Context: an optimization exercise on an open-source flow, tuned for small area and a short achievable clock period. The choices shown serve that exercise and are no tape-out recipe. RTL that was checked went through simulation tests only; none was proved equivalent to the original. The series may have gaps, and a smaller design here may also do less where the tests do not look. Function not checked in runs 1 to 10: the RTL went through the layout flow alone.

===== flow/flow/run.sh =====
#!/bin/bash
set -euo pipefail
bash standard.sh SETUP_SLACK_MARGIN=6 finish > standard_run.log 2>&1

===== flow/standard.sh =====
#!/bin/bash
# synth_recipe.tcl (not shown) runs the flow's synth.tcl, then flattens the netlist and writes it again
# the make line also repeats each setting of config.mk as NAME=value (left out here)
make -C /OpenROAD-flow-scripts/flow DESIGN_CONFIG=/design/flow/config.mk WORK_HOME=/design/flow/orfs CLKGATE_MAP_FILE= SYNTH_SCRIPT=/design/flow/synth_recipe.tcl "${@:-finish}"

===== flow/config.mk =====
export PLATFORM = sky130hd
export DESIGN_NAME = FIR1
export DESIGN_NICKNAME = FIR1
export VERILOG_FILES = /design/flow/design.v
export SDC_FILE = /design/flow/constraint.sdc
export NUM_CORES = 4
export LEC_CHECK = 0
export CAP_MARGIN = 20
export CORE_MARGIN = 2
export CORE_UTILIZATION = 40
export SLEW_MARGIN = 20

===== flow/constraint.sdc =====
create_clock -name core_clock -period 10.0 [get_ports {clk}]
set_input_delay 2.0000 -clock core_clock [delete_from_list [all_inputs] [get_ports {clk}]]
set_output_delay 2.0000 -clock core_clock [all_outputs]
set_load 0.01 [all_outputs]

===== flow/design.v =====
module FIR1 (X, clk, Y, reset);
  input  [13:0] X;
  input         clk;
  output [13:0] Y;
  input         reset;
  reg [13:0] d1;
  reg [13:0] d2;
  reg [13:0] d3;
  reg [13:0] d4;
  reg [13:0] d5;
  reg [13:0] d6;
  reg [13:0] d7;
  reg [13:0] d8;
  reg [13:0] d9;
  reg [13:0] d10;
  reg [13:0] d11;
  reg [13:0] d12;
  reg [13:0] d13;
  reg [13:0] d14;
  reg [13:0] d15;
  reg [13:0] d16;
  reg [13:0] d17;
  reg [13:0] d18;
  reg [13:0] d19;
  reg [13:0] d20;
  reg [14:0] q2_0;
  reg [14:0] q2_2;
  reg [14:0] q2_3;
  reg [29:0] r2a;
  reg [28:0] r2b;
  reg [27:0] r1;
  reg [13:0] Y;
  wire s1 = ~q2_0[11] ^ ~q2_0[7];
  wire c2 = ~q2_0[11] & ~q2_0[7];
  wire s3 = ~q2_0[12] ^ ~q2_0[8];
  wire c4 = ~q2_0[12] & ~q2_0[8];
  wire s5 = ~q2_0[13] ^ ~q2_0[9] ^ ~q2_0[7];
  wire c6 = (~q2_0[13] & ~q2_0[9]) | (~q2_0[13] & ~q2_0[7]) | (~q2_0[9] & ~q2_0[7]);
  wire s7 = q2_0[14] ^ ~q2_0[10] ^ ~q2_0[8];
  wire c8 = (q2_0[14] & ~q2_0[10]) | (q2_0[14] & ~q2_0[8]) | (~q2_0[10] & ~q2_0[8]);
  wire s9 = ~q2_0[6] ^ ~d4[10];
  wire c10 = ~q2_0[6] & ~d4[10];
  wire s11 = ~q2_0[11] ^ ~q2_0[9] ^ ~q2_0[7];
  wire c12 = (~q2_0[11] & ~q2_0[9]) | (~q2_0[11] & ~q2_0[7]) | (~q2_0[9] & ~q2_0[7]);
  wire s13 = ~d4[11] ^ ~d14[11];
  wire c14 = ~d4[11] & ~d14[11];
  wire s15 = ~q2_0[12] ^ ~q2_0[10];
  wire c16 = ~q2_0[12] & ~q2_0[10];
  wire s17 = ~q2_0[7] ^ ~q2_0[3];
  wire c18 = ~q2_0[7] & ~q2_0[3];
  wire s19 = ~q2_0[8] ^ ~q2_0[4] ^ ~q2_0[2];
  wire c20 = (~q2_0[8] & ~q2_0[4]) | (~q2_0[8] & ~q2_0[2]) | (~q2_0[4] & ~q2_0[2]);
  wire s21 = ~q2_0[9] ^ ~q2_0[5] ^ ~q2_0[3];
  wire c22 = (~q2_0[9] & ~q2_0[5]) | (~q2_0[9] & ~q2_0[3]) | (~q2_0[5] & ~q2_0[3]);
  wire s23 = ~q2_0[1] ^ ~d4[5];
  wire c24 = ~q2_0[1] & ~d4[5];
  wire s25 = ~q2_0[10] ^ ~q2_0[6] ^ ~q2_0[4];
  wire c26 = (~q2_0[10] & ~q2_0[6]) | (~q2_0[10] & ~q2_0[4]) | (~q2_0[6] & ~q2_0[4]);
  wire s27 = ~q2_0[2] ^ ~d4[6] ^ ~d14[6];
  wire c28 = (~q2_0[2] & ~d4[6]) | (~q2_0[2] & ~d14[6]) | (~d4[6] & ~d14[6]);
  wire s29 = d4[0] ^ d14[0] ^ ~q2_2[10];
  wire c30 = (d4[0] & d14[0]) | (d4[0] & ~q2_2[10]) | (d14[0] & ~q2_2[10]);
  wire s31 = ~q2_2[8] ^ ~q2_2[3];
  wire c32 = ~q2_2[8] & ~q2_2[3];
  wire s33 = ~q2_0[5] ^ ~q2_0[3] ^ ~d4[7];
  wire c34 = (~q2_0[5] & ~q2_0[3]) | (~q2_0[5] & ~d4[7]) | (~q2_0[3] & ~d4[7]);
  wire s35 = ~d14[7] ^ d4[1] ^ d14[1];
  wire c36 = (~d14[7] & d4[1]) | (~d14[7] & d14[1]) | (d4[1] & d14[1]);
  wire s37 = ~q2_2[11] ^ ~q2_2[9] ^ ~q2_2[4];
  wire c38 = (~q2_2[11] & ~q2_2[9]) | (~q2_2[11] & ~q2_2[4]) | (~q2_2[9] & ~q2_2[4]);
  wire s39 = ~q2_2[2] ^ ~q2_2[0] ^ ~q2_3[10];
  wire c40 = (~q2_2[2] & ~q2_2[0]) | (~q2_2[2] & ~q2_3[10]) | (~q2_2[0] & ~q2_3[10]);
  wire s41 = q2_3[6] ^ ~q2_3[4] ^ q2_3[0];
  wire c42 = (q2_3[6] & ~q2_3[4]) | (q2_3[6] & q2_3[0]) | (~q2_3[4] & q2_3[0]);
  wire s43 = ~q2_0[6] ^ ~q2_0[4] ^ ~d4[8];
  wire c44 = (~q2_0[6] & ~q2_0[4]) | (~q2_0[6] & ~d4[8]) | (~q2_0[4] & ~d4[8]);
  wire s45 = ~d14[8] ^ d4[2] ^ d14[2];
  wire c46 = (~d14[8] & d4[2]) | (~d14[8] & d14[2]) | (d4[2] & d14[2]);
  wire s47 = ~q2_2[12] ^ ~q2_2[10] ^ ~q2_2[5];
  wire c48 = (~q2_2[12] & ~q2_2[10]) | (~q2_2[12] & ~q2_2[5]) | (~q2_2[10] & ~q2_2[5]);
  wire s49 = ~q2_2[3] ^ ~q2_2[1] ^ ~q2_3[11];
  wire c50 = (~q2_2[3] & ~q2_2[1]) | (~q2_2[3] & ~q2_3[11]) | (~q2_2[1] & ~q2_3[11]);
  wire s51 = q2_3[7] ^ ~q2_3[5] ^ q2_3[1];
  wire c52 = (q2_3[7] & ~q2_3[5]) | (q2_3[7] & q2_3[1]) | (~q2_3[5] & q2_3[1]);
  wire s53 = d20[10] ^ ~d20[8];
  wire c54 = d20[10] & ~d20[8];
  wire s55 = ~q2_0[5] ^ ~d4[9] ^ ~d14[9];
  wire c56 = (~q2_0[5] & ~d4[9]) | (~q2_0[5] & ~d14[9]) | (~d4[9] & ~d14[9]);
  wire s57 = d4[3] ^ d14[3] ^ ~q2_2[13];
  wire c58 = (d4[3] & d14[3]) | (d4[3] & ~q2_2[13]) | (d14[3] & ~q2_2[13]);
  wire s59 = ~q2_2[11] ^ ~q2_2[6] ^ ~q2_2[4];
  wire c60 = (~q2_2[11] & ~q2_2[6]) | (~q2_2[11] & ~q2_2[4]) | (~q2_2[6] & ~q2_2[4]);
  wire s61 = ~q2_2[2] ^ ~q2_3[12] ^ q2_3[8];
  wire c62 = (~q2_2[2] & ~q2_3[12]) | (~q2_2[2] & q2_3[8]) | (~q2_3[12] & q2_3[8]);
  wire s63 = ~q2_3[6] ^ q2_3[2] ^ q2_3[0];
  wire c64 = (~q2_3[6] & q2_3[2]) | (~q2_3[6] & q2_3[0]) | (q2_3[2] & q2_3[0]);
  wire s65 = d20[11] ^ ~d20[9] ^ c4;
  wire c66 = (d20[11] & ~d20[9]) | (d20[11] & c4) | (~d20[9] & c4);
  wire s67 = ~d14[10] ^ d4[4] ^ d14[4];
  wire c68 = (~d14[10] & d4[4]) | (~d14[10] & d14[4]) | (d4[4] & d14[4]);
  wire s69 = q2_2[14] ^ ~q2_2[12] ^ ~q2_2[7];
  wire c70 = (q2_2[14] & ~q2_2[12]) | (q2_2[14] & ~q2_2[7]) | (~q2_2[12] & ~q2_2[7]);
  wire s71 = ~q2_2[5] ^ ~q2_2[3] ^ ~q2_3[13];
  wire c72 = (~q2_2[5] & ~q2_2[3]) | (~q2_2[5] & ~q2_3[13]) | (~q2_2[3] & ~q2_3[13]);
  wire s73 = q2_3[9] ^ ~q2_3[7] ^ q2_3[3];
  wire c74 = (q2_3[9] & ~q2_3[7]) | (q2_3[9] & q2_3[3]) | (~q2_3[7] & q2_3[3]);
  wire s75 = q2_3[1] ^ d9[0] ^ d20[12];
  wire c76 = (q2_3[1] & d9[0]) | (q2_3[1] & d20[12]) | (d9[0] & d20[12]);
  wire s77 = ~d20[10] ^ c6 ^ s7;
  wire c78 = (~d20[10] & c6) | (~d20[10] & s7) | (c6 & s7);
  wire s79 = d4[5] ^ d14[5] ^ ~q2_2[13];
  wire c80 = (d4[5] & d14[5]) | (d4[5] & ~q2_2[13]) | (d14[5] & ~q2_2[13]);
  wire s81 = ~q2_2[8] ^ ~q2_2[6] ^ ~q2_2[4];
  wire c82 = (~q2_2[8] & ~q2_2[6]) | (~q2_2[8] & ~q2_2[4]) | (~q2_2[6] & ~q2_2[4]);
  wire s83 = q2_3[14] ^ q2_3[10] ^ ~q2_3[8];
  wire c84 = (q2_3[14] & q2_3[10]) | (q2_3[14] & ~q2_3[8]) | (q2_3[10] & ~q2_3[8]);
  wire s85 = q2_3[4] ^ q2_3[2] ^ d9[1];
  wire c86 = (q2_3[4] & q2_3[2]) | (q2_3[4] & d9[1]) | (q2_3[2] & d9[1]);
  wire s87 = ~d20[13] ^ ~d20[11] ^ 1'b1;
  wire c88 = (~d20[13] & ~d20[11]) | (~d20[13] & 1'b1) | (~d20[11] & 1'b1);
  wire s89 = c8 ^ c10 ^ s11;
  wire c90 = (c8 & c10) | (c8 & s11) | (c10 & s11);
  wire s91 = ~q2_0[8] ^ ~d4[12] ^ ~d14[12];
  wire c92 = (~q2_0[8] & ~d4[12]) | (~q2_0[8] & ~d14[12]) | (~d4[12] & ~d14[12]);
  wire s93 = d4[6] ^ d14[6] ^ q2_2[14];
  wire c94 = (d4[6] & d14[6]) | (d4[6] & q2_2[14]) | (d14[6] & q2_2[14]);
  wire s95 = ~q2_2[9] ^ ~q2_2[7] ^ ~q2_2[5];
  wire c96 = (~q2_2[9] & ~q2_2[7]) | (~q2_2[9] & ~q2_2[5]) | (~q2_2[7] & ~q2_2[5]);
  wire s97 = q2_3[11] ^ ~q2_3[9] ^ q2_3[5];
  wire c98 = (q2_3[11] & ~q2_3[9]) | (q2_3[11] & q2_3[5]) | (~q2_3[9] & q2_3[5]);
  wire s99 = q2_3[3] ^ d9[2] ^ ~d20[12];
  wire c100 = (q2_3[3] & d9[2]) | (q2_3[3] & ~d20[12]) | (d9[2] & ~d20[12]);
  wire s101 = 1'b1 ^ c12 ^ c14;
  wire c102 = (1'b1 & c12) | (1'b1 & c14) | (c12 & c14);
  wire s103 = ~q2_0[13] ^ ~q2_0[11] ^ ~q2_0[9];
  wire c104 = (~q2_0[13] & ~q2_0[11]) | (~q2_0[13] & ~q2_0[9]) | (~q2_0[11] & ~q2_0[9]);
  wire s105 = d4[13] ^ d14[13] ^ d4[7];
  wire c106 = (d4[13] & d14[13]) | (d4[13] & d4[7]) | (d14[13] & d4[7]);
  wire s107 = d14[7] ^ ~q2_2[10] ^ ~q2_2[8];
  wire c108 = (d14[7] & ~q2_2[10]) | (d14[7] & ~q2_2[8]) | (~q2_2[10] & ~q2_2[8]);
  wire s109 = ~q2_2[6] ^ q2_3[12] ^ ~q2_3[10];
  wire c110 = (~q2_2[6] & q2_3[12]) | (~q2_2[6] & ~q2_3[10]) | (q2_3[12] & ~q2_3[10]);
  wire s111 = q2_3[6] ^ q2_3[4] ^ d9[3];
  wire c112 = (q2_3[6] & q2_3[4]) | (q2_3[6] & d9[3]) | (q2_3[4] & d9[3]);
  wire s113 = d20[13] ^ 1'b1;
  wire c114 = d20[13] & 1'b1;
  wire s115 = q2_0[14] ^ ~q2_0[12] ^ ~q2_0[10];
  wire c116 = (q2_0[14] & ~q2_0[12]) | (q2_0[14] & ~q2_0[10]) | (~q2_0[12] & ~q2_0[10]);
  wire s117 = d4[8] ^ d14[8] ^ ~q2_2[11];
  wire c118 = (d4[8] & d14[8]) | (d4[8] & ~q2_2[11]) | (d14[8] & ~q2_2[11]);
  wire s119 = ~q2_2[9] ^ ~q2_2[7] ^ q2_3[13];
  wire c120 = (~q2_2[9] & ~q2_2[7]) | (~q2_2[9] & q2_3[13]) | (~q2_2[7] & q2_3[13]);
  wire s121 = ~q2_0[13] ^ ~q2_0[11] ^ d4[9];
  wire c122 = (~q2_0[13] & ~q2_0[11]) | (~q2_0[13] & d4[9]) | (~q2_0[11] & d4[9]);
  wire s123 = d14[9] ^ ~q2_2[12];
  wire c124 = d14[9] & ~q2_2[12];
  wire s125 = q2_0[14] ^ ~q2_0[12];
  wire c126 = q2_0[14] & ~q2_0[12];
  wire s127 = ~q2_0[5] ^ ~q2_0[1];
  wire c128 = ~q2_0[5] & ~q2_0[1];
  wire s129 = ~q2_0[6] ^ ~q2_0[2] ^ ~q2_0[0];
  wire c130 = (~q2_0[6] & ~q2_0[2]) | (~q2_0[6] & ~q2_0[0]) | (~q2_0[2] & ~q2_0[0]);
  wire s131 = ~d4[2] ^ ~d14[2];
  wire c132 = ~d4[2] & ~d14[2];
  wire s133 = ~q2_0[1] ^ ~d4[3] ^ ~d14[3];
  wire c134 = (~q2_0[1] & ~d4[3]) | (~q2_0[1] & ~d14[3]) | (~d4[3] & ~d14[3]);
  wire s135 = ~q2_2[7] ^ ~q2_2[5] ^ ~q2_2[0];
  wire c136 = (~q2_2[7] & ~q2_2[5]) | (~q2_2[7] & ~q2_2[0]) | (~q2_2[5] & ~q2_2[0]);
  wire s137 = ~q2_3[6] ^ q2_3[2] ^ ~q2_3[0];
  wire c138 = (~q2_3[6] & q2_3[2]) | (~q2_3[6] & ~q2_3[0]) | (q2_3[2] & ~q2_3[0]);
  wire s139 = ~q2_0[0] ^ ~d4[4] ^ ~d14[4];
  wire c140 = (~q2_0[0] & ~d4[4]) | (~q2_0[0] & ~d14[4]) | (~d4[4] & ~d14[4]);
  wire s141 = ~q2_2[8] ^ ~q2_2[6] ^ ~q2_2[1];
  wire c142 = (~q2_2[8] & ~q2_2[6]) | (~q2_2[8] & ~q2_2[1]) | (~q2_2[6] & ~q2_2[1]);
  wire s143 = ~q2_3[7] ^ q2_3[3] ^ ~q2_3[1];
  wire c144 = (~q2_3[7] & q2_3[3]) | (~q2_3[7] & ~q2_3[1]) | (q2_3[3] & ~q2_3[1]);
  wire s145 = d20[6] ^ ~d20[4];
  wire c146 = d20[6] & ~d20[4];
  wire s147 = ~d14[5] ^ ~q2_2[9] ^ ~q2_2[7];
  wire c148 = (~d14[5] & ~q2_2[9]) | (~d14[5] & ~q2_2[7]) | (~q2_2[9] & ~q2_2[7]);
  wire s149 = ~q2_2[2] ^ ~q2_2[0] ^ ~q2_3[8];
  wire c150 = (~q2_2[2] & ~q2_2[0]) | (~q2_2[2] & ~q2_3[8]) | (~q2_2[0] & ~q2_3[8]);
  wire s151 = q2_3[4] ^ ~q2_3[2] ^ d20[7];
  wire c152 = (q2_3[4] & ~q2_3[2]) | (q2_3[4] & d20[7]) | (~q2_3[2] & d20[7]);
  wire s153 = ~d20[5] ^ c20 ^ s21;
  wire c154 = (~d20[5] & c20) | (~d20[5] & s21) | (c20 & s21);
  wire s155 = ~q2_2[1] ^ ~q2_3[9] ^ q2_3[5];
  wire c156 = (~q2_2[1] & ~q2_3[9]) | (~q2_2[1] & q2_3[5]) | (~q2_3[9] & q2_3[5]);
  wire s157 = ~q2_3[3] ^ d20[8] ^ ~d20[6];
  wire c158 = (~q2_3[3] & d20[8]) | (~q2_3[3] & ~d20[6]) | (d20[8] & ~d20[6]);
  wire s159 = 1'b1 ^ c22 ^ c24;
  wire c160 = (1'b1 & c22) | (1'b1 & c24) | (c22 & c24);
  wire s161 = s25 ^ s27 ^ s29;
  wire c162 = (s25 & s27) | (s25 & s29) | (s27 & s29);
  wire s163 = d20[9] ^ ~d20[7] ^ 1'b1;
  wire c164 = (d20[9] & ~d20[7]) | (d20[9] & 1'b1) | (~d20[7] & 1'b1);
  wire s165 = s1 ^ c26 ^ c28;
  wire c166 = (s1 & c26) | (s1 & c28) | (c26 & c28);
  wire s167 = c30 ^ c32 ^ s33;
  wire c168 = (c30 & c32) | (c30 & s33) | (c32 & s33);
  wire s169 = s35 ^ s37 ^ s39;
  wire c170 = (s35 & s37) | (s35 & s39) | (s37 & s39);
  wire s171 = c2 ^ s3 ^ c34;
  wire c172 = (c2 & s3) | (c2 & c34) | (s3 & c34);
  wire s173 = c36 ^ c38 ^ c40;
  wire c174 = (c36 & c38) | (c36 & c40) | (c38 & c40);
  wire s175 = c42 ^ s43 ^ s45;
  wire c176 = (c42 & s43) | (c42 & s45) | (s43 & s45);
  wire s177 = s47 ^ s49 ^ s51;
  wire c178 = (s47 & s49) | (s47 & s51) | (s49 & s51);
  wire s179 = s5 ^ c44 ^ c46;
  wire c180 = (s5 & c44) | (s5 & c46) | (c44 & c46);
  wire s181 = c48 ^ c50 ^ c52;
  wire c182 = (c48 & c50) | (c48 & c52) | (c50 & c52);
  wire s183 = c54 ^ s55 ^ s57;
  wire c184 = (c54 & s55) | (c54 & s57) | (s55 & s57);
  wire s185 = s59 ^ s61 ^ s63;
  wire c186 = (s59 & s61) | (s59 & s63) | (s61 & s63);
  wire s187 = s9 ^ c56 ^ c58;
  wire c188 = (s9 & c56) | (s9 & c58) | (c56 & c58);
  wire s189 = c60 ^ c62 ^ c64;
  wire c190 = (c60 & c62) | (c60 & c64) | (c62 & c64);
  wire s191 = c66 ^ s67 ^ s69;
  wire c192 = (c66 & s67) | (c66 & s69) | (s67 & s69);
  wire s193 = s71 ^ s73 ^ s75;
  wire c194 = (s71 & s73) | (s71 & s75) | (s73 & s75);
  wire s195 = s13 ^ c68 ^ c70;
  wire c196 = (s13 & c68) | (s13 & c70) | (c68 & c70);
  wire s197 = c72 ^ c74 ^ c76;
  wire c198 = (c72 & c74) | (c72 & c76) | (c74 & c76);
  wire s199 = c78 ^ s79 ^ s81;
  wire c200 = (c78 & s79) | (c78 & s81) | (s79 & s81);
  wire s201 = s83 ^ s85 ^ s87;
  wire c202 = (s83 & s85) | (s83 & s87) | (s85 & s87);
  wire s203 = s15 ^ c80 ^ c82;
  wire c204 = (s15 & c80) | (s15 & c82) | (c80 & c82);
  wire s205 = c84 ^ c86 ^ c88;
  wire c206 = (c84 & c86) | (c84 & c88) | (c86 & c88);
  wire s207 = c90 ^ s91 ^ s93;
  wire c208 = (c90 & s91) | (c90 & s93) | (s91 & s93);
  wire s209 = s95 ^ s97 ^ s99;
  wire c210 = (s95 & s97) | (s95 & s99) | (s97 & s99);
  wire s211 = c16 ^ c92 ^ c94;
  wire c212 = (c16 & c92) | (c16 & c94) | (c92 & c94);
  wire s213 = c96 ^ c98 ^ c100;
  wire c214 = (c96 & c98) | (c96 & c100) | (c98 & c100);
  wire s215 = c102 ^ s103 ^ s105;
  wire c216 = (c102 & s103) | (c102 & s105) | (s103 & s105);
  wire s217 = s107 ^ s109 ^ s111;
  wire c218 = (s107 & s109) | (s107 & s111) | (s109 & s111);
  wire s219 = ~q2_3[11] ^ q2_3[7] ^ q2_3[5];
  wire c220 = (~q2_3[11] & q2_3[7]) | (~q2_3[11] & q2_3[5]) | (q2_3[7] & q2_3[5]);
  wire s221 = d9[4] ^ c104 ^ c106;
  wire c222 = (d9[4] & c104) | (d9[4] & c106) | (c104 & c106);
  wire s223 = c108 ^ c110 ^ c112;
  wire c224 = (c108 & c110) | (c108 & c112) | (c110 & c112);
  wire s225 = c114 ^ s115 ^ s117;
  wire c226 = (c114 & s115) | (c114 & s117) | (s115 & s117);
  wire s227 = ~q2_2[10] ^ ~q2_2[8] ^ ~q2_3[14];
  wire c228 = (~q2_2[10] & ~q2_2[8]) | (~q2_2[10] & ~q2_3[14]) | (~q2_2[8] & ~q2_3[14]);
  wire s229 = ~q2_3[12] ^ q2_3[8] ^ q2_3[6];
  wire c230 = (~q2_3[12] & q2_3[8]) | (~q2_3[12] & q2_3[6]) | (q2_3[8] & q2_3[6]);
  wire s231 = d9[5] ^ 1'b1 ^ c116;
  wire c232 = (d9[5] & 1'b1) | (d9[5] & c116) | (1'b1 & c116);
  wire s233 = c118 ^ c120 ^ s121;
  wire c234 = (c118 & c120) | (c118 & s121) | (c120 & s121);
  wire s235 = d4[10] ^ d14[10] ^ ~q2_2[13];
  wire c236 = (d4[10] & d14[10]) | (d4[10] & ~q2_2[13]) | (d14[10] & ~q2_2[13]);
  wire s237 = ~q2_2[11] ^ ~q2_2[9] ^ ~q2_3[13];
  wire c238 = (~q2_2[11] & ~q2_2[9]) | (~q2_2[11] & ~q2_3[13]) | (~q2_2[9] & ~q2_3[13]);
  wire s239 = q2_3[9] ^ q2_3[7] ^ d9[6];
  wire c240 = (q2_3[9] & q2_3[7]) | (q2_3[9] & d9[6]) | (q2_3[7] & d9[6]);
  wire s241 = 1'b1 ^ c122 ^ c124;
  wire c242 = (1'b1 & c122) | (1'b1 & c124) | (c122 & c124);
  wire s243 = ~q2_0[13] ^ d4[11] ^ d14[11];
  wire c244 = (~q2_0[13] & d4[11]) | (~q2_0[13] & d14[11]) | (d4[11] & d14[11]);
  wire s245 = q2_2[14] ^ ~q2_2[12] ^ ~q2_2[10];
  wire c246 = (q2_2[14] & ~q2_2[12]) | (q2_2[14] & ~q2_2[10]) | (~q2_2[12] & ~q2_2[10]);
  wire s247 = q2_3[14] ^ q2_3[10] ^ q2_3[8];
  wire c248 = (q2_3[14] & q2_3[10]) | (q2_3[14] & q2_3[8]) | (q2_3[10] & q2_3[8]);
  wire s249 = q2_0[14] ^ d4[12] ^ d14[12];
  wire c250 = (q2_0[14] & d4[12]) | (q2_0[14] & d14[12]) | (d4[12] & d14[12]);
  wire s251 = ~q2_2[13] ^ ~q2_2[11];
  wire c252 = ~q2_2[13] & ~q2_2[11];
  wire s253 = ~d4[13] ^ ~d14[13];
  wire c254 = ~d4[13] & ~d14[13];
  wire s255 = ~q2_0[4] ^ ~q2_0[0] ^ ~d4[0];
  wire c256 = (~q2_0[4] & ~q2_0[0]) | (~q2_0[4] & ~d4[0]) | (~q2_0[0] & ~d4[0]);
  wire s257 = ~d14[0] ^ ~q2_2[4];
  wire c258 = ~d14[0] & ~q2_2[4];
  wire s259 = ~d4[1] ^ ~d14[1] ^ ~q2_2[5];
  wire c260 = (~d4[1] & ~d14[1]) | (~d4[1] & ~q2_2[5]) | (~d14[1] & ~q2_2[5]);
  wire s261 = ~q2_2[3] ^ ~q2_3[4] ^ q2_3[0];
  wire c262 = (~q2_2[3] & ~q2_3[4]) | (~q2_2[3] & q2_3[0]) | (~q2_3[4] & q2_3[0]);
  wire s263 = d20[3] ^ ~d20[1];
  wire c264 = d20[3] & ~d20[1];
  wire s265 = ~q2_2[6] ^ ~q2_2[4] ^ ~q2_3[5];
  wire c266 = (~q2_2[6] & ~q2_2[4]) | (~q2_2[6] & ~q2_3[5]) | (~q2_2[4] & ~q2_3[5]);
  wire s267 = q2_3[1] ^ d20[4] ^ ~d20[2];
  wire c268 = (q2_3[1] & d20[4]) | (q2_3[1] & ~d20[2]) | (d20[4] & ~d20[2]);
  wire s269 = c128 ^ s129 ^ s131;
  wire c270 = (c128 & s129) | (c128 & s131) | (s129 & s131);
  wire s271 = d20[5] ^ ~d20[3] ^ 1'b1;
  wire c272 = (d20[5] & ~d20[3]) | (d20[5] & 1'b1) | (~d20[3] & 1'b1);
  wire s273 = s17 ^ c130 ^ c132;
  wire c274 = (s17 & c130) | (s17 & c132) | (c130 & c132);
  wire s275 = s133 ^ s135 ^ s137;
  wire c276 = (s133 & s135) | (s133 & s137) | (s135 & s137);
  wire s277 = c18 ^ s19 ^ c134;
  wire c278 = (c18 & s19) | (c18 & c134) | (s19 & c134);
  wire s279 = c136 ^ c138 ^ s139;
  wire c280 = (c136 & c138) | (c136 & s139) | (c138 & s139);
  wire s281 = s141 ^ s143 ^ s145;
  wire c282 = (s141 & s143) | (s141 & s145) | (s143 & s145);
  wire s283 = s23 ^ c140 ^ c142;
  wire c284 = (s23 & c140) | (s23 & c142) | (c140 & c142);
  wire s285 = c144 ^ c146 ^ s147;
  wire c286 = (c144 & c146) | (c144 & s147) | (c146 & s147);
  wire s287 = s149 ^ s151 ^ s153;
  wire c288 = (s149 & s151) | (s149 & s153) | (s151 & s153);
  wire s289 = s31 ^ c148 ^ c150;
  wire c290 = (s31 & c148) | (s31 & c150) | (c148 & c150);
  wire s291 = c152 ^ c154 ^ s155;
  wire c292 = (c152 & c154) | (c152 & s155) | (c154 & s155);
  wire s293 = s157 ^ s159 ^ s161;
  wire c294 = (s157 & s159) | (s157 & s161) | (s159 & s161);
  wire s295 = s41 ^ c156 ^ c158;
  wire c296 = (s41 & c156) | (s41 & c158) | (c156 & c158);
  wire s297 = c160 ^ c162 ^ s163;
  wire c298 = (c160 & c162) | (c160 & s163) | (c162 & s163);
  wire s299 = s165 ^ s167 ^ s169;
  wire c300 = (s165 & s167) | (s165 & s169) | (s167 & s169);
  wire s301 = s53 ^ c164 ^ c166;
  wire c302 = (s53 & c164) | (s53 & c166) | (c164 & c166);
  wire s303 = c168 ^ c170 ^ s171;
  wire c304 = (c168 & c170) | (c168 & s171) | (c170 & s171);
  wire s305 = s173 ^ s175 ^ s177;
  wire c306 = (s173 & s175) | (s173 & s177) | (s175 & s177);
  wire s307 = s65 ^ c172 ^ c174;
  wire c308 = (s65 & c172) | (s65 & c174) | (c172 & c174);
  wire s309 = c176 ^ c178 ^ s179;
  wire c310 = (c176 & c178) | (c176 & s179) | (c178 & s179);
  wire s311 = s181 ^ s183 ^ s185;
  wire c312 = (s181 & s183) | (s181 & s185) | (s183 & s185);
  wire s313 = s77 ^ c180 ^ c182;
  wire c314 = (s77 & c180) | (s77 & c182) | (c180 & c182);
  wire s315 = c184 ^ c186 ^ s187;
  wire c316 = (c184 & c186) | (c184 & s187) | (c186 & s187);
  wire s317 = s189 ^ s191 ^ s193;
  wire c318 = (s189 & s191) | (s189 & s193) | (s191 & s193);
  wire s319 = s89 ^ c188 ^ c190;
  wire c320 = (s89 & c188) | (s89 & c190) | (c188 & c190);
  wire s321 = c192 ^ c194 ^ s195;
  wire c322 = (c192 & c194) | (c192 & s195) | (c194 & s195);
  wire s323 = s197 ^ s199 ^ s201;
  wire c324 = (s197 & s199) | (s197 & s201) | (s199 & s201);
  wire s325 = s101 ^ c196 ^ c198;
  wire c326 = (s101 & c196) | (s101 & c198) | (c196 & c198);
  wire s327 = c200 ^ c202 ^ s203;
  wire c328 = (c200 & c202) | (c200 & s203) | (c202 & s203);
  wire s329 = s205 ^ s207 ^ s209;
  wire c330 = (s205 & s207) | (s205 & s209) | (s207 & s209);
  wire s331 = s113 ^ c204 ^ c206;
  wire c332 = (s113 & c204) | (s113 & c206) | (c204 & c206);
  wire s333 = c208 ^ c210 ^ s211;
  wire c334 = (c208 & c210) | (c208 & s211) | (c210 & s211);
  wire s335 = s213 ^ s215 ^ s217;
  wire c336 = (s213 & s215) | (s213 & s217) | (s215 & s217);
  wire s337 = s119 ^ c212 ^ c214;
  wire c338 = (s119 & c212) | (s119 & c214) | (c212 & c214);
  wire s339 = c216 ^ c218 ^ s219;
  wire c340 = (c216 & c218) | (c216 & s219) | (c218 & s219);
  wire s341 = s221 ^ s223 ^ s225;
  wire c342 = (s221 & s223) | (s221 & s225) | (s223 & s225);
  wire s343 = s123 ^ c220 ^ c222;
  wire c344 = (s123 & c220) | (s123 & c222) | (c220 & c222);
  wire s345 = c224 ^ c226 ^ s227;
  wire c346 = (c224 & c226) | (c224 & s227) | (c226 & s227);
  wire s347 = s229 ^ s231 ^ s233;
  wire c348 = (s229 & s231) | (s229 & s233) | (s231 & s233);
  wire s349 = s125 ^ c228 ^ c230;
  wire c350 = (s125 & c228) | (s125 & c230) | (c228 & c230);
  wire s351 = c232 ^ c234 ^ s235;
  wire c352 = (c232 & c234) | (c232 & s235) | (c234 & s235);
  wire s353 = s237 ^ s239 ^ s241;
  wire c354 = (s237 & s239) | (s237 & s241) | (s239 & s241);
  wire s355 = d9[7] ^ c126 ^ c236;
  wire c356 = (d9[7] & c126) | (d9[7] & c236) | (c126 & c236);
  wire s357 = c238 ^ c240 ^ c242;
  wire c358 = (c238 & c240) | (c238 & c242) | (c240 & c242);
  wire s359 = s243 ^ s245 ^ s247;
  wire c360 = (s243 & s245) | (s243 & s247) | (s245 & s247);
  wire s361 = q2_3[11] ^ q2_3[9] ^ d9[8];
  wire c362 = (q2_3[11] & q2_3[9]) | (q2_3[11] & d9[8]) | (q2_3[9] & d9[8]);
  wire s363 = 1'b1 ^ c244 ^ c246;
  wire c364 = (1'b1 & c244) | (1'b1 & c246) | (c244 & c246);
  wire s365 = c248 ^ s249 ^ s251;
  wire c366 = (c248 & s249) | (c248 & s251) | (s249 & s251);
  wire s367 = q2_2[14] ^ ~q2_2[12] ^ q2_3[12];
  wire c368 = (q2_2[14] & ~q2_2[12]) | (q2_2[14] & q2_3[12]) | (~q2_2[12] & q2_3[12]);
  wire s369 = q2_3[10] ^ d9[9] ^ 1'b1;
  wire c370 = (q2_3[10] & d9[9]) | (q2_3[10] & 1'b1) | (d9[9] & 1'b1);
  wire s371 = c250 ^ c252 ^ s253;
  wire c372 = (c250 & c252) | (c250 & s253) | (c252 & s253);
  wire s373 = ~q2_2[13] ^ q2_3[13] ^ q2_3[11];
  wire c374 = (~q2_2[13] & q2_3[13]) | (~q2_2[13] & q2_3[11]) | (q2_3[13] & q2_3[11]);
  wire s375 = d9[10] ^ 1'b1;
  wire c376 = d9[10] & 1'b1;
  wire s377 = ~q2_0[2] ^ ~q2_2[2];
  wire c378 = ~q2_0[2] & ~q2_2[2];
  wire s379 = ~q2_0[3] ^ ~q2_2[3] ^ ~q2_2[1];
  wire c380 = (~q2_0[3] & ~q2_2[3]) | (~q2_0[3] & ~q2_2[1]) | (~q2_2[3] & ~q2_2[1]);
  wire s381 = ~q2_3[2] ^ d20[1];
  wire c382 = ~q2_3[2] & d20[1];
  wire s383 = ~q2_2[2] ^ ~q2_3[3] ^ d20[2];
  wire c384 = (~q2_2[2] & ~q2_3[3]) | (~q2_2[2] & d20[2]) | (~q2_3[3] & d20[2]);
  wire s385 = ~d20[0] ^ s255 ^ s257;
  wire c386 = (~d20[0] & s255) | (~d20[0] & s257) | (s255 & s257);
  wire s387 = s127 ^ c256 ^ c258;
  wire c388 = (s127 & c256) | (s127 & c258) | (c256 & c258);
  wire s389 = s259 ^ s261 ^ s263;
  wire c390 = (s259 & s261) | (s259 & s263) | (s261 & s263);
  wire s391 = c260 ^ c262 ^ c264;
  wire c392 = (c260 & c262) | (c260 & c264) | (c262 & c264);
  wire s393 = s265 ^ s267 ^ s269;
  wire c394 = (s265 & s267) | (s265 & s269) | (s267 & s269);
  wire s395 = c266 ^ c268 ^ c270;
  wire c396 = (c266 & c268) | (c266 & c270) | (c268 & c270);
  wire s397 = s271 ^ s273 ^ s275;
  wire c398 = (s271 & s273) | (s271 & s275) | (s273 & s275);
  wire s399 = c272 ^ c274 ^ c276;
  wire c400 = (c272 & c274) | (c272 & c276) | (c274 & c276);
  wire s401 = s277 ^ s279 ^ s281;
  wire c402 = (s277 & s279) | (s277 & s281) | (s279 & s281);
  wire s403 = c278 ^ c280 ^ c282;
  wire c404 = (c278 & c280) | (c278 & c282) | (c280 & c282);
  wire s405 = s283 ^ s285 ^ s287;
  wire c406 = (s283 & s285) | (s283 & s287) | (s285 & s287);
  wire s407 = c284 ^ c286 ^ c288;
  wire c408 = (c284 & c286) | (c284 & c288) | (c286 & c288);
  wire s409 = s289 ^ s291 ^ s293;
  wire c410 = (s289 & s291) | (s289 & s293) | (s291 & s293);
  wire s411 = c290 ^ c292 ^ c294;
  wire c412 = (c290 & c292) | (c290 & c294) | (c292 & c294);
  wire s413 = s295 ^ s297 ^ s299;
  wire c414 = (s295 & s297) | (s295 & s299) | (s297 & s299);
  wire s415 = c296 ^ c298 ^ c300;
  wire c416 = (c296 & c298) | (c296 & c300) | (c298 & c300);
  wire s417 = s301 ^ s303 ^ s305;
  wire c418 = (s301 & s303) | (s301 & s305) | (s303 & s305);
  wire s419 = c302 ^ c304 ^ c306;
  wire c420 = (c302 & c304) | (c302 & c306) | (c304 & c306);
  wire s421 = s307 ^ s309 ^ s311;
  wire c422 = (s307 & s309) | (s307 & s311) | (s309 & s311);
  wire s423 = c308 ^ c310 ^ c312;
  wire c424 = (c308 & c310) | (c308 & c312) | (c310 & c312);
  wire s425 = s313 ^ s315 ^ s317;
  wire c426 = (s313 & s315) | (s313 & s317) | (s315 & s317);
  wire s427 = c314 ^ c316 ^ c318;
  wire c428 = (c314 & c316) | (c314 & c318) | (c316 & c318);
  wire s429 = s319 ^ s321 ^ s323;
  wire c430 = (s319 & s321) | (s319 & s323) | (s321 & s323);
  wire s431 = c320 ^ c322 ^ c324;
  wire c432 = (c320 & c322) | (c320 & c324) | (c322 & c324);
  wire s433 = s325 ^ s327 ^ s329;
  wire c434 = (s325 & s327) | (s325 & s329) | (s327 & s329);
  wire s435 = c326 ^ c328 ^ c330;
  wire c436 = (c326 & c328) | (c326 & c330) | (c328 & c330);
  wire s437 = s331 ^ s333 ^ s335;
  wire c438 = (s331 & s333) | (s331 & s335) | (s333 & s335);
  wire s439 = c332 ^ c334 ^ c336;
  wire c440 = (c332 & c334) | (c332 & c336) | (c334 & c336);
  wire s441 = s337 ^ s339 ^ s341;
  wire c442 = (s337 & s339) | (s337 & s341) | (s339 & s341);
  wire s443 = c338 ^ c340 ^ c342;
  wire c444 = (c338 & c340) | (c338 & c342) | (c340 & c342);
  wire s445 = s343 ^ s345 ^ s347;
  wire c446 = (s343 & s345) | (s343 & s347) | (s345 & s347);
  wire s447 = c344 ^ c346 ^ c348;
  wire c448 = (c344 & c346) | (c344 & c348) | (c346 & c348);
  wire s449 = s349 ^ s351 ^ s353;
  wire c450 = (s349 & s351) | (s349 & s353) | (s351 & s353);
  wire s451 = c350 ^ c352 ^ c354;
  wire c452 = (c350 & c352) | (c350 & c354) | (c352 & c354);
  wire s453 = s355 ^ s357 ^ s359;
  wire c454 = (s355 & s357) | (s355 & s359) | (s357 & s359);
  wire s455 = c356 ^ c358 ^ c360;
  wire c456 = (c356 & c358) | (c356 & c360) | (c358 & c360);
  wire s457 = s361 ^ s363 ^ s365;
  wire c458 = (s361 & s363) | (s361 & s365) | (s363 & s365);
  wire s459 = c362 ^ c364 ^ c366;
  wire c460 = (c362 & c364) | (c362 & c366) | (c364 & c366);
  wire s461 = s367 ^ s369 ^ s371;
  wire c462 = (s367 & s369) | (s367 & s371) | (s369 & s371);
  wire s463 = c254 ^ c368 ^ c370;
  wire c464 = (c254 & c368) | (c254 & c370) | (c368 & c370);
  wire s465 = c372 ^ s373 ^ s375;
  wire c466 = (c372 & s373) | (c372 & s375) | (s373 & s375);
  wire s467 = q2_2[14] ^ ~q2_3[14] ^ q2_3[12];
  wire c468 = (q2_2[14] & ~q2_3[14]) | (q2_2[14] & q2_3[12]) | (~q2_3[14] & q2_3[12]);
  wire s469 = d9[11] ^ c374 ^ c376;
  wire c470 = (d9[11] & c374) | (d9[11] & c376) | (c374 & c376);
  wire s471 = ~q2_2[0] ^ ~q2_3[1];
  wire c472 = ~q2_2[0] & ~q2_3[1];
  wire s473 = 1'b1 ^ c378 ^ s379;
  wire c474 = (1'b1 & c378) | (1'b1 & s379) | (c378 & s379);
  wire s475 = c380 ^ c382 ^ s383;
  wire c476 = (c380 & c382) | (c380 & s383) | (c382 & s383);
  wire s477 = c384 ^ c386 ^ s387;
  wire c478 = (c384 & c386) | (c384 & s387) | (c386 & s387);
  wire s479 = c388 ^ c390 ^ s391;
  wire c480 = (c388 & c390) | (c388 & s391) | (c390 & s391);
  wire s481 = c392 ^ c394 ^ s395;
  wire c482 = (c392 & c394) | (c392 & s395) | (c394 & s395);
  wire s483 = c396 ^ c398 ^ s399;
  wire c484 = (c396 & c398) | (c396 & s399) | (c398 & s399);
  wire s485 = c400 ^ c402 ^ s403;
  wire c486 = (c400 & c402) | (c400 & s403) | (c402 & s403);
  wire s487 = c404 ^ c406 ^ s407;
  wire c488 = (c404 & c406) | (c404 & s407) | (c406 & s407);
  wire s489 = c408 ^ c410 ^ s411;
  wire c490 = (c408 & c410) | (c408 & s411) | (c410 & s411);
  wire s491 = c412 ^ c414 ^ s415;
  wire c492 = (c412 & c414) | (c412 & s415) | (c414 & s415);
  wire s493 = c416 ^ c418 ^ s419;
  wire c494 = (c416 & c418) | (c416 & s419) | (c418 & s419);
  wire s495 = c420 ^ c422 ^ s423;
  wire c496 = (c420 & c422) | (c420 & s423) | (c422 & s423);
  wire s497 = c424 ^ c426 ^ s427;
  wire c498 = (c424 & c426) | (c424 & s427) | (c426 & s427);
  wire s499 = c428 ^ c430 ^ s431;
  wire c500 = (c428 & c430) | (c428 & s431) | (c430 & s431);
  wire s501 = c432 ^ c434 ^ s435;
  wire c502 = (c432 & c434) | (c432 & s435) | (c434 & s435);
  wire s503 = c436 ^ c438 ^ s439;
  wire c504 = (c436 & c438) | (c436 & s439) | (c438 & s439);
  wire s505 = c440 ^ c442 ^ s443;
  wire c506 = (c440 & c442) | (c440 & s443) | (c442 & s443);
  wire s507 = c444 ^ c446 ^ s447;
  wire c508 = (c444 & c446) | (c444 & s447) | (c446 & s447);
  wire s509 = c448 ^ c450 ^ s451;
  wire c510 = (c448 & c450) | (c448 & s451) | (c450 & s451);
  wire s511 = c452 ^ c454 ^ s455;
  wire c512 = (c452 & c454) | (c452 & s455) | (c454 & s455);
  wire s513 = c456 ^ c458 ^ s459;
  wire c514 = (c456 & c458) | (c456 & s459) | (c458 & s459);
  wire s515 = c460 ^ c462 ^ s463;
  wire c516 = (c460 & c462) | (c460 & s463) | (c462 & s463);
  wire s517 = c464 ^ c466 ^ s467;
  wire c518 = (c464 & c466) | (c464 & s467) | (c466 & s467);
  wire s519 = q2_3[13] ^ d9[12] ^ c468;
  wire c520 = (q2_3[13] & d9[12]) | (q2_3[13] & c468) | (d9[12] & c468);
  wire s521 = ~q2_3[14] ^ ~d9[13];
  wire c522 = ~q2_3[14] & ~d9[13];
  wire s523 = ~q2_0[1] ^ ~q2_2[1];
  wire c524 = ~q2_0[1] & ~q2_2[1];
  wire s525 = d20[0] ^ s377 ^ s471;
  wire c526 = (d20[0] & s377) | (d20[0] & s471) | (s377 & s471);
  wire s527 = s381 ^ c472 ^ s473;
  wire c528 = (s381 & c472) | (s381 & s473) | (c472 & s473);
  wire s529 = s385 ^ c474 ^ s475;
  wire c530 = (s385 & c474) | (s385 & s475) | (c474 & s475);
  wire s531 = s389 ^ c476 ^ s477;
  wire c532 = (s389 & c476) | (s389 & s477) | (c476 & s477);
  wire s533 = s393 ^ c478 ^ s479;
  wire c534 = (s393 & c478) | (s393 & s479) | (c478 & s479);
  wire s535 = s397 ^ c480 ^ s481;
  wire c536 = (s397 & c480) | (s397 & s481) | (c480 & s481);
  wire s537 = s401 ^ c482 ^ s483;
  wire c538 = (s401 & c482) | (s401 & s483) | (c482 & s483);
  wire s539 = s405 ^ c484 ^ s485;
  wire c540 = (s405 & c484) | (s405 & s485) | (c484 & s485);
  wire s541 = s409 ^ c486 ^ s487;
  wire c542 = (s409 & c486) | (s409 & s487) | (c486 & s487);
  wire s543 = s413 ^ c488 ^ s489;
  wire c544 = (s413 & c488) | (s413 & s489) | (c488 & s489);
  wire s545 = s417 ^ c490 ^ s491;
  wire c546 = (s417 & c490) | (s417 & s491) | (c490 & s491);
  wire s547 = s421 ^ c492 ^ s493;
  wire c548 = (s421 & c492) | (s421 & s493) | (c492 & s493);
  wire s549 = s425 ^ c494 ^ s495;
  wire c550 = (s425 & c494) | (s425 & s495) | (c494 & s495);
  wire s551 = s429 ^ c496 ^ s497;
  wire c552 = (s429 & c496) | (s429 & s497) | (c496 & s497);
  wire s553 = s433 ^ c498 ^ s499;
  wire c554 = (s433 & c498) | (s433 & s499) | (c498 & s499);
  wire s555 = s437 ^ c500 ^ s501;
  wire c556 = (s437 & c500) | (s437 & s501) | (c500 & s501);
  wire s557 = s441 ^ c502 ^ s503;
  wire c558 = (s441 & c502) | (s441 & s503) | (c502 & s503);
  wire s559 = s445 ^ c504 ^ s505;
  wire c560 = (s445 & c504) | (s445 & s505) | (c504 & s505);
  wire s561 = s449 ^ c506 ^ s507;
  wire c562 = (s449 & c506) | (s449 & s507) | (c506 & s507);
  wire s563 = s453 ^ c508 ^ s509;
  wire c564 = (s453 & c508) | (s453 & s509) | (c508 & s509);
  wire s565 = s457 ^ c510 ^ s511;
  wire c566 = (s457 & c510) | (s457 & s511) | (c510 & s511);
  wire s567 = s461 ^ c512 ^ s513;
  wire c568 = (s461 & c512) | (s461 & s513) | (c512 & s513);
  wire s569 = s465 ^ c514 ^ s515;
  wire c570 = (s465 & c514) | (s465 & s515) | (c514 & s515);
  wire s571 = s469 ^ c516 ^ s517;
  wire c572 = (s469 & c516) | (s469 & s517) | (c516 & s517);
  wire s573 = c470 ^ c518 ^ s519;
  wire c574 = (c470 & c518) | (c470 & s519) | (c518 & s519);
  wire s575 = 1'b1 ^ c520 ^ s521;
  wire c576 = (1'b1 & c520) | (1'b1 & s521) | (c520 & s521);
  wire s577 = r2a[4] ^ r2b[4];
  wire c578 = r2a[4] & r2b[4];
  wire s579 = r2a[5] ^ r2b[5];
  wire c580 = r2a[5] & r2b[5];
  wire s581 = r2a[6] ^ r2b[6] ^ d1[4];
  wire c582 = (r2a[6] & r2b[6]) | (r2a[6] & d1[4]) | (r2b[6] & d1[4]);
  wire s583 = d1[2] ^ d1[0];
  wire c584 = d1[2] & d1[0];
  wire s585 = r2a[7] ^ r2b[7] ^ d1[5];
  wire c586 = (r2a[7] & r2b[7]) | (r2a[7] & d1[5]) | (r2b[7] & d1[5]);
  wire s587 = d1[3] ^ d1[1] ^ d19[5];
  wire c588 = (d1[3] & d1[1]) | (d1[3] & d19[5]) | (d1[1] & d19[5]);
  wire s589 = r2a[8] ^ r2b[8] ^ d1[6];
  wire c590 = (r2a[8] & r2b[8]) | (r2a[8] & d1[6]) | (r2b[8] & d1[6]);
  wire s591 = d1[4] ^ d1[2] ^ d19[6];
  wire c592 = (d1[4] & d1[2]) | (d1[4] & d19[6]) | (d1[2] & d19[6]);
  wire s593 = r2a[9] ^ r2b[9] ^ d1[7];
  wire c594 = (r2a[9] & r2b[9]) | (r2a[9] & d1[7]) | (r2b[9] & d1[7]);
  wire s595 = d1[5] ^ d1[3] ^ d19[7];
  wire c596 = (d1[5] & d1[3]) | (d1[5] & d19[7]) | (d1[3] & d19[7]);
  wire s597 = r2a[10] ^ r2b[10] ^ d1[8];
  wire c598 = (r2a[10] & r2b[10]) | (r2a[10] & d1[8]) | (r2b[10] & d1[8]);
  wire s599 = d1[6] ^ d1[4] ^ d19[8];
  wire c600 = (d1[6] & d1[4]) | (d1[6] & d19[8]) | (d1[4] & d19[8]);
  wire s601 = r2a[11] ^ r2b[11] ^ d1[9];
  wire c602 = (r2a[11] & r2b[11]) | (r2a[11] & d1[9]) | (r2b[11] & d1[9]);
  wire s603 = d1[7] ^ d1[5] ^ d19[9];
  wire c604 = (d1[7] & d1[5]) | (d1[7] & d19[9]) | (d1[5] & d19[9]);
  wire s605 = r2a[12] ^ r2b[12] ^ d1[10];
  wire c606 = (r2a[12] & r2b[12]) | (r2a[12] & d1[10]) | (r2b[12] & d1[10]);
  wire s607 = d1[8] ^ d1[6] ^ d19[10];
  wire c608 = (d1[8] & d1[6]) | (d1[8] & d19[10]) | (d1[6] & d19[10]);
  wire s609 = r2a[13] ^ r2b[13] ^ d1[11];
  wire c610 = (r2a[13] & r2b[13]) | (r2a[13] & d1[11]) | (r2b[13] & d1[11]);
  wire s611 = d1[9] ^ d1[7] ^ d19[11];
  wire c612 = (d1[9] & d1[7]) | (d1[9] & d19[11]) | (d1[7] & d19[11]);
  wire s613 = r2a[14] ^ r2b[14] ^ d1[12];
  wire c614 = (r2a[14] & r2b[14]) | (r2a[14] & d1[12]) | (r2b[14] & d1[12]);
  wire s615 = d1[10] ^ d1[8] ^ d19[12];
  wire c616 = (d1[10] & d1[8]) | (d1[10] & d19[12]) | (d1[8] & d19[12]);
  wire s617 = r2a[15] ^ r2b[15] ^ ~d1[13];
  wire c618 = (r2a[15] & r2b[15]) | (r2a[15] & ~d1[13]) | (r2b[15] & ~d1[13]);
  wire s619 = d1[11] ^ d1[9] ^ ~d19[13];
  wire c620 = (d1[11] & d1[9]) | (d1[11] & ~d19[13]) | (d1[9] & ~d19[13]);
  wire s621 = d19[11] ^ d19[9];
  wire c622 = d19[11] & d19[9];
  wire s623 = r2a[16] ^ r2b[16] ^ d1[12];
  wire c624 = (r2a[16] & r2b[16]) | (r2a[16] & d1[12]) | (r2b[16] & d1[12]);
  wire s625 = d1[10] ^ d19[12];
  wire c626 = d1[10] & d19[12];
  wire s627 = r2a[17] ^ r2b[17] ^ ~d1[13];
  wire c628 = (r2a[17] & r2b[17]) | (r2a[17] & ~d1[13]) | (r2b[17] & ~d1[13]);
  wire s629 = d1[2] ^ d1[0] ^ d19[2];
  wire c630 = (d1[2] & d1[0]) | (d1[2] & d19[2]) | (d1[0] & d19[2]);
  wire s631 = d1[3] ^ d1[1] ^ d19[3];
  wire c632 = (d1[3] & d1[1]) | (d1[3] & d19[3]) | (d1[1] & d19[3]);
  wire s633 = d19[1] ^ c578;
  wire c634 = d19[1] & c578;
  wire s635 = d19[4] ^ d19[2] ^ d19[0];
  wire c636 = (d19[4] & d19[2]) | (d19[4] & d19[0]) | (d19[2] & d19[0]);
  wire s637 = c580 ^ s581 ^ s583;
  wire c638 = (c580 & s581) | (c580 & s583) | (s581 & s583);
  wire s639 = d19[3] ^ d19[1] ^ c582;
  wire c640 = (d19[3] & d19[1]) | (d19[3] & c582) | (d19[1] & c582);
  wire s641 = c584 ^ s585 ^ s587;
  wire c642 = (c584 & s585) | (c584 & s587) | (s585 & s587);
  wire s643 = d19[4] ^ d19[2] ^ c586;
  wire c644 = (d19[4] & d19[2]) | (d19[4] & c586) | (d19[2] & c586);
  wire s645 = c588 ^ s589 ^ s591;
  wire c646 = (c588 & s589) | (c588 & s591) | (s589 & s591);
  wire s647 = d19[5] ^ d19[3] ^ c590;
  wire c648 = (d19[5] & d19[3]) | (d19[5] & c590) | (d19[3] & c590);
  wire s649 = c592 ^ s593 ^ s595;
  wire c650 = (c592 & s593) | (c592 & s595) | (s593 & s595);
  wire s651 = d19[6] ^ d19[4] ^ c594;
  wire c652 = (d19[6] & d19[4]) | (d19[6] & c594) | (d19[4] & c594);
  wire s653 = c596 ^ s597 ^ s599;
  wire c654 = (c596 & s597) | (c596 & s599) | (s597 & s599);
  wire s655 = d19[7] ^ d19[5] ^ c598;
  wire c656 = (d19[7] & d19[5]) | (d19[7] & c598) | (d19[5] & c598);
  wire s657 = c600 ^ s601 ^ s603;
  wire c658 = (c600 & s601) | (c600 & s603) | (s601 & s603);
  wire s659 = d19[8] ^ d19[6] ^ c602;
  wire c660 = (d19[8] & d19[6]) | (d19[8] & c602) | (d19[6] & c602);
  wire s661 = c604 ^ s605 ^ s607;
  wire c662 = (c604 & s605) | (c604 & s607) | (s605 & s607);
  wire s663 = d19[9] ^ d19[7] ^ c606;
  wire c664 = (d19[9] & d19[7]) | (d19[9] & c606) | (d19[7] & c606);
  wire s665 = c608 ^ s609 ^ s611;
  wire c666 = (c608 & s609) | (c608 & s611) | (s609 & s611);
  wire s667 = d19[10] ^ d19[8] ^ c610;
  wire c668 = (d19[10] & d19[8]) | (d19[10] & c610) | (d19[8] & c610);
  wire s669 = c612 ^ s613 ^ s615;
  wire c670 = (c612 & s613) | (c612 & s615) | (s613 & s615);
  wire s671 = 1'b1 ^ c614 ^ c616;
  wire c672 = (1'b1 & c614) | (1'b1 & c616) | (c614 & c616);
  wire s673 = s617 ^ s619 ^ s621;
  wire c674 = (s617 & s619) | (s617 & s621) | (s619 & s621);
  wire s675 = d19[10] ^ c618 ^ c620;
  wire c676 = (d19[10] & c618) | (d19[10] & c620) | (c618 & c620);
  wire s677 = c622 ^ s623 ^ s625;
  wire c678 = (c622 & s623) | (c622 & s625) | (s623 & s625);
  wire s679 = d1[11] ^ ~d19[13] ^ d19[11];
  wire c680 = (d1[11] & ~d19[13]) | (d1[11] & d19[11]) | (~d19[13] & d19[11]);
  wire s681 = c624 ^ c626 ^ s627;
  wire c682 = (c624 & c626) | (c624 & s627) | (c626 & s627);
  wire s683 = r2a[18] ^ r2b[18] ^ d1[12];
  wire c684 = (r2a[18] & r2b[18]) | (r2a[18] & d1[12]) | (r2b[18] & d1[12]);
  wire s685 = d19[12] ^ c628;
  wire c686 = d19[12] & c628;
  wire s687 = r2a[19] ^ r2b[19] ^ ~d1[13];
  wire c688 = (r2a[19] & r2b[19]) | (r2a[19] & ~d1[13]) | (r2b[19] & ~d1[13]);
  wire s689 = ~d19[13] ^ 1'b1;
  wire c690 = ~d19[13] & 1'b1;
  wire s691 = r2a[2] ^ r2b[2];
  wire c692 = r2a[2] & r2b[2];
  wire s693 = r2a[3] ^ r2b[3] ^ d1[1];
  wire c694 = (r2a[3] & r2b[3]) | (r2a[3] & d1[1]) | (r2b[3] & d1[1]);
  wire s695 = d19[0] ^ 1'b1 ^ s577;
  wire c696 = (d19[0] & 1'b1) | (d19[0] & s577) | (1'b1 & s577);
  wire s697 = s579 ^ c630 ^ s631;
  wire c698 = (s579 & c630) | (s579 & s631) | (c630 & s631);
  wire s699 = c632 ^ c634 ^ s635;
  wire c700 = (c632 & c634) | (c632 & s635) | (c634 & s635);
  wire s701 = c636 ^ c638 ^ s639;
  wire c702 = (c636 & c638) | (c636 & s639) | (c638 & s639);
  wire s703 = c640 ^ c642 ^ s643;
  wire c704 = (c640 & c642) | (c640 & s643) | (c642 & s643);
  wire s705 = c644 ^ c646 ^ s647;
  wire c706 = (c644 & c646) | (c644 & s647) | (c646 & s647);
  wire s707 = c648 ^ c650 ^ s651;
  wire c708 = (c648 & c650) | (c648 & s651) | (c650 & s651);
  wire s709 = c652 ^ c654 ^ s655;
  wire c710 = (c652 & c654) | (c652 & s655) | (c654 & s655);
  wire s711 = c656 ^ c658 ^ s659;
  wire c712 = (c656 & c658) | (c656 & s659) | (c658 & s659);
  wire s713 = c660 ^ c662 ^ s663;
  wire c714 = (c660 & c662) | (c660 & s663) | (c662 & s663);
  wire s715 = c664 ^ c666 ^ s667;
  wire c716 = (c664 & c666) | (c664 & s667) | (c666 & s667);
  wire s717 = c668 ^ c670 ^ s671;
  wire c718 = (c668 & c670) | (c668 & s671) | (c670 & s671);
  wire s719 = c672 ^ c674 ^ s675;
  wire c720 = (c672 & c674) | (c672 & s675) | (c674 & s675);
  wire s721 = c676 ^ c678 ^ s679;
  wire c722 = (c676 & c678) | (c676 & s679) | (c678 & s679);
  wire s723 = c680 ^ c682 ^ s683;
  wire c724 = (c680 & c682) | (c680 & s683) | (c682 & s683);
  wire s725 = c684 ^ c686 ^ s687;
  wire c726 = (c684 & c686) | (c684 & s687) | (c686 & s687);
  wire s727 = r2a[20] ^ r2b[20] ^ c688;
  wire c728 = (r2a[20] & r2b[20]) | (r2a[20] & c688) | (r2b[20] & c688);
  wire s729 = r2a[21] ^ r2b[21];
  wire c730 = r2a[21] & r2b[21];
  wire s731 = r2a[22] ^ r2b[22];
  wire c732 = r2a[22] & r2b[22];
  wire s733 = r2a[23] ^ r2b[23];
  wire c734 = r2a[23] & r2b[23];
  wire s735 = r2a[24] ^ r2b[24];
  wire c736 = r2a[24] & r2b[24];
  wire s737 = r2a[25] ^ r2b[25];
  wire c738 = r2a[25] & r2b[25];
  wire s739 = r2a[26] ^ r2b[26];
  wire c740 = r2a[26] & r2b[26];
  wire s741 = r2a[27] ^ r2b[27];
  wire c742 = r2a[27] & r2b[27];
  wire s743 = r2a[28] ^ r2b[28];
  wire c744 = r2a[28] & r2b[28];
  wire s745 = d1[0] ^ d19[0];
  wire c746 = d1[0] & d19[0];
  wire s747 = d19[1] ^ c692 ^ s693;
  wire c748 = (d19[1] & c692) | (d19[1] & s693) | (c692 & s693);
  wire s749 = s629 ^ c694 ^ s695;
  wire c750 = (s629 & c694) | (s629 & s695) | (c694 & s695);
  wire s751 = s633 ^ c696 ^ s697;
  wire c752 = (s633 & c696) | (s633 & s697) | (c696 & s697);
  wire s753 = s637 ^ c698 ^ s699;
  wire c754 = (s637 & c698) | (s637 & s699) | (c698 & s699);
  wire s755 = s641 ^ c700 ^ s701;
  wire c756 = (s641 & c700) | (s641 & s701) | (c700 & s701);
  wire s757 = s645 ^ c702 ^ s703;
  wire c758 = (s645 & c702) | (s645 & s703) | (c702 & s703);
  wire s759 = s649 ^ c704 ^ s705;
  wire c760 = (s649 & c704) | (s649 & s705) | (c704 & s705);
  wire s761 = s653 ^ c706 ^ s707;
  wire c762 = (s653 & c706) | (s653 & s707) | (c706 & s707);
  wire s763 = s657 ^ c708 ^ s709;
  wire c764 = (s657 & c708) | (s657 & s709) | (c708 & s709);
  wire s765 = s661 ^ c710 ^ s711;
  wire c766 = (s661 & c710) | (s661 & s711) | (c710 & s711);
  wire s767 = s665 ^ c712 ^ s713;
  wire c768 = (s665 & c712) | (s665 & s713) | (c712 & s713);
  wire s769 = s669 ^ c714 ^ s715;
  wire c770 = (s669 & c714) | (s669 & s715) | (c714 & s715);
  wire s771 = s673 ^ c716 ^ s717;
  wire c772 = (s673 & c716) | (s673 & s717) | (c716 & s717);
  wire s773 = s677 ^ c718 ^ s719;
  wire c774 = (s677 & c718) | (s677 & s719) | (c718 & s719);
  wire s775 = s681 ^ c720 ^ s721;
  wire c776 = (s681 & c720) | (s681 & s721) | (c720 & s721);
  wire s777 = s685 ^ c722 ^ s723;
  wire c778 = (s685 & c722) | (s685 & s723) | (c722 & s723);
  wire s779 = s689 ^ c724 ^ s725;
  wire c780 = (s689 & c724) | (s689 & s725) | (c724 & s725);
  wire s781 = c690 ^ c726 ^ s727;
  wire c782 = (c690 & c726) | (c690 & s727) | (c726 & s727);
  wire s783 = 1'b1 ^ c728 ^ s729;
  wire c784 = (1'b1 & c728) | (1'b1 & s729) | (c728 & s729);
  wire s785 = 1'b1 ^ c730 ^ s731;
  wire c786 = (1'b1 & c730) | (1'b1 & s731) | (c730 & s731);
  wire s787 = 1'b1 ^ c732 ^ s733;
  wire c788 = (1'b1 & c732) | (1'b1 & s733) | (c732 & s733);
  wire s789 = 1'b1 ^ c734 ^ s735;
  wire c790 = (1'b1 & c734) | (1'b1 & s735) | (c734 & s735);
  wire s791 = 1'b1 ^ c736 ^ s737;
  wire c792 = (1'b1 & c736) | (1'b1 & s737) | (c736 & s737);
  wire s793 = 1'b1 ^ c738 ^ s739;
  wire c794 = (1'b1 & c738) | (1'b1 & s739) | (c738 & s739);
  wire s795 = 1'b1 ^ c740 ^ s741;
  wire c796 = (1'b1 & c740) | (1'b1 & s741) | (c740 & s741);
  wire s797 = 1'b1 ^ c742 ^ s743;
  wire c798 = (1'b1 & c742) | (1'b1 & s743) | (c742 & s743);
  wire s799 = r2a[29] ^ 1'b1 ^ c744;
  wire c800 = (r2a[29] & 1'b1) | (r2a[29] & c744) | (1'b1 & c744);
  wire [29:0] ra1 = {c798, c796, c794, c792, c790, c788, c786, c784, c782, c780, c778, c776, c774, c772, c770, c768, c766, c764, c762, c760, c758, c756, c754, c752, c750, c748, c746, s691, r2a[1], r2a[0]};
  wire [29:0] rb1 = {s799, s797, s795, s793, s791, s789, s787, s785, s783, s781, s779, s777, s775, s773, s771, s769, s767, s765, s763, s761, s759, s757, s755, s753, s751, s749, s747, s745, r2b[1], r2b[0]};
  wire [29:0] rs1 = ra1 + rb1;
  wire s801 = r1[2] ^ X[2];
  wire c802 = r1[2] & X[2];
  wire s803 = r1[3] ^ X[3] ^ ~X[1];
  wire c804 = (r1[3] & X[3]) | (r1[3] & ~X[1]) | (X[3] & ~X[1]);
  wire s805 = r1[4] ^ X[4] ^ ~X[2];
  wire c806 = (r1[4] & X[4]) | (r1[4] & ~X[2]) | (X[4] & ~X[2]);
  wire s807 = r1[5] ^ X[5] ^ ~X[3];
  wire c808 = (r1[5] & X[5]) | (r1[5] & ~X[3]) | (X[5] & ~X[3]);
  wire s809 = r1[6] ^ X[6] ^ ~X[4];
  wire c810 = (r1[6] & X[6]) | (r1[6] & ~X[4]) | (X[6] & ~X[4]);
  wire s811 = r1[7] ^ X[7] ^ ~X[5];
  wire c812 = (r1[7] & X[7]) | (r1[7] & ~X[5]) | (X[7] & ~X[5]);
  wire s813 = r1[8] ^ X[8] ^ ~X[6];
  wire c814 = (r1[8] & X[8]) | (r1[8] & ~X[6]) | (X[8] & ~X[6]);
  wire s815 = r1[9] ^ X[9] ^ ~X[7];
  wire c816 = (r1[9] & X[9]) | (r1[9] & ~X[7]) | (X[9] & ~X[7]);
  wire s817 = r1[10] ^ X[10] ^ ~X[8];
  wire c818 = (r1[10] & X[10]) | (r1[10] & ~X[8]) | (X[10] & ~X[8]);
  wire s819 = r1[11] ^ X[11] ^ ~X[9];
  wire c820 = (r1[11] & X[11]) | (r1[11] & ~X[9]) | (X[11] & ~X[9]);
  wire s821 = r1[12] ^ X[12] ^ ~X[10];
  wire c822 = (r1[12] & X[12]) | (r1[12] & ~X[10]) | (X[12] & ~X[10]);
  wire s823 = r1[13] ^ ~X[13] ^ ~X[11];
  wire c824 = (r1[13] & ~X[13]) | (r1[13] & ~X[11]) | (~X[13] & ~X[11]);
  wire s825 = r1[14] ^ ~X[12];
  wire c826 = r1[14] & ~X[12];
  wire s827 = r1[15] ^ X[13];
  wire c828 = r1[15] & X[13];
  wire [29:0] fa = {r1[27], r1[26], r1[25], r1[24], r1[23], r1[22], r1[21], r1[20], r1[19], r1[18], r1[17], r1[16], c826, c824, c822, c820, c818, c816, c814, c812, c810, c808, c806, c804, c802, ~X[0], r1[1], r1[0], 1'b0, 1'b0};
  wire [29:0] fb = {1'b0, 1'b0, 1'b0, 1'b0, 1'b0, 1'b0, 1'b0, 1'b0, 1'b0, 1'b0, 1'b0, c828, s827, s825, s823, s821, s819, s817, s815, s813, s811, s809, s807, s805, s803, s801, X[1], X[0], 1'b0, 1'b0};
  wire [29:0] fs = fa + fb;
  always @(posedge clk or posedge reset) begin
    if (reset) begin
      d1 <= 14'd0;
      d2 <= 14'd0;
      d3 <= 14'd0;
      d4 <= 14'd0;
      d5 <= 14'd0;
      d6 <= 14'd0;
      d7 <= 14'd0;
      d8 <= 14'd0;
      d9 <= 14'd0;
      d10 <= 14'd0;
      d11 <= 14'd0;
      d12 <= 14'd0;
      d13 <= 14'd0;
      d14 <= 14'd0;
      d15 <= 14'd0;
      d16 <= 14'd0;
      d17 <= 14'd0;
      d18 <= 14'd0;
      d19 <= 14'd0;
      d20 <= 14'd0;
      q2_0 <= 15'd0;
      q2_2 <= 15'd0;
      q2_3 <= 15'd0;
      r2a <= 30'd0;
      r2b <= 29'd0;
      r1 <= 28'd268394500;
      Y <= 14'd0;
    end else begin
      d1 <= X;
      d2 <= d1;
      d3 <= d2;
      d4 <= d3;
      d5 <= d4;
      d6 <= d5;
      d7 <= d6;
      d8 <= d7;
      d9 <= d8;
      d10 <= d9;
      d11 <= d10;
      d12 <= d11;
      d13 <= d12;
      d14 <= d13;
      d15 <= d14;
      d16 <= d15;
      d17 <= d16;
      d18 <= d17;
      d19 <= d18;
      d20 <= d19;
      q2_0 <= $signed(d1) + $signed(d15);
      q2_2 <= $signed(d5) + $signed(d11);
      q2_3 <= $signed(d7) + $signed(d9);
      r2a <= {1'b1, c522, c574, c572, c570, c568, c566, c564, c562, c560, c558, c556, c554, c552, c550, c548, c546, c544, c542, c540, c538, c536, c534, c532, c530, c528, c526, c524, ~q2_3[0], ~q2_0[0]};
      r2b <= {c576, s575, s573, s571, s569, s567, s565, s563, s561, s559, s557, s555, s553, s551, s549, s547, s545, s543, s541, s539, s537, s535, s533, s531, s529, s527, s525, s523, ~q2_2[0]};
      r1 <= rs1[29:2];
      Y <= fs[29:16];
    end
  end
endmodule

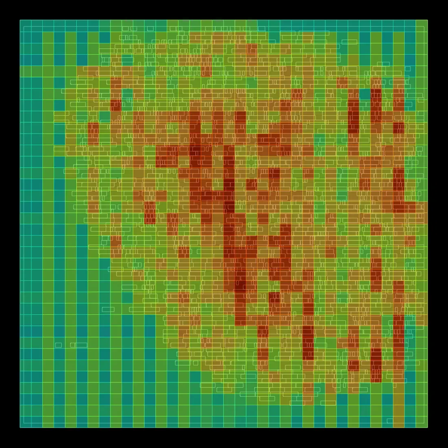
*Track usage over the die, run 1*
GRT Max-Usage Layer: met2
met3 Usage GRT: 0.0287
final core utilization: 0.468
drt wl/cell: 18.5 um
met1 Usage GRT: 0.236

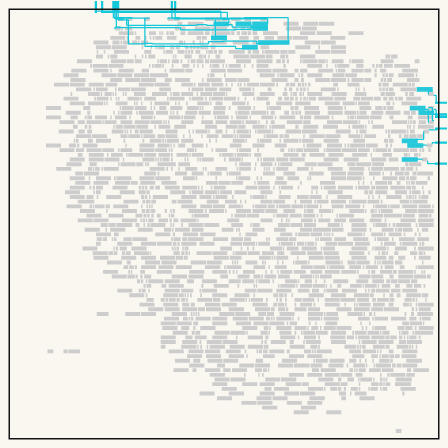
*Wires at chosen ports, followed through buffers, run 1*
| port | color | bits | direction | end cells | wire |
|---|---|---|---|---|---|
| `Y` | cyan | 14 | output | 14 | 823 um |

==> impl_metrics.env, run 1 <==
export IMPL_grt_max_degree=179
export IMPL_cpPeakStageDelay_ns=0.53
export IMPL_met2_usage=0.302
export IMPL_cp_data_arrival_time_ns=4.89
export IMPL_seq_share=0.387
export IMPL_placedInstanceArea_sq_um=25300
export IMPL_largest_reg_flops=30
export IMPL_holdWs_ns=0.338
export IMPL_drive_gt1_frac=0.142
export IMPL_synth_adder_area_share=0.370
export IMPL_critPathCapture="r1[24]"
export IMPL_cts_buffer_depth=3
export IMPL_core_area_sq_um=59100
export IMPL_post_cts_resized=133
export IMPL_overflow=0
export IMPL_crit_buf_inv=3
export IMPL_cp_startpoint="d1[4]"
export IMPL_dr_total_vias=12700
export IMPL_period_share=0.440
export IMPL_finalHoldViolations=0
export IMPL_regMostFlops="r2a"
export IMPL_synth_compound_area_frac=0.0442
export IMPL_cts_tree="yes"
export IMPL_muxShareOfSynthArea=0.000418
export IMPL_crit_fanout=5
export IMPL_yosys_warnings=1
export IMPL_worstMarginPinSlew_ns=1.06
export IMPL_regToRegStartpoint="d1[4]"
export IMPL_io_buffers=29
export IMPL_layout_nonclk_buf_frac=0.0244
export IMPL_reg2reg_slack_ns=5.60
export IMPL_synth_top_family_by_area="adder cells"
export IMPL_synth_seq_cells=426
export IMPL_route_detailed_drc=0
export IMPL_clkbuf_count=68
export IMPL_fill_cells=5145
export IMPL_tapCellCount=773
export IMPL_syn_inst=1831
export IMPL_slew_headroom=0.292
export IMPL_fmax_mhz=227
export IMPL_row_count=89
export IMPL_drtIter0Drc=655
export IMPL_wl_met3_um=1750
export IMPL_hold_path_class="flop to flop"
export IMPL_crit_chain="inv_4, fa_2, inv_2, fa_2, fa_1, fa_1, ha_4, nand3_4, o211ai_1, nor3_4, o31ai_4, buf_12, a31oi_4, a21o_1, a21oi_2, xor2_1"
export IMPL_cts_made_buffers=47
export IMPL_whs_endpoint="d14[7]"
export IMPL_reg2regPathDepth=16
export IMPL_diodes=0
export IMPL_multi_input_area_share=0.422
export IMPL_dieWidth_um=249
export IMPL_yosys_cell_types_count=60
export IMPL_non_clock_buffer_count=74
export IMPL_first_pass_iters=22
export IMPL_grt_pass1_vias=14600
export IMPL_final_cell_mix="512 x inv_1, 385 x dfrtp_1, 339 x fa_1"
export IMPL_synth_top_area_frac=0.429
export IMPL_yosysTopAreaCell="dfrtp_1"
export IMPL_yosys_top_cells_area="dfrtp_1 43%, fa_1 29%, inv_1 8.4%, ha_1 7.8%, xnor2_1 1.8%"
export IMPL_dp_cells=2630
export IMPL_final_common_cell="inv_1"
export IMPL_status="timing/DRC/antenna clean"
export IMPL_cp_data_required_time_ns=10.49
export IMPL_end_kind="flop"
export IMPL_wl_met2_um=25700
export IMPL_cts_htree_levels=2
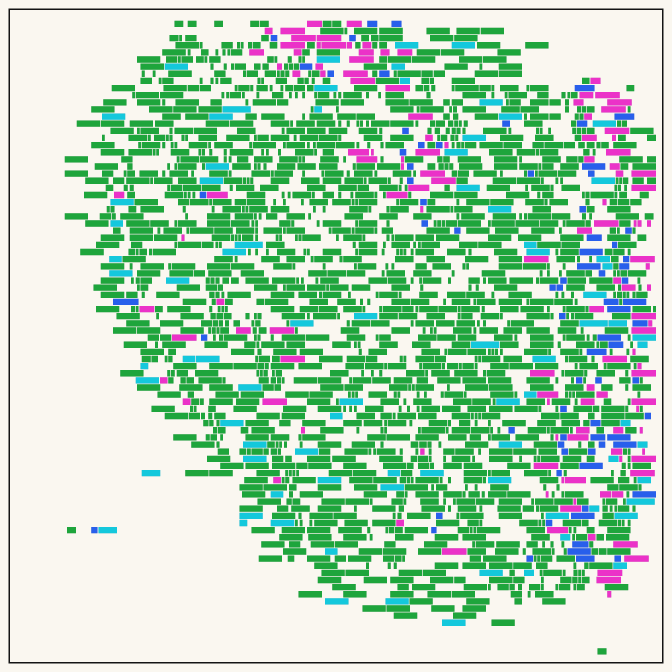
*Cell sizes after repair, run 1*
| size | color | cells | share |
|---|---|---|---|
| drive 1 or less | green | 1703 | 86% |
| drive 3 to 4 | blue | 76 | 3.8% |
| drive 2 | magenta | 124 | 6.2% |
| drive 6 and up | cyan | 82 | 4.1% |
final instance area: 27700 sq um
Syn-to-layout area delta: 15.6%
setup ws final: 5.60 ns

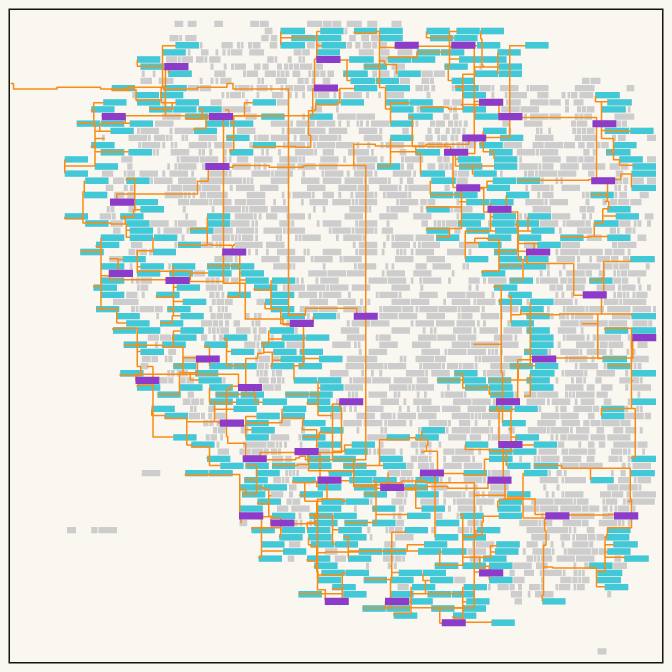
*Clock distribution, run 1*
[clock wires] orange | length: 5480 um
[flip-flops] cyan | count: 426
[cells driving clock nets] purple | count: 47
flops lie: spread over the die
routed clock nets: 48
clock latency (worst-skew pair): 0.58 ns
Fin Clk Skew: 0.0176 ns

==> run 2, diff against run 1 <==
==> flow/run.sh (new file) <==
#!/bin/bash
# synth_recipe.tcl (not shown) runs the flow's synth.tcl, then flattens the netlist and writes it again
# the make line also repeats each setting of config.mk as NAME=value (left out here)
make -C /OpenROAD-flow-scripts/flow DESIGN_CONFIG=/design/flow/config.mk WORK_HOME=/design/flow/orfs CLKGATE_MAP_FILE= SYNTH_SCRIPT=/design/flow/synth_recipe.tcl finish
--- a/flow/config.mk
+++ b/flow/config.mk
@@ -8,4 +8,5 @@
 export CAP_MARGIN = 20
 export CORE_MARGIN = 2
 export CORE_UTILIZATION = 40
+export SETUP_SLACK_MARGIN = 5
 export SLEW_MARGIN = 20
removed: flow/flow/run.sh
removed: flow/standard.sh
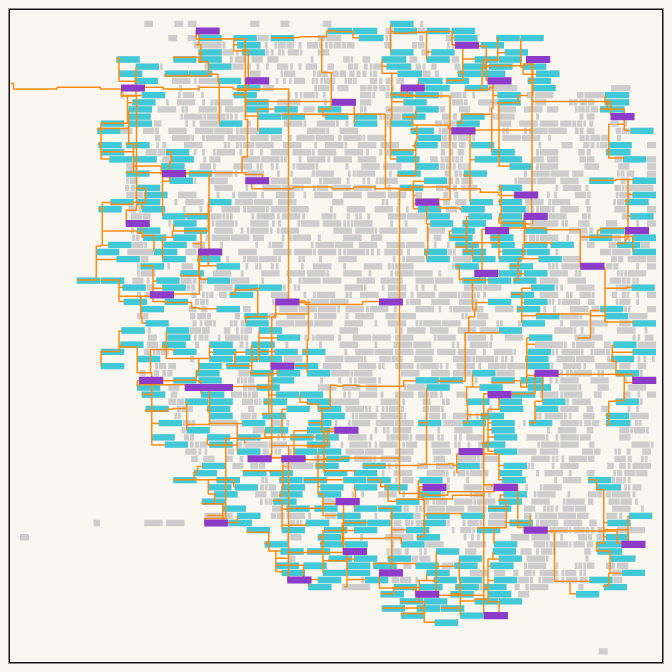
*Clock distribution, run 2*
[cells driving clock nets] purple | count: 46
[flip-flops] cyan | count: 426
[clock wires] orange | length: 5540 um
routed clock nets: 47

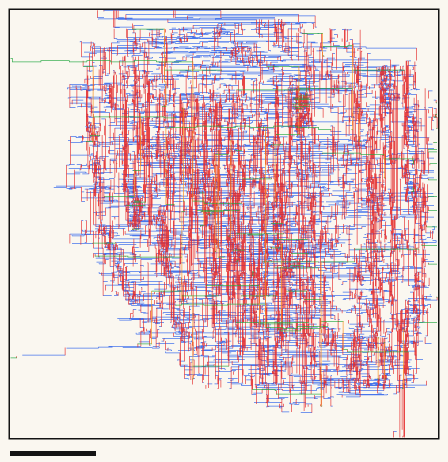
*Metal layers overlaid, run 2*
Bar = 50 um.
| layer | color | wire length |
|---|---|---|
| met2 | red | 25.6 mm |
| met4 | orange | 1170 um |
| met1 | blue | 22.7 mm |
| met3 | green | 1530 um |
final WL: 51000 um
drt wl/cell: 18.8 um
Total Routing Usage GR: 0.175
vias: 12600

==> run 2 against run 1 <==
Effect of this change:
- area after synthesis unchanged
- routed wire length down 0.16%
- synthesized cell count unchanged
- die area did not move
- sequential cell count stayed put
- setup slack worse by 0.43 ns
- highest routed layer unchanged
==> impl_metrics.env, run 2 <==
export IMPL_status="timing/DRC/antenna clean"
export IMPL_synth_seq_cells=426
export IMPL_reg2regPathDepth=15
export IMPL_cp_startpoint="d1[7]"
export IMPL_drive_gt1_frac=0.0679
export IMPL_diodes=0
export IMPL_syn_inst=1831
export IMPL_synth_top_family_by_area="adder cells"
export IMPL_core_area_sq_um=59100
export IMPL_crit_fanout=5
export IMPL_multi_input_area_share=0.416
export IMPL_whs_path_depth=0
export IMPL_globalRouteMet1Util=0.233
export IMPL_ys_seq_area_frac=0.446
export IMPL_grt_pass1_wl_um=82300
export IMPL_syn_nets=2346
export IMPL_post_cts_resized=0
export IMPL_holdWs_ns=0.342
export IMPL_finalHoldViolations=0
export IMPL_cts_htree_levels=2
export IMPL_layout_nonclk_buf_frac=0.0138
export IMPL_post_cts_buffers=0
export IMPL_final_cell_mix="533 x inv_1, 407 x dfrtp_1, 349 x fa_1"
export IMPL_muxShareOfSynthArea=0.000418
export IMPL_clk_latency_ns=0.59
export IMPL_hold_path_class="flop to flop"
export IMPL_finalInstanceArea_sq_um=27100
export IMPL_cpPeakStageDelay_ns=0.56
export IMPL_syn_to_final_growth_pct=13.1
export IMPL_grt_max_degree=180
export IMPL_grt_pass1_vias=14600
export IMPL_tapCellCount=773
export IMPL_whs_endpoint="d9[12]"
export IMPL_tns_ns=0
export IMPL_fill_cells=5211
export IMPL_slew_headroom=0.329
export IMPL_wl_met3_um=1530
export IMPL_global_route_peak_usage_layer="met2"
export IMPL_fmax_mhz=207
export IMPL_wl_met2_um=25600
export IMPL_dieWidth_um=249
export IMPL_row_count=89
export IMPL_yosysTopAreaCell="dfrtp_1"
export IMPL_yosys_cell_types_count=60
export IMPL_wl_met1_um=22700
export IMPL_overflow=0
export IMPL_regMostFlops="r2a"
export IMPL_syn_area_sq_um=24000
export IMPL_critPathCapture="r1[27]"
export IMPL_yosys_warnings=1
export IMPL_first_pass_iters=18
export IMPL_clkbuf_count=53
export IMPL_cp_data_arrival_time_ns=5.34
export IMPL_synth_adder_area_share=0.370
export IMPL_drtIter0Drc=664
export IMPL_post_route_util=0.458
export IMPL_crit_buf_inv=3
export IMPL_worstMarginPinSlew_ns=1.01
export IMPL_non_clock_buffer_count=35
export IMPL_cts_buffer_depth=3
export IMPL_layout_setup_ws_ns=5.17
export IMPL_synth_top_area_frac=0.429
export IMPL_grtUsageMet3=0.0253
export IMPL_period_share=0.483
export IMPL_final_common_cell="inv_1"
export IMPL_cts_tree="yes"
export IMPL_synth_compound_area_frac=0.0442
export IMPL_regToRegStartpoint="d1[7]"
export IMPL_seq_share=0.394
export IMPL_io_pins=30
export IMPL_crit_chain="inv_1, fa_1, inv_1, fa_1, fa_1, fa_1, ha_1, or3_1, nor3_4, o31ai_4, buf_12, a31oi_4, nor2_1, o41ai_2, xnor2_1"
export IMPL_io_buffers=29
export IMPL_cp_data_required_time_ns=10.51
export IMPL_reg2reg_slack_ns=5.17
==> run 3: a larger rewrite; changed files in full <==
removed: flow/run.sh
==> flow/design.v <==
module FIR1 (X, clk, Y, reset);
  input  [13:0] X;
  input         clk;
  output [13:0] Y;
  input         reset;
  reg [13:0] d1;
  reg [13:0] d2;
  reg [13:0] d3;
  reg [13:0] d4;
  reg [13:0] d5;
  reg [13:0] d6;
  reg [13:0] d7;
  reg [13:0] d8;
  reg [13:0] d9;
  reg [13:0] d10;
  reg [13:0] d11;
  reg [13:0] d12;
  reg [13:0] d13;
  reg [13:0] d14;
  reg [13:0] d15;
  reg [13:0] d16;
  reg [13:0] d17;
  reg [13:0] d18;
  reg [13:0] d19;
  reg [13:0] d20;
  reg [14:0] q2_0;
  reg [14:0] q2_2;
  reg [14:0] q2_3;
  reg [29:0] r2a;
  reg [28:0] r2b;
  reg [18:0] m1_0;
  reg [27:0] r1;
  reg [13:0] Y;
  wire s1 = ~q2_0[10] ^ ~q2_0[6] ^ ~q2_0[4];
  wire c2 = (~q2_0[10] & ~q2_0[6]) | (~q2_0[10] & ~q2_0[4]) | (~q2_0[6] & ~q2_0[4]);
  wire s3 = ~q2_0[11] ^ ~q2_0[7] ^ ~q2_0[5];
  wire c4 = (~q2_0[11] & ~q2_0[7]) | (~q2_0[11] & ~q2_0[5]) | (~q2_0[7] & ~q2_0[5]);
  wire s5 = ~q2_0[3] ^ ~d4[7] ^ ~d14[7];
  wire c6 = (~q2_0[3] & ~d4[7]) | (~q2_0[3] & ~d14[7]) | (~d4[7] & ~d14[7]);
  wire s7 = d4[1] ^ d14[1];
  wire c8 = d4[1] & d14[1];
  wire s9 = ~q2_0[12] ^ ~q2_0[8] ^ ~q2_0[6];
  wire c10 = (~q2_0[12] & ~q2_0[8]) | (~q2_0[12] & ~q2_0[6]) | (~q2_0[8] & ~q2_0[6]);
  wire s11 = ~q2_0[4] ^ ~d4[8] ^ ~d14[8];
  wire c12 = (~q2_0[4] & ~d4[8]) | (~q2_0[4] & ~d14[8]) | (~d4[8] & ~d14[8]);
  wire s13 = d4[2] ^ d14[2] ^ ~q2_2[12];
  wire c14 = (d4[2] & d14[2]) | (d4[2] & ~q2_2[12]) | (d14[2] & ~q2_2[12]);
  wire s15 = ~q2_0[13] ^ ~q2_0[9] ^ ~q2_0[7];
  wire c16 = (~q2_0[13] & ~q2_0[9]) | (~q2_0[13] & ~q2_0[7]) | (~q2_0[9] & ~q2_0[7]);
  wire s17 = ~q2_0[5] ^ ~d4[9] ^ ~d14[9];
  wire c18 = (~q2_0[5] & ~d4[9]) | (~q2_0[5] & ~d14[9]) | (~d4[9] & ~d14[9]);
  wire s19 = d4[3] ^ d14[3] ^ ~q2_2[13];
  wire c20 = (d4[3] & d14[3]) | (d4[3] & ~q2_2[13]) | (d14[3] & ~q2_2[13]);
  wire s21 = ~q2_2[11] ^ ~q2_2[6];
  wire c22 = ~q2_2[11] & ~q2_2[6];
  wire s23 = q2_0[14] ^ ~q2_0[10] ^ ~q2_0[8];
  wire c24 = (q2_0[14] & ~q2_0[10]) | (q2_0[14] & ~q2_0[8]) | (~q2_0[10] & ~q2_0[8]);
  wire s25 = ~q2_0[6] ^ ~d4[10] ^ ~d14[10];
  wire c26 = (~q2_0[6] & ~d4[10]) | (~q2_0[6] & ~d14[10]) | (~d4[10] & ~d14[10]);
  wire s27 = d4[4] ^ d14[4] ^ q2_2[14];
  wire c28 = (d4[4] & d14[4]) | (d4[4] & q2_2[14]) | (d14[4] & q2_2[14]);
  wire s29 = ~q2_2[12] ^ ~q2_2[7] ^ ~q2_2[5];
  wire c30 = (~q2_2[12] & ~q2_2[7]) | (~q2_2[12] & ~q2_2[5]) | (~q2_2[7] & ~q2_2[5]);
  wire s31 = ~q2_2[3] ^ ~q2_3[13];
  wire c32 = ~q2_2[3] & ~q2_3[13];
  wire s33 = ~q2_0[11] ^ ~q2_0[9] ^ ~q2_0[7];
  wire c34 = (~q2_0[11] & ~q2_0[9]) | (~q2_0[11] & ~q2_0[7]) | (~q2_0[9] & ~q2_0[7]);
  wire s35 = ~d4[11] ^ ~d14[11] ^ d4[5];
  wire c36 = (~d4[11] & ~d14[11]) | (~d4[11] & d4[5]) | (~d14[11] & d4[5]);
  wire s37 = d14[5] ^ ~q2_2[13] ^ ~q2_2[8];
  wire c38 = (d14[5] & ~q2_2[13]) | (d14[5] & ~q2_2[8]) | (~q2_2[13] & ~q2_2[8]);
  wire s39 = ~q2_2[6] ^ ~q2_2[4] ^ q2_3[14];
  wire c40 = (~q2_2[6] & ~q2_2[4]) | (~q2_2[6] & q2_3[14]) | (~q2_2[4] & q2_3[14]);
  wire s41 = ~q2_0[12] ^ ~q2_0[10] ^ ~q2_0[8];
  wire c42 = (~q2_0[12] & ~q2_0[10]) | (~q2_0[12] & ~q2_0[8]) | (~q2_0[10] & ~q2_0[8]);
  wire s43 = ~d4[12] ^ ~d14[12] ^ d4[6];
  wire c44 = (~d4[12] & ~d14[12]) | (~d4[12] & d4[6]) | (~d14[12] & d4[6]);
  wire s45 = d14[6] ^ q2_2[14];
  wire c46 = d14[6] & q2_2[14];
  wire s47 = ~q2_0[13] ^ ~q2_0[11] ^ ~q2_0[9];
  wire c48 = (~q2_0[13] & ~q2_0[11]) | (~q2_0[13] & ~q2_0[9]) | (~q2_0[11] & ~q2_0[9]);
  wire s49 = ~q2_0[6] ^ ~q2_0[2];
  wire c50 = ~q2_0[6] & ~q2_0[2];
  wire s51 = ~q2_0[7] ^ ~q2_0[3] ^ ~q2_0[1];
  wire c52 = (~q2_0[7] & ~q2_0[3]) | (~q2_0[7] & ~q2_0[1]) | (~q2_0[3] & ~q2_0[1]);
  wire s53 = ~d4[3] ^ ~d14[3] ^ ~q2_2[7];
  wire c54 = (~d4[3] & ~d14[3]) | (~d4[3] & ~q2_2[7]) | (~d14[3] & ~q2_2[7]);
  wire s55 = ~q2_2[5] ^ ~q2_2[0];
  wire c56 = ~q2_2[5] & ~q2_2[0];
  wire s57 = ~q2_0[8] ^ ~q2_0[4] ^ ~q2_0[2];
  wire c58 = (~q2_0[8] & ~q2_0[4]) | (~q2_0[8] & ~q2_0[2]) | (~q2_0[4] & ~q2_0[2]);
  wire s59 = ~q2_0[0] ^ ~d4[4] ^ ~d14[4];
  wire c60 = (~q2_0[0] & ~d4[4]) | (~q2_0[0] & ~d14[4]) | (~d4[4] & ~d14[4]);
  wire s61 = ~q2_2[8] ^ ~q2_2[6] ^ ~q2_2[1];
  wire c62 = (~q2_2[8] & ~q2_2[6]) | (~q2_2[8] & ~q2_2[1]) | (~q2_2[6] & ~q2_2[1]);
  wire s63 = ~q2_3[7] ^ q2_3[3];
  wire c64 = ~q2_3[7] & q2_3[3];
  wire s65 = ~q2_0[9] ^ ~q2_0[5] ^ ~q2_0[3];
  wire c66 = (~q2_0[9] & ~q2_0[5]) | (~q2_0[9] & ~q2_0[3]) | (~q2_0[5] & ~q2_0[3]);
  wire s67 = ~q2_0[1] ^ ~d4[5] ^ ~d14[5];
  wire c68 = (~q2_0[1] & ~d4[5]) | (~q2_0[1] & ~d14[5]) | (~d4[5] & ~d14[5]);
  wire s69 = ~q2_2[9] ^ ~q2_2[7] ^ ~q2_2[2];
  wire c70 = (~q2_2[9] & ~q2_2[7]) | (~q2_2[9] & ~q2_2[2]) | (~q2_2[7] & ~q2_2[2]);
  wire s71 = ~q2_2[0] ^ ~q2_3[8] ^ q2_3[4];
  wire c72 = (~q2_2[0] & ~q2_3[8]) | (~q2_2[0] & q2_3[4]) | (~q2_3[8] & q2_3[4]);
  wire s73 = ~q2_3[2] ^ d20[7];
  wire c74 = ~q2_3[2] & d20[7];
  wire s75 = ~q2_0[2] ^ ~d4[6] ^ ~d14[6];
  wire c76 = (~q2_0[2] & ~d4[6]) | (~q2_0[2] & ~d14[6]) | (~d4[6] & ~d14[6]);
  wire s77 = d4[0] ^ d14[0] ^ ~q2_2[10];
  wire c78 = (d4[0] & d14[0]) | (d4[0] & ~q2_2[10]) | (d14[0] & ~q2_2[10]);
  wire s79 = ~q2_2[8] ^ ~q2_2[3] ^ ~q2_2[1];
  wire c80 = (~q2_2[8] & ~q2_2[3]) | (~q2_2[8] & ~q2_2[1]) | (~q2_2[3] & ~q2_2[1]);
  wire s81 = ~q2_3[9] ^ q2_3[5] ^ ~q2_3[3];
  wire c82 = (~q2_3[9] & q2_3[5]) | (~q2_3[9] & ~q2_3[3]) | (q2_3[5] & ~q2_3[3]);
  wire s83 = d20[8] ^ ~d20[6] ^ d18[8];
  wire c84 = (d20[8] & ~d20[6]) | (d20[8] & d18[8]) | (~d20[6] & d18[8]);
  wire s85 = d18[6] ^ d18[4];
  wire c86 = d18[6] & d18[4];
  wire s87 = ~q2_2[11] ^ ~q2_2[9] ^ ~q2_2[4];
  wire c88 = (~q2_2[11] & ~q2_2[9]) | (~q2_2[11] & ~q2_2[4]) | (~q2_2[9] & ~q2_2[4]);
  wire s89 = ~q2_2[2] ^ ~q2_2[0] ^ ~q2_3[10];
  wire c90 = (~q2_2[2] & ~q2_2[0]) | (~q2_2[2] & ~q2_3[10]) | (~q2_2[0] & ~q2_3[10]);
  wire s91 = q2_3[6] ^ ~q2_3[4] ^ q2_3[0];
  wire c92 = (q2_3[6] & ~q2_3[4]) | (q2_3[6] & q2_3[0]) | (~q2_3[4] & q2_3[0]);
  wire s93 = d20[9] ^ ~d20[7] ^ d18[9];
  wire c94 = (d20[9] & ~d20[7]) | (d20[9] & d18[9]) | (~d20[7] & d18[9]);
  wire s95 = d18[7] ^ d18[5] ^ 1'b1;
  wire c96 = (d18[7] & d18[5]) | (d18[7] & 1'b1) | (d18[5] & 1'b1);
  wire s97 = c2 ^ s3 ^ s5;
  wire c98 = (c2 & s3) | (c2 & s5) | (s3 & s5);
  wire s99 = ~q2_2[10] ^ ~q2_2[5] ^ ~q2_2[3];
  wire c100 = (~q2_2[10] & ~q2_2[5]) | (~q2_2[10] & ~q2_2[3]) | (~q2_2[5] & ~q2_2[3]);
  wire s101 = ~q2_2[1] ^ ~q2_3[11] ^ q2_3[7];
  wire c102 = (~q2_2[1] & ~q2_3[11]) | (~q2_2[1] & q2_3[7]) | (~q2_3[11] & q2_3[7]);
  wire s103 = ~q2_3[5] ^ q2_3[1] ^ d20[10];
  wire c104 = (~q2_3[5] & q2_3[1]) | (~q2_3[5] & d20[10]) | (q2_3[1] & d20[10]);
  wire s105 = ~d20[8] ^ d18[10] ^ d18[8];
  wire c106 = (~d20[8] & d18[10]) | (~d20[8] & d18[8]) | (d18[10] & d18[8]);
  wire s107 = d18[6] ^ c4 ^ c6;
  wire c108 = (d18[6] & c4) | (d18[6] & c6) | (c4 & c6);
  wire s109 = c8 ^ s9 ^ s11;
  wire c110 = (c8 & s9) | (c8 & s11) | (s9 & s11);
  wire s111 = ~q2_2[4] ^ ~q2_2[2] ^ ~q2_3[12];
  wire c112 = (~q2_2[4] & ~q2_2[2]) | (~q2_2[4] & ~q2_3[12]) | (~q2_2[2] & ~q2_3[12]);
  wire s113 = q2_3[8] ^ ~q2_3[6] ^ q2_3[2];
  wire c114 = (q2_3[8] & ~q2_3[6]) | (q2_3[8] & q2_3[2]) | (~q2_3[6] & q2_3[2]);
  wire s115 = q2_3[0] ^ d20[11] ^ ~d20[9];
  wire c116 = (q2_3[0] & d20[11]) | (q2_3[0] & ~d20[9]) | (d20[11] & ~d20[9]);
  wire s117 = d18[11] ^ d18[9] ^ d18[7];
  wire c118 = (d18[11] & d18[9]) | (d18[11] & d18[7]) | (d18[9] & d18[7]);
  wire s119 = c10 ^ c12 ^ c14;
  wire c120 = (c10 & c12) | (c10 & c14) | (c12 & c14);
  wire s121 = s15 ^ s17 ^ s19;
  wire c122 = (s15 & s17) | (s15 & s19) | (s17 & s19);
  wire s123 = q2_3[9] ^ ~q2_3[7] ^ q2_3[3];
  wire c124 = (q2_3[9] & ~q2_3[7]) | (q2_3[9] & q2_3[3]) | (~q2_3[7] & q2_3[3]);
  wire s125 = q2_3[1] ^ d9[0] ^ d20[12];
  wire c126 = (q2_3[1] & d9[0]) | (q2_3[1] & d20[12]) | (d9[0] & d20[12]);
  wire s127 = ~d20[10] ^ d18[12] ^ d18[10];
  wire c128 = (~d20[10] & d18[12]) | (~d20[10] & d18[10]) | (d18[12] & d18[10]);
  wire s129 = d18[8] ^ c16 ^ c18;
  wire c130 = (d18[8] & c16) | (d18[8] & c18) | (c16 & c18);
  wire s131 = c20 ^ c22 ^ s23;
  wire c132 = (c20 & c22) | (c20 & s23) | (c22 & s23);
  wire s133 = s25 ^ s27 ^ s29;
  wire c134 = (s25 & s27) | (s25 & s29) | (s27 & s29);
  wire s135 = q2_3[10] ^ ~q2_3[8] ^ q2_3[4];
  wire c136 = (q2_3[10] & ~q2_3[8]) | (q2_3[10] & q2_3[4]) | (~q2_3[8] & q2_3[4]);
  wire s137 = q2_3[2] ^ d9[1] ^ ~d20[13];
  wire c138 = (q2_3[2] & d9[1]) | (q2_3[2] & ~d20[13]) | (d9[1] & ~d20[13]);
  wire s139 = ~d20[11] ^ ~d18[13] ^ d18[11];
  wire c140 = (~d20[11] & ~d18[13]) | (~d20[11] & d18[11]) | (~d18[13] & d18[11]);
  wire s141 = d18[9] ^ c24 ^ c26;
  wire c142 = (d18[9] & c24) | (d18[9] & c26) | (c24 & c26);
  wire s143 = c28 ^ c30 ^ c32;
  wire c144 = (c28 & c30) | (c28 & c32) | (c30 & c32);
  wire s145 = s33 ^ s35 ^ s37;
  wire c146 = (s33 & s35) | (s33 & s37) | (s35 & s37);
  wire s147 = ~q2_2[9] ^ ~q2_2[7] ^ ~q2_2[5];
  wire c148 = (~q2_2[9] & ~q2_2[7]) | (~q2_2[9] & ~q2_2[5]) | (~q2_2[7] & ~q2_2[5]);
  wire s149 = q2_3[11] ^ ~q2_3[9] ^ q2_3[5];
  wire c150 = (q2_3[11] & ~q2_3[9]) | (q2_3[11] & q2_3[5]) | (~q2_3[9] & q2_3[5]);
  wire s151 = q2_3[3] ^ d9[2] ^ ~d20[12];
  wire c152 = (q2_3[3] & d9[2]) | (q2_3[3] & ~d20[12]) | (d9[2] & ~d20[12]);
  wire s153 = d18[12] ^ d18[10] ^ 1'b1;
  wire c154 = (d18[12] & d18[10]) | (d18[12] & 1'b1) | (d18[10] & 1'b1);
  wire s155 = c34 ^ c36 ^ c38;
  wire c156 = (c34 & c36) | (c34 & c38) | (c36 & c38);
  wire s157 = c40 ^ s41 ^ s43;
  wire c158 = (c40 & s41) | (c40 & s43) | (s41 & s43);
  wire s159 = d4[13] ^ d14[13] ^ d4[7];
  wire c160 = (d4[13] & d14[13]) | (d4[13] & d4[7]) | (d14[13] & d4[7]);
  wire s161 = d14[7] ^ ~q2_2[10] ^ ~q2_2[8];
  wire c162 = (d14[7] & ~q2_2[10]) | (d14[7] & ~q2_2[8]) | (~q2_2[10] & ~q2_2[8]);
  wire s163 = ~q2_2[6] ^ q2_3[12] ^ ~q2_3[10];
  wire c164 = (~q2_2[6] & q2_3[12]) | (~q2_2[6] & ~q2_3[10]) | (q2_3[12] & ~q2_3[10]);
  wire s165 = q2_3[6] ^ q2_3[4] ^ d9[3];
  wire c166 = (q2_3[6] & q2_3[4]) | (q2_3[6] & d9[3]) | (q2_3[4] & d9[3]);
  wire s167 = d20[13] ^ ~d18[13] ^ d18[11];
  wire c168 = (d20[13] & ~d18[13]) | (d20[13] & d18[11]) | (~d18[13] & d18[11]);
  wire s169 = c42 ^ c44 ^ c46;
  wire c170 = (c42 & c44) | (c42 & c46) | (c44 & c46);
  wire s171 = q2_0[14] ^ ~q2_0[12] ^ ~q2_0[10];
  wire c172 = (q2_0[14] & ~q2_0[12]) | (q2_0[14] & ~q2_0[10]) | (~q2_0[12] & ~q2_0[10]);
  wire s173 = d4[8] ^ d14[8] ^ ~q2_2[11];
  wire c174 = (d4[8] & d14[8]) | (d4[8] & ~q2_2[11]) | (d14[8] & ~q2_2[11]);
  wire s175 = ~q2_2[9] ^ ~q2_2[7] ^ q2_3[13];
  wire c176 = (~q2_2[9] & ~q2_2[7]) | (~q2_2[9] & q2_3[13]) | (~q2_2[7] & q2_3[13]);
  wire s177 = ~q2_3[11] ^ q2_3[7] ^ q2_3[5];
  wire c178 = (~q2_3[11] & q2_3[7]) | (~q2_3[11] & q2_3[5]) | (q2_3[7] & q2_3[5]);
  wire s179 = ~q2_0[13] ^ ~q2_0[11] ^ d4[9];
  wire c180 = (~q2_0[13] & ~q2_0[11]) | (~q2_0[13] & d4[9]) | (~q2_0[11] & d4[9]);
  wire s181 = d14[9] ^ ~q2_2[12] ^ ~q2_2[10];
  wire c182 = (d14[9] & ~q2_2[12]) | (d14[9] & ~q2_2[10]) | (~q2_2[12] & ~q2_2[10]);
  wire s183 = q2_0[14] ^ ~q2_0[12];
  wire c184 = q2_0[14] & ~q2_0[12];
  wire s185 = ~q2_0[4] ^ ~q2_0[0] ^ ~d4[0];
  wire c186 = (~q2_0[4] & ~q2_0[0]) | (~q2_0[4] & ~d4[0]) | (~q2_0[0] & ~d4[0]);
  wire s187 = ~q2_0[5] ^ ~q2_0[1] ^ ~d4[1];
  wire c188 = (~q2_0[5] & ~q2_0[1]) | (~q2_0[5] & ~d4[1]) | (~q2_0[1] & ~d4[1]);
  wire s189 = ~d14[1] ^ ~q2_2[5] ^ ~q2_2[3];
  wire c190 = (~d14[1] & ~q2_2[5]) | (~d14[1] & ~q2_2[3]) | (~q2_2[5] & ~q2_2[3]);
  wire s191 = ~q2_0[0] ^ ~d4[2] ^ ~d14[2];
  wire c192 = (~q2_0[0] & ~d4[2]) | (~q2_0[0] & ~d14[2]) | (~d4[2] & ~d14[2]);
  wire s193 = ~q2_2[6] ^ ~q2_2[4] ^ ~q2_3[5];
  wire c194 = (~q2_2[6] & ~q2_2[4]) | (~q2_2[6] & ~q2_3[5]) | (~q2_2[4] & ~q2_3[5]);
  wire s195 = q2_3[1] ^ d20[4] ^ ~d20[2];
  wire c196 = (q2_3[1] & d20[4]) | (q2_3[1] & ~d20[2]) | (d20[4] & ~d20[2]);
  wire s197 = ~q2_3[6] ^ q2_3[2] ^ ~q2_3[0];
  wire c198 = (~q2_3[6] & q2_3[2]) | (~q2_3[6] & ~q2_3[0]) | (q2_3[2] & ~q2_3[0]);
  wire s199 = d20[5] ^ ~d20[3] ^ d18[5];
  wire c200 = (d20[5] & ~d20[3]) | (d20[5] & d18[5]) | (~d20[3] & d18[5]);
  wire s201 = d18[3] ^ d18[1] ^ 1'b1;
  wire c202 = (d18[3] & d18[1]) | (d18[3] & 1'b1) | (d18[1] & 1'b1);
  wire s203 = c50 ^ s51;
  wire c204 = c50 & s51;
  wire s205 = ~q2_3[1] ^ d20[6] ^ ~d20[4];
  wire c206 = (~q2_3[1] & d20[6]) | (~q2_3[1] & ~d20[4]) | (d20[6] & ~d20[4]);
  wire s207 = d18[6] ^ d18[4] ^ d18[2];
  wire c208 = (d18[6] & d18[4]) | (d18[6] & d18[2]) | (d18[4] & d18[2]);
  wire s209 = c52 ^ c54 ^ c56;
  wire c210 = (c52 & c54) | (c52 & c56) | (c54 & c56);
  wire s211 = s57 ^ s59 ^ s61;
  wire c212 = (s57 & s59) | (s57 & s61) | (s59 & s61);
  wire s213 = ~d20[5] ^ d18[7] ^ d18[5];
  wire c214 = (~d20[5] & d18[7]) | (~d20[5] & d18[5]) | (d18[7] & d18[5]);
  wire s215 = d18[3] ^ c58 ^ c60;
  wire c216 = (d18[3] & c58) | (d18[3] & c60) | (c58 & c60);
  wire s217 = c62 ^ c64 ^ s65;
  wire c218 = (c62 & c64) | (c62 & s65) | (c64 & s65);
  wire s219 = s67 ^ s69 ^ s71;
  wire c220 = (s67 & s69) | (s67 & s71) | (s69 & s71);
  wire s221 = 1'b1 ^ s1 ^ c66;
  wire c222 = (1'b1 & s1) | (1'b1 & c66) | (s1 & c66);
  wire s223 = c68 ^ c70 ^ c72;
  wire c224 = (c68 & c70) | (c68 & c72) | (c70 & c72);
  wire s225 = c74 ^ s75 ^ s77;
  wire c226 = (c74 & s75) | (c74 & s77) | (s75 & s77);
  wire s227 = s79 ^ s81 ^ s83;
  wire c228 = (s79 & s81) | (s79 & s83) | (s81 & s83);
  wire s229 = s7 ^ c76 ^ c78;
  wire c230 = (s7 & c76) | (s7 & c78) | (c76 & c78);
  wire s231 = c80 ^ c82 ^ c84;
  wire c232 = (c80 & c82) | (c80 & c84) | (c82 & c84);
  wire s233 = c86 ^ s87 ^ s89;
  wire c234 = (c86 & s87) | (c86 & s89) | (s87 & s89);
  wire s235 = s91 ^ s93 ^ s95;
  wire c236 = (s91 & s93) | (s91 & s95) | (s93 & s95);
  wire s237 = s13 ^ c88 ^ c90;
  wire c238 = (s13 & c88) | (s13 & c90) | (c88 & c90);
  wire s239 = c92 ^ c94 ^ c96;
  wire c240 = (c92 & c94) | (c92 & c96) | (c94 & c96);
  wire s241 = c98 ^ s99 ^ s101;
  wire c242 = (c98 & s99) | (c98 & s101) | (s99 & s101);
  wire s243 = s103 ^ s105 ^ s107;
  wire c244 = (s103 & s105) | (s103 & s107) | (s105 & s107);
  wire s245 = s21 ^ c100 ^ c102;
  wire c246 = (s21 & c100) | (s21 & c102) | (c100 & c102);
  wire s247 = c104 ^ c106 ^ c108;
  wire c248 = (c104 & c106) | (c104 & c108) | (c106 & c108);
  wire s249 = c110 ^ s111 ^ s113;
  wire c250 = (c110 & s111) | (c110 & s113) | (s111 & s113);
  wire s251 = s115 ^ s117 ^ s119;
  wire c252 = (s115 & s117) | (s115 & s119) | (s117 & s119);
  wire s253 = s31 ^ c112 ^ c114;
  wire c254 = (s31 & c112) | (s31 & c114) | (c112 & c114);
  wire s255 = c116 ^ c118 ^ c120;
  wire c256 = (c116 & c118) | (c116 & c120) | (c118 & c120);
  wire s257 = c122 ^ s123 ^ s125;
  wire c258 = (c122 & s123) | (c122 & s125) | (s123 & s125);
  wire s259 = s127 ^ s129 ^ s131;
  wire c260 = (s127 & s129) | (s127 & s131) | (s129 & s131);
  wire s261 = s39 ^ c124 ^ c126;
  wire c262 = (s39 & c124) | (s39 & c126) | (c124 & c126);
  wire s263 = c128 ^ c130 ^ c132;
  wire c264 = (c128 & c130) | (c128 & c132) | (c130 & c132);
  wire s265 = c134 ^ s135 ^ s137;
  wire c266 = (c134 & s135) | (c134 & s137) | (s135 & s137);
  wire s267 = s139 ^ s141 ^ s143;
  wire c268 = (s139 & s141) | (s139 & s143) | (s141 & s143);
  wire s269 = s45 ^ c136 ^ c138;
  wire c270 = (s45 & c136) | (s45 & c138) | (c136 & c138);
  wire s271 = c140 ^ c142 ^ c144;
  wire c272 = (c140 & c142) | (c140 & c144) | (c142 & c144);
  wire s273 = c146 ^ s147 ^ s149;
  wire c274 = (c146 & s147) | (c146 & s149) | (s147 & s149);
  wire s275 = s151 ^ s153 ^ s155;
  wire c276 = (s151 & s153) | (s151 & s155) | (s153 & s155);
  wire s277 = s47 ^ c148 ^ c150;
  wire c278 = (s47 & c148) | (s47 & c150) | (c148 & c150);
  wire s279 = c152 ^ c154 ^ c156;
  wire c280 = (c152 & c154) | (c152 & c156) | (c154 & c156);
  wire s281 = c158 ^ s159 ^ s161;
  wire c282 = (c158 & s159) | (c158 & s161) | (s159 & s161);
  wire s283 = s163 ^ s165 ^ s167;
  wire c284 = (s163 & s165) | (s163 & s167) | (s165 & s167);
  wire s285 = d9[4] ^ d18[12] ^ c48;
  wire c286 = (d9[4] & d18[12]) | (d9[4] & c48) | (d18[12] & c48);
  wire s287 = c160 ^ c162 ^ c164;
  wire c288 = (c160 & c162) | (c160 & c164) | (c162 & c164);
  wire s289 = c166 ^ c168 ^ c170;
  wire c290 = (c166 & c168) | (c166 & c170) | (c168 & c170);
  wire s291 = s171 ^ s173 ^ s175;
  wire c292 = (s171 & s173) | (s171 & s175) | (s173 & s175);
  wire s293 = ~q2_2[8] ^ ~q2_3[14] ^ ~q2_3[12];
  wire c294 = (~q2_2[8] & ~q2_3[14]) | (~q2_2[8] & ~q2_3[12]) | (~q2_3[14] & ~q2_3[12]);
  wire s295 = q2_3[8] ^ q2_3[6] ^ d9[5];
  wire c296 = (q2_3[8] & q2_3[6]) | (q2_3[8] & d9[5]) | (q2_3[6] & d9[5]);
  wire s297 = ~d18[13] ^ c172 ^ c174;
  wire c298 = (~d18[13] & c172) | (~d18[13] & c174) | (c172 & c174);
  wire s299 = c176 ^ c178 ^ s179;
  wire c300 = (c176 & c178) | (c176 & s179) | (c178 & s179);
  wire s301 = d4[10] ^ d14[10] ^ ~q2_2[13];
  wire c302 = (d4[10] & d14[10]) | (d4[10] & ~q2_2[13]) | (d14[10] & ~q2_2[13]);
  wire s303 = ~q2_2[11] ^ ~q2_2[9] ^ ~q2_3[13];
  wire c304 = (~q2_2[11] & ~q2_2[9]) | (~q2_2[11] & ~q2_3[13]) | (~q2_2[9] & ~q2_3[13]);
  wire s305 = q2_3[9] ^ q2_3[7] ^ d9[6];
  wire c306 = (q2_3[9] & q2_3[7]) | (q2_3[9] & d9[6]) | (q2_3[7] & d9[6]);
  wire s307 = 1'b1 ^ c180 ^ c182;
  wire c308 = (1'b1 & c180) | (1'b1 & c182) | (c180 & c182);
  wire s309 = ~q2_0[13] ^ d4[11] ^ d14[11];
  wire c310 = (~q2_0[13] & d4[11]) | (~q2_0[13] & d14[11]) | (d4[11] & d14[11]);
  wire s311 = q2_2[14] ^ ~q2_2[12] ^ ~q2_2[10];
  wire c312 = (q2_2[14] & ~q2_2[12]) | (q2_2[14] & ~q2_2[10]) | (~q2_2[12] & ~q2_2[10]);
  wire s313 = q2_3[14] ^ q2_3[10] ^ q2_3[8];
  wire c314 = (q2_3[14] & q2_3[10]) | (q2_3[14] & q2_3[8]) | (q2_3[10] & q2_3[8]);
  wire s315 = q2_0[14] ^ d4[12] ^ d14[12];
  wire c316 = (q2_0[14] & d4[12]) | (q2_0[14] & d14[12]) | (d4[12] & d14[12]);
  wire s317 = ~q2_2[13] ^ ~q2_2[11];
  wire c318 = ~q2_2[13] & ~q2_2[11];
  wire s319 = ~d4[13] ^ ~d14[13];
  wire c320 = ~d4[13] & ~d14[13];
  wire s321 = ~q2_0[3] ^ ~q2_2[3];
  wire c322 = ~q2_0[3] & ~q2_2[3];
  wire s323 = ~d14[0] ^ ~q2_2[4] ^ ~q2_2[2];
  wire c324 = (~d14[0] & ~q2_2[4]) | (~d14[0] & ~q2_2[2]) | (~q2_2[4] & ~q2_2[2]);
  wire s325 = ~q2_3[3] ^ d20[2] ^ ~d20[0];
  wire c326 = (~q2_3[3] & d20[2]) | (~q2_3[3] & ~d20[0]) | (d20[2] & ~d20[0]);
  wire s327 = ~q2_3[4] ^ q2_3[0] ^ d20[3];
  wire c328 = (~q2_3[4] & q2_3[0]) | (~q2_3[4] & d20[3]) | (q2_3[0] & d20[3]);
  wire s329 = ~d20[1] ^ d18[3] ^ d18[1];
  wire c330 = (~d20[1] & d18[3]) | (~d20[1] & d18[1]) | (d18[3] & d18[1]);
  wire s331 = c186 ^ s187;
  wire c332 = c186 & s187;
  wire s333 = d18[4] ^ d18[2] ^ d18[0];
  wire c334 = (d18[4] & d18[2]) | (d18[4] & d18[0]) | (d18[2] & d18[0]);
  wire s335 = s49 ^ c188 ^ c190;
  wire c336 = (s49 & c188) | (s49 & c190) | (c188 & c190);
  wire s337 = s191 ^ s193 ^ s195;
  wire c338 = (s191 & s193) | (s191 & s195) | (s193 & s195);
  wire s339 = s53 ^ s55 ^ c192;
  wire c340 = (s53 & s55) | (s53 & c192) | (s55 & c192);
  wire s341 = c194 ^ c196 ^ s197;
  wire c342 = (c194 & c196) | (c194 & s197) | (c196 & s197);
  wire s343 = s199 ^ s201 ^ s203;
  wire c344 = (s199 & s201) | (s199 & s203) | (s201 & s203);
  wire s345 = s63 ^ c198 ^ c200;
  wire c346 = (s63 & c198) | (s63 & c200) | (c198 & c200);
  wire s347 = c202 ^ c204 ^ s205;
  wire c348 = (c202 & c204) | (c202 & s205) | (c204 & s205);
  wire s349 = s207 ^ s209 ^ s211;
  wire c350 = (s207 & s209) | (s207 & s211) | (s209 & s211);
  wire s351 = s73 ^ c206 ^ c208;
  wire c352 = (s73 & c206) | (s73 & c208) | (c206 & c208);
  wire s353 = c210 ^ c212 ^ s213;
  wire c354 = (c210 & c212) | (c210 & s213) | (c212 & s213);
  wire s355 = s215 ^ s217 ^ s219;
  wire c356 = (s215 & s217) | (s215 & s219) | (s217 & s219);
  wire s357 = s85 ^ c214 ^ c216;
  wire c358 = (s85 & c214) | (s85 & c216) | (c214 & c216);
  wire s359 = c218 ^ c220 ^ s221;
  wire c360 = (c218 & c220) | (c218 & s221) | (c220 & s221);
  wire s361 = s223 ^ s225 ^ s227;
  wire c362 = (s223 & s225) | (s223 & s227) | (s225 & s227);
  wire s363 = s97 ^ c222 ^ c224;
  wire c364 = (s97 & c222) | (s97 & c224) | (c222 & c224);
  wire s365 = c226 ^ c228 ^ s229;
  wire c366 = (c226 & c228) | (c226 & s229) | (c228 & s229);
  wire s367 = s231 ^ s233 ^ s235;
  wire c368 = (s231 & s233) | (s231 & s235) | (s233 & s235);
  wire s369 = s109 ^ c230 ^ c232;
  wire c370 = (s109 & c230) | (s109 & c232) | (c230 & c232);
  wire s371 = c234 ^ c236 ^ s237;
  wire c372 = (c234 & c236) | (c234 & s237) | (c236 & s237);
  wire s373 = s239 ^ s241 ^ s243;
  wire c374 = (s239 & s241) | (s239 & s243) | (s241 & s243);
  wire s375 = s121 ^ c238 ^ c240;
  wire c376 = (s121 & c238) | (s121 & c240) | (c238 & c240);
  wire s377 = c242 ^ c244 ^ s245;
  wire c378 = (c242 & c244) | (c242 & s245) | (c244 & s245);
  wire s379 = s247 ^ s249 ^ s251;
  wire c380 = (s247 & s249) | (s247 & s251) | (s249 & s251);
  wire s381 = s133 ^ c246 ^ c248;
  wire c382 = (s133 & c246) | (s133 & c248) | (c246 & c248);
  wire s383 = c250 ^ c252 ^ s253;
  wire c384 = (c250 & c252) | (c250 & s253) | (c252 & s253);
  wire s385 = s255 ^ s257 ^ s259;
  wire c386 = (s255 & s257) | (s255 & s259) | (s257 & s259);
  wire s387 = s145 ^ c254 ^ c256;
  wire c388 = (s145 & c254) | (s145 & c256) | (c254 & c256);
  wire s389 = c258 ^ c260 ^ s261;
  wire c390 = (c258 & c260) | (c258 & s261) | (c260 & s261);
  wire s391 = s263 ^ s265 ^ s267;
  wire c392 = (s263 & s265) | (s263 & s267) | (s265 & s267);
  wire s393 = s157 ^ c262 ^ c264;
  wire c394 = (s157 & c262) | (s157 & c264) | (c262 & c264);
  wire s395 = c266 ^ c268 ^ s269;
  wire c396 = (c266 & c268) | (c266 & s269) | (c268 & s269);
  wire s397 = s271 ^ s273 ^ s275;
  wire c398 = (s271 & s273) | (s271 & s275) | (s273 & s275);
  wire s399 = s169 ^ c270 ^ c272;
  wire c400 = (s169 & c270) | (s169 & c272) | (c270 & c272);
  wire s401 = c274 ^ c276 ^ s277;
  wire c402 = (c274 & c276) | (c274 & s277) | (c276 & s277);
  wire s403 = s279 ^ s281 ^ s283;
  wire c404 = (s279 & s281) | (s279 & s283) | (s281 & s283);
  wire s405 = s177 ^ c278 ^ c280;
  wire c406 = (s177 & c278) | (s177 & c280) | (c278 & c280);
  wire s407 = c282 ^ c284 ^ s285;
  wire c408 = (c282 & c284) | (c282 & s285) | (c284 & s285);
  wire s409 = s287 ^ s289 ^ s291;
  wire c410 = (s287 & s289) | (s287 & s291) | (s289 & s291);
  wire s411 = s181 ^ c286 ^ c288;
  wire c412 = (s181 & c286) | (s181 & c288) | (c286 & c288);
  wire s413 = c290 ^ c292 ^ s293;
  wire c414 = (c290 & c292) | (c290 & s293) | (c292 & s293);
  wire s415 = s295 ^ s297 ^ s299;
  wire c416 = (s295 & s297) | (s295 & s299) | (s297 & s299);
  wire s417 = s183 ^ c294 ^ c296;
  wire c418 = (s183 & c294) | (s183 & c296) | (c294 & c296);
  wire s419 = c298 ^ c300 ^ s301;
  wire c420 = (c298 & c300) | (c298 & s301) | (c300 & s301);
  wire s421 = s303 ^ s305 ^ s307;
  wire c422 = (s303 & s305) | (s303 & s307) | (s305 & s307);
  wire s423 = d9[7] ^ c184 ^ c302;
  wire c424 = (d9[7] & c184) | (d9[7] & c302) | (c184 & c302);
  wire s425 = c304 ^ c306 ^ c308;
  wire c426 = (c304 & c306) | (c304 & c308) | (c306 & c308);
  wire s427 = s309 ^ s311 ^ s313;
  wire c428 = (s309 & s311) | (s309 & s313) | (s311 & s313);
  wire s429 = q2_3[11] ^ q2_3[9] ^ d9[8];
  wire c430 = (q2_3[11] & q2_3[9]) | (q2_3[11] & d9[8]) | (q2_3[9] & d9[8]);
  wire s431 = 1'b1 ^ c310 ^ c312;
  wire c432 = (1'b1 & c310) | (1'b1 & c312) | (c310 & c312);
  wire s433 = c314 ^ s315 ^ s317;
  wire c434 = (c314 & s315) | (c314 & s317) | (s315 & s317);
  wire s435 = q2_2[14] ^ ~q2_2[12] ^ q2_3[12];
  wire c436 = (q2_2[14] & ~q2_2[12]) | (q2_2[14] & q2_3[12]) | (~q2_2[12] & q2_3[12]);
  wire s437 = q2_3[10] ^ d9[9] ^ 1'b1;
  wire c438 = (q2_3[10] & d9[9]) | (q2_3[10] & 1'b1) | (d9[9] & 1'b1);
  wire s439 = c316 ^ c318 ^ s319;
  wire c440 = (c316 & c318) | (c316 & s319) | (c318 & s319);
  wire s441 = ~q2_2[13] ^ q2_3[13] ^ q2_3[11];
  wire c442 = (~q2_2[13] & q2_3[13]) | (~q2_2[13] & q2_3[11]) | (q2_3[13] & q2_3[11]);
  wire s443 = d9[10] ^ 1'b1;
  wire c444 = d9[10] & 1'b1;
  wire s445 = ~q2_0[2] ^ ~q2_2[2] ^ ~q2_2[0];
  wire c446 = (~q2_0[2] & ~q2_2[2]) | (~q2_0[2] & ~q2_2[0]) | (~q2_2[2] & ~q2_2[0]);
  wire s447 = ~q2_2[1] ^ ~q2_3[2] ^ d20[1];
  wire c448 = (~q2_2[1] & ~q2_3[2]) | (~q2_2[1] & d20[1]) | (~q2_3[2] & d20[1]);
  wire s449 = d18[1] ^ 1'b1;
  wire c450 = d18[1] & 1'b1;
  wire s451 = d18[2] ^ d18[0] ^ s185;
  wire c452 = (d18[2] & d18[0]) | (d18[2] & s185) | (d18[0] & s185);
  wire s453 = c322 ^ s323 ^ s325;
  wire c454 = (c322 & s323) | (c322 & s325) | (s323 & s325);
  wire s455 = s189 ^ c324 ^ c326;
  wire c456 = (s189 & c324) | (s189 & c326) | (c324 & c326);
  wire s457 = s327 ^ s329 ^ s331;
  wire c458 = (s327 & s329) | (s327 & s331) | (s329 & s331);
  wire s459 = c328 ^ c330 ^ c332;
  wire c460 = (c328 & c330) | (c328 & c332) | (c330 & c332);
  wire s461 = s333 ^ s335 ^ s337;
  wire c462 = (s333 & s335) | (s333 & s337) | (s335 & s337);
  wire s463 = c334 ^ c336 ^ c338;
  wire c464 = (c334 & c336) | (c334 & c338) | (c336 & c338);
  wire s465 = s339 ^ s341 ^ s343;
  wire c466 = (s339 & s341) | (s339 & s343) | (s341 & s343);
  wire s467 = c340 ^ c342 ^ c344;
  wire c468 = (c340 & c342) | (c340 & c344) | (c342 & c344);
  wire s469 = s345 ^ s347 ^ s349;
  wire c470 = (s345 & s347) | (s345 & s349) | (s347 & s349);
  wire s471 = c346 ^ c348 ^ c350;
  wire c472 = (c346 & c348) | (c346 & c350) | (c348 & c350);
  wire s473 = s351 ^ s353 ^ s355;
  wire c474 = (s351 & s353) | (s351 & s355) | (s353 & s355);
  wire s475 = c352 ^ c354 ^ c356;
  wire c476 = (c352 & c354) | (c352 & c356) | (c354 & c356);
  wire s477 = s357 ^ s359 ^ s361;
  wire c478 = (s357 & s359) | (s357 & s361) | (s359 & s361);
  wire s479 = c358 ^ c360 ^ c362;
  wire c480 = (c358 & c360) | (c358 & c362) | (c360 & c362);
  wire s481 = s363 ^ s365 ^ s367;
  wire c482 = (s363 & s365) | (s363 & s367) | (s365 & s367);
  wire s483 = c364 ^ c366 ^ c368;
  wire c484 = (c364 & c366) | (c364 & c368) | (c366 & c368);
  wire s485 = s369 ^ s371 ^ s373;
  wire c486 = (s369 & s371) | (s369 & s373) | (s371 & s373);
  wire s487 = c370 ^ c372 ^ c374;
  wire c488 = (c370 & c372) | (c370 & c374) | (c372 & c374);
  wire s489 = s375 ^ s377 ^ s379;
  wire c490 = (s375 & s377) | (s375 & s379) | (s377 & s379);
  wire s491 = c376 ^ c378 ^ c380;
  wire c492 = (c376 & c378) | (c376 & c380) | (c378 & c380);
  wire s493 = s381 ^ s383 ^ s385;
  wire c494 = (s381 & s383) | (s381 & s385) | (s383 & s385);
  wire s495 = c382 ^ c384 ^ c386;
  wire c496 = (c382 & c384) | (c382 & c386) | (c384 & c386);
  wire s497 = s387 ^ s389 ^ s391;
  wire c498 = (s387 & s389) | (s387 & s391) | (s389 & s391);
  wire s499 = c388 ^ c390 ^ c392;
  wire c500 = (c388 & c390) | (c388 & c392) | (c390 & c392);
  wire s501 = s393 ^ s395 ^ s397;
  wire c502 = (s393 & s395) | (s393 & s397) | (s395 & s397);
  wire s503 = c394 ^ c396 ^ c398;
  wire c504 = (c394 & c396) | (c394 & c398) | (c396 & c398);
  wire s505 = s399 ^ s401 ^ s403;
  wire c506 = (s399 & s401) | (s399 & s403) | (s401 & s403);
  wire s507 = c400 ^ c402 ^ c404;
  wire c508 = (c400 & c402) | (c400 & c404) | (c402 & c404);
  wire s509 = s405 ^ s407 ^ s409;
  wire c510 = (s405 & s407) | (s405 & s409) | (s407 & s409);
  wire s511 = c406 ^ c408 ^ c410;
  wire c512 = (c406 & c408) | (c406 & c410) | (c408 & c410);
  wire s513 = s411 ^ s413 ^ s415;
  wire c514 = (s411 & s413) | (s411 & s415) | (s413 & s415);
  wire s515 = c412 ^ c414 ^ c416;
  wire c516 = (c412 & c414) | (c412 & c416) | (c414 & c416);
  wire s517 = s417 ^ s419 ^ s421;
  wire c518 = (s417 & s419) | (s417 & s421) | (s419 & s421);
  wire s519 = c418 ^ c420 ^ c422;
  wire c520 = (c418 & c420) | (c418 & c422) | (c420 & c422);
  wire s521 = s423 ^ s425 ^ s427;
  wire c522 = (s423 & s425) | (s423 & s427) | (s425 & s427);
  wire s523 = c424 ^ c426 ^ c428;
  wire c524 = (c424 & c426) | (c424 & c428) | (c426 & c428);
  wire s525 = s429 ^ s431 ^ s433;
  wire c526 = (s429 & s431) | (s429 & s433) | (s431 & s433);
  wire s527 = c430 ^ c432 ^ c434;
  wire c528 = (c430 & c432) | (c430 & c434) | (c432 & c434);
  wire s529 = s435 ^ s437 ^ s439;
  wire c530 = (s435 & s437) | (s435 & s439) | (s437 & s439);
  wire s531 = c320 ^ c436 ^ c438;
  wire c532 = (c320 & c436) | (c320 & c438) | (c436 & c438);
  wire s533 = c440 ^ s441 ^ s443;
  wire c534 = (c440 & s441) | (c440 & s443) | (s441 & s443);
  wire s535 = q2_2[14] ^ ~q2_3[14] ^ q2_3[12];
  wire c536 = (q2_2[14] & ~q2_3[14]) | (q2_2[14] & q2_3[12]) | (~q2_3[14] & q2_3[12]);
  wire s537 = d9[11] ^ c442 ^ c444;
  wire c538 = (d9[11] & c442) | (d9[11] & c444) | (c442 & c444);
  wire s539 = ~q2_3[1] ^ d20[0];
  wire c540 = ~q2_3[1] & d20[0];
  wire s541 = s321 ^ c446 ^ s447;
  wire c542 = (s321 & c446) | (s321 & s447) | (c446 & s447);
  wire s543 = c448 ^ c450 ^ s451;
  wire c544 = (c448 & c450) | (c448 & s451) | (c450 & s451);
  wire s545 = c452 ^ c454 ^ s455;
  wire c546 = (c452 & c454) | (c452 & s455) | (c454 & s455);
  wire s547 = c456 ^ c458 ^ s459;
  wire c548 = (c456 & c458) | (c456 & s459) | (c458 & s459);
  wire s549 = c460 ^ c462 ^ s463;
  wire c550 = (c460 & c462) | (c460 & s463) | (c462 & s463);
  wire s551 = c464 ^ c466 ^ s467;
  wire c552 = (c464 & c466) | (c464 & s467) | (c466 & s467);
  wire s553 = c468 ^ c470 ^ s471;
  wire c554 = (c468 & c470) | (c468 & s471) | (c470 & s471);
  wire s555 = c472 ^ c474 ^ s475;
  wire c556 = (c472 & c474) | (c472 & s475) | (c474 & s475);
  wire s557 = c476 ^ c478 ^ s479;
  wire c558 = (c476 & c478) | (c476 & s479) | (c478 & s479);
  wire s559 = c480 ^ c482 ^ s483;
  wire c560 = (c480 & c482) | (c480 & s483) | (c482 & s483);
  wire s561 = c484 ^ c486 ^ s487;
  wire c562 = (c484 & c486) | (c484 & s487) | (c486 & s487);
  wire s563 = c488 ^ c490 ^ s491;
  wire c564 = (c488 & c490) | (c488 & s491) | (c490 & s491);
  wire s565 = c492 ^ c494 ^ s495;
  wire c566 = (c492 & c494) | (c492 & s495) | (c494 & s495);
  wire s567 = c496 ^ c498 ^ s499;
  wire c568 = (c496 & c498) | (c496 & s499) | (c498 & s499);
  wire s569 = c500 ^ c502 ^ s503;
  wire c570 = (c500 & c502) | (c500 & s503) | (c502 & s503);
  wire s571 = c504 ^ c506 ^ s507;
  wire c572 = (c504 & c506) | (c504 & s507) | (c506 & s507);
  wire s573 = c508 ^ c510 ^ s511;
  wire c574 = (c508 & c510) | (c508 & s511) | (c510 & s511);
  wire s575 = c512 ^ c514 ^ s515;
  wire c576 = (c512 & c514) | (c512 & s515) | (c514 & s515);
  wire s577 = c516 ^ c518 ^ s519;
  wire c578 = (c516 & c518) | (c516 & s519) | (c518 & s519);
  wire s579 = c520 ^ c522 ^ s523;
  wire c580 = (c520 & c522) | (c520 & s523) | (c522 & s523);
  wire s581 = c524 ^ c526 ^ s527;
  wire c582 = (c524 & c526) | (c524 & s527) | (c526 & s527);
  wire s583 = c528 ^ c530 ^ s531;
  wire c584 = (c528 & c530) | (c528 & s531) | (c530 & s531);
  wire s585 = c532 ^ c534 ^ s535;
  wire c586 = (c532 & c534) | (c532 & s535) | (c534 & s535);
  wire s587 = q2_3[13] ^ d9[12] ^ c536;
  wire c588 = (q2_3[13] & d9[12]) | (q2_3[13] & c536) | (d9[12] & c536);
  wire s589 = ~q2_3[14] ^ ~d9[13];
  wire c590 = ~q2_3[14] & ~d9[13];
  wire s591 = ~q2_0[1] ^ ~q2_2[1];
  wire c592 = ~q2_0[1] & ~q2_2[1];
  wire s593 = d18[0] ^ s445 ^ s539;
  wire c594 = (d18[0] & s445) | (d18[0] & s539) | (s445 & s539);
  wire s595 = s449 ^ c540 ^ s541;
  wire c596 = (s449 & c540) | (s449 & s541) | (c540 & s541);
  wire s597 = s453 ^ c542 ^ s543;
  wire c598 = (s453 & c542) | (s453 & s543) | (c542 & s543);
  wire s599 = s457 ^ c544 ^ s545;
  wire c600 = (s457 & c544) | (s457 & s545) | (c544 & s545);
  wire s601 = s461 ^ c546 ^ s547;
  wire c602 = (s461 & c546) | (s461 & s547) | (c546 & s547);
  wire s603 = s465 ^ c548 ^ s549;
  wire c604 = (s465 & c548) | (s465 & s549) | (c548 & s549);
  wire s605 = s469 ^ c550 ^ s551;
  wire c606 = (s469 & c550) | (s469 & s551) | (c550 & s551);
  wire s607 = s473 ^ c552 ^ s553;
  wire c608 = (s473 & c552) | (s473 & s553) | (c552 & s553);
  wire s609 = s477 ^ c554 ^ s555;
  wire c610 = (s477 & c554) | (s477 & s555) | (c554 & s555);
  wire s611 = s481 ^ c556 ^ s557;
  wire c612 = (s481 & c556) | (s481 & s557) | (c556 & s557);
  wire s613 = s485 ^ c558 ^ s559;
  wire c614 = (s485 & c558) | (s485 & s559) | (c558 & s559);
  wire s615 = s489 ^ c560 ^ s561;
  wire c616 = (s489 & c560) | (s489 & s561) | (c560 & s561);
  wire s617 = s493 ^ c562 ^ s563;
  wire c618 = (s493 & c562) | (s493 & s563) | (c562 & s563);
  wire s619 = s497 ^ c564 ^ s565;
  wire c620 = (s497 & c564) | (s497 & s565) | (c564 & s565);
  wire s621 = s501 ^ c566 ^ s567;
  wire c622 = (s501 & c566) | (s501 & s567) | (c566 & s567);
  wire s623 = s505 ^ c568 ^ s569;
  wire c624 = (s505 & c568) | (s505 & s569) | (c568 & s569);
  wire s625 = s509 ^ c570 ^ s571;
  wire c626 = (s509 & c570) | (s509 & s571) | (c570 & s571);
  wire s627 = s513 ^ c572 ^ s573;
  wire c628 = (s513 & c572) | (s513 & s573) | (c572 & s573);
  wire s629 = s517 ^ c574 ^ s575;
  wire c630 = (s517 & c574) | (s517 & s575) | (c574 & s575);
  wire s631 = s521 ^ c576 ^ s577;
  wire c632 = (s521 & c576) | (s521 & s577) | (c576 & s577);
  wire s633 = s525 ^ c578 ^ s579;
  wire c634 = (s525 & c578) | (s525 & s579) | (c578 & s579);
  wire s635 = s529 ^ c580 ^ s581;
  wire c636 = (s529 & c580) | (s529 & s581) | (c580 & s581);
  wire s637 = s533 ^ c582 ^ s583;
  wire c638 = (s533 & c582) | (s533 & s583) | (c582 & s583);
  wire s639 = s537 ^ c584 ^ s585;
  wire c640 = (s537 & c584) | (s537 & s585) | (c584 & s585);
  wire s641 = c538 ^ c586 ^ s587;
  wire c642 = (c538 & c586) | (c538 & s587) | (c586 & s587);
  wire s643 = 1'b1 ^ c588 ^ s589;
  wire c644 = (1'b1 & c588) | (1'b1 & s589) | (c588 & s589);
  wire s645 = ~X[13] ^ X[11];
  wire c646 = ~X[13] & X[11];
  wire s647 = X[12] ^ X[10];
  wire c648 = X[12] & X[10];
  wire s649 = X[4] ^ X[2];
  wire c650 = X[4] & X[2];
  wire s651 = X[5] ^ X[3] ^ X[1];
  wire c652 = (X[5] & X[3]) | (X[5] & X[1]) | (X[3] & X[1]);
  wire s653 = X[6] ^ X[4] ^ X[2];
  wire c654 = (X[6] & X[4]) | (X[6] & X[2]) | (X[4] & X[2]);
  wire s655 = X[7] ^ X[5] ^ X[3];
  wire c656 = (X[7] & X[5]) | (X[7] & X[3]) | (X[5] & X[3]);
  wire s657 = X[8] ^ X[6] ^ X[4];
  wire c658 = (X[8] & X[6]) | (X[8] & X[4]) | (X[6] & X[4]);
  wire s659 = X[9] ^ X[7] ^ X[5];
  wire c660 = (X[9] & X[7]) | (X[9] & X[5]) | (X[7] & X[5]);
  wire s661 = X[10] ^ X[8] ^ X[6];
  wire c662 = (X[10] & X[8]) | (X[10] & X[6]) | (X[8] & X[6]);
  wire s663 = X[11] ^ X[9] ^ X[7];
  wire c664 = (X[11] & X[9]) | (X[11] & X[7]) | (X[9] & X[7]);
  wire s665 = X[12] ^ X[10] ^ X[8];
  wire c666 = (X[12] & X[10]) | (X[12] & X[8]) | (X[10] & X[8]);
  wire s667 = X[9] ^ 1'b1 ^ s645;
  wire c668 = (X[9] & 1'b1) | (X[9] & s645) | (1'b1 & s645);
  wire s669 = 1'b1 ^ c646 ^ s647;
  wire c670 = (1'b1 & c646) | (1'b1 & s647) | (c646 & s647);
  wire s671 = ~X[13] ^ X[11] ^ c648;
  wire c672 = (~X[13] & X[11]) | (~X[13] & c648) | (X[11] & c648);
  wire s673 = X[12] ^ 1'b1;
  wire c674 = X[12] & 1'b1;
  wire [18:0] m1_0a = {1'b1, ~X[13], c672, c670, c668, c666, c664, c662, c660, c658, c656, c654, c652, c650, X[0], X[3], X[2], X[1], X[0]};
  wire [18:0] m1_0b = {1'b0, c674, s673, s671, s669, s667, s665, s663, s661, s659, s657, s655, s653, s651, s649, X[1], X[0], 1'b0, 1'b0};
  wire s675 = r2a[4] ^ r2b[4];
  wire c676 = r2a[4] & r2b[4];
  wire s677 = r2a[5] ^ r2b[5];
  wire c678 = r2a[5] & r2b[5];
  wire s679 = r2a[6] ^ r2b[6];
  wire c680 = r2a[6] & r2b[6];
  wire s681 = r2a[7] ^ r2b[7];
  wire c682 = r2a[7] & r2b[7];
  wire s683 = r2a[8] ^ r2b[8];
  wire c684 = r2a[8] & r2b[8];
  wire s685 = r2a[9] ^ r2b[9];
  wire c686 = r2a[9] & r2b[9];
  wire s687 = r2a[10] ^ r2b[10];
  wire c688 = r2a[10] & r2b[10];
  wire s689 = r2a[11] ^ r2b[11];
  wire c690 = r2a[11] & r2b[11];
  wire s691 = r2a[12] ^ r2b[12];
  wire c692 = r2a[12] & r2b[12];
  wire s693 = r2a[13] ^ r2b[13];
  wire c694 = r2a[13] & r2b[13];
  wire s695 = r2a[14] ^ r2b[14];
  wire c696 = r2a[14] & r2b[14];
  wire s697 = r2a[15] ^ r2b[15] ^ m1_0[13];
  wire c698 = (r2a[15] & r2b[15]) | (r2a[15] & m1_0[13]) | (r2b[15] & m1_0[13]);
  wire s699 = r2a[16] ^ r2b[16] ^ m1_0[14];
  wire c700 = (r2a[16] & r2b[16]) | (r2a[16] & m1_0[14]) | (r2b[16] & m1_0[14]);
  wire s701 = r2a[17] ^ r2b[17];
  wire c702 = r2a[17] & r2b[17];
  wire s703 = r2a[18] ^ r2b[18] ^ m1_0[16];
  wire c704 = (r2a[18] & r2b[18]) | (r2a[18] & m1_0[16]) | (r2b[18] & m1_0[16]);
  wire s705 = r2a[19] ^ r2b[19] ^ m1_0[17];
  wire c706 = (r2a[19] & r2b[19]) | (r2a[19] & m1_0[17]) | (r2b[19] & m1_0[17]);
  wire s707 = r2a[20] ^ r2b[20];
  wire c708 = r2a[20] & r2b[20];
  wire s709 = r2a[21] ^ r2b[21];
  wire c710 = r2a[21] & r2b[21];
  wire s711 = r2a[22] ^ r2b[22];
  wire c712 = r2a[22] & r2b[22];
  wire s713 = r2a[23] ^ r2b[23];
  wire c714 = r2a[23] & r2b[23];
  wire s715 = r2a[24] ^ r2b[24];
  wire c716 = r2a[24] & r2b[24];
  wire s717 = r2a[25] ^ r2b[25];
  wire c718 = r2a[25] & r2b[25];
  wire s719 = r2a[26] ^ r2b[26];
  wire c720 = r2a[26] & r2b[26];
  wire s721 = r2a[27] ^ r2b[27];
  wire c722 = r2a[27] & r2b[27];
  wire s723 = r2a[28] ^ r2b[28];
  wire c724 = r2a[28] & r2b[28];
  wire s725 = r2a[2] ^ r2b[2];
  wire c726 = r2a[2] & r2b[2];
  wire s727 = r2a[3] ^ r2b[3] ^ m1_0[1];
  wire c728 = (r2a[3] & r2b[3]) | (r2a[3] & m1_0[1]) | (r2b[3] & m1_0[1]);
  wire s729 = m1_0[2] ^ 1'b1 ^ s675;
  wire c730 = (m1_0[2] & 1'b1) | (m1_0[2] & s675) | (1'b1 & s675);
  wire s731 = m1_0[3] ^ c676 ^ s677;
  wire c732 = (m1_0[3] & c676) | (m1_0[3] & s677) | (c676 & s677);
  wire s733 = m1_0[4] ^ c678 ^ s679;
  wire c734 = (m1_0[4] & c678) | (m1_0[4] & s679) | (c678 & s679);
  wire s735 = m1_0[5] ^ c680 ^ s681;
  wire c736 = (m1_0[5] & c680) | (m1_0[5] & s681) | (c680 & s681);
  wire s737 = m1_0[6] ^ c682 ^ s683;
  wire c738 = (m1_0[6] & c682) | (m1_0[6] & s683) | (c682 & s683);
  wire s739 = m1_0[7] ^ c684 ^ s685;
  wire c740 = (m1_0[7] & c684) | (m1_0[7] & s685) | (c684 & s685);
  wire s741 = m1_0[8] ^ c686 ^ s687;
  wire c742 = (m1_0[8] & c686) | (m1_0[8] & s687) | (c686 & s687);
  wire s743 = m1_0[9] ^ c688 ^ s689;
  wire c744 = (m1_0[9] & c688) | (m1_0[9] & s689) | (c688 & s689);
  wire s745 = m1_0[10] ^ c690 ^ s691;
  wire c746 = (m1_0[10] & c690) | (m1_0[10] & s691) | (c690 & s691);
  wire s747 = m1_0[11] ^ c692 ^ s693;
  wire c748 = (m1_0[11] & c692) | (m1_0[11] & s693) | (c692 & s693);
  wire s749 = m1_0[12] ^ c694 ^ s695;
  wire c750 = (m1_0[12] & c694) | (m1_0[12] & s695) | (c694 & s695);
  wire s751 = 1'b1 ^ c696 ^ s697;
  wire c752 = (1'b1 & c696) | (1'b1 & s697) | (c696 & s697);
  wire s753 = 1'b1 ^ c698 ^ s699;
  wire c754 = (1'b1 & c698) | (1'b1 & s699) | (c698 & s699);
  wire s755 = m1_0[15] ^ c700 ^ s701;
  wire c756 = (m1_0[15] & c700) | (m1_0[15] & s701) | (c700 & s701);
  wire s757 = 1'b1 ^ c702 ^ s703;
  wire c758 = (1'b1 & c702) | (1'b1 & s703) | (c702 & s703);
  wire s759 = 1'b1 ^ c704 ^ s705;
  wire c760 = (1'b1 & c704) | (1'b1 & s705) | (c704 & s705);
  wire s761 = ~m1_0[18] ^ c706 ^ s707;
  wire c762 = (~m1_0[18] & c706) | (~m1_0[18] & s707) | (c706 & s707);
  wire s763 = 1'b1 ^ c708 ^ s709;
  wire c764 = (1'b1 & c708) | (1'b1 & s709) | (c708 & s709);
  wire s765 = 1'b1 ^ c710 ^ s711;
  wire c766 = (1'b1 & c710) | (1'b1 & s711) | (c710 & s711);
  wire s767 = 1'b1 ^ c712 ^ s713;
  wire c768 = (1'b1 & c712) | (1'b1 & s713) | (c712 & s713);
  wire s769 = 1'b1 ^ c714 ^ s715;
  wire c770 = (1'b1 & c714) | (1'b1 & s715) | (c714 & s715);
  wire s771 = 1'b1 ^ c716 ^ s717;
  wire c772 = (1'b1 & c716) | (1'b1 & s717) | (c716 & s717);
  wire s773 = 1'b1 ^ c718 ^ s719;
  wire c774 = (1'b1 & c718) | (1'b1 & s719) | (c718 & s719);
  wire s775 = 1'b1 ^ c720 ^ s721;
  wire c776 = (1'b1 & c720) | (1'b1 & s721) | (c720 & s721);
  wire s777 = 1'b1 ^ c722 ^ s723;
  wire c778 = (1'b1 & c722) | (1'b1 & s723) | (c722 & s723);
  wire s779 = r2a[29] ^ 1'b1 ^ c724;
  wire c780 = (r2a[29] & 1'b1) | (r2a[29] & c724) | (1'b1 & c724);
  wire [29:0] ra1 = {c778, c776, c774, c772, c770, c768, c766, c764, c762, c760, c758, c756, c754, c752, c750, c748, c746, c744, c742, c740, c738, c736, c734, c732, c730, c728, c726, m1_0[0], r2a[1], r2a[0]};
  wire [29:0] rb1 = {s779, s777, s775, s773, s771, s769, s767, s765, s763, s761, s759, s757, s755, s753, s751, s749, s747, s745, s743, s741, s739, s737, s735, s733, s731, s729, s727, s725, r2b[1], r2b[0]};
  wire [29:0] rs1 = ra1 + rb1;
  wire s781 = r1[2] ^ X[2];
  wire c782 = r1[2] & X[2];
  wire s783 = r1[3] ^ X[3] ^ ~X[1];
  wire c784 = (r1[3] & X[3]) | (r1[3] & ~X[1]) | (X[3] & ~X[1]);
  wire s785 = r1[4] ^ X[4] ^ ~X[2];
  wire c786 = (r1[4] & X[4]) | (r1[4] & ~X[2]) | (X[4] & ~X[2]);
  wire s787 = r1[5] ^ X[5] ^ ~X[3];
  wire c788 = (r1[5] & X[5]) | (r1[5] & ~X[3]) | (X[5] & ~X[3]);
  wire s789 = r1[6] ^ X[6] ^ ~X[4];
  wire c790 = (r1[6] & X[6]) | (r1[6] & ~X[4]) | (X[6] & ~X[4]);
  wire s791 = r1[7] ^ X[7] ^ ~X[5];
  wire c792 = (r1[7] & X[7]) | (r1[7] & ~X[5]) | (X[7] & ~X[5]);
  wire s793 = r1[8] ^ X[8] ^ ~X[6];
  wire c794 = (r1[8] & X[8]) | (r1[8] & ~X[6]) | (X[8] & ~X[6]);
  wire s795 = r1[9] ^ X[9] ^ ~X[7];
  wire c796 = (r1[9] & X[9]) | (r1[9] & ~X[7]) | (X[9] & ~X[7]);
  wire s797 = r1[10] ^ X[10] ^ ~X[8];
  wire c798 = (r1[10] & X[10]) | (r1[10] & ~X[8]) | (X[10] & ~X[8]);
  wire s799 = r1[11] ^ X[11] ^ ~X[9];
  wire c800 = (r1[11] & X[11]) | (r1[11] & ~X[9]) | (X[11] & ~X[9]);
  wire s801 = r1[12] ^ X[12] ^ ~X[10];
  wire c802 = (r1[12] & X[12]) | (r1[12] & ~X[10]) | (X[12] & ~X[10]);
  wire s803 = r1[13] ^ ~X[13] ^ ~X[11];
  wire c804 = (r1[13] & ~X[13]) | (r1[13] & ~X[11]) | (~X[13] & ~X[11]);
  wire s805 = r1[14] ^ ~X[12];
  wire c806 = r1[14] & ~X[12];
  wire s807 = r1[15] ^ X[13];
  wire c808 = r1[15] & X[13];
  wire [29:0] fa = {r1[27], r1[26], r1[25], r1[24], r1[23], r1[22], r1[21], r1[20], r1[19], r1[18], r1[17], r1[16], c806, c804, c802, c800, c798, c796, c794, c792, c790, c788, c786, c784, c782, ~X[0], r1[1], r1[0], 1'b0, 1'b0};
  wire [29:0] fb = {1'b0, 1'b0, 1'b0, 1'b0, 1'b0, 1'b0, 1'b0, 1'b0, 1'b0, 1'b0, 1'b0, c808, s807, s805, s803, s801, s799, s797, s795, s793, s791, s789, s787, s785, s783, s781, X[1], X[0], 1'b0, 1'b0};
  wire [29:0] fs = fa + fb;
  always @(posedge clk or posedge reset) begin
    if (reset) begin
      d1 <= 14'd0;
      d2 <= 14'd0;
      d3 <= 14'd0;
      d4 <= 14'd0;
      d5 <= 14'd0;
      d6 <= 14'd0;
      d7 <= 14'd0;
      d8 <= 14'd0;
      d9 <= 14'd0;
      d10 <= 14'd0;
      d11 <= 14'd0;
      d12 <= 14'd0;
      d13 <= 14'd0;
      d14 <= 14'd0;
      d15 <= 14'd0;
      d16 <= 14'd0;
      d17 <= 14'd0;
      d18 <= 14'd0;
      d19 <= 14'd0;
      d20 <= 14'd0;
      q2_0 <= 15'd0;
      q2_2 <= 15'd0;
      q2_3 <= 15'd0;
      r2a <= 30'd0;
      r2b <= 29'd0;
      m1_0 <= 19'd0;
      r1 <= 28'd268394500;
      Y <= 14'd0;
    end else begin
      d1 <= X;
      d2 <= d1;
      d3 <= d2;
      d4 <= d3;
      d5 <= d4;
      d6 <= d5;
      d7 <= d6;
      d8 <= d7;
      d9 <= d8;
      d10 <= d9;
      d11 <= d10;
      d12 <= d11;
      d13 <= d12;
      d14 <= d13;
      d15 <= d14;
      d16 <= d15;
      d17 <= d16;
      d18 <= d17;
      d19 <= d18;
      d20 <= d19;
      q2_0 <= $signed(d1) + $signed(d15);
      q2_2 <= $signed(d5) + $signed(d11);
      q2_3 <= $signed(d7) + $signed(d9);
      r2a <= {1'b1, c590, c642, c640, c638, c636, c634, c632, c630, c628, c626, c624, c622, c620, c618, c616, c614, c612, c610, c608, c606, c604, c602, c600, c598, c596, c594, c592, ~q2_3[0], ~q2_0[0]};
      r2b <= {c644, s643, s641, s639, s637, s635, s633, s631, s629, s627, s625, s623, s621, s619, s617, s615, s613, s611, s609, s607, s605, s603, s601, s599, s597, s595, s593, s591, ~q2_2[0]};
      m1_0 <= m1_0a + m1_0b;
      r1 <= rs1[29:2];
      Y <= fs[29:16];
    end
  end
endmodule
==> flow/flow/run.sh <==
#!/bin/bash
set -euo pipefail
bash standard.sh SETUP_SLACK_MARGIN=6.3 finish > standard_run.log 2>&1
==> flow/standard.sh <==
#!/bin/bash
# synth_recipe.tcl (not shown) runs the flow's synth.tcl, then flattens the netlist and writes it again
# the make line also repeats each setting of config.mk as NAME=value (left out here)
make -C /OpenROAD-flow-scripts/flow DESIGN_CONFIG=/design/flow/config.mk WORK_HOME=/design/flow/orfs CLKGATE_MAP_FILE= SYNTH_SCRIPT=/design/flow/synth_recipe.tcl "${@:-finish}"
==> flow/config.mk <==
export PLATFORM = sky130hd
export DESIGN_NAME = FIR1
export DESIGN_NICKNAME = FIR1
export VERILOG_FILES = /design/flow/design.v
export SDC_FILE = /design/flow/constraint.sdc
export NUM_CORES = 4
export LEC_CHECK = 0
export CAP_MARGIN = 20
export CORE_MARGIN = 2
export CORE_UTILIZATION = 40
export SLEW_MARGIN = 20
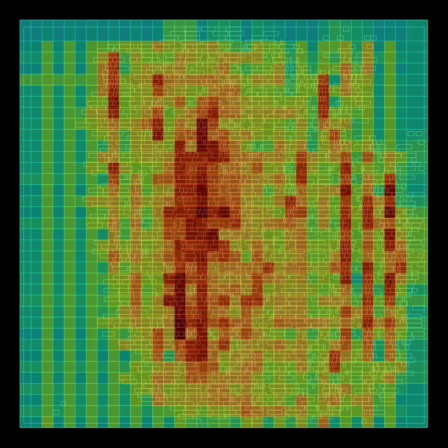
*Track usage over the die, run 3*
GR Util met2: 0.297
met1 Usage GRT: 0.248

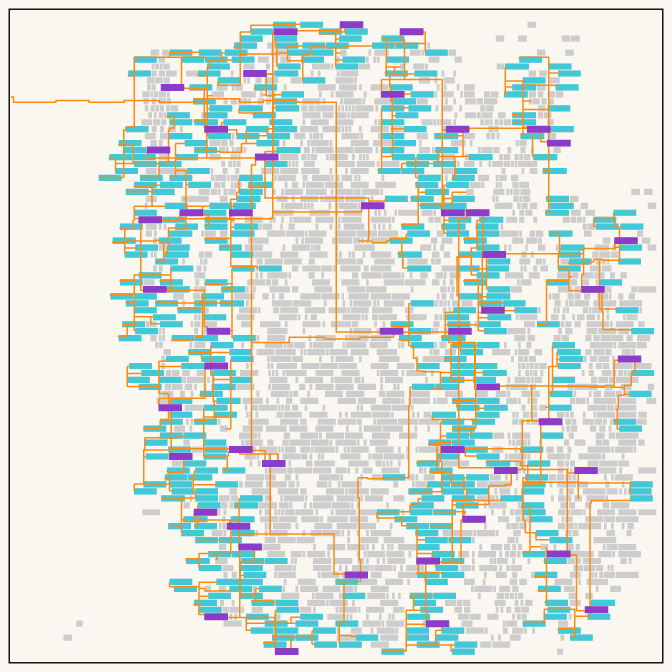
*Clock distribution, run 3*
[flip-flops] cyan | count: 443
[clock wires] orange | length: 5810 um
[cells driving clock nets] purple | count: 48
routed clock nets: 49
clock latency (worst-skew pair): 0.59 ns
Fin Clk Skew: 0.0318 ns

==> run 3 against run 2 <==
Effect of this change:
- register-to-register slack better by 0.88 ns
- hold slack worse by 0.012 ns
- routed wire length up 11%
- synthesized cell count up 8.2%
- sequential cell count up 17
- core utilization up 1.7 points
- global-route usage up 0.90 points
- clock skew up 0.014 ns
- largest cell class unchanged
- highest routed layer unchanged
==> impl_metrics.env, run 3 <==
export IMPL_status="timing/DRC/antenna clean"
export IMPL_reg2reg_slack_ns=6.05
export IMPL_wl_met2_um=26100
export IMPL_muxShareOfSynthArea=0.000398
export IMPL_cts_tree="yes"
export IMPL_regMostFlops="r2a"
export IMPL_multi_input_cells=968
export IMPL_yosysTopAreaCell="dfrtp_1"
export IMPL_layout_nonclk_buf_frac=0.0333
export IMPL_holdWs_ns=0.330
export IMPL_yosys_top_cells_area="dfrtp_1 43%, fa_1 27%, ha_1 8.7%, inv_1 8.4%, xnor2_1 2.3%"
export IMPL_avgRoutedWirePerCell_um=18.8
export IMPL_yosys_warnings=1
export IMPL_crit_buf_inv=3
export IMPL_synth_top_family_by_area="adder cells"
export IMPL_syn_to_final_growth_pct=17.1
export IMPL_grt_pass1_wl_um=88900
export IMPL_overflow=0
export IMPL_core_area_sq_um=61900
export IMPL_dp_cells=2844
export IMPL_end_kind="flop"
export IMPL_grt_usage=0.184
export IMPL_io_buffers=29
export IMPL_worstMarginPinSlew_ns=0.956
export IMPL_drtIter0Drc=564
export IMPL_row_count=91
export IMPL_cts_made_buffers=48
export IMPL_reg2regPathDepth=10
export IMPL_tns_ns=0
export IMPL_final_common_cell="inv_1"
export IMPL_whs_path_depth=0
export IMPL_wl_met1_um=25100
export IMPL_finalInstanceArea_sq_um=29400
export IMPL_regToRegStartpoint="q2_0[8]"
export IMPL_syn_inst=1982
export IMPL_yosys_cell_types_count=62
export IMPL_dr_total_vias=14000
export IMPL_grt_pass1_vias=15500
export IMPL_synth_adder_area_share=0.354
export IMPL_diodes=0
export IMPL_global_route_peak_usage_layer="met2"
export IMPL_cts_htree_levels=2
export IMPL_first_pass_iters=5
export IMPL_totalWireLength_um=56400
export IMPL_crit_fanout=2
export IMPL_period_share=0.395
export IMPL_syn_area_sq_um=25100
export IMPL_io_pins=30
export IMPL_wl_met3_um=2300
export IMPL_r2r_end="r2b[15]"
export IMPL_non_clock_buffer_count=104
export IMPL_slew_headroom=0.362
export IMPL_tapCellCount=837
export IMPL_synth_top_area_frac=0.426
export IMPL_finalHoldViolations=0
export IMPL_final_cell_mix="484 x inv_1, 379 x dfrtp_1, 250 x fa_1"
export IMPL_whs_endpoint="d14[3]"
export IMPL_grtUsageMet3=0.0252
export IMPL_critPathCapture="r2b[15]"
export IMPL_cp_data_required_time_ns=10.46
export IMPL_synth_seq_cells=443
export IMPL_post_cts_buffers=50
export IMPL_ys_seq_area_frac=0.442
export IMPL_route_detailed_drc=0
export IMPL_drive_gt1_frac=0.212
export IMPL_fmax_mhz=253
export IMPL_post_cts_resized=229
export IMPL_seq_share=0.379
export IMPL_layout_setup_ws_ns=6.05
export IMPL_clkbuf_count=66
export IMPL_dieWidth_um=255
export IMPL_cts_buffer_depth=3
==> run 4, diff against run 3 <==
--- a/flow/config.mk
+++ b/flow/config.mk
@@ -5,6 +5,7 @@
 export SDC_FILE = /design/flow/constraint.sdc
 export NUM_CORES = 4
 export LEC_CHECK = 0
+export ABC_AREA = 1
 export CAP_MARGIN = 20
 export CORE_MARGIN = 2
 export CORE_UTILIZATION = 40
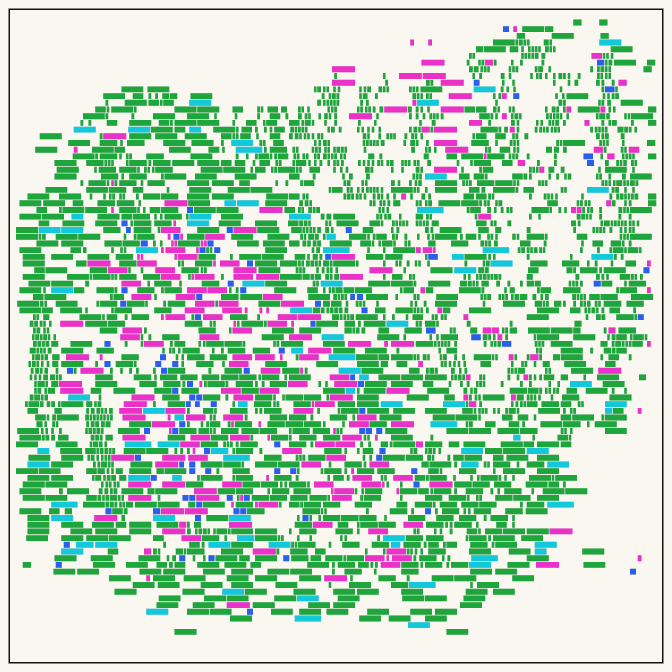
*Cell sizes after repair, run 4*
| size | color | cells | share |
|---|---|---|---|
| drive 2 | magenta | 238 | 8.4% |
| drive 1 or less | green | 2417 | 85% |
| drive 6 and up | cyan | 85 | 3.0% |
| drive 3 to 4 | blue | 95 | 3.4% |

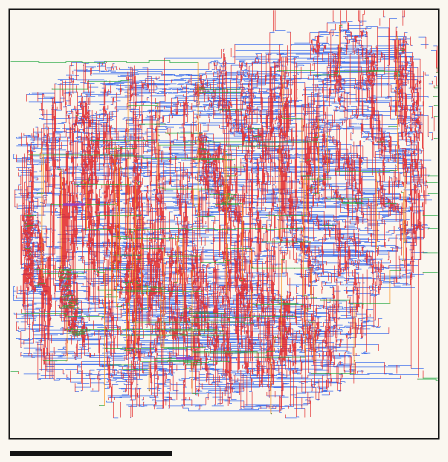
*Metal layers overlaid, run 4*
Bar = 100 um.
| layer | color | wire length |
|---|---|---|
| met5 | purple | 21.2 um |
| met2 | red | 34.5 mm |
| met1 | blue | 30.6 mm |
| met4 | orange | 2250 um |
| met3 | green | 2940 um |
final WL: 70300 um
drt wl/cell: 19.0 um
vias: 17300

==> run 4 against run 3 <==
Effect of this change:
- still clean
- first-iteration DRC count up 82%
- global-route usage up 2.7 points
- maximum frequency down 2.0%
- hold slack better by 0.015 ns
- sequential share of layout area down 2.4 points
- area after synthesis up 8.3%
- setup slack worse by 0.081 ns
- critical path depth unchanged
- highest routed layer is now met5
==> impl_metrics.env, run 4 <==
export IMPL_ys_seq_area_frac=0.408
export IMPL_whs_path_depth=0
export IMPL_row_count=95
export IMPL_synth_seq_cells=443
export IMPL_grt_pass1_vias=18900
export IMPL_cp_data_required_time_ns=10.54
export IMPL_regToRegStartpoint="q2_0[7]"
export IMPL_vias_per_cell=4.66
export IMPL_fin_nets=3318
export IMPL_clk_latency_ns=0.61
export IMPL_crit_chain="inv_4, fa_1, fa_1, inv_1, fa_2, fa_2, fa_2, fa_1, inv_2, fa_2"
export IMPL_antenna_found_initial=6
export IMPL_reg2regPathDepth=10
export IMPL_overflow=0
export IMPL_finalInstanceArea_sq_um=31400
export IMPL_skew_ns=0.0151
export IMPL_synth_adder_area_share=0.327
export IMPL_route_detailed_drc=0
export IMPL_io_pins=30
export IMPL_post_route_util=0.467
export IMPL_startpoint_type="flop"
export IMPL_multi_input_area_sq_um=13500
export IMPL_max_cap_violations=0
export IMPL_yosys_cell_types_count=34
export IMPL_core_area_sq_um=67300
export IMPL_tapCellCount=873
export IMPL_global_route_peak_usage_layer="met2"
export IMPL_syn_inst=2644
export IMPL_wl_met1_um=30600
export IMPL_multi_input_cells=1439
export IMPL_cts_made_buffers=51
export IMPL_diodes=1
export IMPL_final_common_cell="inv_1"
export IMPL_non_clock_buffer_count=95
export IMPL_hold_path_class="flop to flop"
export IMPL_fmax_mhz=248
export IMPL_slew_headroom=0.364
export IMPL_grtUsageMet3=0.0297
export IMPL_tns_ns=0
export IMPL_r2r_end="r2b[15]"
export IMPL_largest_reg_flops=30
export IMPL_status="timing/DRC/antenna clean"
export IMPL_reg2reg_slack_ns=5.97
export IMPL_critPathCapture="r2b[15]"
export IMPL_cts_sinks=443
export IMPL_yosysTopAreaCell="dfrtp_1"
export IMPL_min_period_ns=4.03
export IMPL_syn_area_sq_um=27200
export IMPL_synth_compound_area_frac=0.0286
export IMPL_path_class="flop to flop"
export IMPL_layout_nonclk_buf_frac=0.0252
export IMPL_cts_tree="yes"
export IMPL_yosys_top_cells_area="dfrtp_1 39%, fa_1 25%, inv_1 10%, ha_1 8.0%, nand2_1 6.8%"
export IMPL_crit_top_cell="fa_2"
export IMPL_yosys_warnings=1
export IMPL_dieWidth_um=265
export IMPL_place_congestion=0.888
export IMPL_grt_usage=0.211
export IMPL_wl_met3_um=2940
export IMPL_period_share=0.403
export IMPL_crit_family="adder cells"
export IMPL_synth_top_cells_by_count="761 x inv_1, 493 x nand2_1, 428 x dfrtp_1"
export IMPL_grt_pass1_wl_um=110000
export IMPL_cts_buffer_depth=3
export IMPL_worstMarginPinSlew_ns=0.954
export IMPL_drive_gt1_frac=0.147
export IMPL_syn_to_final_growth_pct=15.4
export IMPL_met2_usage=0.363
export IMPL_post_cts_buffers=43
export IMPL_crit_buf_inv=3
export IMPL_synth_edf_count=0
export IMPL_holdWs_ns=0.345
export IMPL_seq_share=0.356
export IMPL_regMostFlops="r2a"
export IMPL_cts_htree_levels=2
export IMPL_die_h_um=265
export IMPL_setup_viol=0
export IMPL_syn_nets=3170
export IMPL_cp_startpoint="q2_0[7]"
export IMPL_wl_met2_um=34500
export IMPL_dp_hpwl_um=56800
export IMPL_synth_async_reset_ratio=1.00
export IMPL_multi_input_area_share=0.429
export IMPL_highest_layer="met5"
export IMPL_fill_cells=6256
export IMPL_end_kind="flop"
export IMPL_cp_data_arrival_time_ns=4.57
export IMPL_reg_top3="r2a x30, r2b x29, r1 x28"
export IMPL_muxShareOfSynthArea=0
export IMPL_io_buffers=29
export IMPL_finalHoldViolations=0
export IMPL_crit_fanout=3
export IMPL_grt_max_degree=180
export IMPL_placedInstanceArea_sq_um=28700
export IMPL_cpPeakStageDelay_ns=0.55
export IMPL_post_cts_resized=141
export IMPL_globalRouteMet1Util=0.277
export IMPL_dp_cells=3549
export IMPL_final_cells=3709
export IMPL_whs_endpoint="d3[0]"
export IMPL_synth_top_area_frac=0.394
export IMPL_synth_top_family_by_area="adder cells"
export IMPL_layout_setup_ws_ns=5.97
export IMPL_rsz0062_at_grt="yes"
export IMPL_first_pass_iters=5
export IMPL_final_cell_mix="702 x inv_1, 493 x nand2_1, 378 x dfrtp_1"
export IMPL_synth_ff_type="dfrtp_1"
export IMPL_drtIter0Drc=1025
export IMPL_clkbuf_count=62
--- run 5 (changed files replaced; the others as in run 4) ---
removed: flow/flow/run.sh
removed: flow/standard.sh
==> flow/design.v <==
module FIR1 (X, clk, Y, reset);
  input  [13:0] X;
  input         clk;
  output [13:0] Y;
  input         reset;
  reg [13:0] d1;
  reg [13:0] d2;
  reg [13:0] d3;
  reg [13:0] d4;
  reg [13:0] d5;
  reg [13:0] d6;
  reg [13:0] d7;
  reg [13:0] d8;
  reg [13:0] d9;
  reg [13:0] d10;
  reg [13:0] d11;
  reg [13:0] d12;
  reg [13:0] d13;
  reg [13:0] d14;
  reg [13:0] d15;
  reg [13:0] d16;
  reg [13:0] d17;
  reg [13:0] d18;
  reg [13:0] d19;
  reg [13:0] d20;
  reg [14:0] q2_0;
  reg [14:0] q2_2;
  reg [14:0] q2_3;
  reg [29:0] r2a;
  reg [28:0] r2b;
  reg [18:0] m1_0;
  reg [27:0] r1;
  reg [13:0] Y;
  wire s1, c2;
  FIR1_fa us1 (d4[0], d14[0], q2_3[5], s1, c2);
  wire s3, c4;
  FIR1_fa us3 (d4[1], d14[1], q2_3[6], s3, c4);
  wire s5, c6;
  FIR1_fa us5 (q2_3[0], d20[9], d18[9], s5, c6);
  wire s7, c8;
  FIR1_ha us7 (d18[7], d18[5], s7, c8);
  wire s9, c10;
  FIR1_fa us9 (d4[2], d14[2], q2_3[7], s9, c10);
  wire s11, c12;
  FIR1_fa us11 (q2_3[1], d20[10], d18[10], s11, c12);
  wire s13, c14;
  FIR1_fa us13 (q2_0[12], q2_0[8], q2_0[6], s13, c14);
  wire s15, c16;
  FIR1_fa us15 (q2_0[13], q2_0[9], q2_0[7], s15, c16);
  wire s17, c18;
  FIR1_fa us17 (q2_0[5], d4[9], d14[9], s17, c18);
  wire s19, c20;
  FIR1_fa us19 (d4[3], d14[3], q2_3[8], s19, c20);
  wire s21, c22;
  FIR1_ha us21 (q2_3[2], q2_3[0], s21, c22);
  wire s23, c24;
  FIR1_fa us23 (q2_0[14], d4[4], d14[4], s23, c24);
  wire s25, c26;
  FIR1_fa us25 (q2_0[10], q2_0[8], q2_0[6], s25, c26);
  wire s27, c28;
  FIR1_fa us27 (q2_2[14], q2_3[9], q2_3[3], s27, c28);
  wire s29, c30;
  FIR1_fa us29 (d4[10], d14[10], q2_2[12], s29, c30);
  wire s31, c32;
  FIR1_ha us31 (q2_3[1], d9[0], s31, c32);
  wire s33, c34;
  FIR1_fa us33 (q2_0[11], q2_0[9], q2_0[7], s33, c34);
  wire s35, c36;
  FIR1_fa us35 (d4[11], d14[11], q2_2[13], s35, c36);
  wire s37, c38;
  FIR1_fa us37 (d4[5], d14[5], q2_3[14], s37, c38);
  wire s39, c40;
  FIR1_fa us39 (q2_2[8], q2_2[6], q2_2[4], s39, c40);
  wire s41, c42;
  FIR1_fa us41 (q2_0[12], q2_0[10], q2_0[8], s41, c42);
  wire s43, c44;
  FIR1_fa us43 (d4[6], d14[6], q2_2[14], s43, c44);
  wire s45, c46;
  FIR1_ha us45 (q2_3[11], q2_3[5], s45, c46);
  wire s47, c48;
  FIR1_fa us47 (d4[13], d14[13], d4[7], s47, c48);
  wire s49, c50;
  FIR1_ha us49 (q2_3[1], d20[4], s49, c50);
  wire s51, c52;
  FIR1_fa us51 (q2_3[2], d20[5], d18[5], s51, c52);
  wire s53, c54;
  FIR1_fa us53 (q2_0[7], q2_0[3], q2_0[1], s53, c54);
  wire s55, c56;
  FIR1_ha us55 (d18[3], d18[1], s55, c56);
  wire s57, c58;
  FIR1_fa us57 (q2_3[3], d20[6], d18[6], s57, c58);
  wire s59, c60;
  FIR1_fa us59 (q2_0[8], q2_0[4], q2_0[2], s59, c60);
  wire s61, c62;
  FIR1_fa us61 (q2_0[0], d4[4], d14[4], s61, c62);
  wire s63, c64;
  FIR1_ha us63 (d18[4], d18[2], s63, c64);
  wire s65, c66;
  FIR1_fa us65 (q2_3[4], d20[7], d18[7], s65, c66);
  wire s67, c68;
  FIR1_fa us67 (q2_0[9], q2_0[5], q2_0[3], s67, c68);
  wire s69, c70;
  FIR1_fa us69 (q2_0[1], d4[5], d14[5], s69, c70);
  wire s71, c72;
  FIR1_fa us71 (q2_2[9], q2_2[7], q2_2[2], s71, c72);
  wire s73, c74;
  FIR1_ha us73 (d18[5], d18[3], s73, c74);
  wire s75, c76;
  FIR1_fa us75 (d20[8], d18[8], d18[6], s75, c76);
  wire s77, c78;
  FIR1_fa us77 (q2_0[10], q2_0[6], q2_0[4], s77, c78);
  wire s79, c80;
  FIR1_fa us79 (q2_0[2], d4[6], d14[6], s79, c80);
  wire s81, c82;
  FIR1_fa us81 (q2_2[10], q2_2[8], q2_2[3], s81, c82);
  wire s83, c84;
  FIR1_fa us83 (q2_2[1], q2_3[9], q2_3[3], s83, c84);
  wire s85, c86;
  FIR1_ha us85 (d18[4], s1, s85, c86);
  wire s87, c88;
  FIR1_fa us87 (c2, s3, s5, s87, c88);
  wire s89, c90;
  FIR1_fa us89 (q2_0[11], q2_0[7], q2_0[5], s89, c90);
  wire s91, c92;
  FIR1_fa us91 (q2_0[3], d4[7], d14[7], s91, c92);
  wire s93, c94;
  FIR1_fa us93 (q2_2[11], q2_2[9], q2_2[4], s93, c94);
  wire s95, c96;
  FIR1_fa us95 (q2_2[2], q2_2[0], q2_3[10], s95, c96);
  wire s97, c98;
  FIR1_fa us97 (~s7, q2_3[4], d20[7], s97, c98);
  wire s99, c100;
  FIR1_fa us99 (d18[8], d18[6], c4, s99, c100);
  wire s101, c102;
  FIR1_fa us101 (c6, c8, s9, s101, c102);
  wire s103, c104;
  FIR1_fa us103 (q2_0[4], d4[8], d14[8], s103, c104);
  wire s105, c106;
  FIR1_fa us105 (q2_2[12], q2_2[10], q2_2[5], s105, c106);
  wire s107, c108;
  FIR1_fa us107 (q2_2[3], q2_2[1], q2_3[11], s107, c108);
  wire s109, c110;
  FIR1_fa us109 (q2_3[5], d20[8], s13, s109, c110);
  wire s111, c112;
  FIR1_fa us111 (d20[11], d18[11], d18[9], s111, c112);
  wire s113, c114;
  FIR1_fa us113 (d18[7], c10, c12, s113, c114);
  wire s115, c116;
  FIR1_fa us115 (q2_2[13], q2_2[11], q2_2[6], s115, c116);
  wire s117, c118;
  FIR1_fa us117 (q2_2[4], q2_2[2], q2_3[12], s117, c118);
  wire s119, c120;
  FIR1_fa us119 (q2_3[6], d20[9], c14, s119, c120);
  wire s121, c122;
  FIR1_fa us121 (s19, s21, ~s15, s121, c122);
  wire s123, c124;
  FIR1_fa us123 (q2_2[7], q2_2[5], q2_2[3], s123, c124);
  wire s125, c126;
  FIR1_fa us125 (d20[12], d18[12], d18[10], s125, c126);
  wire s127, c128;
  FIR1_fa us127 (q2_3[13], q2_3[7], d20[10], s127, c128);
  wire s129, c130;
  FIR1_fa us129 (d18[8], c20, c22, s129, c130);
  wire s131, c132;
  FIR1_fa us131 (c16, c18, s25, s131, c132);
  wire s133, c134;
  FIR1_fa us133 (s23, s27, s31, s133, c134);
  wire s135, c136;
  FIR1_fa us135 (q2_3[10], q2_3[4], q2_3[2], s135, c136);
  wire s137, c138;
  FIR1_fa us137 (d9[1], d18[11], d18[9], s137, c138);
  wire s139, c140;
  FIR1_fa us139 (c24, c28, c32, s139, c140);
  wire s141, c142;
  FIR1_fa us141 (q2_3[8], d20[13], d20[11], s141, c142);
  wire s143, c144;
  FIR1_fa us143 (d18[13], c26, c30, s143, c144);
  wire s145, c146;
  FIR1_fa us145 (s33, s35, s39, s145, c146);
  wire s147, c148;
  FIR1_fa us147 (q2_3[3], d9[2], d18[12], s147, c148);
  wire s149, c150;
  FIR1_fa us149 (d18[10], c38, s43, s149, c150);
  wire s151, c152;
  FIR1_fa us151 (d4[12], d14[12], q2_2[9], s151, c152);
  wire s153, c154;
  FIR1_fa us153 (q2_2[7], q2_2[5], q2_3[9], s153, c154);
  wire s155, c156;
  FIR1_fa us155 (d20[12], c34, c36, s155, c156);
  wire s157, c158;
  FIR1_fa us157 (~s45, c40, s41, s157, c158);
  wire s159, c160;
  FIR1_fa us159 (d14[7], q2_3[12], q2_3[6], s159, c160);
  wire s161, c162;
  FIR1_fa us161 (q2_3[4], d9[3], d20[13], s161, c162);
  wire s163, c164;
  FIR1_fa us163 (d18[11], c44, c46, s163, c164);
  wire s165, c166;
  FIR1_fa us165 (q2_0[13], q2_0[11], q2_0[9], s165, c166);
  wire s167, c168;
  FIR1_fa us167 (q2_2[10], q2_2[8], q2_2[6], s167, c168);
  wire s169, c170;
  FIR1_fa us169 (q2_3[10], d18[13], c42, s169, c170);
  wire s171, c172;
  FIR1_fa us171 (q2_0[14], d4[8], d14[8], s171, c172);
  wire s173, c174;
  FIR1_fa us173 (q2_3[13], q2_3[7], q2_3[5], s173, c174);
  wire s175, c176;
  FIR1_fa us175 (q2_0[12], q2_0[10], q2_2[11], s175, c176);
  wire s177, c178;
  FIR1_fa us177 (d9[4], d18[12], c48, s177, c178);
  wire s179, c180;
  FIR1_fa us179 (d4[9], d14[9], q2_3[8], s179, c180);
  wire s181, c182;
  FIR1_fa us181 (q2_0[13], q2_0[11], q2_2[12], s181, c182);
  wire s183, c184;
  FIR1_ha us183 (q2_0[14], d4[10], s183, c184);
  wire s185, c186;
  FIR1_fa us185 (q2_0[4], q2_0[0], d4[0], s185, c186);
  wire s187, c188;
  FIR1_fa us187 (q2_3[0], d20[3], d18[3], s187, c188);
  wire s189, c190;
  FIR1_fa us189 (q2_0[5], q2_0[1], d4[1], s189, c190);
  wire s191, c192;
  FIR1_fa us191 (d18[4], d18[2], d18[0], s191, c192);
  wire s193, c194;
  FIR1_fa us193 (q2_0[6], q2_0[2], q2_0[0], s193, c194);
  wire s195, c196;
  FIR1_fa us195 (d4[2], d14[2], q2_2[6], s195, c196);
  wire s197, c198;
  FIR1_fa us197 (d4[3], d14[3], q2_2[7], s197, c198);
  wire s199, c200;
  FIR1_fa us199 (q2_2[5], q2_2[0], q2_3[6], s199, c200);
  wire s201, c202;
  FIR1_fa us201 (c50, s51, s55, s201, c202);
  wire s203 = q2_3[0] ^ d20[3];
  wire c204 = q2_3[0] | d20[3];
  wire s205, c206;
  FIR1_fa us205 (c52, c56, s57, s205, c206);
  wire s207, c208;
  FIR1_fa us207 (q2_2[8], q2_2[6], q2_2[1], s207, c208);
  wire s209, c210;
  FIR1_fa us209 (q2_3[7], q2_3[1], d20[4], s209, c210);
  wire s211, c212;
  FIR1_fa us211 (c54, s59, s61, s211, c212);
  wire s213, c214;
  FIR1_fa us213 (c58, c64, s65, s213, c214);
  wire s215, c216;
  FIR1_fa us215 (q2_2[0], q2_3[8], q2_3[2], s215, c216);
  wire s217, c218;
  FIR1_fa us217 (d20[5], c60, c62, s217, c218);
  wire s219, c220;
  FIR1_fa us219 (s67, s69, s71, s219, c220);
  wire s221, c222;
  FIR1_fa us221 (c66, c74, s75, s221, c222);
  wire s223, c224;
  FIR1_fa us223 (d20[6], c68, c70, s223, c224);
  wire s225, c226;
  FIR1_fa us225 (c72, s77, s79, s225, c226);
  wire s227, c228;
  FIR1_fa us227 (~s85, s81, s83, s227, c228);
  wire s229, c230;
  FIR1_fa us229 (c78, c80, c82, s229, c230);
  wire s231, c232;
  FIR1_fa us231 (c84, s89, s91, s231, c232);
  wire s233, c234;
  FIR1_fa us233 (c76, c86, s87, s233, c234);
  wire s235, c236;
  FIR1_fa us235 (s93, s95, s97, s235, c236);
  wire s237, c238;
  FIR1_fa us237 (s11, c88, s99, s237, c238);
  wire s239, c240;
  FIR1_fa us239 (c90, c92, c94, s239, c240);
  wire s241, c242;
  FIR1_fa us241 (c96, c98, s103, s241, c242);
  wire s243, c244;
  FIR1_fa us243 (s105, s107, s109, s243, c244);
  wire s245, c246;
  FIR1_fa us245 (c100, c102, s111, s245, c246);
  wire s247, c248;
  FIR1_fa us247 (s17, c104, c106, s247, c248);
  wire s249, c250;
  FIR1_fa us249 (c108, c110, s115, s249, c250);
  wire s251, c252;
  FIR1_fa us251 (s113, s121, ~s117, s251, c252);
  wire s253, c254;
  FIR1_fa us253 (s29, c116, c118, s253, c254);
  wire s255, c256;
  FIR1_fa us255 (c112, c114, c122, s255, c256);
  wire s257, c258;
  FIR1_fa us257 (c120, s123, s127, s257, c258);
  wire s259, c260;
  FIR1_fa us259 (s125, s129, s133, s259, c260);
  wire s261, c262;
  FIR1_fa us261 (s37, c126, c130, s261, c262);
  wire s263, c264;
  FIR1_fa us263 (c134, s135, s137, s263, c264);
  wire s265, c266;
  FIR1_fa us265 (c124, c128, c132, s265, c266);
  wire s267, c268;
  FIR1_fa us267 (s141, s143, s145, s267, c268);
  wire s269, c270;
  FIR1_fa us269 (c136, c138, c140, s269, c270);
  wire s271, c272;
  FIR1_fa us271 (c142, c144, c146, s271, c272);
  wire s273, c274;
  FIR1_fa us273 (s151, s153, s155, s273, c274);
  wire s275, c276;
  FIR1_fa us275 (s147, s149, ~s157, s275, c276);
  wire s277, c278;
  FIR1_fa us277 (c152, c154, c156, s277, c278);
  wire s279, c280;
  FIR1_fa us279 (s47, c148, c150, s279, c280);
  wire s281, c282;
  FIR1_fa us281 (c158, s165, s167, s281, c282);
  wire s283, c284;
  FIR1_fa us283 (s159, s161, s163, s283, c284);
  wire s285, c286;
  FIR1_fa us285 (q2_2[9], q2_2[7], q2_3[11], s285, c286);
  wire s287, c288;
  FIR1_fa us287 (c160, c162, c164, s287, c288);
  wire s289, c290;
  FIR1_fa us289 (c166, c168, c170, s289, c290);
  wire s291, c292;
  FIR1_fa us291 (s171, s173, s177, s291, c292);
  wire s293, c294;
  FIR1_fa us293 (q2_2[10], q2_2[8], q2_3[14], s293, c294);
  wire s295, c296;
  FIR1_fa us295 (q2_3[6], d9[5], c172, s295, c296);
  wire s297, c298;
  FIR1_fa us297 (q2_3[12], d18[13], c176, s297, c298);
  wire s299, c300;
  FIR1_fa us299 (c174, c178, s179, s299, c300);
  wire s301, c302;
  FIR1_fa us301 (d14[10], q2_3[9], q2_3[7], s301, c302);
  wire s303, c304;
  FIR1_fa us303 (q2_0[12], q2_2[13], q2_2[11], s303, c304);
  wire s305, c306;
  FIR1_fa us305 (d9[6], c180, s183, s305, c306);
  wire s307, c308;
  FIR1_fa us307 (q2_2[9], q2_3[13], c182, s307, c308);
  wire s309, c310;
  FIR1_fa us309 (d4[11], d14[11], q2_2[14], s309, c310);
  wire s311, c312;
  FIR1_fa us311 (q2_3[14], q2_3[10], q2_3[8], s311, c312);
  wire s313, c314;
  FIR1_fa us313 (q2_0[13], q2_2[12], q2_2[10], s313, c314);
  wire s315, c316;
  FIR1_fa us315 (q2_0[14], d4[12], d14[12], s315, c316);
  wire s317, c318;
  FIR1_ha us317 (q2_3[11], q2_3[9], s317, c318);
  wire s319, c320;
  FIR1_ha us319 (q2_2[14], q2_3[12], s319, c320);
  wire s321, c322;
  FIR1_ha us321 (d20[1], d18[1], s321, c322);
  wire s323, c324;
  FIR1_fa us323 (d14[0], q2_2[4], q2_2[2], s323, c324);
  wire s325, c326;
  FIR1_fa us325 (d20[2], d18[2], d18[0], s325, c326);
  wire s327, c328;
  FIR1_fa us327 (d14[1], q2_2[5], q2_2[3], s327, c328);
  wire s329, c330;
  FIR1_fa us329 (q2_3[4], d20[1], c186, s329, c330);
  wire s331, c332;
  FIR1_ha us331 (d18[1], s187, s331, c332);
  wire s333, c334;
  FIR1_fa us333 (q2_2[4], q2_3[5], d20[2], s333, c334);
  wire s335, c336;
  FIR1_fa us335 (s49, c188, s191, s335, c336);
  wire s337, c338;
  FIR1_fa us337 (c190, s193, s195, s337, c338);
  wire s339, c340;
  FIR1_fa us339 (s53, c194, c196, s339, c340);
  wire s341, c342;
  FIR1_fa us341 (c192, s201, s203, s341, c342);
  wire s343 = ~s197 ^ ~s199;
  wire c344 = ~s197 | ~s199;
  wire s345, c346;
  FIR1_fa us345 (c198, c200, c204, s345, c346);
  wire s347, c348;
  FIR1_fa us347 (s63, c202, s205, s347, c348);
  wire s349, c350;
  FIR1_fa us349 (s207, s209, s211, s349, c350);
  wire s351, c352;
  FIR1_fa us351 (c208, c210, c212, s351, c352);
  wire s353, c354;
  FIR1_fa us353 (s73, c206, s213, s353, c354);
  wire s355, c356;
  FIR1_fa us355 (s215, s217, s219, s355, c356);
  wire s357, c358;
  FIR1_fa us357 (c216, c218, c220, s357, c358);
  wire s359, c360;
  FIR1_fa us359 (s223, s225, s227, s359, c360);
  wire s361 = c214 ^ s221;
  wire c362 = c214 | s221;
  wire s363, c364;
  FIR1_fa us363 (c224, c226, c228, s363, c364);
  wire s365, c366;
  FIR1_fa us365 (s229, s231, s235, s365, c366);
  wire s367 = c222 ^ s233;
  wire c368 = c222 | s233;
  wire s369, c370;
  FIR1_fa us369 (c230, c232, c236, s369, c370);
  wire s371, c372;
  FIR1_fa us371 (s101, c234, s237, s371, c372);
  wire s373, c374;
  FIR1_fa us373 (s239, s241, s243, s373, c374);
  wire s375, c376;
  FIR1_fa us375 (s119, c240, c242, s375, c376);
  wire s377, c378;
  FIR1_fa us377 (c238, s245, s251, s377, c378);
  wire s379, c380;
  FIR1_fa us379 (c244, s247, s249, s379, c380);
  wire s381, c382;
  FIR1_fa us381 (c246, c252, s255, s381, c382);
  wire s383, c384;
  FIR1_fa us383 (s131, c248, c250, s383, c384);
  wire s385, c386;
  FIR1_fa us385 (~s259, s253, s257, s385, c386);
  wire s387, c388;
  FIR1_fa us387 (s139, c256, c260, s387, c388);
  wire s389, c390;
  FIR1_fa us389 (c254, c258, s265, s389, c390);
  wire s391, c392;
  FIR1_fa us391 (s261, s263, ~s267, s391, c392);
  wire s393, c394;
  FIR1_fa us393 (c262, c264, s269, s393, c394);
  wire s395, c396;
  FIR1_fa us395 (c266, c268, s271, s395, c396);
  wire s397 = s275 ^ ~s273;
  wire c398 = s275 | ~s273;
  wire s399, c400;
  FIR1_fa us399 (c270, c276, s279, s399, c400);
  wire s401, c402;
  FIR1_fa us401 (s169, c272, c274, s401, c402);
  wire s403, c404;
  FIR1_fa us403 (~s283, s277, s281, s403, c404);
  wire s405, c406;
  FIR1_fa us405 (c280, c284, s287, s405, c406);
  wire s407, c408;
  FIR1_fa us407 (s175, c278, c282, s407, c408);
  wire s409, c410;
  FIR1_fa us409 (~s291, s285, s289, s409, c410);
  wire s411, c412;
  FIR1_fa us411 (c288, c292, s295, s411, c412);
  wire s413, c414;
  FIR1_fa us413 (s181, c286, c290, s413, c414);
  wire s415, c416;
  FIR1_fa us415 (~s299, s293, s297, s415, c416);
  wire s417, c418;
  FIR1_fa us417 (c296, c300, s301, s417, c418);
  wire s419, c420;
  FIR1_fa us419 (c294, c298, s303, s419, c420);
  wire s421 = s305 ^ ~s307;
  wire c422 = s305 | ~s307;
  wire s423, c424;
  FIR1_fa us423 (d9[7], c184, c302, s423, c424);
  wire s425, c426;
  FIR1_fa us425 (c306, s309, s311, s425, c426);
  wire s427, c428;
  FIR1_fa us427 (c304, c308, s313, s427, c428);
  wire s429, c430;
  FIR1_fa us429 (d9[8], c310, c312, s429, c430);
  wire s431, c432;
  FIR1_fa us431 (q2_2[13], q2_2[11], c314, s431, c432);
  wire s433 = s315 ^ s317;
  wire c434 = s315 | s317;
  wire s435, c436;
  FIR1_fa us435 (q2_3[10], d9[9], c316, s435, c436);
  wire s437, c438;
  FIR1_fa us437 (d4[13], d14[13], q2_2[12], s437, c438);
  wire s439 = c318 ^ s319;
  wire c440 = c318 | s319;
  wire s441, c442;
  FIR1_fa us441 (q2_3[13], q2_3[11], d9[10], s441, c442);
  wire s443 = c320 ^ q2_2[13];
  wire c444 = c320 & ~q2_2[13];
  wire s445, c446;
  FIR1_fa us445 (q2_0[2], q2_2[2], q2_2[0], s445, c446);
  wire s447, c448;
  FIR1_fa us447 (q2_0[3], q2_2[3], q2_2[1], s447, c448);
  wire s449 = s321 ^ q2_3[2];
  wire c450 = s321 & ~q2_3[2];
  wire s451, c452;
  FIR1_fa us451 (q2_3[3], d20[0], s185, s451, c452);
  wire s453, c454;
  FIR1_fa us453 (c322, s325, ~s323, s453, c454);
  wire s455, c456;
  FIR1_fa us455 (s189, c324, s327, s455, c456);
  wire s457, c458;
  FIR1_fa us457 (c326, s331, ~s329, s457, c458);
  wire s459, c460;
  FIR1_fa us459 (c328, c330, s333, s459, c460);
  wire s461, c462;
  FIR1_fa us461 (c332, s335, ~s337, s461, c462);
  wire s463, c464;
  FIR1_fa us463 (c334, c338, s339, s463, c464);
  wire s465, c466;
  FIR1_fa us465 (c336, s341, ~s343, s465, c466);
  wire s467, c468;
  FIR1_fa us467 (c342, c344, s347, s467, c468);
  wire s469, c470;
  FIR1_fa us469 (c340, s345, s349, s469, c470);
  wire s471, c472;
  FIR1_fa us471 (c346, c350, s351, s471, c472);
  wire s473, c474;
  FIR1_fa us473 (c348, s353, ~s355, s473, c474);
  wire s475, c476;
  FIR1_fa us475 (c352, c356, s357, s475, c476);
  wire s477, c478;
  FIR1_fa us477 (~c354, s359, s361, s477, c478);
  wire s479, c480;
  FIR1_fa us479 (c358, c360, s363, s479, c480);
  wire s481, c482;
  FIR1_fa us481 (~c362, s365, s367, s481, c482);
  wire s483, c484;
  FIR1_fa us483 (c364, c366, s369, s483, c484);
  wire s485, c486;
  FIR1_fa us485 (c368, s371, ~s373, s485, c486);
  wire s487, c488;
  FIR1_fa us487 (c370, c374, s375, s487, c488);
  wire s489, c490;
  FIR1_fa us489 (c372, s377, ~s379, s489, c490);
  wire s491, c492;
  FIR1_fa us491 (c376, c380, s383, s491, c492);
  wire s493, c494;
  FIR1_fa us493 (c378, s381, ~s385, s493, c494);
  wire s495, c496;
  FIR1_fa us495 (c382, s387, s391, s495, c496);
  wire s497, c498;
  FIR1_fa us497 (c384, c386, s389, s497, c498);
  wire s499, c500;
  FIR1_fa us499 (c388, c392, s393, s499, c500);
  wire s501, c502;
  FIR1_fa us501 (c390, s395, s397, s501, c502);
  wire s503, c504;
  FIR1_fa us503 (c394, c398, s399, s503, c504);
  wire s505, c506;
  FIR1_fa us505 (c396, s401, s403, s505, c506);
  wire s507, c508;
  FIR1_fa us507 (c402, c404, s407, s507, c508);
  wire s509, c510;
  FIR1_fa us509 (c400, s405, ~s409, s509, c510);
  wire s511, c512;
  FIR1_fa us511 (c408, c410, s413, s511, c512);
  wire s513, c514;
  FIR1_fa us513 (c406, s411, ~s415, s513, c514);
  wire s515, c516;
  FIR1_fa us515 (c414, c416, s419, s515, c516);
  wire s517, c518;
  FIR1_fa us517 (c412, s417, ~s421, s517, c518);
  wire s519, c520;
  FIR1_fa us519 (c418, c422, s423, s519, c520);
  wire s521, c522;
  FIR1_fa us521 (~s425, c420, s427, s521, c522);
  wire s523, c524;
  FIR1_fa us523 (c424, c426, s429, s523, c524);
  wire s525, c526;
  FIR1_fa us525 (c428, s431, s433, s525, c526);
  wire s527, c528;
  FIR1_fa us527 (c430, c434, s435, s527, c528);
  wire s529, c530;
  FIR1_fa us529 (c432, s437, s439, s529, c530);
  wire s531, c532;
  FIR1_fa us531 (c436, c440, s441, s531, c532);
  wire s533 = ~c438 ^ ~s443;
  wire c534 = ~c438 | ~s443;
  wire s535, c536;
  FIR1_fa us535 (q2_2[14], q2_3[12], d9[11], s535, c536);
  wire s537, c538;
  FIR1_fa us537 (c442, c444, ~q2_3[14], s537, c538);
  wire s539, c540;
  FIR1_ha us539 (d20[0], d18[0], s539, c540);
  wire s541, c542;
  FIR1_fa us541 (c446, s447, s449, s541, c542);
  wire s543, c544;
  FIR1_fa us543 (c450, s453, ~c448, s543, c544);
  wire s545, c546;
  FIR1_fa us545 (c454, s457, ~c452, s545, c546);
  wire s547, c548;
  FIR1_fa us547 (c458, s461, ~c456, s547, c548);
  wire s549, c550;
  FIR1_fa us549 (c462, s465, ~c460, s549, c550);
  wire s551, c552;
  FIR1_fa us551 (c466, s467, ~c464, s551, c552);
  wire s553, c554;
  FIR1_fa us553 (c468, s473, ~c470, s553, c554);
  wire s555, c556;
  FIR1_fa us555 (c472, s475, s477, s555, c556);
  wire s557, c558;
  FIR1_fa us557 (c476, c478, s479, s557, c558);
  wire s559, c560;
  FIR1_fa us559 (c480, c482, s483, s559, c560);
  wire s561, c562;
  FIR1_fa us561 (c486, s489, ~c484, s561, c562);
  wire s563, c564;
  FIR1_fa us563 (c490, s493, ~c488, s563, c564);
  wire s565, c566;
  FIR1_fa us565 (c494, s495, ~c492, s565, c566);
  wire s567, c568;
  FIR1_fa us567 (c496, s499, ~c498, s567, c568);
  wire s569, c570;
  FIR1_fa us569 (c500, s503, ~c502, s569, c570);
  wire s571, c572;
  FIR1_fa us571 (c504, s509, ~c506, s571, c572);
  wire s573, c574;
  FIR1_fa us573 (c510, s513, ~c508, s573, c574);
  wire s575, c576;
  FIR1_fa us575 (c514, s517, ~c512, s575, c576);
  wire s577, c578;
  FIR1_fa us577 (c518, s519, ~c516, s577, c578);
  wire s579, c580;
  FIR1_fa us579 (c520, s523, ~c522, s579, c580);
  wire s581, c582;
  FIR1_fa us581 (c524, s527, ~c526, s581, c582);
  wire s583, c584;
  FIR1_fa us583 (c528, s531, ~c530, s583, c584);
  wire s585, c586;
  FIR1_fa us585 (c532, c534, s535, s585, c586);
  wire s587, c588;
  FIR1_fa us587 (q2_3[13], d9[12], c536, s587, c588);
  wire s589 = q2_3[14] ^ d9[13];
  wire c590 = q2_3[14] | d9[13];
  wire s591 = q2_0[1] ^ q2_2[1];
  wire c592 = q2_0[1] | q2_2[1];
  wire s593, c594;
  FIR1_fa us593 (~s539, q2_3[1], s445, s593, c594);
  wire s595 = c540 ^ ~s541;
  wire c596 = c540 | ~s541;
  wire s597, c598;
  FIR1_fa us597 (~s543, s451, c542, s597, c598);
  wire s599, c600;
  FIR1_fa us599 (c544, s545, ~s455, s599, c600);
  wire s601, c602;
  FIR1_fa us601 (c546, s547, ~s459, s601, c602);
  wire s603, c604;
  FIR1_fa us603 (c548, s549, ~s463, s603, c604);
  wire s605, c606;
  FIR1_fa us605 (c550, s551, ~s469, s605, c606);
  wire s607, c608;
  FIR1_fa us607 (c552, s553, ~s471, s607, c608);
  wire s609, c610;
  FIR1_fa us609 (c474, c554, ~s555, s609, c610);
  wire s611, c612;
  FIR1_fa us611 (s481, c556, s557, s611, c612);
  wire s613, c614;
  FIR1_fa us613 (~s485, c558, s559, s613, c614);
  wire s615, c616;
  FIR1_fa us615 (~s561, s487, c560, s615, c616);
  wire s617, c618;
  FIR1_fa us617 (c562, s563, ~s491, s617, c618);
  wire s619, c620;
  FIR1_fa us619 (c564, s565, ~s497, s619, c620);
  wire s621, c622;
  FIR1_fa us621 (c566, s567, ~s501, s621, c622);
  wire s623, c624;
  FIR1_fa us623 (c568, s569, ~s505, s623, c624);
  wire s625, c626;
  FIR1_fa us625 (c570, s571, ~s507, s625, c626);
  wire s627, c628;
  FIR1_fa us627 (c572, s573, ~s511, s627, c628);
  wire s629, c630;
  FIR1_fa us629 (c574, s575, ~s515, s629, c630);
  wire s631, c632;
  FIR1_fa us631 (c576, s577, ~s521, s631, c632);
  wire s633, c634;
  FIR1_fa us633 (c578, s579, ~s525, s633, c634);
  wire s635, c636;
  FIR1_fa us635 (c580, s581, ~s529, s635, c636);
  wire s637, c638;
  FIR1_fa us637 (c582, s583, ~s533, s637, c638);
  wire s639, c640;
  FIR1_fa us639 (s537, c584, s585, s639, c640);
  wire s641, c642;
  FIR1_fa us641 (c538, c586, s587, s641, c642);
  wire s643 = c588 ^ s589;
  wire c644 = c588 | s589;
  wire s645, c646;
  FIR1_ha us645 (X[11], X[9], s645, c646);
  wire s647, c648;
  FIR1_ha us647 (X[12], X[10], s647, c648);
  wire s649, c650;
  FIR1_ha us649 (X[4], X[2], s649, c650);
  wire s651, c652;
  FIR1_fa us651 (X[5], X[3], X[1], s651, c652);
  wire s653, c654;
  FIR1_fa us653 (X[6], X[4], X[2], s653, c654);
  wire s655, c656;
  FIR1_fa us655 (X[7], X[5], X[3], s655, c656);
  wire s657, c658;
  FIR1_fa us657 (X[8], X[6], X[4], s657, c658);
  wire s659, c660;
  FIR1_fa us659 (X[9], X[7], X[5], s659, c660);
  wire s661, c662;
  FIR1_fa us661 (X[10], X[8], X[6], s661, c662);
  wire s663, c664;
  FIR1_fa us663 (X[11], X[9], X[7], s663, c664);
  wire s665, c666;
  FIR1_fa us665 (X[12], X[10], X[8], s665, c666);
  wire s667 = s645 ^ ~X[13];
  wire c668 = s645 | ~X[13];
  wire s669 = c646 ^ s647;
  wire c670 = c646 | s647;
  wire s671, c672;
  FIR1_fa us671 (X[11], c648, ~X[13], s671, c672);
  wire [18:0] m1_0a = {1'b1, ~X[13], c672, c670, c668, c666, c664, c662, c660, c658, c656, c654, c652, c650, X[0], X[3], X[2], X[1], X[0]};
  wire [18:0] m1_0b = {1'b0, X[12], ~X[12], s671, ~s669, ~s667, s665, s663, s661, s659, s657, s655, s653, s651, s649, X[1], X[0], 1'b0, 1'b0};
  wire s673, c674;
  FIR1_ha us673 (r2a[4], m1_0[2], s673, c674);
  wire s675, c676;
  FIR1_ha us675 (r2b[5], m1_0[3], s675, c676);
  wire s677, c678;
  FIR1_ha us677 (r2a[6], r2b[6], s677, c678);
  wire s679, c680;
  FIR1_ha us679 (r2a[7], r2b[7], s679, c680);
  wire s681, c682;
  FIR1_ha us681 (r2a[8], r2b[8], s681, c682);
  wire s683, c684;
  FIR1_ha us683 (r2a[9], r2b[9], s683, c684);
  wire s685, c686;
  FIR1_ha us685 (r2a[10], r2b[10], s685, c686);
  wire s687, c688;
  FIR1_ha us687 (r2a[11], m1_0[9], s687, c688);
  wire s689 = m1_0[10] ^ r2a[12];
  wire c690 = m1_0[10] & ~r2a[12];
  wire s691 = m1_0[11] ^ r2a[13];
  wire c692 = m1_0[11] & ~r2a[13];
  wire s693, c694;
  FIR1_ha us693 (r2b[14], m1_0[12], s693, c694);
  wire s695, c696;
  FIR1_fa us695 (r2a[15], r2b[15], m1_0[13], s695, c696);
  wire s697, c698;
  FIR1_fa us697 (r2a[16], r2b[16], m1_0[14], s697, c698);
  wire s699, c700;
  FIR1_ha us699 (r2a[17], r2b[17], s699, c700);
  wire s701, c702;
  FIR1_fa us701 (r2a[18], r2b[18], m1_0[16], s701, c702);
  wire s703, c704;
  FIR1_fa us703 (r2a[19], r2b[19], m1_0[17], s703, c704);
  wire s705, c706;
  FIR1_ha us705 (r2a[20], r2b[20], s705, c706);
  wire s707, c708;
  FIR1_ha us707 (r2a[21], r2b[21], s707, c708);
  wire s709, c710;
  FIR1_ha us709 (r2a[22], r2b[22], s709, c710);
  wire s711, c712;
  FIR1_ha us711 (r2a[23], r2b[23], s711, c712);
  wire s713, c714;
  FIR1_ha us713 (r2a[24], r2b[24], s713, c714);
  wire s715, c716;
  FIR1_ha us715 (r2a[25], r2b[25], s715, c716);
  wire s717, c718;
  FIR1_ha us717 (r2a[26], r2b[26], s717, c718);
  wire s719 = r2a[27] ^ r2b[27];
  wire c720 = r2a[27] & ~r2b[27];
  wire s721 = r2b[28] ^ r2a[28];
  wire c722 = r2b[28] & ~r2a[28];
  wire s723 = m1_0[0] ^ r2a[2];
  wire c724 = m1_0[0] & ~r2a[2];
  wire s725, c726;
  FIR1_fa us725 (~m1_0[1], r2a[3], r2b[3], s725, c726);
  wire s727 = s673 ^ ~r2b[4];
  wire c728 = s673 | ~r2b[4];
  wire s729, c730;
  FIR1_fa us729 (c674, s675, ~r2a[5], s729, c730);
  wire s731, c732;
  FIR1_fa us731 (m1_0[4], c676, s677, s731, c732);
  wire s733, c734;
  FIR1_fa us733 (m1_0[5], c678, s679, s733, c734);
  wire s735, c736;
  FIR1_fa us735 (m1_0[6], c680, s681, s735, c736);
  wire s737, c738;
  FIR1_fa us737 (m1_0[7], c682, s683, s737, c738);
  wire s739, c740;
  FIR1_fa us739 (m1_0[8], c684, s685, s739, c740);
  wire s741, c742;
  FIR1_fa us741 (c686, s687, ~r2b[11], s741, c742);
  wire s743, c744;
  FIR1_fa us743 (~c688, r2b[12], s689, s743, c744);
  wire s745, c746;
  FIR1_fa us745 (~c690, r2b[13], s691, s745, c746);
  wire s747, c748;
  FIR1_fa us747 (c692, s693, ~r2a[14], s747, c748);
  wire s749 = c694 ^ s695;
  wire c750 = c694 | s695;
  wire s751 = c696 ^ s697;
  wire c752 = c696 | s697;
  wire s753, c754;
  FIR1_fa us753 (m1_0[15], c698, s699, s753, c754);
  wire s755 = c700 ^ s701;
  wire c756 = c700 | s701;
  wire s757 = c702 ^ s703;
  wire c758 = c702 | s703;
  wire s759, c760;
  FIR1_fa us759 (c704, s705, ~m1_0[18], s759, c760);
  wire s761 = c706 ^ s707;
  wire c762 = c706 | s707;
  wire s763 = c708 ^ s709;
  wire c764 = c708 | s709;
  wire s765 = c710 ^ s711;
  wire c766 = c710 | s711;
  wire s767 = c712 ^ s713;
  wire c768 = c712 | s713;
  wire s769 = c714 ^ s715;
  wire c770 = c714 | s715;
  wire s771 = c716 ^ s717;
  wire c772 = c716 | s717;
  wire s773 = c718 ^ ~s719;
  wire c774 = c718 | ~s719;
  wire s775 = c720 ^ ~s721;
  wire c776 = c720 | ~s721;
  wire s777 = r2a[29] ^ c722;
  wire c778 = r2a[29] | c722;
  wire [29:0] rs1 = {c776, c774, c772, c770, c768, c766, c764, c762, c760, c758, c756, c754, c752, c750, c748, ~c746, ~c744, c742, c740, c738, c736, c734, c732, c730, c728, ~c726, c724, ~r2b[2], r2b[1], ~r2a[0]} + {~s777, ~s775, ~s773, ~s771, ~s769, ~s767, ~s765, ~s763, ~s761, s759, ~s757, ~s755, s753, ~s751, ~s749, s747, ~s745, ~s743, s741, s739, s737, s735, s733, s731, s729, ~s727, ~s725, ~s723, ~r2a[1], ~r2b[0]};
  wire s779, c780;
  FIR1_ha us779 (r1[2], X[2], s779, c780);
  wire s781, c782;
  FIR1_fa us781 (r1[3], X[3], ~X[1], s781, c782);
  wire s783, c784;
  FIR1_fa us783 (r1[4], X[4], ~X[2], s783, c784);
  wire s785, c786;
  FIR1_fa us785 (r1[5], X[5], ~X[3], s785, c786);
  wire s787, c788;
  FIR1_fa us787 (r1[6], X[6], ~X[4], s787, c788);
  wire s789, c790;
  FIR1_fa us789 (r1[7], X[7], ~X[5], s789, c790);
  wire s791, c792;
  FIR1_fa us791 (r1[8], X[8], ~X[6], s791, c792);
  wire s793, c794;
  FIR1_fa us793 (r1[9], X[9], ~X[7], s793, c794);
  wire s795, c796;
  FIR1_fa us795 (r1[10], X[10], ~X[8], s795, c796);
  wire s797, c798;
  FIR1_fa us797 (r1[11], X[11], ~X[9], s797, c798);
  wire s799, c800;
  FIR1_fa us799 (r1[12], X[12], ~X[10], s799, c800);
  wire s801, c802;
  FIR1_fa us801 (~r1[13], X[13], X[11], s801, c802);
  wire s803 = r1[14] ^ X[12];
  wire c804 = r1[14] & ~X[12];
  wire s805, c806;
  FIR1_ha us805 (r1[15], X[13], s805, c806);
  wire [29:0] fs = {r1[27], r1[26], r1[25], r1[24], r1[23], r1[22], r1[21], r1[20], r1[19], r1[18], r1[17], r1[16], c804, ~c802, c800, c798, c796, c794, c792, c790, c788, c786, c784, c782, c780, ~X[0], r1[1], r1[0], 1'b0, 1'b0} + {1'b0, 1'b0, 1'b0, 1'b0, 1'b0, 1'b0, 1'b0, 1'b0, 1'b0, 1'b0, 1'b0, c806, s805, ~s803, ~s801, s799, s797, s795, s793, s791, s789, s787, s785, s783, s781, s779, X[1], X[0], 1'b0, 1'b0};
  always @(posedge clk or posedge reset) begin
    if (reset) begin
      d1 <= 14'd0;
      d2 <= 14'd0;
      d3 <= 14'd0;
      d4 <= 14'd0;
      d5 <= 14'd0;
      d6 <= 14'd0;
      d7 <= 14'd0;
      d8 <= 14'd0;
      d9 <= 14'd0;
      d10 <= 14'd0;
      d11 <= 14'd0;
      d12 <= 14'd0;
      d13 <= 14'd0;
      d14 <= 14'd0;
      d15 <= 14'd0;
      d16 <= 14'd0;
      d17 <= 14'd0;
      d18 <= 14'd0;
      d19 <= 14'd0;
      d20 <= 14'd0;
      q2_0 <= 15'd0;
      q2_2 <= 15'd0;
      q2_3 <= 15'd0;
      r2a <= 30'd268464175;
      r2b <= 29'd134232093;
      m1_0 <= 19'd0;
      r1 <= 28'd268394500;
      Y <= 14'd0;
    end else begin
      d1 <= X;
      d2 <= d1;
      d3 <= d2;
      d4 <= d3;
      d5 <= d4;
      d6 <= d5;
      d7 <= d6;
      d8 <= d7;
      d9 <= d8;
      d10 <= d9;
      d11 <= d10;
      d12 <= d11;
      d13 <= d12;
      d14 <= d13;
      d15 <= d14;
      d16 <= d15;
      d17 <= d16;
      d18 <= d17;
      d19 <= d18;
      d20 <= d19;
      q2_0 <= {d1[13], d1} + {d15[13], d15};
      q2_2 <= {d5[13], d5} + {d11[13], d11};
      q2_3 <= {d7[13], d7} + {d9[13], d9};
      r2a <= {1'b1, c590, c642, c640, c638, c636, c634, c632, c630, c628, c626, c624, c622, c620, c618, c616, c614, c612, c610, c608, c606, c604, c602, c600, c598, c596, c594, c592, q2_3[0], q2_0[0]};
      r2b <= {c644, s643, s641, s639, s637, s635, s633, s631, s629, s627, s625, s623, s621, s619, s617, s615, s613, s611, s609, s607, s605, s603, s601, s599, s597, s595, s593, s591, q2_2[0]};
      m1_0 <= m1_0a + m1_0b;
      r1 <= rs1[29:2];
      Y <= fs[29:16];
    end
  end
endmodule
module FIR1_fa (a, b, c, s, co);
  input a, b, c;
  output s, co;
  assign s = a ^ b ^ c;
  assign co = (a & b) | (a & c) | (b & c);
endmodule
module FIR1_ha (a, b, s, co);
  input a, b;
  output s, co;
  assign s = a ^ b;
  assign co = a & b;
endmodule
==> flow/run.sh <==
#!/bin/bash
# synth_recipe.tcl (not shown) runs the flow's synth.tcl, then flattens the netlist and writes it again
# the make line also repeats each setting of config.mk as NAME=value (left out here)
make -C /OpenROAD-flow-scripts/flow DESIGN_CONFIG=/design/flow/config.mk WORK_HOME=/design/flow/orfs CLKGATE_MAP_FILE= SYNTH_SCRIPT=/design/flow/synth_recipe.tcl finish
==> flow/config.mk <==
export PLATFORM = sky130hd
export DESIGN_NAME = FIR1
export DESIGN_NICKNAME = FIR1
export VERILOG_FILES = /design/flow/design.v
export SDC_FILE = /design/flow/constraint.sdc
export NUM_CORES = 4
export LEC_CHECK = 0
export CAP_MARGIN = 20
export CORE_MARGIN = 2
export CORE_UTILIZATION = 40
export SETUP_SLACK_MARGIN = 5
export SLEW_MARGIN = 20
export SYNTH_HIERARCHICAL = 1
export SYNTH_MINIMUM_KEEP_SIZE = 0
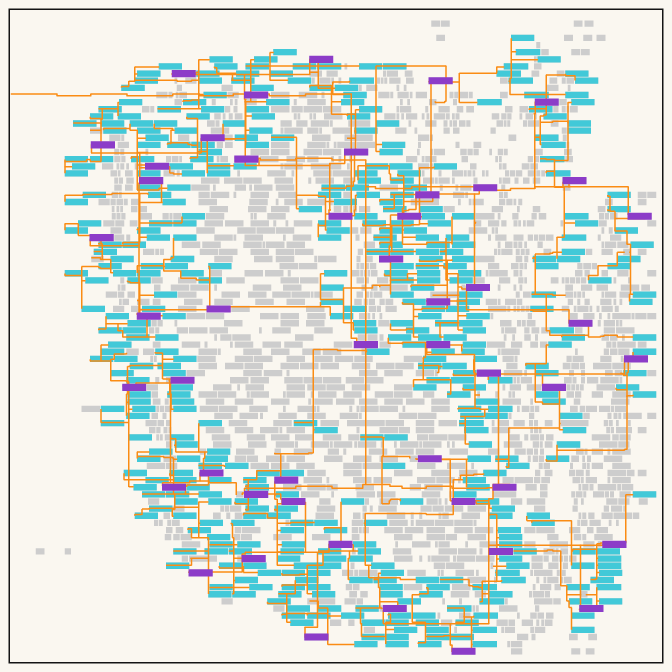
*Clock distribution, run 5*
Fin Clk Skew: 0.0286 ns

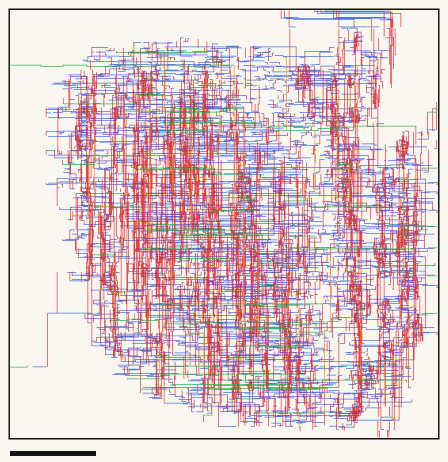
*Metal layers overlaid, run 5*
Bar = 50 um.
| layer | color | wire length |
|---|---|---|
| met1 | blue | 23.6 mm |
| met2 | red | 25.3 mm |
| met4 | orange | 1220 um |
| met3 | green | 2550 um |
final WL: 52700 um
vias: 12600
drt wl/cell: 20.7 um
Total Routing Usage GR: 0.181

==> run 5 against run 4 <==
Effect of this change:
- die area down 12%
- register-to-register slack lost 0.51 ns
- critical path depth grew 1
- clock skew up 0.013 ns
- setup slack lost 0.67 ns
- core utilization decreased by 1.0 points
==> impl_metrics.env, run 5 <==
export IMPL_status="timing/DRC/antenna clean"
export IMPL_clkbuf_count=65
export IMPL_multi_input_cells=1004
export IMPL_reg_top3="r2a x30, r2b x29, r1 x28"
export IMPL_regMostFlops="r2a"
export IMPL_cp_slowest_cell="clkdlybuf4s50_1"
export IMPL_r2r_end="r2b[14]"
export IMPL_io_buffers=29
export IMPL_setup_viol=0
export IMPL_slew_viol_final=0
export IMPL_grt_pass1_vias=14400
export IMPL_crit_family="compound AO/OA/AOI/OAI gates"
export IMPL_dp_hpwl_um=41300
export IMPL_cts_made_buffers=48
export IMPL_seq_cells=443
export IMPL_syn_nets=2180
export IMPL_min_from="d16[3]"
export IMPL_dieWidth_um=249
export IMPL_wl_met1_um=23600
export IMPL_largest_reg_flops=30
export IMPL_route_detailed_drc=0
export IMPL_hold_path_class="flop to flop"
export IMPL_final_common_cell="dfrtp_1"
export IMPL_drtIter0Drc=738
export IMPL_worst_path_stages=11
export IMPL_startpoint_type="input pin"
export IMPL_final_cell_mix="411 x dfrtp_1, 333 x fa_1, 202 x inv_1"
export IMPL_synth_xor_area_frac=0.0300
export IMPL_dp_cells=2455
export IMPL_tapCellCount=773
export IMPL_wl_met3_um=2550
export IMPL_die_h_um=249
export IMPL_layout_nonclk_buf_frac=0.0133
export IMPL_yosys_area_share_simple=0.0378
export IMPL_diodes=0
export IMPL_syn_avg_cell_area_sq_um=14.5
export IMPL_finalHoldViolations=0
export IMPL_io_pins=30
export IMPL_min_period_ns=4.70
export IMPL_first_pass_iters=24
export IMPL_worstMarginPinSlew_ns=1.02
export IMPL_whs_endpoint="d17[3]"
export IMPL_regToRegStartpoint="q2_3[3]"
export IMPL_placedInstanceArea_sq_um=25200
export IMPL_ys_seq_area_frac=0.465
export IMPL_rsz0062_at_grt="no"
export IMPL_grt_pass1_wl_um=83900
export IMPL_finalInstanceArea_sq_um=27000
export IMPL_cts_sinks=443
export IMPL_synth_most_common_cell="dfrtp_1"
export IMPL_critPathCapture="Y[13]"
export IMPL_multi_input_area_share=0.446
export IMPL_yosys_top_cells_area="dfrtp_1 43%, fa_1 28%, ha_1 9.2%, dfstp_2 3.5%, inv_1 3.2%"
export IMPL_crit_chain="clkdlybuf4s50_1, inv_1, fa_1, ha_1, nand2_1, o21ai_0, a221oi_1, a31oi_2, and4_1, nand3_1, xnor2_1"
export IMPL_fin_nets=2258
export IMPL_synth_top_family_by_area="adder cells"
export IMPL_wl_met2_um=25300
export IMPL_place_congestion=0.875
export IMPL_seqCellArea_sq_um=11100
export IMPL_row_count=89
export IMPL_multi_input_area_sq_um=12000
export IMPL_met2_usage=0.299
export IMPL_holdWs_ns=0.331
export IMPL_antenna_found_initial=2
export IMPL_global_route_peak_usage_layer="met2"
export IMPL_grt_max_degree=183
export IMPL_synth_async_reset_ratio=1.00
export IMPL_seq_share=0.412
export IMPL_slew_headroom=0.322
export IMPL_tns_ns=0
export IMPL_cts_htree_levels=2
export IMPL_non_clock_buffer_count=33
export IMPL_syn_area_sq_um=23900
export IMPL_grtUsageMet3=0.0398
export IMPL_drive_gt1_frac=0.0750
export IMPL_globalRouteMet1Util=0.244
export IMPL_synth_seq_cells=443
export IMPL_cpPeakStageDelay_ns=0.69
export IMPL_reg2regPathDepth=9
export IMPL_synth_adder_area_share=0.370
export IMPL_num_nonclk_inverters=203
export IMPL_cp_data_required_time_ns=10.47
export IMPL_fill_cells=5159
export IMPL_post_cts_buffers=0
export IMPL_yosys_cell_types_count=63
export IMPL_vias_per_cell=4.95
export IMPL_synth_top_cells_by_count="411 x dfrtp_1, 333 x fa_1, 203 x inv_1"
export IMPL_cts_tree="yes"
export IMPL_crit_buf_inv=2
export IMPL_fmax_mhz=213
export IMPL_clk_latency_ns=0.59
export IMPL_final_cells=2546
export IMPL_core_area_sq_um=59100
export IMPL_path_class="input pin to flop"
export IMPL_cp_startpoint="X[8]"
export IMPL_yosysTopAreaCell="dfrtp_1"
export IMPL_max_cap_violations=0
export IMPL_cp_data_arrival_time_ns=5.17
export IMPL_post_cts_resized=0
export IMPL_overflow=0
export IMPL_whs_path_depth=0
export IMPL_cts_buffer_depth=3
export IMPL_synth_ff_type="dfrtp_1"
export IMPL_synth_compound_area_frac=0.0642
export IMPL_syn_to_final_growth_pct=12.7
export IMPL_reg2reg_slack_ns=5.46
export IMPL_yosys_warnings=7
export IMPL_dieArea_sq_um=61800
export IMPL_hold_buffers=0
export IMPL_highest_layer="met4"
export IMPL_syn_inst=1655
export IMPL_end_kind="flop"
export IMPL_period_share=0.470
export IMPL_layout_setup_ws_ns=5.30
export IMPL_synth_edf_count=0
export IMPL_path_clk_slew_ns=0.06
export IMPL_post_route_util=0.456
export IMPL_crit_fanout=8
export IMPL_synth_top_area_frac=0.430
export IMPL_muxShareOfSynthArea=0
==> run 6, diff against run 5 <==
==> flow/flow/run.sh (new file) <==
#!/bin/bash
set -euo pipefail
bash standard.sh SETUP_SLACK_MARGIN=6.3 finish > standard_run.log 2>&1
==> flow/standard.sh (new file) <==
#!/bin/bash
# synth_recipe.tcl (not shown) runs the flow's synth.tcl, then flattens the netlist and writes it again
# the make line also repeats each setting of config.mk as NAME=value (left out here)
make -C /OpenROAD-flow-scripts/flow DESIGN_CONFIG=/design/flow/config.mk WORK_HOME=/design/flow/orfs CLKGATE_MAP_FILE= SYNTH_SCRIPT=/design/flow/synth_recipe.tcl "${@:-finish}"
--- a/flow/config.mk
+++ b/flow/config.mk
@@ -8,7 +8,6 @@
 export CAP_MARGIN = 20
 export CORE_MARGIN = 2
 export CORE_UTILIZATION = 40
-export SETUP_SLACK_MARGIN = 5
 export SLEW_MARGIN = 20
 export SYNTH_HIERARCHICAL = 1
 export SYNTH_MINIMUM_KEEP_SIZE = 0
removed: flow/run.sh
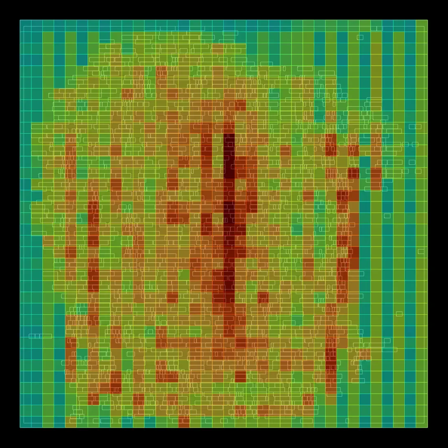
*Track usage over the die, run 6*
met1 Usage GRT: 0.275
final core utilization: 0.472
Total Routing Usage GR: 0.196

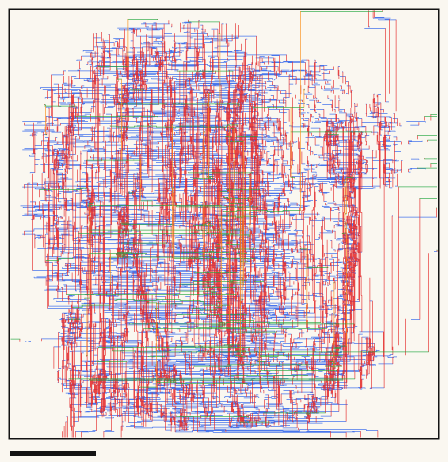
*Metal layers overlaid, run 6*
Bar = 50 um.
| layer | color | wire length |
|---|---|---|
| met4 | orange | 1450 um |
| met1 | blue | 26.1 mm |
| met2 | red | 27.0 mm |
| met3 | green | 3320 um |
final WL: 57900 um
drt wl/cell: 22.2 um

==> run 6 against run 5 <==
Effect of this change:
- count of clock-buffer cells in the layout down 8
- sequential share of layout area down 1.1 points
- area after synthesis unchanged
- critical path depth down 2
- sequential cell count unchanged
- via count up 2.9%
- global-route usage up 1.5 points
==> impl_metrics.env, run 6 <==
export IMPL_status="timing/DRC/antenna clean"
export IMPL_syn_avg_cell_area_sq_um=14.5
export IMPL_synth_async_reset_ratio=1.00
export IMPL_crit_top_cell="fa_1"
export IMPL_dp_hpwl_um=45500
export IMPL_finalInstanceArea_sq_um=27900
export IMPL_synth_adder_area_share=0.370
export IMPL_cts_made_buffers=45
export IMPL_seq_cells=443
export IMPL_end_kind="flop"
export IMPL_cts_htree_levels=2
export IMPL_met2_usage=0.310
export IMPL_largest_reg_flops=30
export IMPL_post_cts_resized=202
export IMPL_synth_top_area_frac=0.430
export IMPL_crit_family="adder cells"
export IMPL_reg2regPathDepth=9
export IMPL_critPathCapture="r2b[13]"
export IMPL_cp_data_required_time_ns=10.52
export IMPL_wl_met2_um=27000
export IMPL_route_detailed_drc=0
export IMPL_yosys_cell_types_count=63
export IMPL_crit_chain="fa_1, inv_2, fa_1, fa_1, fa_1, fa_1, fa_1, inv_1, fa_2"
export IMPL_yosys_top_cells_area="dfrtp_1 43%, fa_1 28%, ha_1 9.2%, dfstp_2 3.5%, inv_1 3.2%"
export IMPL_max_cap_violations=0
export IMPL_synth_ff_type="dfrtp_1"
export IMPL_holdWs_ns=0.342
export IMPL_multi_input_area_share=0.448
export IMPL_slew_viol_final=0
export IMPL_fmax_mhz=240
export IMPL_overflow=0
export IMPL_synth_edf_count=0
export IMPL_core_area_sq_um=59100
export IMPL_setup_viol=0
export IMPL_drtIter0Drc=858
export IMPL_layout_setup_ws_ns=5.83
export IMPL_num_nonclk_inverters=203
export IMPL_synth_top_cells_by_count="411 x dfrtp_1, 333 x fa_1, 203 x inv_1"
export IMPL_path_class="flop to flop"
export IMPL_regMostFlops="r2a"
export IMPL_tns_ns=0
export IMPL_whs_path_depth=0
export IMPL_seqCellArea_sq_um=11200
export IMPL_ys_seq_area_frac=0.465
export IMPL_drive_gt1_frac=0.199
export IMPL_place_congestion=0.882
export IMPL_startpoint_type="flop"
export IMPL_skew_ns=0.0158
export IMPL_syn_area_sq_um=23900
export IMPL_period_share=0.417
export IMPL_cts_sinks=443
export IMPL_syn_nets=2180
export IMPL_r2r_end="r2b[13]"
export IMPL_synth_most_common_cell="dfrtp_1"
export IMPL_post_cts_buffers=50
export IMPL_dp_cells=2457
export IMPL_non_clock_buffer_count=101
export IMPL_cp_data_arrival_time_ns=4.70
export IMPL_diodes=3
export IMPL_reg_top3="r2a x30, r2b x29, r1 x28"
export IMPL_worstMarginPinSlew_ns=0.883
export IMPL_tapCellCount=773
export IMPL_fill_cells=5057
export IMPL_clkbuf_count=57
export IMPL_io_pins=30
export IMPL_grt_pass1_vias=14500
export IMPL_hold_path_class="flop to flop"
export IMPL_first_pass_iters=16
==> run 7: too many edits to list; what changed since run 6 <==
flow/design.v: 917 -> 884 lines; modules unchanged: 2
  FIR1: edited, 905 -> 872 lines
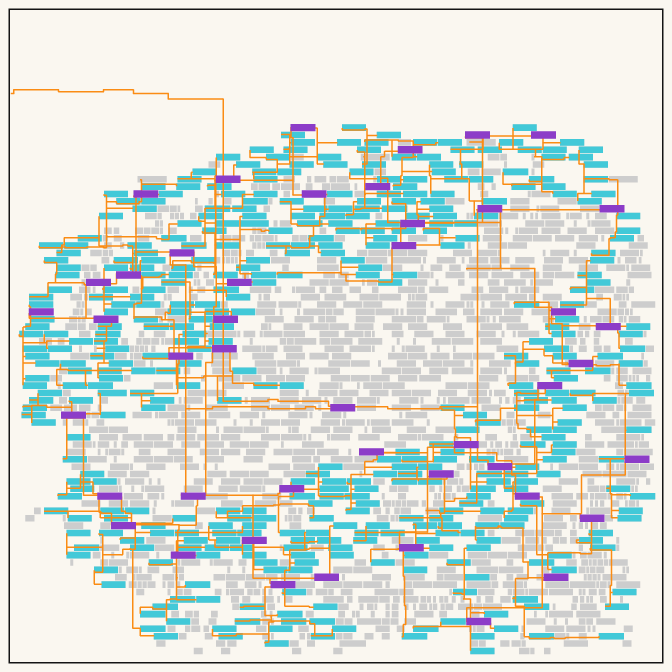
*Clock distribution, run 7*
Fin Clk Skew: 0.0170 ns
clock latency (worst-skew pair): 0.57 ns

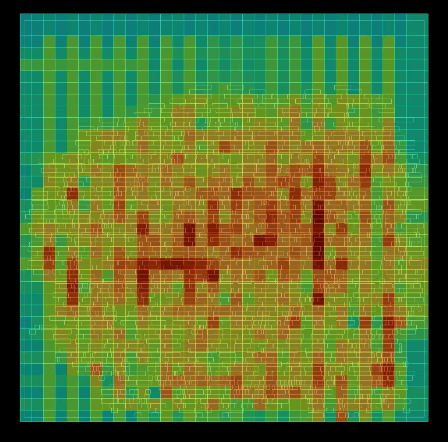
*Track usage over the die, run 7*
met1 Usage GRT: 0.248
final core utilization: 0.483
drt wl/cell: 20.8 um
GR Util met2: 0.305

==> run 7 against run 6 <==
Effect of this change:
- hold slack got worse by 0.0043 ns
- die area down 6.4%
- sequential share of layout area is 0.26 points higher
- via count is 11% lower
- sequential cell count shrank 17
- final cell count is 8.4% lower
- setup slack better by 0.030 ns
- highest routed layer unchanged
==> impl_metrics.env, run 7 <==
export IMPL_synth_compound_area_frac=0.0426
export IMPL_cp_data_arrival_time_ns=4.65
export IMPL_non_clock_buffer_count=108
export IMPL_grt_pass1_vias=13000
export IMPL_yosys_top_cells_area="dfrtp_1 42%, fa_1 32%, ha_1 6.4%, dfstp_2 5.9%, inv_1 3.4%"
export IMPL_syn_inst=1448
export IMPL_crit_buf_inv=0
export IMPL_critPathCapture="r2b[15]"
export IMPL_grtUsageMet3=0.0244
export IMPL_fill_cells=4700
export IMPL_wl_met3_um=1750
export IMPL_seq_share=0.404
export IMPL_multi_input_area_share=0.435
export IMPL_seq_cells=426
export IMPL_r2r_end="r2b[15]"
export IMPL_muxShareOfSynthArea=0
export IMPL_cp_slowest_cell="dfstp_4"
export IMPL_max_cap_violations=0
export IMPL_rsz0062_at_grt="yes"
export IMPL_syn_area_sq_um=22400
export IMPL_min_from="d19[10]"
export IMPL_startpoint_type="flop"
export IMPL_cts_htree_levels=2
export IMPL_finalInstanceArea_sq_um=26700
export IMPL_die_h_um=241
export IMPL_crit_family="adder cells"
export IMPL_highest_layer="met4"
export IMPL_final_cell_mix="348 x dfrtp_1, 293 x fa_1, 182 x inv_1"
export IMPL_holdWs_ns=0.338
export IMPL_multi_input_cells=819
export IMPL_ys_seq_area_frac=0.479
export IMPL_num_nonclk_inverters=202
export IMPL_crit_chain="fa_2, fa_2, fa_2, fa_2, fa_2, fa_2, fa_2"
export IMPL_synth_most_common_cell="dfrtp_1"
export IMPL_layout_setup_ws_ns=5.86
export IMPL_syn_nets=1940
export IMPL_worst_path_stages=7
export IMPL_syn_to_final_growth_pct=19.1
export IMPL_whs_path_depth=0
export IMPL_period_share=0.414
export IMPL_cts_sinks=426
export IMPL_end_kind="flop"
export IMPL_status="timing/DRC/antenna clean"
export IMPL_drive_gt1_frac=0.245
export IMPL_reg2reg_slack_ns=5.86
export IMPL_synth_async_reset_ratio=1.00
export IMPL_yosys_area_share_simple=0.0280
export IMPL_yosys_warnings=7
export IMPL_tapCellCount=748
export IMPL_cp_startpoint="q2_2[12]"
export IMPL_post_cts_buffers=54
export IMPL_multi_input_area_sq_um=11600
export IMPL_clkbuf_count=65
export IMPL_yosys_cell_types_count=46
export IMPL_cts_tree="yes"
export IMPL_slew_viol_final=0
export IMPL_diodes=0
export IMPL_layout_nonclk_buf_frac=0.0373
export IMPL_synth_top_family_by_area="adder cells"
export IMPL_syn_avg_cell_area_sq_um=15.5
export IMPL_reg2regPathDepth=7
export IMPL_final_common_cell="dfrtp_1"
export IMPL_antenna_found_initial=0
export IMPL_place_congestion=0.894
export IMPL_wl_met1_um=21500
export IMPL_fmax_mhz=241
export IMPL_first_pass_iters=5
export IMPL_synth_top_cells_by_count="376 x dfrtp_1, 362 x fa_1, 202 x inv_1"
export IMPL_dieWidth_um=241
export IMPL_synth_adder_area_share=0.387
export IMPL_dp_hpwl_um=36800
export IMPL_path_clk_slew_ns=0.06
export IMPL_dieArea_sq_um=57900
export IMPL_hold_buffers=0
export IMPL_seqCellArea_sq_um=10800
export IMPL_regMostFlops="r2a"
export IMPL_grt_usage=0.181
export IMPL_global_route_peak_usage_layer="met2"
export IMPL_hold_path_class="flop to flop"
export IMPL_tns_ns=0
export IMPL_setup_viol=0
export IMPL_totalWireLength_um=49600
export IMPL_synth_edf_count=0
export IMPL_wl_met2_um=25300
export IMPL_drtIter0Drc=623
export IMPL_largest_reg_flops=30
export IMPL_whs_endpoint="d20[10]"
export IMPL_cp_data_required_time_ns=10.51
export IMPL_placedInstanceArea_sq_um=23800
export IMPL_vias_per_cell=4.83
export IMPL_fin_nets=2094
export IMPL_io_buffers=29
export IMPL_path_class="flop to flop"
export IMPL_reg_top3="r2a x30, r2b x29, r1 x28"
export IMPL_synth_ff_type="dfrtp_1"
export IMPL_cts_buffer_depth=3
export IMPL_synth_seq_cells=426
export IMPL_grt_max_degree=188
export IMPL_finalHoldViolations=0
export IMPL_slew_headroom=0.316
export IMPL_dr_total_vias=11500
export IMPL_final_cells=2386
export IMPL_regToRegStartpoint="q2_2[12]"
export IMPL_row_count=86
export IMPL_synth_xor_area_frac=0.0289
export IMPL_worstMarginPinSlew_ns=1.03
export IMPL_io_pins=30
export IMPL_yosysTopAreaCell="dfrtp_1"
export IMPL_crit_fanout=3
export IMPL_cpPeakStageDelay_ns=0.66
export IMPL_min_period_ns=4.14
export IMPL_post_cts_resized=159
==> run 8, diff against run 7 <==
==> flow/flow/run.sh (replaced) <==
#!/bin/bash
set -euo pipefail
bash standard.sh SETUP_SLACK_MARGIN=6.0 finish > standard_run.log 2>&1
--- a/flow/config.mk
+++ b/flow/config.mk
@@ -8,6 +8,8 @@
 export CAP_MARGIN = 20
 export CORE_MARGIN = 2
 export CORE_UTILIZATION = 40
+export CTS_CLUSTER_DIAMETER = 150
+export CTS_CLUSTER_SIZE = 20
 export SLEW_MARGIN = 20
 export SYNTH_HIERARCHICAL = 1
 export SYNTH_MINIMUM_KEEP_SIZE = 0
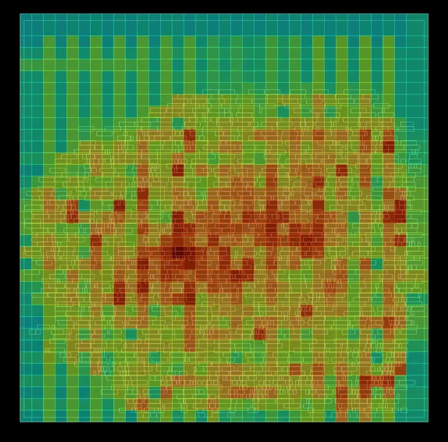
*Track usage over the die, run 8*
met3 Usage GRT: 0.0315
drt wl/cell: 20.6 um
final core utilization: 0.455
Total Routing Usage GR: 0.175
met1 Usage GRT: 0.238

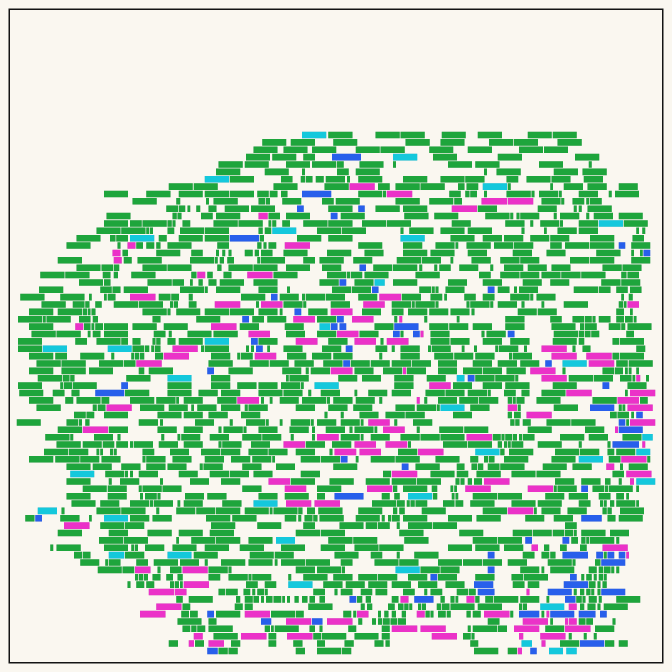
*Cell sizes after repair, run 8*
| size | color | cells | share |
|---|---|---|---|
| drive 6 and up | cyan | 37 | 2.4% |
| drive 2 | magenta | 120 | 7.6% |
| drive 1 or less | green | 1342 | 85% |
| drive 3 to 4 | blue | 72 | 4.6% |
final instance area: 25100 sq um
Non-Clock Buffer Count: 78
Syn-to-layout area delta: 12.1%
setup ws final: 5.86 ns

==> run 8 against run 7 <==
Effect of this change:
- maximum frequency increased by 0.20%
- core utilization shrank 2.9 points
- die area did not move
- setup slack improved by 0.0084 ns
- register-to-register slack about the same
- routed wire length decreased by 3.7%
- critical path depth up 3
==> impl_metrics.env, run 8 <==
export IMPL_reg2reg_slack_ns=5.86
export IMPL_layout_nonclk_buf_frac=0.0274
export IMPL_synth_edf_count=0
export IMPL_antenna_found_initial=0
export IMPL_rsz0062_at_grt="yes"
export IMPL_io_buffers=29
export IMPL_clk_latency_ns=0.58
export IMPL_grt_pass1_wl_um=74000
export IMPL_multi_input_cells=819
export IMPL_fill_cells=4859
export IMPL_synth_top_area_frac=0.420
export IMPL_yosysTopAreaCell="dfrtp_1"
export IMPL_highest_layer="met4"
export IMPL_dp_hpwl_um=36900
export IMPL_end_kind="flop"
export IMPL_cp_slowest_cell="fa_2"
export IMPL_num_nonclk_inverters=202
export IMPL_largestClassByArea="multi-input gates"
export IMPL_finalHoldViolations=0
export IMPL_cp_data_arrival_time_ns=4.58
export IMPL_critPathCapture="r2b[18]"
export IMPL_dieArea_sq_um=57900
export IMPL_io_pins=30
export IMPL_fin_nets=2044
export IMPL_largest_reg_flops=30
export IMPL_path_class="flop to flop"
export IMPL_r2r_end="r2b[18]"
export IMPL_vias_per_cell=4.78
export IMPL_final_cells=2319
export IMPL_yosys_cell_types_count=46
export IMPL_cpPeakStageDelay_ns=0.55
export IMPL_drive_gt1_frac=0.146
export IMPL_whs_endpoint="d4[8]"
export IMPL_met2_usage=0.291
export IMPL_crit_top_cell="fa_2"
export IMPL_global_route_peak_usage_layer="met2"
export IMPL_final_common_cell="dfrtp_1"
export IMPL_dieWidth_um=241
export IMPL_worst_path_stages=10
export IMPL_row_count=86
export IMPL_cts_htree_levels=1
export IMPL_core_area_sq_um=55200
export IMPL_cp_data_required_time_ns=10.45
export IMPL_status="timing/DRC/antenna clean"
export IMPL_reg_top3="r2a x30, r2b x29, r1 x28"
export IMPL_synth_most_common_cell="dfrtp_1"
export IMPL_seq_cells=426
export IMPL_worstMarginPinSlew_ns=0.987
export IMPL_seqCellArea_sq_um=10800
export IMPL_dr_total_vias=11100
export IMPL_overflow=0
export IMPL_diodes=0
export IMPL_tns_ns=0
export IMPL_yosys_warnings=7
export IMPL_wl_met2_um=23800
export IMPL_period_share=0.414
export IMPL_holdWs_ns=0.341
export IMPL_crit_chain="buf_4, buf_6, buf_4, fa_2, fa_1, fa_2, fa_1, fa_2, fa_2, fa_2"
export IMPL_regToRegStartpoint="q2_0[8]"
export IMPL_slew_viol_final=0
export IMPL_max_cap_violations=0
export IMPL_cts_tree="yes"
export IMPL_synth_adder_area_share=0.387
export IMPL_cp_startpoint="q2_0[8]"
export IMPL_dp_cells=2227
export IMPL_seq_share=0.429
export IMPL_cts_made_buffers=25
export IMPL_min_from="d3[8]"
export IMPL_syn_nets=1940
export IMPL_reg2regPathDepth=10
export IMPL_min_period_ns=4.14
export IMPL_post_cts_resized=102
export IMPL_yosys_area_share_simple=0.0280
export IMPL_cts_sinks=426
export IMPL_tapCellCount=748
export IMPL_placedInstanceArea_sq_um=23800
export IMPL_synth_top_cells_by_count="376 x dfrtp_1, 362 x fa_1, 202 x inv_1"
export IMPL_place_congestion=0.916
export IMPL_route_detailed_drc=0
export IMPL_muxShareOfSynthArea=0
export IMPL_synth_top_family_by_area="adder cells"
export IMPL_ant_nets=0
export IMPL_first_pass_iters=5
export IMPL_synth_compound_area_frac=0.0426
export IMPL_syn_avg_cell_area_sq_um=15.5
export IMPL_cts_buffer_depth=3
export IMPL_ys_seq_area_frac=0.479
export IMPL_yosys_top_cells_area="dfrtp_1 42%, fa_1 32%, ha_1 6.4%, dfstp_2 5.9%, inv_1 3.4%"
export IMPL_die_h_um=241
export IMPL_hold_path_class="flop to flop"
export IMPL_startpoint_type="flop"
export IMPL_root_buffer="clkbuf_16"
export IMPL_grt_max_degree=190
export IMPL_regMostFlops="r2a"
export IMPL_totalWireLength_um=47800
export IMPL_post_cts_buffers=32
export IMPL_final_cell_mix="363 x dfrtp_1, 336 x fa_1, 191 x inv_1"
export IMPL_crit_family="adder cells"
export IMPL_skew_ns=0.0193
export IMPL_initial_utilization=0.406
export IMPL_wl_met1_um=20700
export IMPL_whs_path_depth=0
export IMPL_syn_inst=1448
export IMPL_clock_area_frac=0.0288
export IMPL_syn_area_sq_um=22400
export IMPL_setup_viol=0
export IMPL_synth_xor_area_frac=0.0289
export IMPL_synth_async_reset_ratio=1.00
export IMPL_clkbuf_count=44
export IMPL_wl_met3_um=1930
export IMPL_multi_input_area_sq_um=11200
export IMPL_fmax_mhz=242
export IMPL_synth_seq_cells=426
export IMPL_synth_ff_type="dfrtp_1"
export IMPL_multi_input_area_share=0.448
export IMPL_path_clk_slew_ns=0.09
export IMPL_grt_pass1_vias=12500
export IMPL_crit_fanout=3
export IMPL_slew_headroom=0.342
export IMPL_drtIter0Drc=598
export IMPL_place_ws_ns=4.64
export IMPL_crit_buf_inv=3
export IMPL_hold_buffers=0
==> run 9, diff against run 8 <==
--- a/flow/design.v
+++ b/flow/design.v
@@ -29,6 +29,7 @@
   reg [29:0] r2a;
   reg [28:0] r2b;
   reg [27:0] r1;
+  reg [14:0] r1d;
   reg [13:0] Y;
   wire s1 = q2_0[10] ^ q2_0[6];
   wire c2 = q2_0[10] | q2_0[6];
@@ -781,35 +782,164 @@
   wire s749 = r2a[29] ^ r2b[28];
   wire c750 = r2a[29] | r2b[28];
   wire [29:0] rs1 = {~c748, c746, c744, c742, c740, c738, c736, c734, c732, c730, c728, c726, c724, c722, c720, c718, c716, c714, c712, c710, c708, c706, c704, c702, c700, c698, c696, ~r2a[2], r2b[1], r2a[0]} + {~s749, ~s747, s745, s743, s741, s739, s737, s735, s733, s731, s729, s727, s725, s723, s721, s719, s717, s715, s713, s711, s709, s707, s705, s703, s701, s699, s697, s695, ~r2a[1], r2b[0]};
-  wire s751 = r1[1] ^ X[0];
-  wire c752 = r1[1] & ~X[0];
-  wire s753, c754;
-  FIR1_fa us753 (~r1[2], X[1], X[2], s753, c754);
-  wire s755, c756;
-  FIR1_fa us755 (~r1[3], X[2], X[3], s755, c756);
-  wire s757, c758;
-  FIR1_fa us757 (~r1[4], X[3], X[4], s757, c758);
-  wire s759, c760;
-  FIR1_fa us759 (~r1[5], X[4], X[5], s759, c760);
-  wire s761, c762;
-  FIR1_fa us761 (~r1[6], X[5], X[6], s761, c762);
-  wire s763, c764;
-  FIR1_fa us763 (~r1[7], X[6], X[7], s763, c764);
-  wire s765, c766;
-  FIR1_fa us765 (~r1[8], X[7], X[8], s765, c766);
-  wire s767, c768;
-  FIR1_fa us767 (~r1[9], X[8], X[9], s767, c768);
-  wire s769, c770;
-  FIR1_fa us769 (~r1[10], X[9], X[10], s769, c770);
-  wire s771, c772;
-  FIR1_fa us771 (~r1[11], X[10], X[11], s771, c772);
-  wire s773, c774;
-  FIR1_fa us773 (~r1[12], X[11], X[12], s773, c774);
-  wire s775, c776;
-  FIR1_fa us775 (r1[13], X[13], ~X[12], s775, c776);
-  wire s777, c778;
-  FIR1_ha us777 (r1[14], X[13], s777, c778);
-  wire [29:0] fs = {r1[27], r1[26], r1[25], r1[24], r1[23], r1[22], r1[21], r1[20], r1[19], r1[18], r1[17], r1[16], r1[15], c776, ~c774, ~c772, ~c770, ~c768, ~c766, ~c764, ~c762, ~c760, ~c758, ~c756, ~c754, c752, ~X[1], r1[0], 1'b0, 1'b0} + {1'b0, 1'b0, 1'b0, 1'b0, 1'b0, 1'b0, 1'b0, 1'b0, 1'b0, 1'b0, 1'b0, 1'b0, c778, s777, s775, ~s773, ~s771, ~s769, ~s767, ~s765, ~s763, ~s761, ~s759, ~s757, ~s755, ~s753, ~s751, ~X[0], 1'b0, 1'b0};
+  wire [13:0] xu = {X[13], ~X[12:0]};
+  wire [14:0] qd = ~r1d;
+  wire [15:0] ca, cb;   
+  assign ca[0] = r1[0] ^ xu[0];
+  assign cb[0] = 1'b0;
+  assign cb[1] = qd[0] & xu[0];
+  genvar gi;
+  generate for (gi = 1; gi < 14; gi = gi + 1) begin : csa
+    assign ca[gi] = r1[gi] ^ xu[gi] ^ xu[gi-1];
+    assign cb[gi+1] = (qd[gi] & xu[gi]) | (qd[gi] & xu[gi-1]) | (xu[gi] & xu[gi-1]);
+  end endgenerate
+  assign ca[14] = r1[14] ^ xu[13];
+  assign cb[15] = qd[14] & xu[13];
+  assign ca[15] = r1[15];
+  wire [15:0] pg0 = ca & cb, pt0 = ca | cb;
+  wire [15:0] pg1, pt1;
+  assign pg1[0] = pg0[0];
+  assign pt1[0] = pt0[0];
+  assign pg1[1] = pg0[1] | (pt0[1] & pg0[0]);
+  assign pt1[1] = pt0[1] & pt0[0];
+  assign pg1[2] = pg0[2] | (pt0[2] & pg0[1]);
+  assign pt1[2] = pt0[2] & pt0[1];
+  assign pg1[3] = pg0[3] | (pt0[3] & pg0[2]);
+  assign pt1[3] = pt0[3] & pt0[2];
+  assign pg1[4] = pg0[4] | (pt0[4] & pg0[3]);
+  assign pt1[4] = pt0[4] & pt0[3];
+  assign pg1[5] = pg0[5] | (pt0[5] & pg0[4]);
+  assign pt1[5] = pt0[5] & pt0[4];
+  assign pg1[6] = pg0[6] | (pt0[6] & pg0[5]);
+  assign pt1[6] = pt0[6] & pt0[5];
+  assign pg1[7] = pg0[7] | (pt0[7] & pg0[6]);
+  assign pt1[7] = pt0[7] & pt0[6];
+  assign pg1[8] = pg0[8] | (pt0[8] & pg0[7]);
+  assign pt1[8] = pt0[8] & pt0[7];
+  assign pg1[9] = pg0[9] | (pt0[9] & pg0[8]);
+  assign pt1[9] = pt0[9] & pt0[8];
+  assign pg1[10] = pg0[10] | (pt0[10] & pg0[9]);
+  assign pt1[10] = pt0[10] & pt0[9];
+  assign pg1[11] = pg0[11] | (pt0[11] & pg0[10]);
+  assign pt1[11] = pt0[11] & pt0[10];
+  assign pg1[12] = pg0[12] | (pt0[12] & pg0[11]);
+  assign pt1[12] = pt0[12] & pt0[11];
+  assign pg1[13] = pg0[13] | (pt0[13] & pg0[12]);
+  assign pt1[13] = pt0[13] & pt0[12];
+  assign pg1[14] = pg0[14] | (pt0[14] & pg0[13]);
+  assign pt1[14] = pt0[14] & pt0[13];
+  assign pg1[15] = pg0[15] | (pt0[15] & pg0[14]);
+  assign pt1[15] = pt0[15] & pt0[14];
+  wire [15:0] pg2, pt2;
+  assign pg2[0] = pg1[0];
+  assign pt2[0] = pt1[0];
+  assign pg2[1] = pg1[1];
+  assign pt2[1] = pt1[1];
+  assign pg2[2] = pg1[2] | (pt1[2] & pg1[0]);
+  assign pt2[2] = pt1[2] & pt1[0];
+  assign pg2[3] = pg1[3] | (pt1[3] & pg1[1]);
+  assign pt2[3] = pt1[3] & pt1[1];
+  assign pg2[4] = pg1[4] | (pt1[4] & pg1[2]);
+  assign pt2[4] = pt1[4] & pt1[2];
+  assign pg2[5] = pg1[5] | (pt1[5] & pg1[3]);
+  assign pt2[5] = pt1[5] & pt1[3];
+  assign pg2[6] = pg1[6] | (pt1[6] & pg1[4]);
+  assign pt2[6] = pt1[6] & pt1[4];
+  assign pg2[7] = pg1[7] | (pt1[7] & pg1[5]);
+  assign pt2[7] = pt1[7] & pt1[5];
+  assign pg2[8] = pg1[8] | (pt1[8] & pg1[6]);
+  assign pt2[8] = pt1[8] & pt1[6];
+  assign pg2[9] = pg1[9] | (pt1[9] & pg1[7]);
+  assign pt2[9] = pt1[9] & pt1[7];
+  assign pg2[10] = pg1[10] | (pt1[10] & pg1[8]);
+  assign pt2[10] = pt1[10] & pt1[8];
+  assign pg2[11] = pg1[11] | (pt1[11] & pg1[9]);
+  assign pt2[11] = pt1[11] & pt1[9];
+  assign pg2[12] = pg1[12] | (pt1[12] & pg1[10]);
+  assign pt2[12] = pt1[12] & pt1[10];
+  assign pg2[13] = pg1[13] | (pt1[13] & pg1[11]);
+  assign pt2[13] = pt1[13] & pt1[11];
+  assign pg2[14] = pg1[14] | (pt1[14] & pg1[12]);
+  assign pt2[14] = pt1[14] & pt1[12];
+  assign pg2[15] = pg1[15] | (pt1[15] & pg1[13]);
+  assign pt2[15] = pt1[15] & pt1[13];
+  wire [15:0] pg3, pt3;
+  assign pg3[0] = pg2[0];
+  assign pt3[0] = pt2[0];
+  assign pg3[1] = pg2[1];
+  assign pt3[1] = pt2[1];
+  assign pg3[2] = pg2[2];
+  assign pt3[2] = pt2[2];
+  assign pg3[3] = pg2[3];
+  assign pt3[3] = pt2[3];
+  assign pg3[4] = pg2[4] | (pt2[4] & pg2[0]);
+  assign pt3[4] = pt2[4] & pt2[0];
+  assign pg3[5] = pg2[5] | (pt2[5] & pg2[1]);
+  assign pt3[5] = pt2[5] & pt2[1];
+  assign pg3[6] = pg2[6] | (pt2[6] & pg2[2]);
+  assign pt3[6] = pt2[6] & pt2[2];
+  assign pg3[7] = pg2[7] | (pt2[7] & pg2[3]);
+  assign pt3[7] = pt2[7] & pt2[3];
+  assign pg3[8] = pg2[8] | (pt2[8] & pg2[4]);
+  assign pt3[8] = pt2[8] & pt2[4];
+  assign pg3[9] = pg2[9] | (pt2[9] & pg2[5]);
+  assign pt3[9] = pt2[9] & pt2[5];
+  assign pg3[10] = pg2[10] | (pt2[10] & pg2[6]);
+  assign pt3[10] = pt2[10] & pt2[6];
+  assign pg3[11] = pg2[11] | (pt2[11] & pg2[7]);
+  assign pt3[11] = pt2[11] & pt2[7];
+  assign pg3[12] = pg2[12] | (pt2[12] & pg2[8]);
+  assign pt3[12] = pt2[12] & pt2[8];
+  assign pg3[13] = pg2[13] | (pt2[13] & pg2[9]);
+  assign pt3[13] = pt2[13] & pt2[9];
+  assign pg3[14] = pg2[14] | (pt2[14] & pg2[10]);
+  assign pt3[14] = pt2[14] & pt2[10];
+  assign pg3[15] = pg2[15] | (pt2[15] & pg2[11]);
+  assign pt3[15] = pt2[15] & pt2[11];
+  wire [15:0] pg4, pt4;
+  assign pg4[0] = pg3[0];
+  assign pt4[0] = pt3[0];
+  assign pg4[1] = pg3[1];
+  assign pt4[1] = pt3[1];
+  assign pg4[2] = pg3[2];
+  assign pt4[2] = pt3[2];
+  assign pg4[3] = pg3[3];
+  assign pt4[3] = pt3[3];
+  assign pg4[4] = pg3[4];
+  assign pt4[4] = pt3[4];
+  assign pg4[5] = pg3[5];
+  assign pt4[5] = pt3[5];
+  assign pg4[6] = pg3[6];
+  assign pt4[6] = pt3[6];
+  assign pg4[7] = pg3[7];
+  assign pt4[7] = pt3[7];
+  assign pg4[8] = pg3[8] | (pt3[8] & pg3[0]);
+  assign pt4[8] = pt3[8] & pt3[0];
+  assign pg4[9] = pg3[9] | (pt3[9] & pg3[1]);
+  assign pt4[9] = pt3[9] & pt3[1];
+  assign pg4[10] = pg3[10] | (pt3[10] & pg3[2]);
+  assign pt4[10] = pt3[10] & pt3[2];
+  assign pg4[11] = pg3[11] | (pt3[11] & pg3[3]);
+  assign pt4[11] = pt3[11] & pt3[3];
+  assign pg4[12] = pg3[12] | (pt3[12] & pg3[4]);
+  assign pt4[12] = pt3[12] & pt3[4];
+  assign pg4[13] = pg3[13] | (pt3[13] & pg3[5]);
+  assign pt4[13] = pt3[13] & pt3[5];
+  assign pg4[14] = pg3[14] | (pt3[14] & pg3[6]);
+  assign pt4[14] = pt3[14] & pt3[6];
+  assign pg4[15] = pg3[15] | (pt3[15] & pg3[7]);
+  assign pt4[15] = pt3[15] & pt3[7];
+  wire cy16 = pg4[15];   
+  wire cy14 = pg4[13], cy15 = pg4[14];
+  wire y0 = ca[14] ^ cb[14] ^ cy14;
+  wire y1 = ca[15] ^ cb[15] ^ cy15;
+  wire [11:0] hq = r1[27:16];
+  wire [11:0] hall;   
+  assign hall[0] = 1'b1;
+  generate for (gi = 1; gi < 12; gi = gi + 1) begin : inc
+    assign hall[gi] = hall[gi-1] & hq[gi-1];
+  end endgenerate
+  wire [13:0] yn = {hq ^ (hall & {12{cy16}}), y1, y0};
   always @(posedge clk or posedge reset) begin
     if (reset) begin
       d1 <= 14'd0;
@@ -838,6 +968,7 @@
       r2a <= 30'd268437506;
       r2b <= 29'd1024;
       r1 <= 28'd268410883;
+      r1d <= 15'd24572;
       Y <= 14'd0;
     end else begin
       d1 <= X;
@@ -866,7 +997,8 @@
       r2a <= {1'b1, q2_3[14], c634, c632, c630, c628, c626, c624, c622, c620, c618, c616, c614, c612, c610, c608, c606, c604, c602, c600, c598, c596, c594, c592, c590, c588, c586, c584, q2_3[0], q2_0[0]};
       r2b <= {c636, s635, s633, s631, s629, s627, s625, s623, s621, s619, s617, s615, s613, s611, s609, s607, s605, s603, s601, s599, s597, s595, s593, s591, s589, s587, s585, s583, q2_2[0]};
       r1 <= rs1[29:2];
-      Y <= fs[29:16];
+      r1d <= ~rs1[16:2];
+      Y <= yn;
     end
   end
 endmodule
--- a/flow/config.mk
+++ b/flow/config.mk
@@ -8,8 +8,6 @@
 export CAP_MARGIN = 20
 export CORE_MARGIN = 2
 export CORE_UTILIZATION = 40
-export CTS_CLUSTER_DIAMETER = 150
-export CTS_CLUSTER_SIZE = 20
 export SLEW_MARGIN = 20
 export SYNTH_HIERARCHICAL = 1
 export SYNTH_MINIMUM_KEEP_SIZE = 0
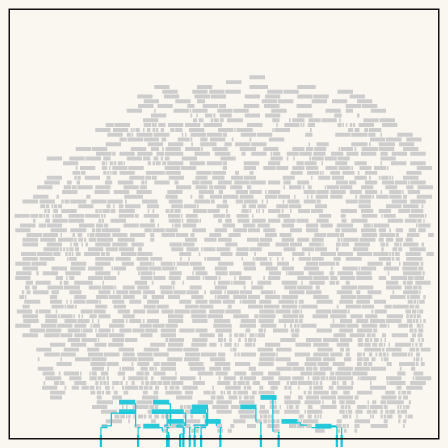
*Wires at chosen ports, followed through buffers, run 9*
| port | color | bits | direction | end cells | wire |
|---|---|---|---|---|---|
| `Y` | cyan | 14 | output | 14 | 266 um |

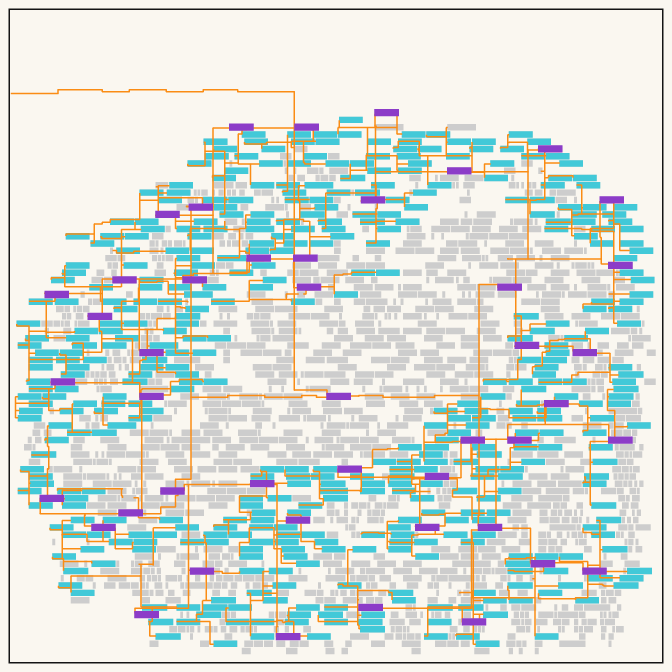
*Clock distribution, run 9*
[clock wires] orange | length: 5420 um
[flip-flops] cyan | count: 440
[cells driving clock nets] purple | count: 45
routed clock nets: 46

==> run 9 against run 8 <==
Effect of this change:
- critical path depth rose by 3
- synthesized cell count is 4.9% higher
- first-iteration DRC count grew 11%
- final cell count is 5.5% higher
- highest routed layer unchanged
- sequential share of layout area is 1.2 points lower
==> impl_metrics.env, run 9 <==
export IMPL_core_area_sq_um=56600
export IMPL_whs_path_depth=0
export IMPL_cts_sinks=440
export IMPL_yosys_area_share_simple=0.0377
export IMPL_setup_viol=0
export IMPL_syn_nets=1987
export IMPL_initial_utilization=0.406
export IMPL_cp_slowest_cell="fa_1"
export IMPL_ys_seq_area_frac=0.482
export IMPL_drtIter0Drc=663
export IMPL_seq_share=0.417
export IMPL_wl_met1_um=21400
export IMPL_synth_top_cells_by_count="379 x dfrtp_1, 350 x fa_1, 191 x inv_1"
export IMPL_crit_fanout=4
export IMPL_holdWs_ns=0.340
export IMPL_status="timing/DRC/antenna clean"
export IMPL_regMostFlops="r2a"
export IMPL_rsz0062_at_grt="yes"
export IMPL_layout_nonclk_buf_frac=0.0312
export IMPL_crit_family="adder cells"
export IMPL_drive_gt1_frac=0.187
export IMPL_multi_input_area_sq_um=11600
export IMPL_cpPeakStageDelay_ns=0.56
export IMPL_overflow=0
export IMPL_root_buffer="clkbuf_16"
export IMPL_path_class="flop to flop"
export IMPL_dp_cells=2299
export IMPL_reg2regPathDepth=13
export IMPL_vias_per_cell=4.79
export IMPL_synth_xor_area_frac=0.0320
export IMPL_avgRoutedWirePerCell_um=20.2
export IMPL_r2r_end="r1[27]"
export IMPL_syn_avg_cell_area_sq_um=15.1
export IMPL_highest_layer="met4"
export IMPL_post_cts_resized=79
export IMPL_cp_startpoint="d1[6]"
export IMPL_reg_top3="r2a x30, r2b x29, r1 x27"
export IMPL_regToRegStartpoint="d1[6]"
export IMPL_seq_cells=440
export IMPL_min_period_ns=4.24
export IMPL_synth_top_family_by_area="adder cells"
export IMPL_crit_chain="fa_2, fa_1, fa_1, ha_4, and3_4, a221o_1, a221o_1, nor4b_4, o31ai_4, a211oi_2, o21ai_2, a21oi_2, xnor2_1"
export IMPL_min_from="d12[1]"
export IMPL_period_share=0.424
export IMPL_cts_htree_levels=2
export IMPL_dieWidth_um=244
export IMPL_wl_met3_um=1690
export IMPL_seqCellArea_sq_um=11100
export IMPL_synth_most_common_cell="dfrtp_1"
export IMPL_dr_total_vias=11700
export IMPL_post_cts_buffers=34
export IMPL_non_clock_buffer_count=96
export IMPL_tapCellCount=756
export IMPL_hold_buffers=0
export IMPL_global_route_peak_usage_layer="met2"
export IMPL_cp_data_arrival_time_ns=4.74
export IMPL_io_buffers=29
export IMPL_fin_nets=2122
export IMPL_slew_viol_final=0
export IMPL_finalHoldViolations=0
export IMPL_fmax_mhz=236
export IMPL_whs_endpoint="d13[1]"
export IMPL_first_pass_iters=5
==> run 10, diff against run 9 <==
==> flow/flow/run.sh (replaced) <==
#!/bin/bash
set -euo pipefail
bash standard.sh SETUP_SLACK_MARGIN=6.6 finish > standard_run.log 2>&1
--- a/flow/config.mk
+++ b/flow/config.mk
@@ -8,6 +8,8 @@
 export CAP_MARGIN = 20
 export CORE_MARGIN = 2
 export CORE_UTILIZATION = 40
+export CTS_CLUSTER_DIAMETER = 150
+export CTS_CLUSTER_SIZE = 20
 export SLEW_MARGIN = 20
 export SYNTH_HIERARCHICAL = 1
 export SYNTH_MINIMUM_KEEP_SIZE = 0
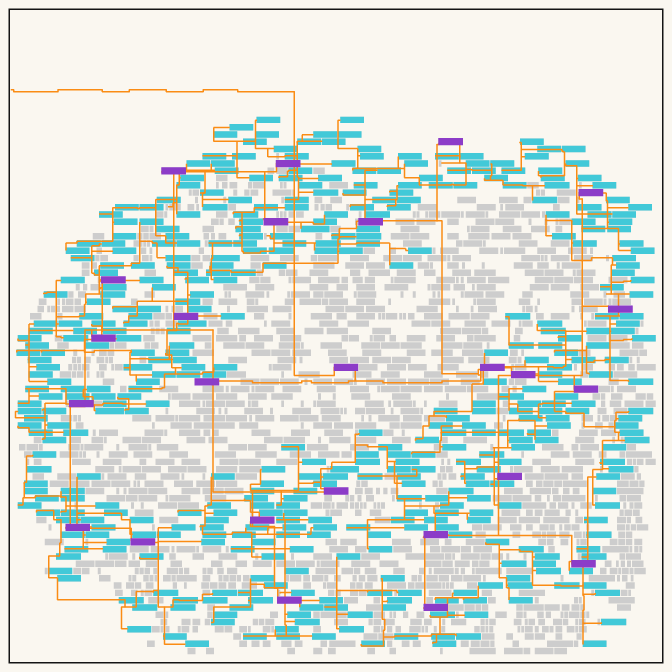
*Clock distribution, run 10*
Fin Clk Skew: 0.0132 ns

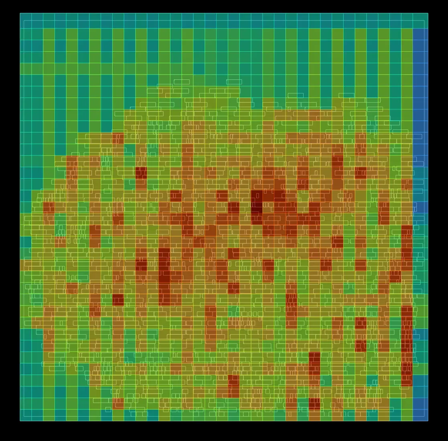
*Track usage over the die, run 10*
drt wl/cell: 20.4 um
met3 Usage GRT: 0.0229
final core utilization: 0.472

==> run 10 against run 9 <==
Effect of this change:
- hold slack improved by 0.0081 ns
- global-route usage hardly changed
- setup slack worse by 0.029 ns
- maximum frequency decreased by 0.68%
- via count grew 0.48%
- first-iteration DRC count shrank 14%
- sequential cell count did not move
- largest cell class unchanged
- highest routed layer unchanged
==> impl_metrics.env, run 10 <==
export IMPL_status="timing/DRC/antenna clean"
export IMPL_clkbuf_count=44
export IMPL_final_cells=2438
export IMPL_finalInstanceArea_sq_um=26700
export IMPL_clk_latency_ns=0.57
export IMPL_first_pass_iters=5
export IMPL_path_class="flop to flop"
export IMPL_synth_top_area_frac=0.413
export IMPL_largest_reg_flops=30
export IMPL_dp_cells=2300
export IMPL_fill_cells=4949
export IMPL_place_ws_ns=4.99
export IMPL_grt_max_degree=172
export IMPL_multi_input_area_sq_um=12000
export IMPL_synth_most_common_cell="dfrtp_1"
export IMPL_post_cts_buffers=70
export IMPL_final_cell_mix="364 x dfrtp_1, 271 x fa_1, 181 x inv_1"
export IMPL_placedInstanceArea_sq_um=24400
export IMPL_highest_layer="met4"
export IMPL_initial_utilization=0.406
export IMPL_min_period_ns=4.27
export IMPL_regToRegStartpoint="r2a[7]"
export IMPL_holdWs_ns=0.348
export IMPL_syn_nets=1987
export IMPL_reg2regPathDepth=14
export IMPL_tapCellCount=756
export IMPL_slew_headroom=0.519
export IMPL_regMostFlops="r2a"
export IMPL_non_clock_buffer_count=126
export IMPL_cts_buffer_depth=3
export IMPL_dieArea_sq_um=59400
export IMPL_final_common_cell="dfrtp_1"
export IMPL_synth_top_cells_by_count="379 x dfrtp_1, 350 x fa_1, 191 x inv_1"
export IMPL_vias_per_cell=4.83
export IMPL_globalRouteMet1Util=0.239
export IMPL_row_count=87
export IMPL_multi_input_area_share=0.449
export IMPL_yosys_cell_types_count=72
export IMPL_synth_seq_cells=440
export IMPL_diodes=0
export IMPL_yosysTopAreaCell="dfrtp_1"
export IMPL_seq_cells=440
export IMPL_period_share=0.427
export IMPL_cp_slowest_cell="fa_1"
export IMPL_grt_pass1_wl_um=78500
export IMPL_root_buffer="clkbuf_16"
export IMPL_drive_gt1_frac=0.235
export IMPL_cp_startpoint="r2a[7]"
export IMPL_io_pins=30
export IMPL_crit_buf_inv=2
export IMPL_layout_nonclk_buf_frac=0.0460
export IMPL_setup_viol=0
export IMPL_totalWireLength_um=49800
export IMPL_dieWidth_um=244
export IMPL_cts_htree_levels=1
export IMPL_synth_edf_count=0
export IMPL_tns_ns=0
export IMPL_syn_inst=1519
export IMPL_slew_viol_final=0
export IMPL_synth_xor_area_frac=0.0320
export IMPL_muxShareOfSynthArea=0.00131
export IMPL_r2r_end="r1[25]"
export IMPL_seqCellArea_sq_um=11100
export IMPL_seq_share=0.416
## Run 11: large edit since run 10, in outline
flow/design.v: 1016 -> 884 lines; modules unchanged: 2
  FIR1: edited, 1004 -> 872 lines
--- a/flow/config.mk
+++ b/flow/config.mk
@@ -9,6 +9,4 @@
 export CORE_MARGIN = 2
 export CORE_UTILIZATION = 40
-export CTS_CLUSTER_DIAMETER = 150
-export CTS_CLUSTER_SIZE = 20
 export SLEW_MARGIN = 20
 export SYNTH_HIERARCHICAL = 1
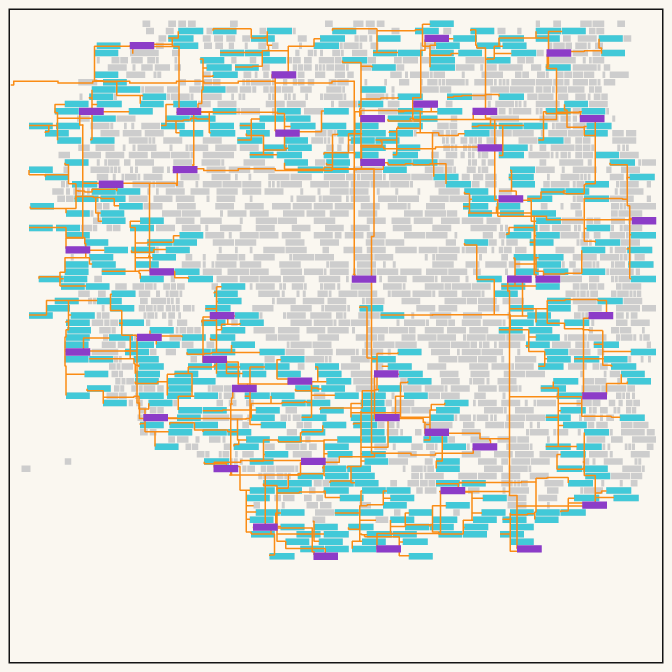
*Clock distribution, run 11*
[clock wires] orange | length: 5320 um
[cells driving clock nets] purple | count: 43
[flip-flops] cyan | count: 426
flops lie: spread over the die

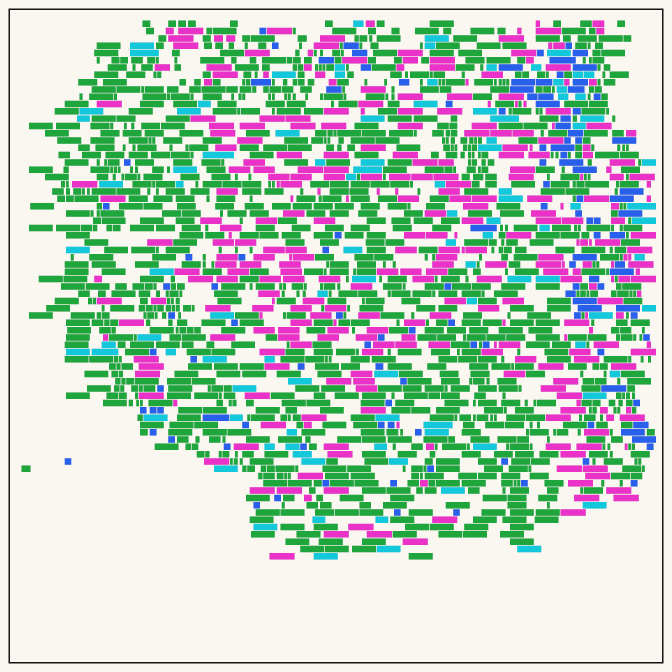
*Cell sizes after repair, run 11*
Syn-to-layout area delta: 19.8%
Non-Clock Buffer Count: 139
final instance area: 27400 sq um
setup ws final: 6.06 ns

==> run 11 against run 10 <==
Effect of this change:
- global-route usage rose by 0.87 points
- die area fell by 0.45%
- via count rose by 1.1%
- routed wire length rose by 2.2%
- final area rose by 2.5%
- sequential cell count fell by 14
- hold slack got worse by 0.0096 ns
- first-iteration DRC count rose by 9.1%
- count of clock-buffer cells in the layout rose by 14
- non-clock buffer count rose by 13
- largest cell class unchanged
==> impl_metrics.env, run 11 <==
export IMPL_max_cap_violations=0
export IMPL_startpoint_type="flop"
export IMPL_die_h_um=243
export IMPL_synth_ff_type="dfrtp_1"
export IMPL_cp_data_arrival_time_ns=4.45
export IMPL_place_congestion=0.868
export IMPL_critPathCapture="r2b[16]"
export IMPL_worstMarginPinSlew_ns=0.754
export IMPL_route_detailed_drc=0
export IMPL_muxShareOfSynthArea=0.000438
export IMPL_cp_slowest_cell="fa_2"
export IMPL_multi_input_area_sq_um=11800
export IMPL_core_area_sq_um=56500
export IMPL_vias_per_cell=4.74
export IMPL_synth_compound_area_frac=0.0469
export IMPL_regMostFlops="r2a"
export IMPL_cp_startpoint="q2_3[14]"
export IMPL_final_common_cell="dfrtp_1"
export IMPL_num_nonclk_inverters=287
export IMPL_yosysTopAreaCell="dfrtp_1"
export IMPL_setup_viol=0
export IMPL_post_route_util=0.485
export IMPL_wl_met1_um=21900
export IMPL_largestClassByArea="multi-input gates"
export IMPL_cpPeakStageDelay_ns=0.60
export IMPL_slew_viol_final=0
export IMPL_diodes=0
export IMPL_grt_max_degree=89
export IMPL_synth_adder_area_share=0.379
export IMPL_overflow=0
export IMPL_synth_xor_area_frac=0.0272
export IMPL_multi_input_cells=831
export IMPL_yosys_area_share_simple=0.0292
export IMPL_finalHoldViolations=0
export IMPL_reg2regPathDepth=8
export IMPL_synth_top_family_by_area="adder cells"
export IMPL_seq_cells=426
export IMPL_dieWidth_um=243
export IMPL_ant_nets=0
export IMPL_io_pins=30
export IMPL_path_clk_slew_ns=0.06
export IMPL_synth_most_common_cell="dfrtp_1"
export IMPL_rsz0062_at_grt="yes"
export IMPL_skew_ns=0.0244
export IMPL_grt_usage=0.183
export IMPL_grt_pass1_vias=13700
export IMPL_slew_headroom=0.494
export IMPL_drtIter0Drc=625
export IMPL_yosys_top_cells_area="dfrtp_1 40%, fa_1 32%, dfstp_2 7.2%, ha_1 6.2%, inv_1 4.7%"
export IMPL_seqCellArea_sq_um=10800
export IMPL_cts_sinks=426
export IMPL_tns_ns=0
export IMPL_whs_endpoint="d9[0]"
export IMPL_cts_htree_levels=2
export IMPL_status="timing/DRC/antenna clean"
==> run 12, diff against run 11 <==
==> flow/flow/run.sh (replaced) <==
#!/bin/bash
set -euo pipefail
bash standard.sh SETUP_SLACK_MARGIN=6.3 finish > standard_run.log 2>&1
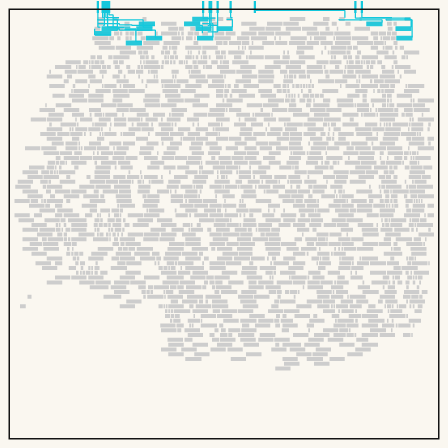
*Wires at chosen ports, followed through buffers, run 12*
| port | color | bits | direction | end cells | wire |
|---|---|---|---|---|---|
| `Y` | cyan | 14 | output | 14 | 470 um |

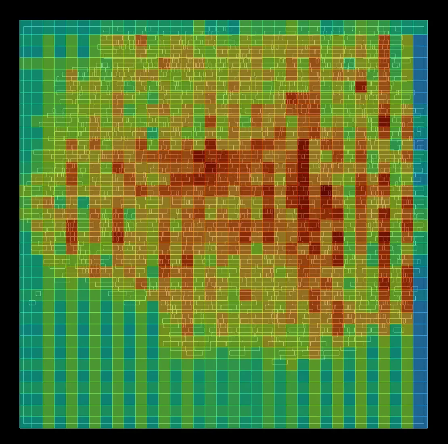
*Track usage over the die, run 12*
met1 Usage GRT: 0.234
Total Routing Usage GR: 0.179
drt wl/cell: 19.8 um

==> run 12 against run 11 <==
Effect of this change:
- clock skew about the same
- final cell count is 0.88% lower
- sequential cell count did not move
- largest cell class unchanged
==> impl_metrics.env, run 12 <==
export IMPL_route_detailed_drc=0
export IMPL_final_cell_mix="308 x fa_1, 302 x dfrtp_1, 258 x inv_1"
export IMPL_cts_sinks=426
export IMPL_fmax_mhz=252
export IMPL_wl_met3_um=2580
export IMPL_reg2regPathDepth=8
export IMPL_synth_adder_area_share=0.379
export IMPL_finalHoldViolations=0
export IMPL_cpPeakStageDelay_ns=0.56
export IMPL_io_buffers=29
export IMPL_syn_nets=2039
export IMPL_grt_pass1_wl_um=78700
export IMPL_holdWs_ns=0.330
export IMPL_rsz0062_at_grt="yes"
export IMPL_tapCellCount=756
export IMPL_grt_max_degree=181
export IMPL_min_period_ns=3.96
export IMPL_yosysTopAreaCell="dfrtp_1"
export IMPL_cp_slowest_cell="fa_2"
export IMPL_cts_tree="yes"
export IMPL_post_cts_resized=175
export IMPL_wl_met2_um=24600
export IMPL_num_nonclk_inverters=287
export IMPL_yosys_area_share_simple=0.0292
export IMPL_cp_startpoint="d18[11]"
export IMPL_syn_avg_cell_area_sq_um=14.8
export IMPL_grtUsageMet3=0.0416
export IMPL_dieArea_sq_um=59100
export IMPL_path_class="flop to flop"
export IMPL_crit_top_cell="fa_2"
export IMPL_multi_input_cells=831
export IMPL_syn_area_sq_um=22900
export IMPL_synth_async_reset_ratio=1.00
export IMPL_place_congestion=0.893
export IMPL_final_cells=2491
export IMPL_dp_hpwl_um=36800
export IMPL_tns_ns=0
export IMPL_seq_share=0.400
export IMPL_placedInstanceArea_sq_um=24200
export IMPL_critPathCapture="r2b[16]"
export IMPL_regMostFlops="r2a"
export IMPL_first_pass_iters=5
export IMPL_end_kind="flop"
export IMPL_layout_nonclk_buf_frac=0.0374
export IMPL_r2r_end="r2b[16]"
export IMPL_whs_path_depth=0
export IMPL_slew_viol_final=0
export IMPL_worst_path_stages=8
export IMPL_status="timing/DRC/antenna clean"
export IMPL_period_share=0.396
export IMPL_clkbuf_count=57
export IMPL_syn_inst=1547
export IMPL_min_from="d12[2]"
export IMPL_reg2reg_slack_ns=6.04
export IMPL_diodes=1
export IMPL_synth_most_common_cell="dfrtp_1"
export IMPL_overflow=0
export IMPL_reg_top3="r2a x30, r2b x29, r1 x28"
export IMPL_crit_buf_inv=1
export IMPL_synth_xor_area_frac=0.0272
export IMPL_worstMarginPinSlew_ns=0.980
export IMPL_dp_cells=2332
export IMPL_cts_made_buffers=44
export IMPL_layout_setup_ws_ns=6.04
export IMPL_multi_input_area_sq_um=11700
export IMPL_skew_ns=0.0249
export IMPL_cts_htree_levels=2
export IMPL_place_ws_ns=4.88
export IMPL_root_buffer="clkbuf_16"
export IMPL_post_cts_buffers=48
export IMPL_ys_seq_area_frac=0.469
==> run 13, diff against run 12 <==
--- a/flow/config.mk
+++ b/flow/config.mk
@@ -7,7 +7,8 @@
 export LEC_CHECK = 0
 export CAP_MARGIN = 20
 export CORE_MARGIN = 2
-export CORE_UTILIZATION = 40
+export CORE_UTILIZATION = 55
+export PLACE_DENSITY = 0.7
 export SLEW_MARGIN = 20
 export SYNTH_HIERARCHICAL = 1
 export SYNTH_MINIMUM_KEEP_SIZE = 0
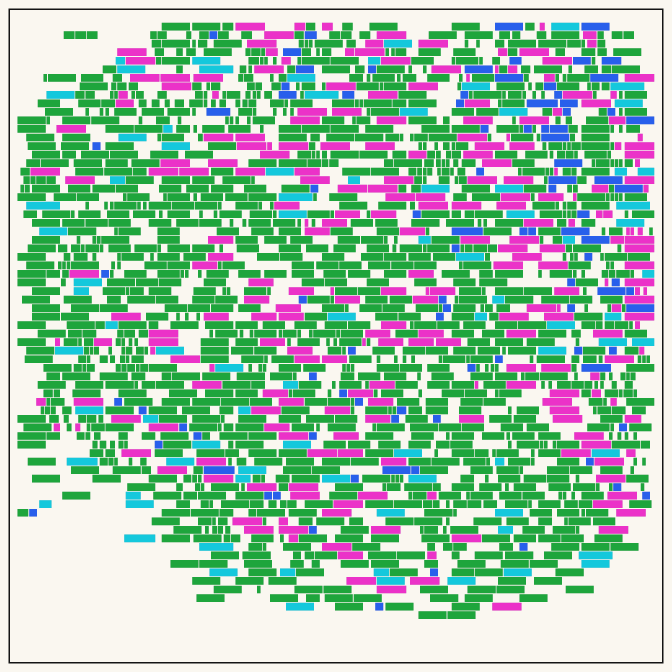
*Cell sizes after repair, run 13*
| size | color | cells | share |
|---|---|---|---|
| drive 3 to 4 | blue | 92 | 5.3% |
| drive 1 or less | green | 1302 | 76% |
| drive 6 and up | cyan | 82 | 4.8% |
| drive 2 | magenta | 245 | 14% |

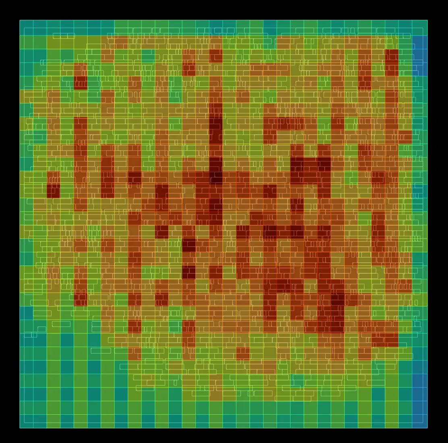
*Track usage over the die, run 13*
Total Routing Usage GR: 0.249
met3 Usage GRT: 0.0417
GR Util met2: 0.428
drt wl/cell: 22.1 um

==> run 13 against run 12 <==
Effect of this change:
- still clean on timing, DRC and antenna
- maximum frequency down 1.5%
- core utilization up 17 points
- count of clock-buffer cells in the layout up 4
- die area down 27%
- clock skew down 0.0053 ns
- hold slack better by 0.010 ns
- largest cell class unchanged
==> impl_metrics.env, run 13 <==
export IMPL_dp_cells=2107
export IMPL_seq_cells=426
export IMPL_min_from="d2[12]"
export IMPL_reg_top3="r2a x30, r2b x29, r1 x28"
export IMPL_path_class="input pin to flop"
export IMPL_clock_area_frac=0.0601
export IMPL_hold_buffers=0
export IMPL_clkbuf_count=61
export IMPL_holdWs_ns=0.341
export IMPL_cp_data_arrival_time_ns=4.48
export IMPL_final_cells=2254
export IMPL_dieArea_sq_um=43200
export IMPL_cpPeakStageDelay_ns=0.56
export IMPL_tapCellCount=532
export IMPL_die_h_um=208
export IMPL_setup_viol=0
export IMPL_regMostFlops="r2a"
export IMPL_place_congestion=0.906
export IMPL_rsz0062_at_grt="yes"
export IMPL_dr_total_vias=12000
export IMPL_syn_area_sq_um=22900
export IMPL_totalWireLength_um=49900
export IMPL_layout_setup_ws_ns=5.98
export IMPL_yosysTopAreaCell="dfrtp_1"
export IMPL_io_pins=30
export IMPL_drtIter0Drc=671
export IMPL_grt_pass1_vias=14300
export IMPL_cts_htree_levels=2
export IMPL_placedInstanceArea_sq_um=23900
export IMPL_crit_buf_inv=2
export IMPL_largestClassByArea="multi-input gates"
export IMPL_cp_data_required_time_ns=10.45
export IMPL_synth_top_family_by_area="adder cells"
export IMPL_wl_met1_um=19900
export IMPL_post_cts_resized=169
export IMPL_row_count=74
export IMPL_hold_path_class="flop to flop"
export IMPL_wl_met3_um=2240
export IMPL_cts_buffer_depth=3
export IMPL_place_ws_ns=4.88
export IMPL_reg2regPathDepth=8
export IMPL_overflow=0
export IMPL_slew_headroom=0.386
export IMPL_tns_ns=0
export IMPL_multi_input_area_sq_um=11600
export IMPL_skew_ns=0.0195
export IMPL_syn_avg_cell_area_sq_um=14.8
export IMPL_cts_sinks=426
export IMPL_synth_adder_area_share=0.379
export IMPL_end_kind="flop"
export IMPL_whs_endpoint="d3[12]"
export IMPL_cp_startpoint="X[7]"
export IMPL_syn_nets=2039
export IMPL_final_cell_mix="312 x fa_1, 296 x dfrtp_1, 270 x inv_1"
export IMPL_antenna_found_initial=1
export IMPL_synth_xor_area_frac=0.0272
export IMPL_cts_made_buffers=44
export IMPL_clk_latency_ns=0.58
export IMPL_grt_max_degree=183
export IMPL_status="timing/DRC/antenna clean"
export IMPL_synth_most_common_cell="dfrtp_1"
export IMPL_num_nonclk_inverters=286
export IMPL_path_clk_slew_ns=0.06
export IMPL_syn_inst=1547
export IMPL_r2r_end="r2b[16]"
export IMPL_root_buffer="clkbuf_16"
export IMPL_route_detailed_drc=0
export IMPL_min_period_ns=4.02
export IMPL_cts_tree="yes"
export IMPL_post_route_util=0.650
export IMPL_crit_fanout=6
export IMPL_finalInstanceArea_sq_um=26600
export IMPL_muxShareOfSynthArea=0.000438
export IMPL_synth_ff_type="dfrtp_1"
export IMPL_regToRegStartpoint="d18[11]"
export IMPL_seqCellArea_sq_um=10800
export IMPL_yosys_cell_types_count=56
export IMPL_post_cts_buffers=51
export IMPL_crit_top_cell="nand4_1"
export IMPL_largest_reg_flops=30
export IMPL_startpoint_type="input pin"
export IMPL_multi_input_area_share=0.435
export IMPL_critPathCapture="Y[11]"
export IMPL_globalRouteMet1Util=0.318
export IMPL_whs_path_depth=0
export IMPL_first_pass_iters=5
export IMPL_dp_hpwl_um=35800
export IMPL_dieWidth_um=208
export IMPL_diodes=1
export IMPL_synth_top_area_frac=0.397
export IMPL_period_share=0.402
export IMPL_global_route_peak_usage_layer="met2"
export IMPL_fmax_mhz=249
export IMPL_synth_compound_area_frac=0.0469
export IMPL_max_cap_violations=0
export IMPL_yosys_top_cells_area="dfrtp_1 40%, fa_1 32%, dfstp_2 7.2%, ha_1 6.2%, inv_1 4.7%"
export IMPL_yosys_area_share_simple=0.0292
export IMPL_multi_input_cells=831
export IMPL_drive_gt1_frac=0.243
export IMPL_synth_top_cells_by_count="363 x dfrtp_1, 362 x fa_1, 286 x inv_1"
export IMPL_fill_cells=2885
export IMPL_reg2reg_slack_ns=6.05
export IMPL_synth_edf_count=0
export IMPL_ys_seq_area_frac=0.469
export IMPL_yosys_warnings=7
export IMPL_final_common_cell="fa_1"
export IMPL_grt_pass1_wl_um=79600
export IMPL_synth_seq_cells=426
export IMPL_ant_nets=0
export IMPL_layout_nonclk_buf_frac=0.0329
export IMPL_core_area_sq_um=40900
export IMPL_syn_to_final_growth_pct=16.3
export IMPL_highest_layer="met4"
export IMPL_seq_share=0.407
export IMPL_crit_chain="buf_8, fa_1, inv_2, ha_4, nand4_1, a21oi_2, o21ai_2, a21o_1, a21bo_4, nor3_4, nand4_1, xnor2_1"

separate check: timing with driven ports:
Ports are ideal in the flow. The routed layouts listed here were re-timed in OpenROAD.
Step 1, drivers: a clkbuf_16 drives clk and a buf_2 each remaining input, both assumed.
Step 2 adds t to the input delays and takes it off the output delays; t is the mean of the earliest and latest rising clock arrival at the registers after step 1. Input paths then give back, and output paths get back, about the clock's delay inside the block.
a / b / c = ideal ports / drivers / drivers and shift; a / b = the first two.
run | t, ns | setup WS [ns] | worst register clock-pin slew, ns
run 1 | 0.631 | 5.600 / 5.600 / 5.241 | 0.06 / 0.06
run 2 | 0.643 | 5.167 / 5.167 / 4.703 | 0.07 / 0.07
run 3 | 0.642 | 6.052 / 6.052 / 5.484 | 0.07 / 0.07
run 4 | 0.658 | 5.971 / 5.971 / 5.850 | 0.06 / 0.06
run 5 | 0.639 | 5.298 / 5.335 / 4.695 | 0.07 / 0.07
run 6 | 0.635 | 5.825 / 5.825 / 5.517 | 0.07 / 0.07
run 7 | 0.623 | 5.855 / 5.855 / 5.261 | 0.06 / 0.06
run 8 | 0.623 | 5.864 / 5.864 / 5.297 | 0.09 / 0.09
run 9 | 0.625 | 5.755 / 5.755 / 5.488 | 0.06 / 0.06
run 10 | 0.617 | 5.726 / 5.726 / 5.698 | 0.09 / 0.09
run 11 | 0.623 | 6.056 / 6.056 / 5.442 | 0.07 / 0.07
run 12 | 0.629 | 6.036 / 6.036 / 5.485 | 0.07 / 0.07
run 13 | 0.626 | 5.977 / 5.988 / 5.362 | 0.07 / 0.07
After both steps setup and hold are still met in every run listed. The setup slack of run 13, which loses most, moves by +0.011 ns with the drivers and by -0.615 ns with both steps.
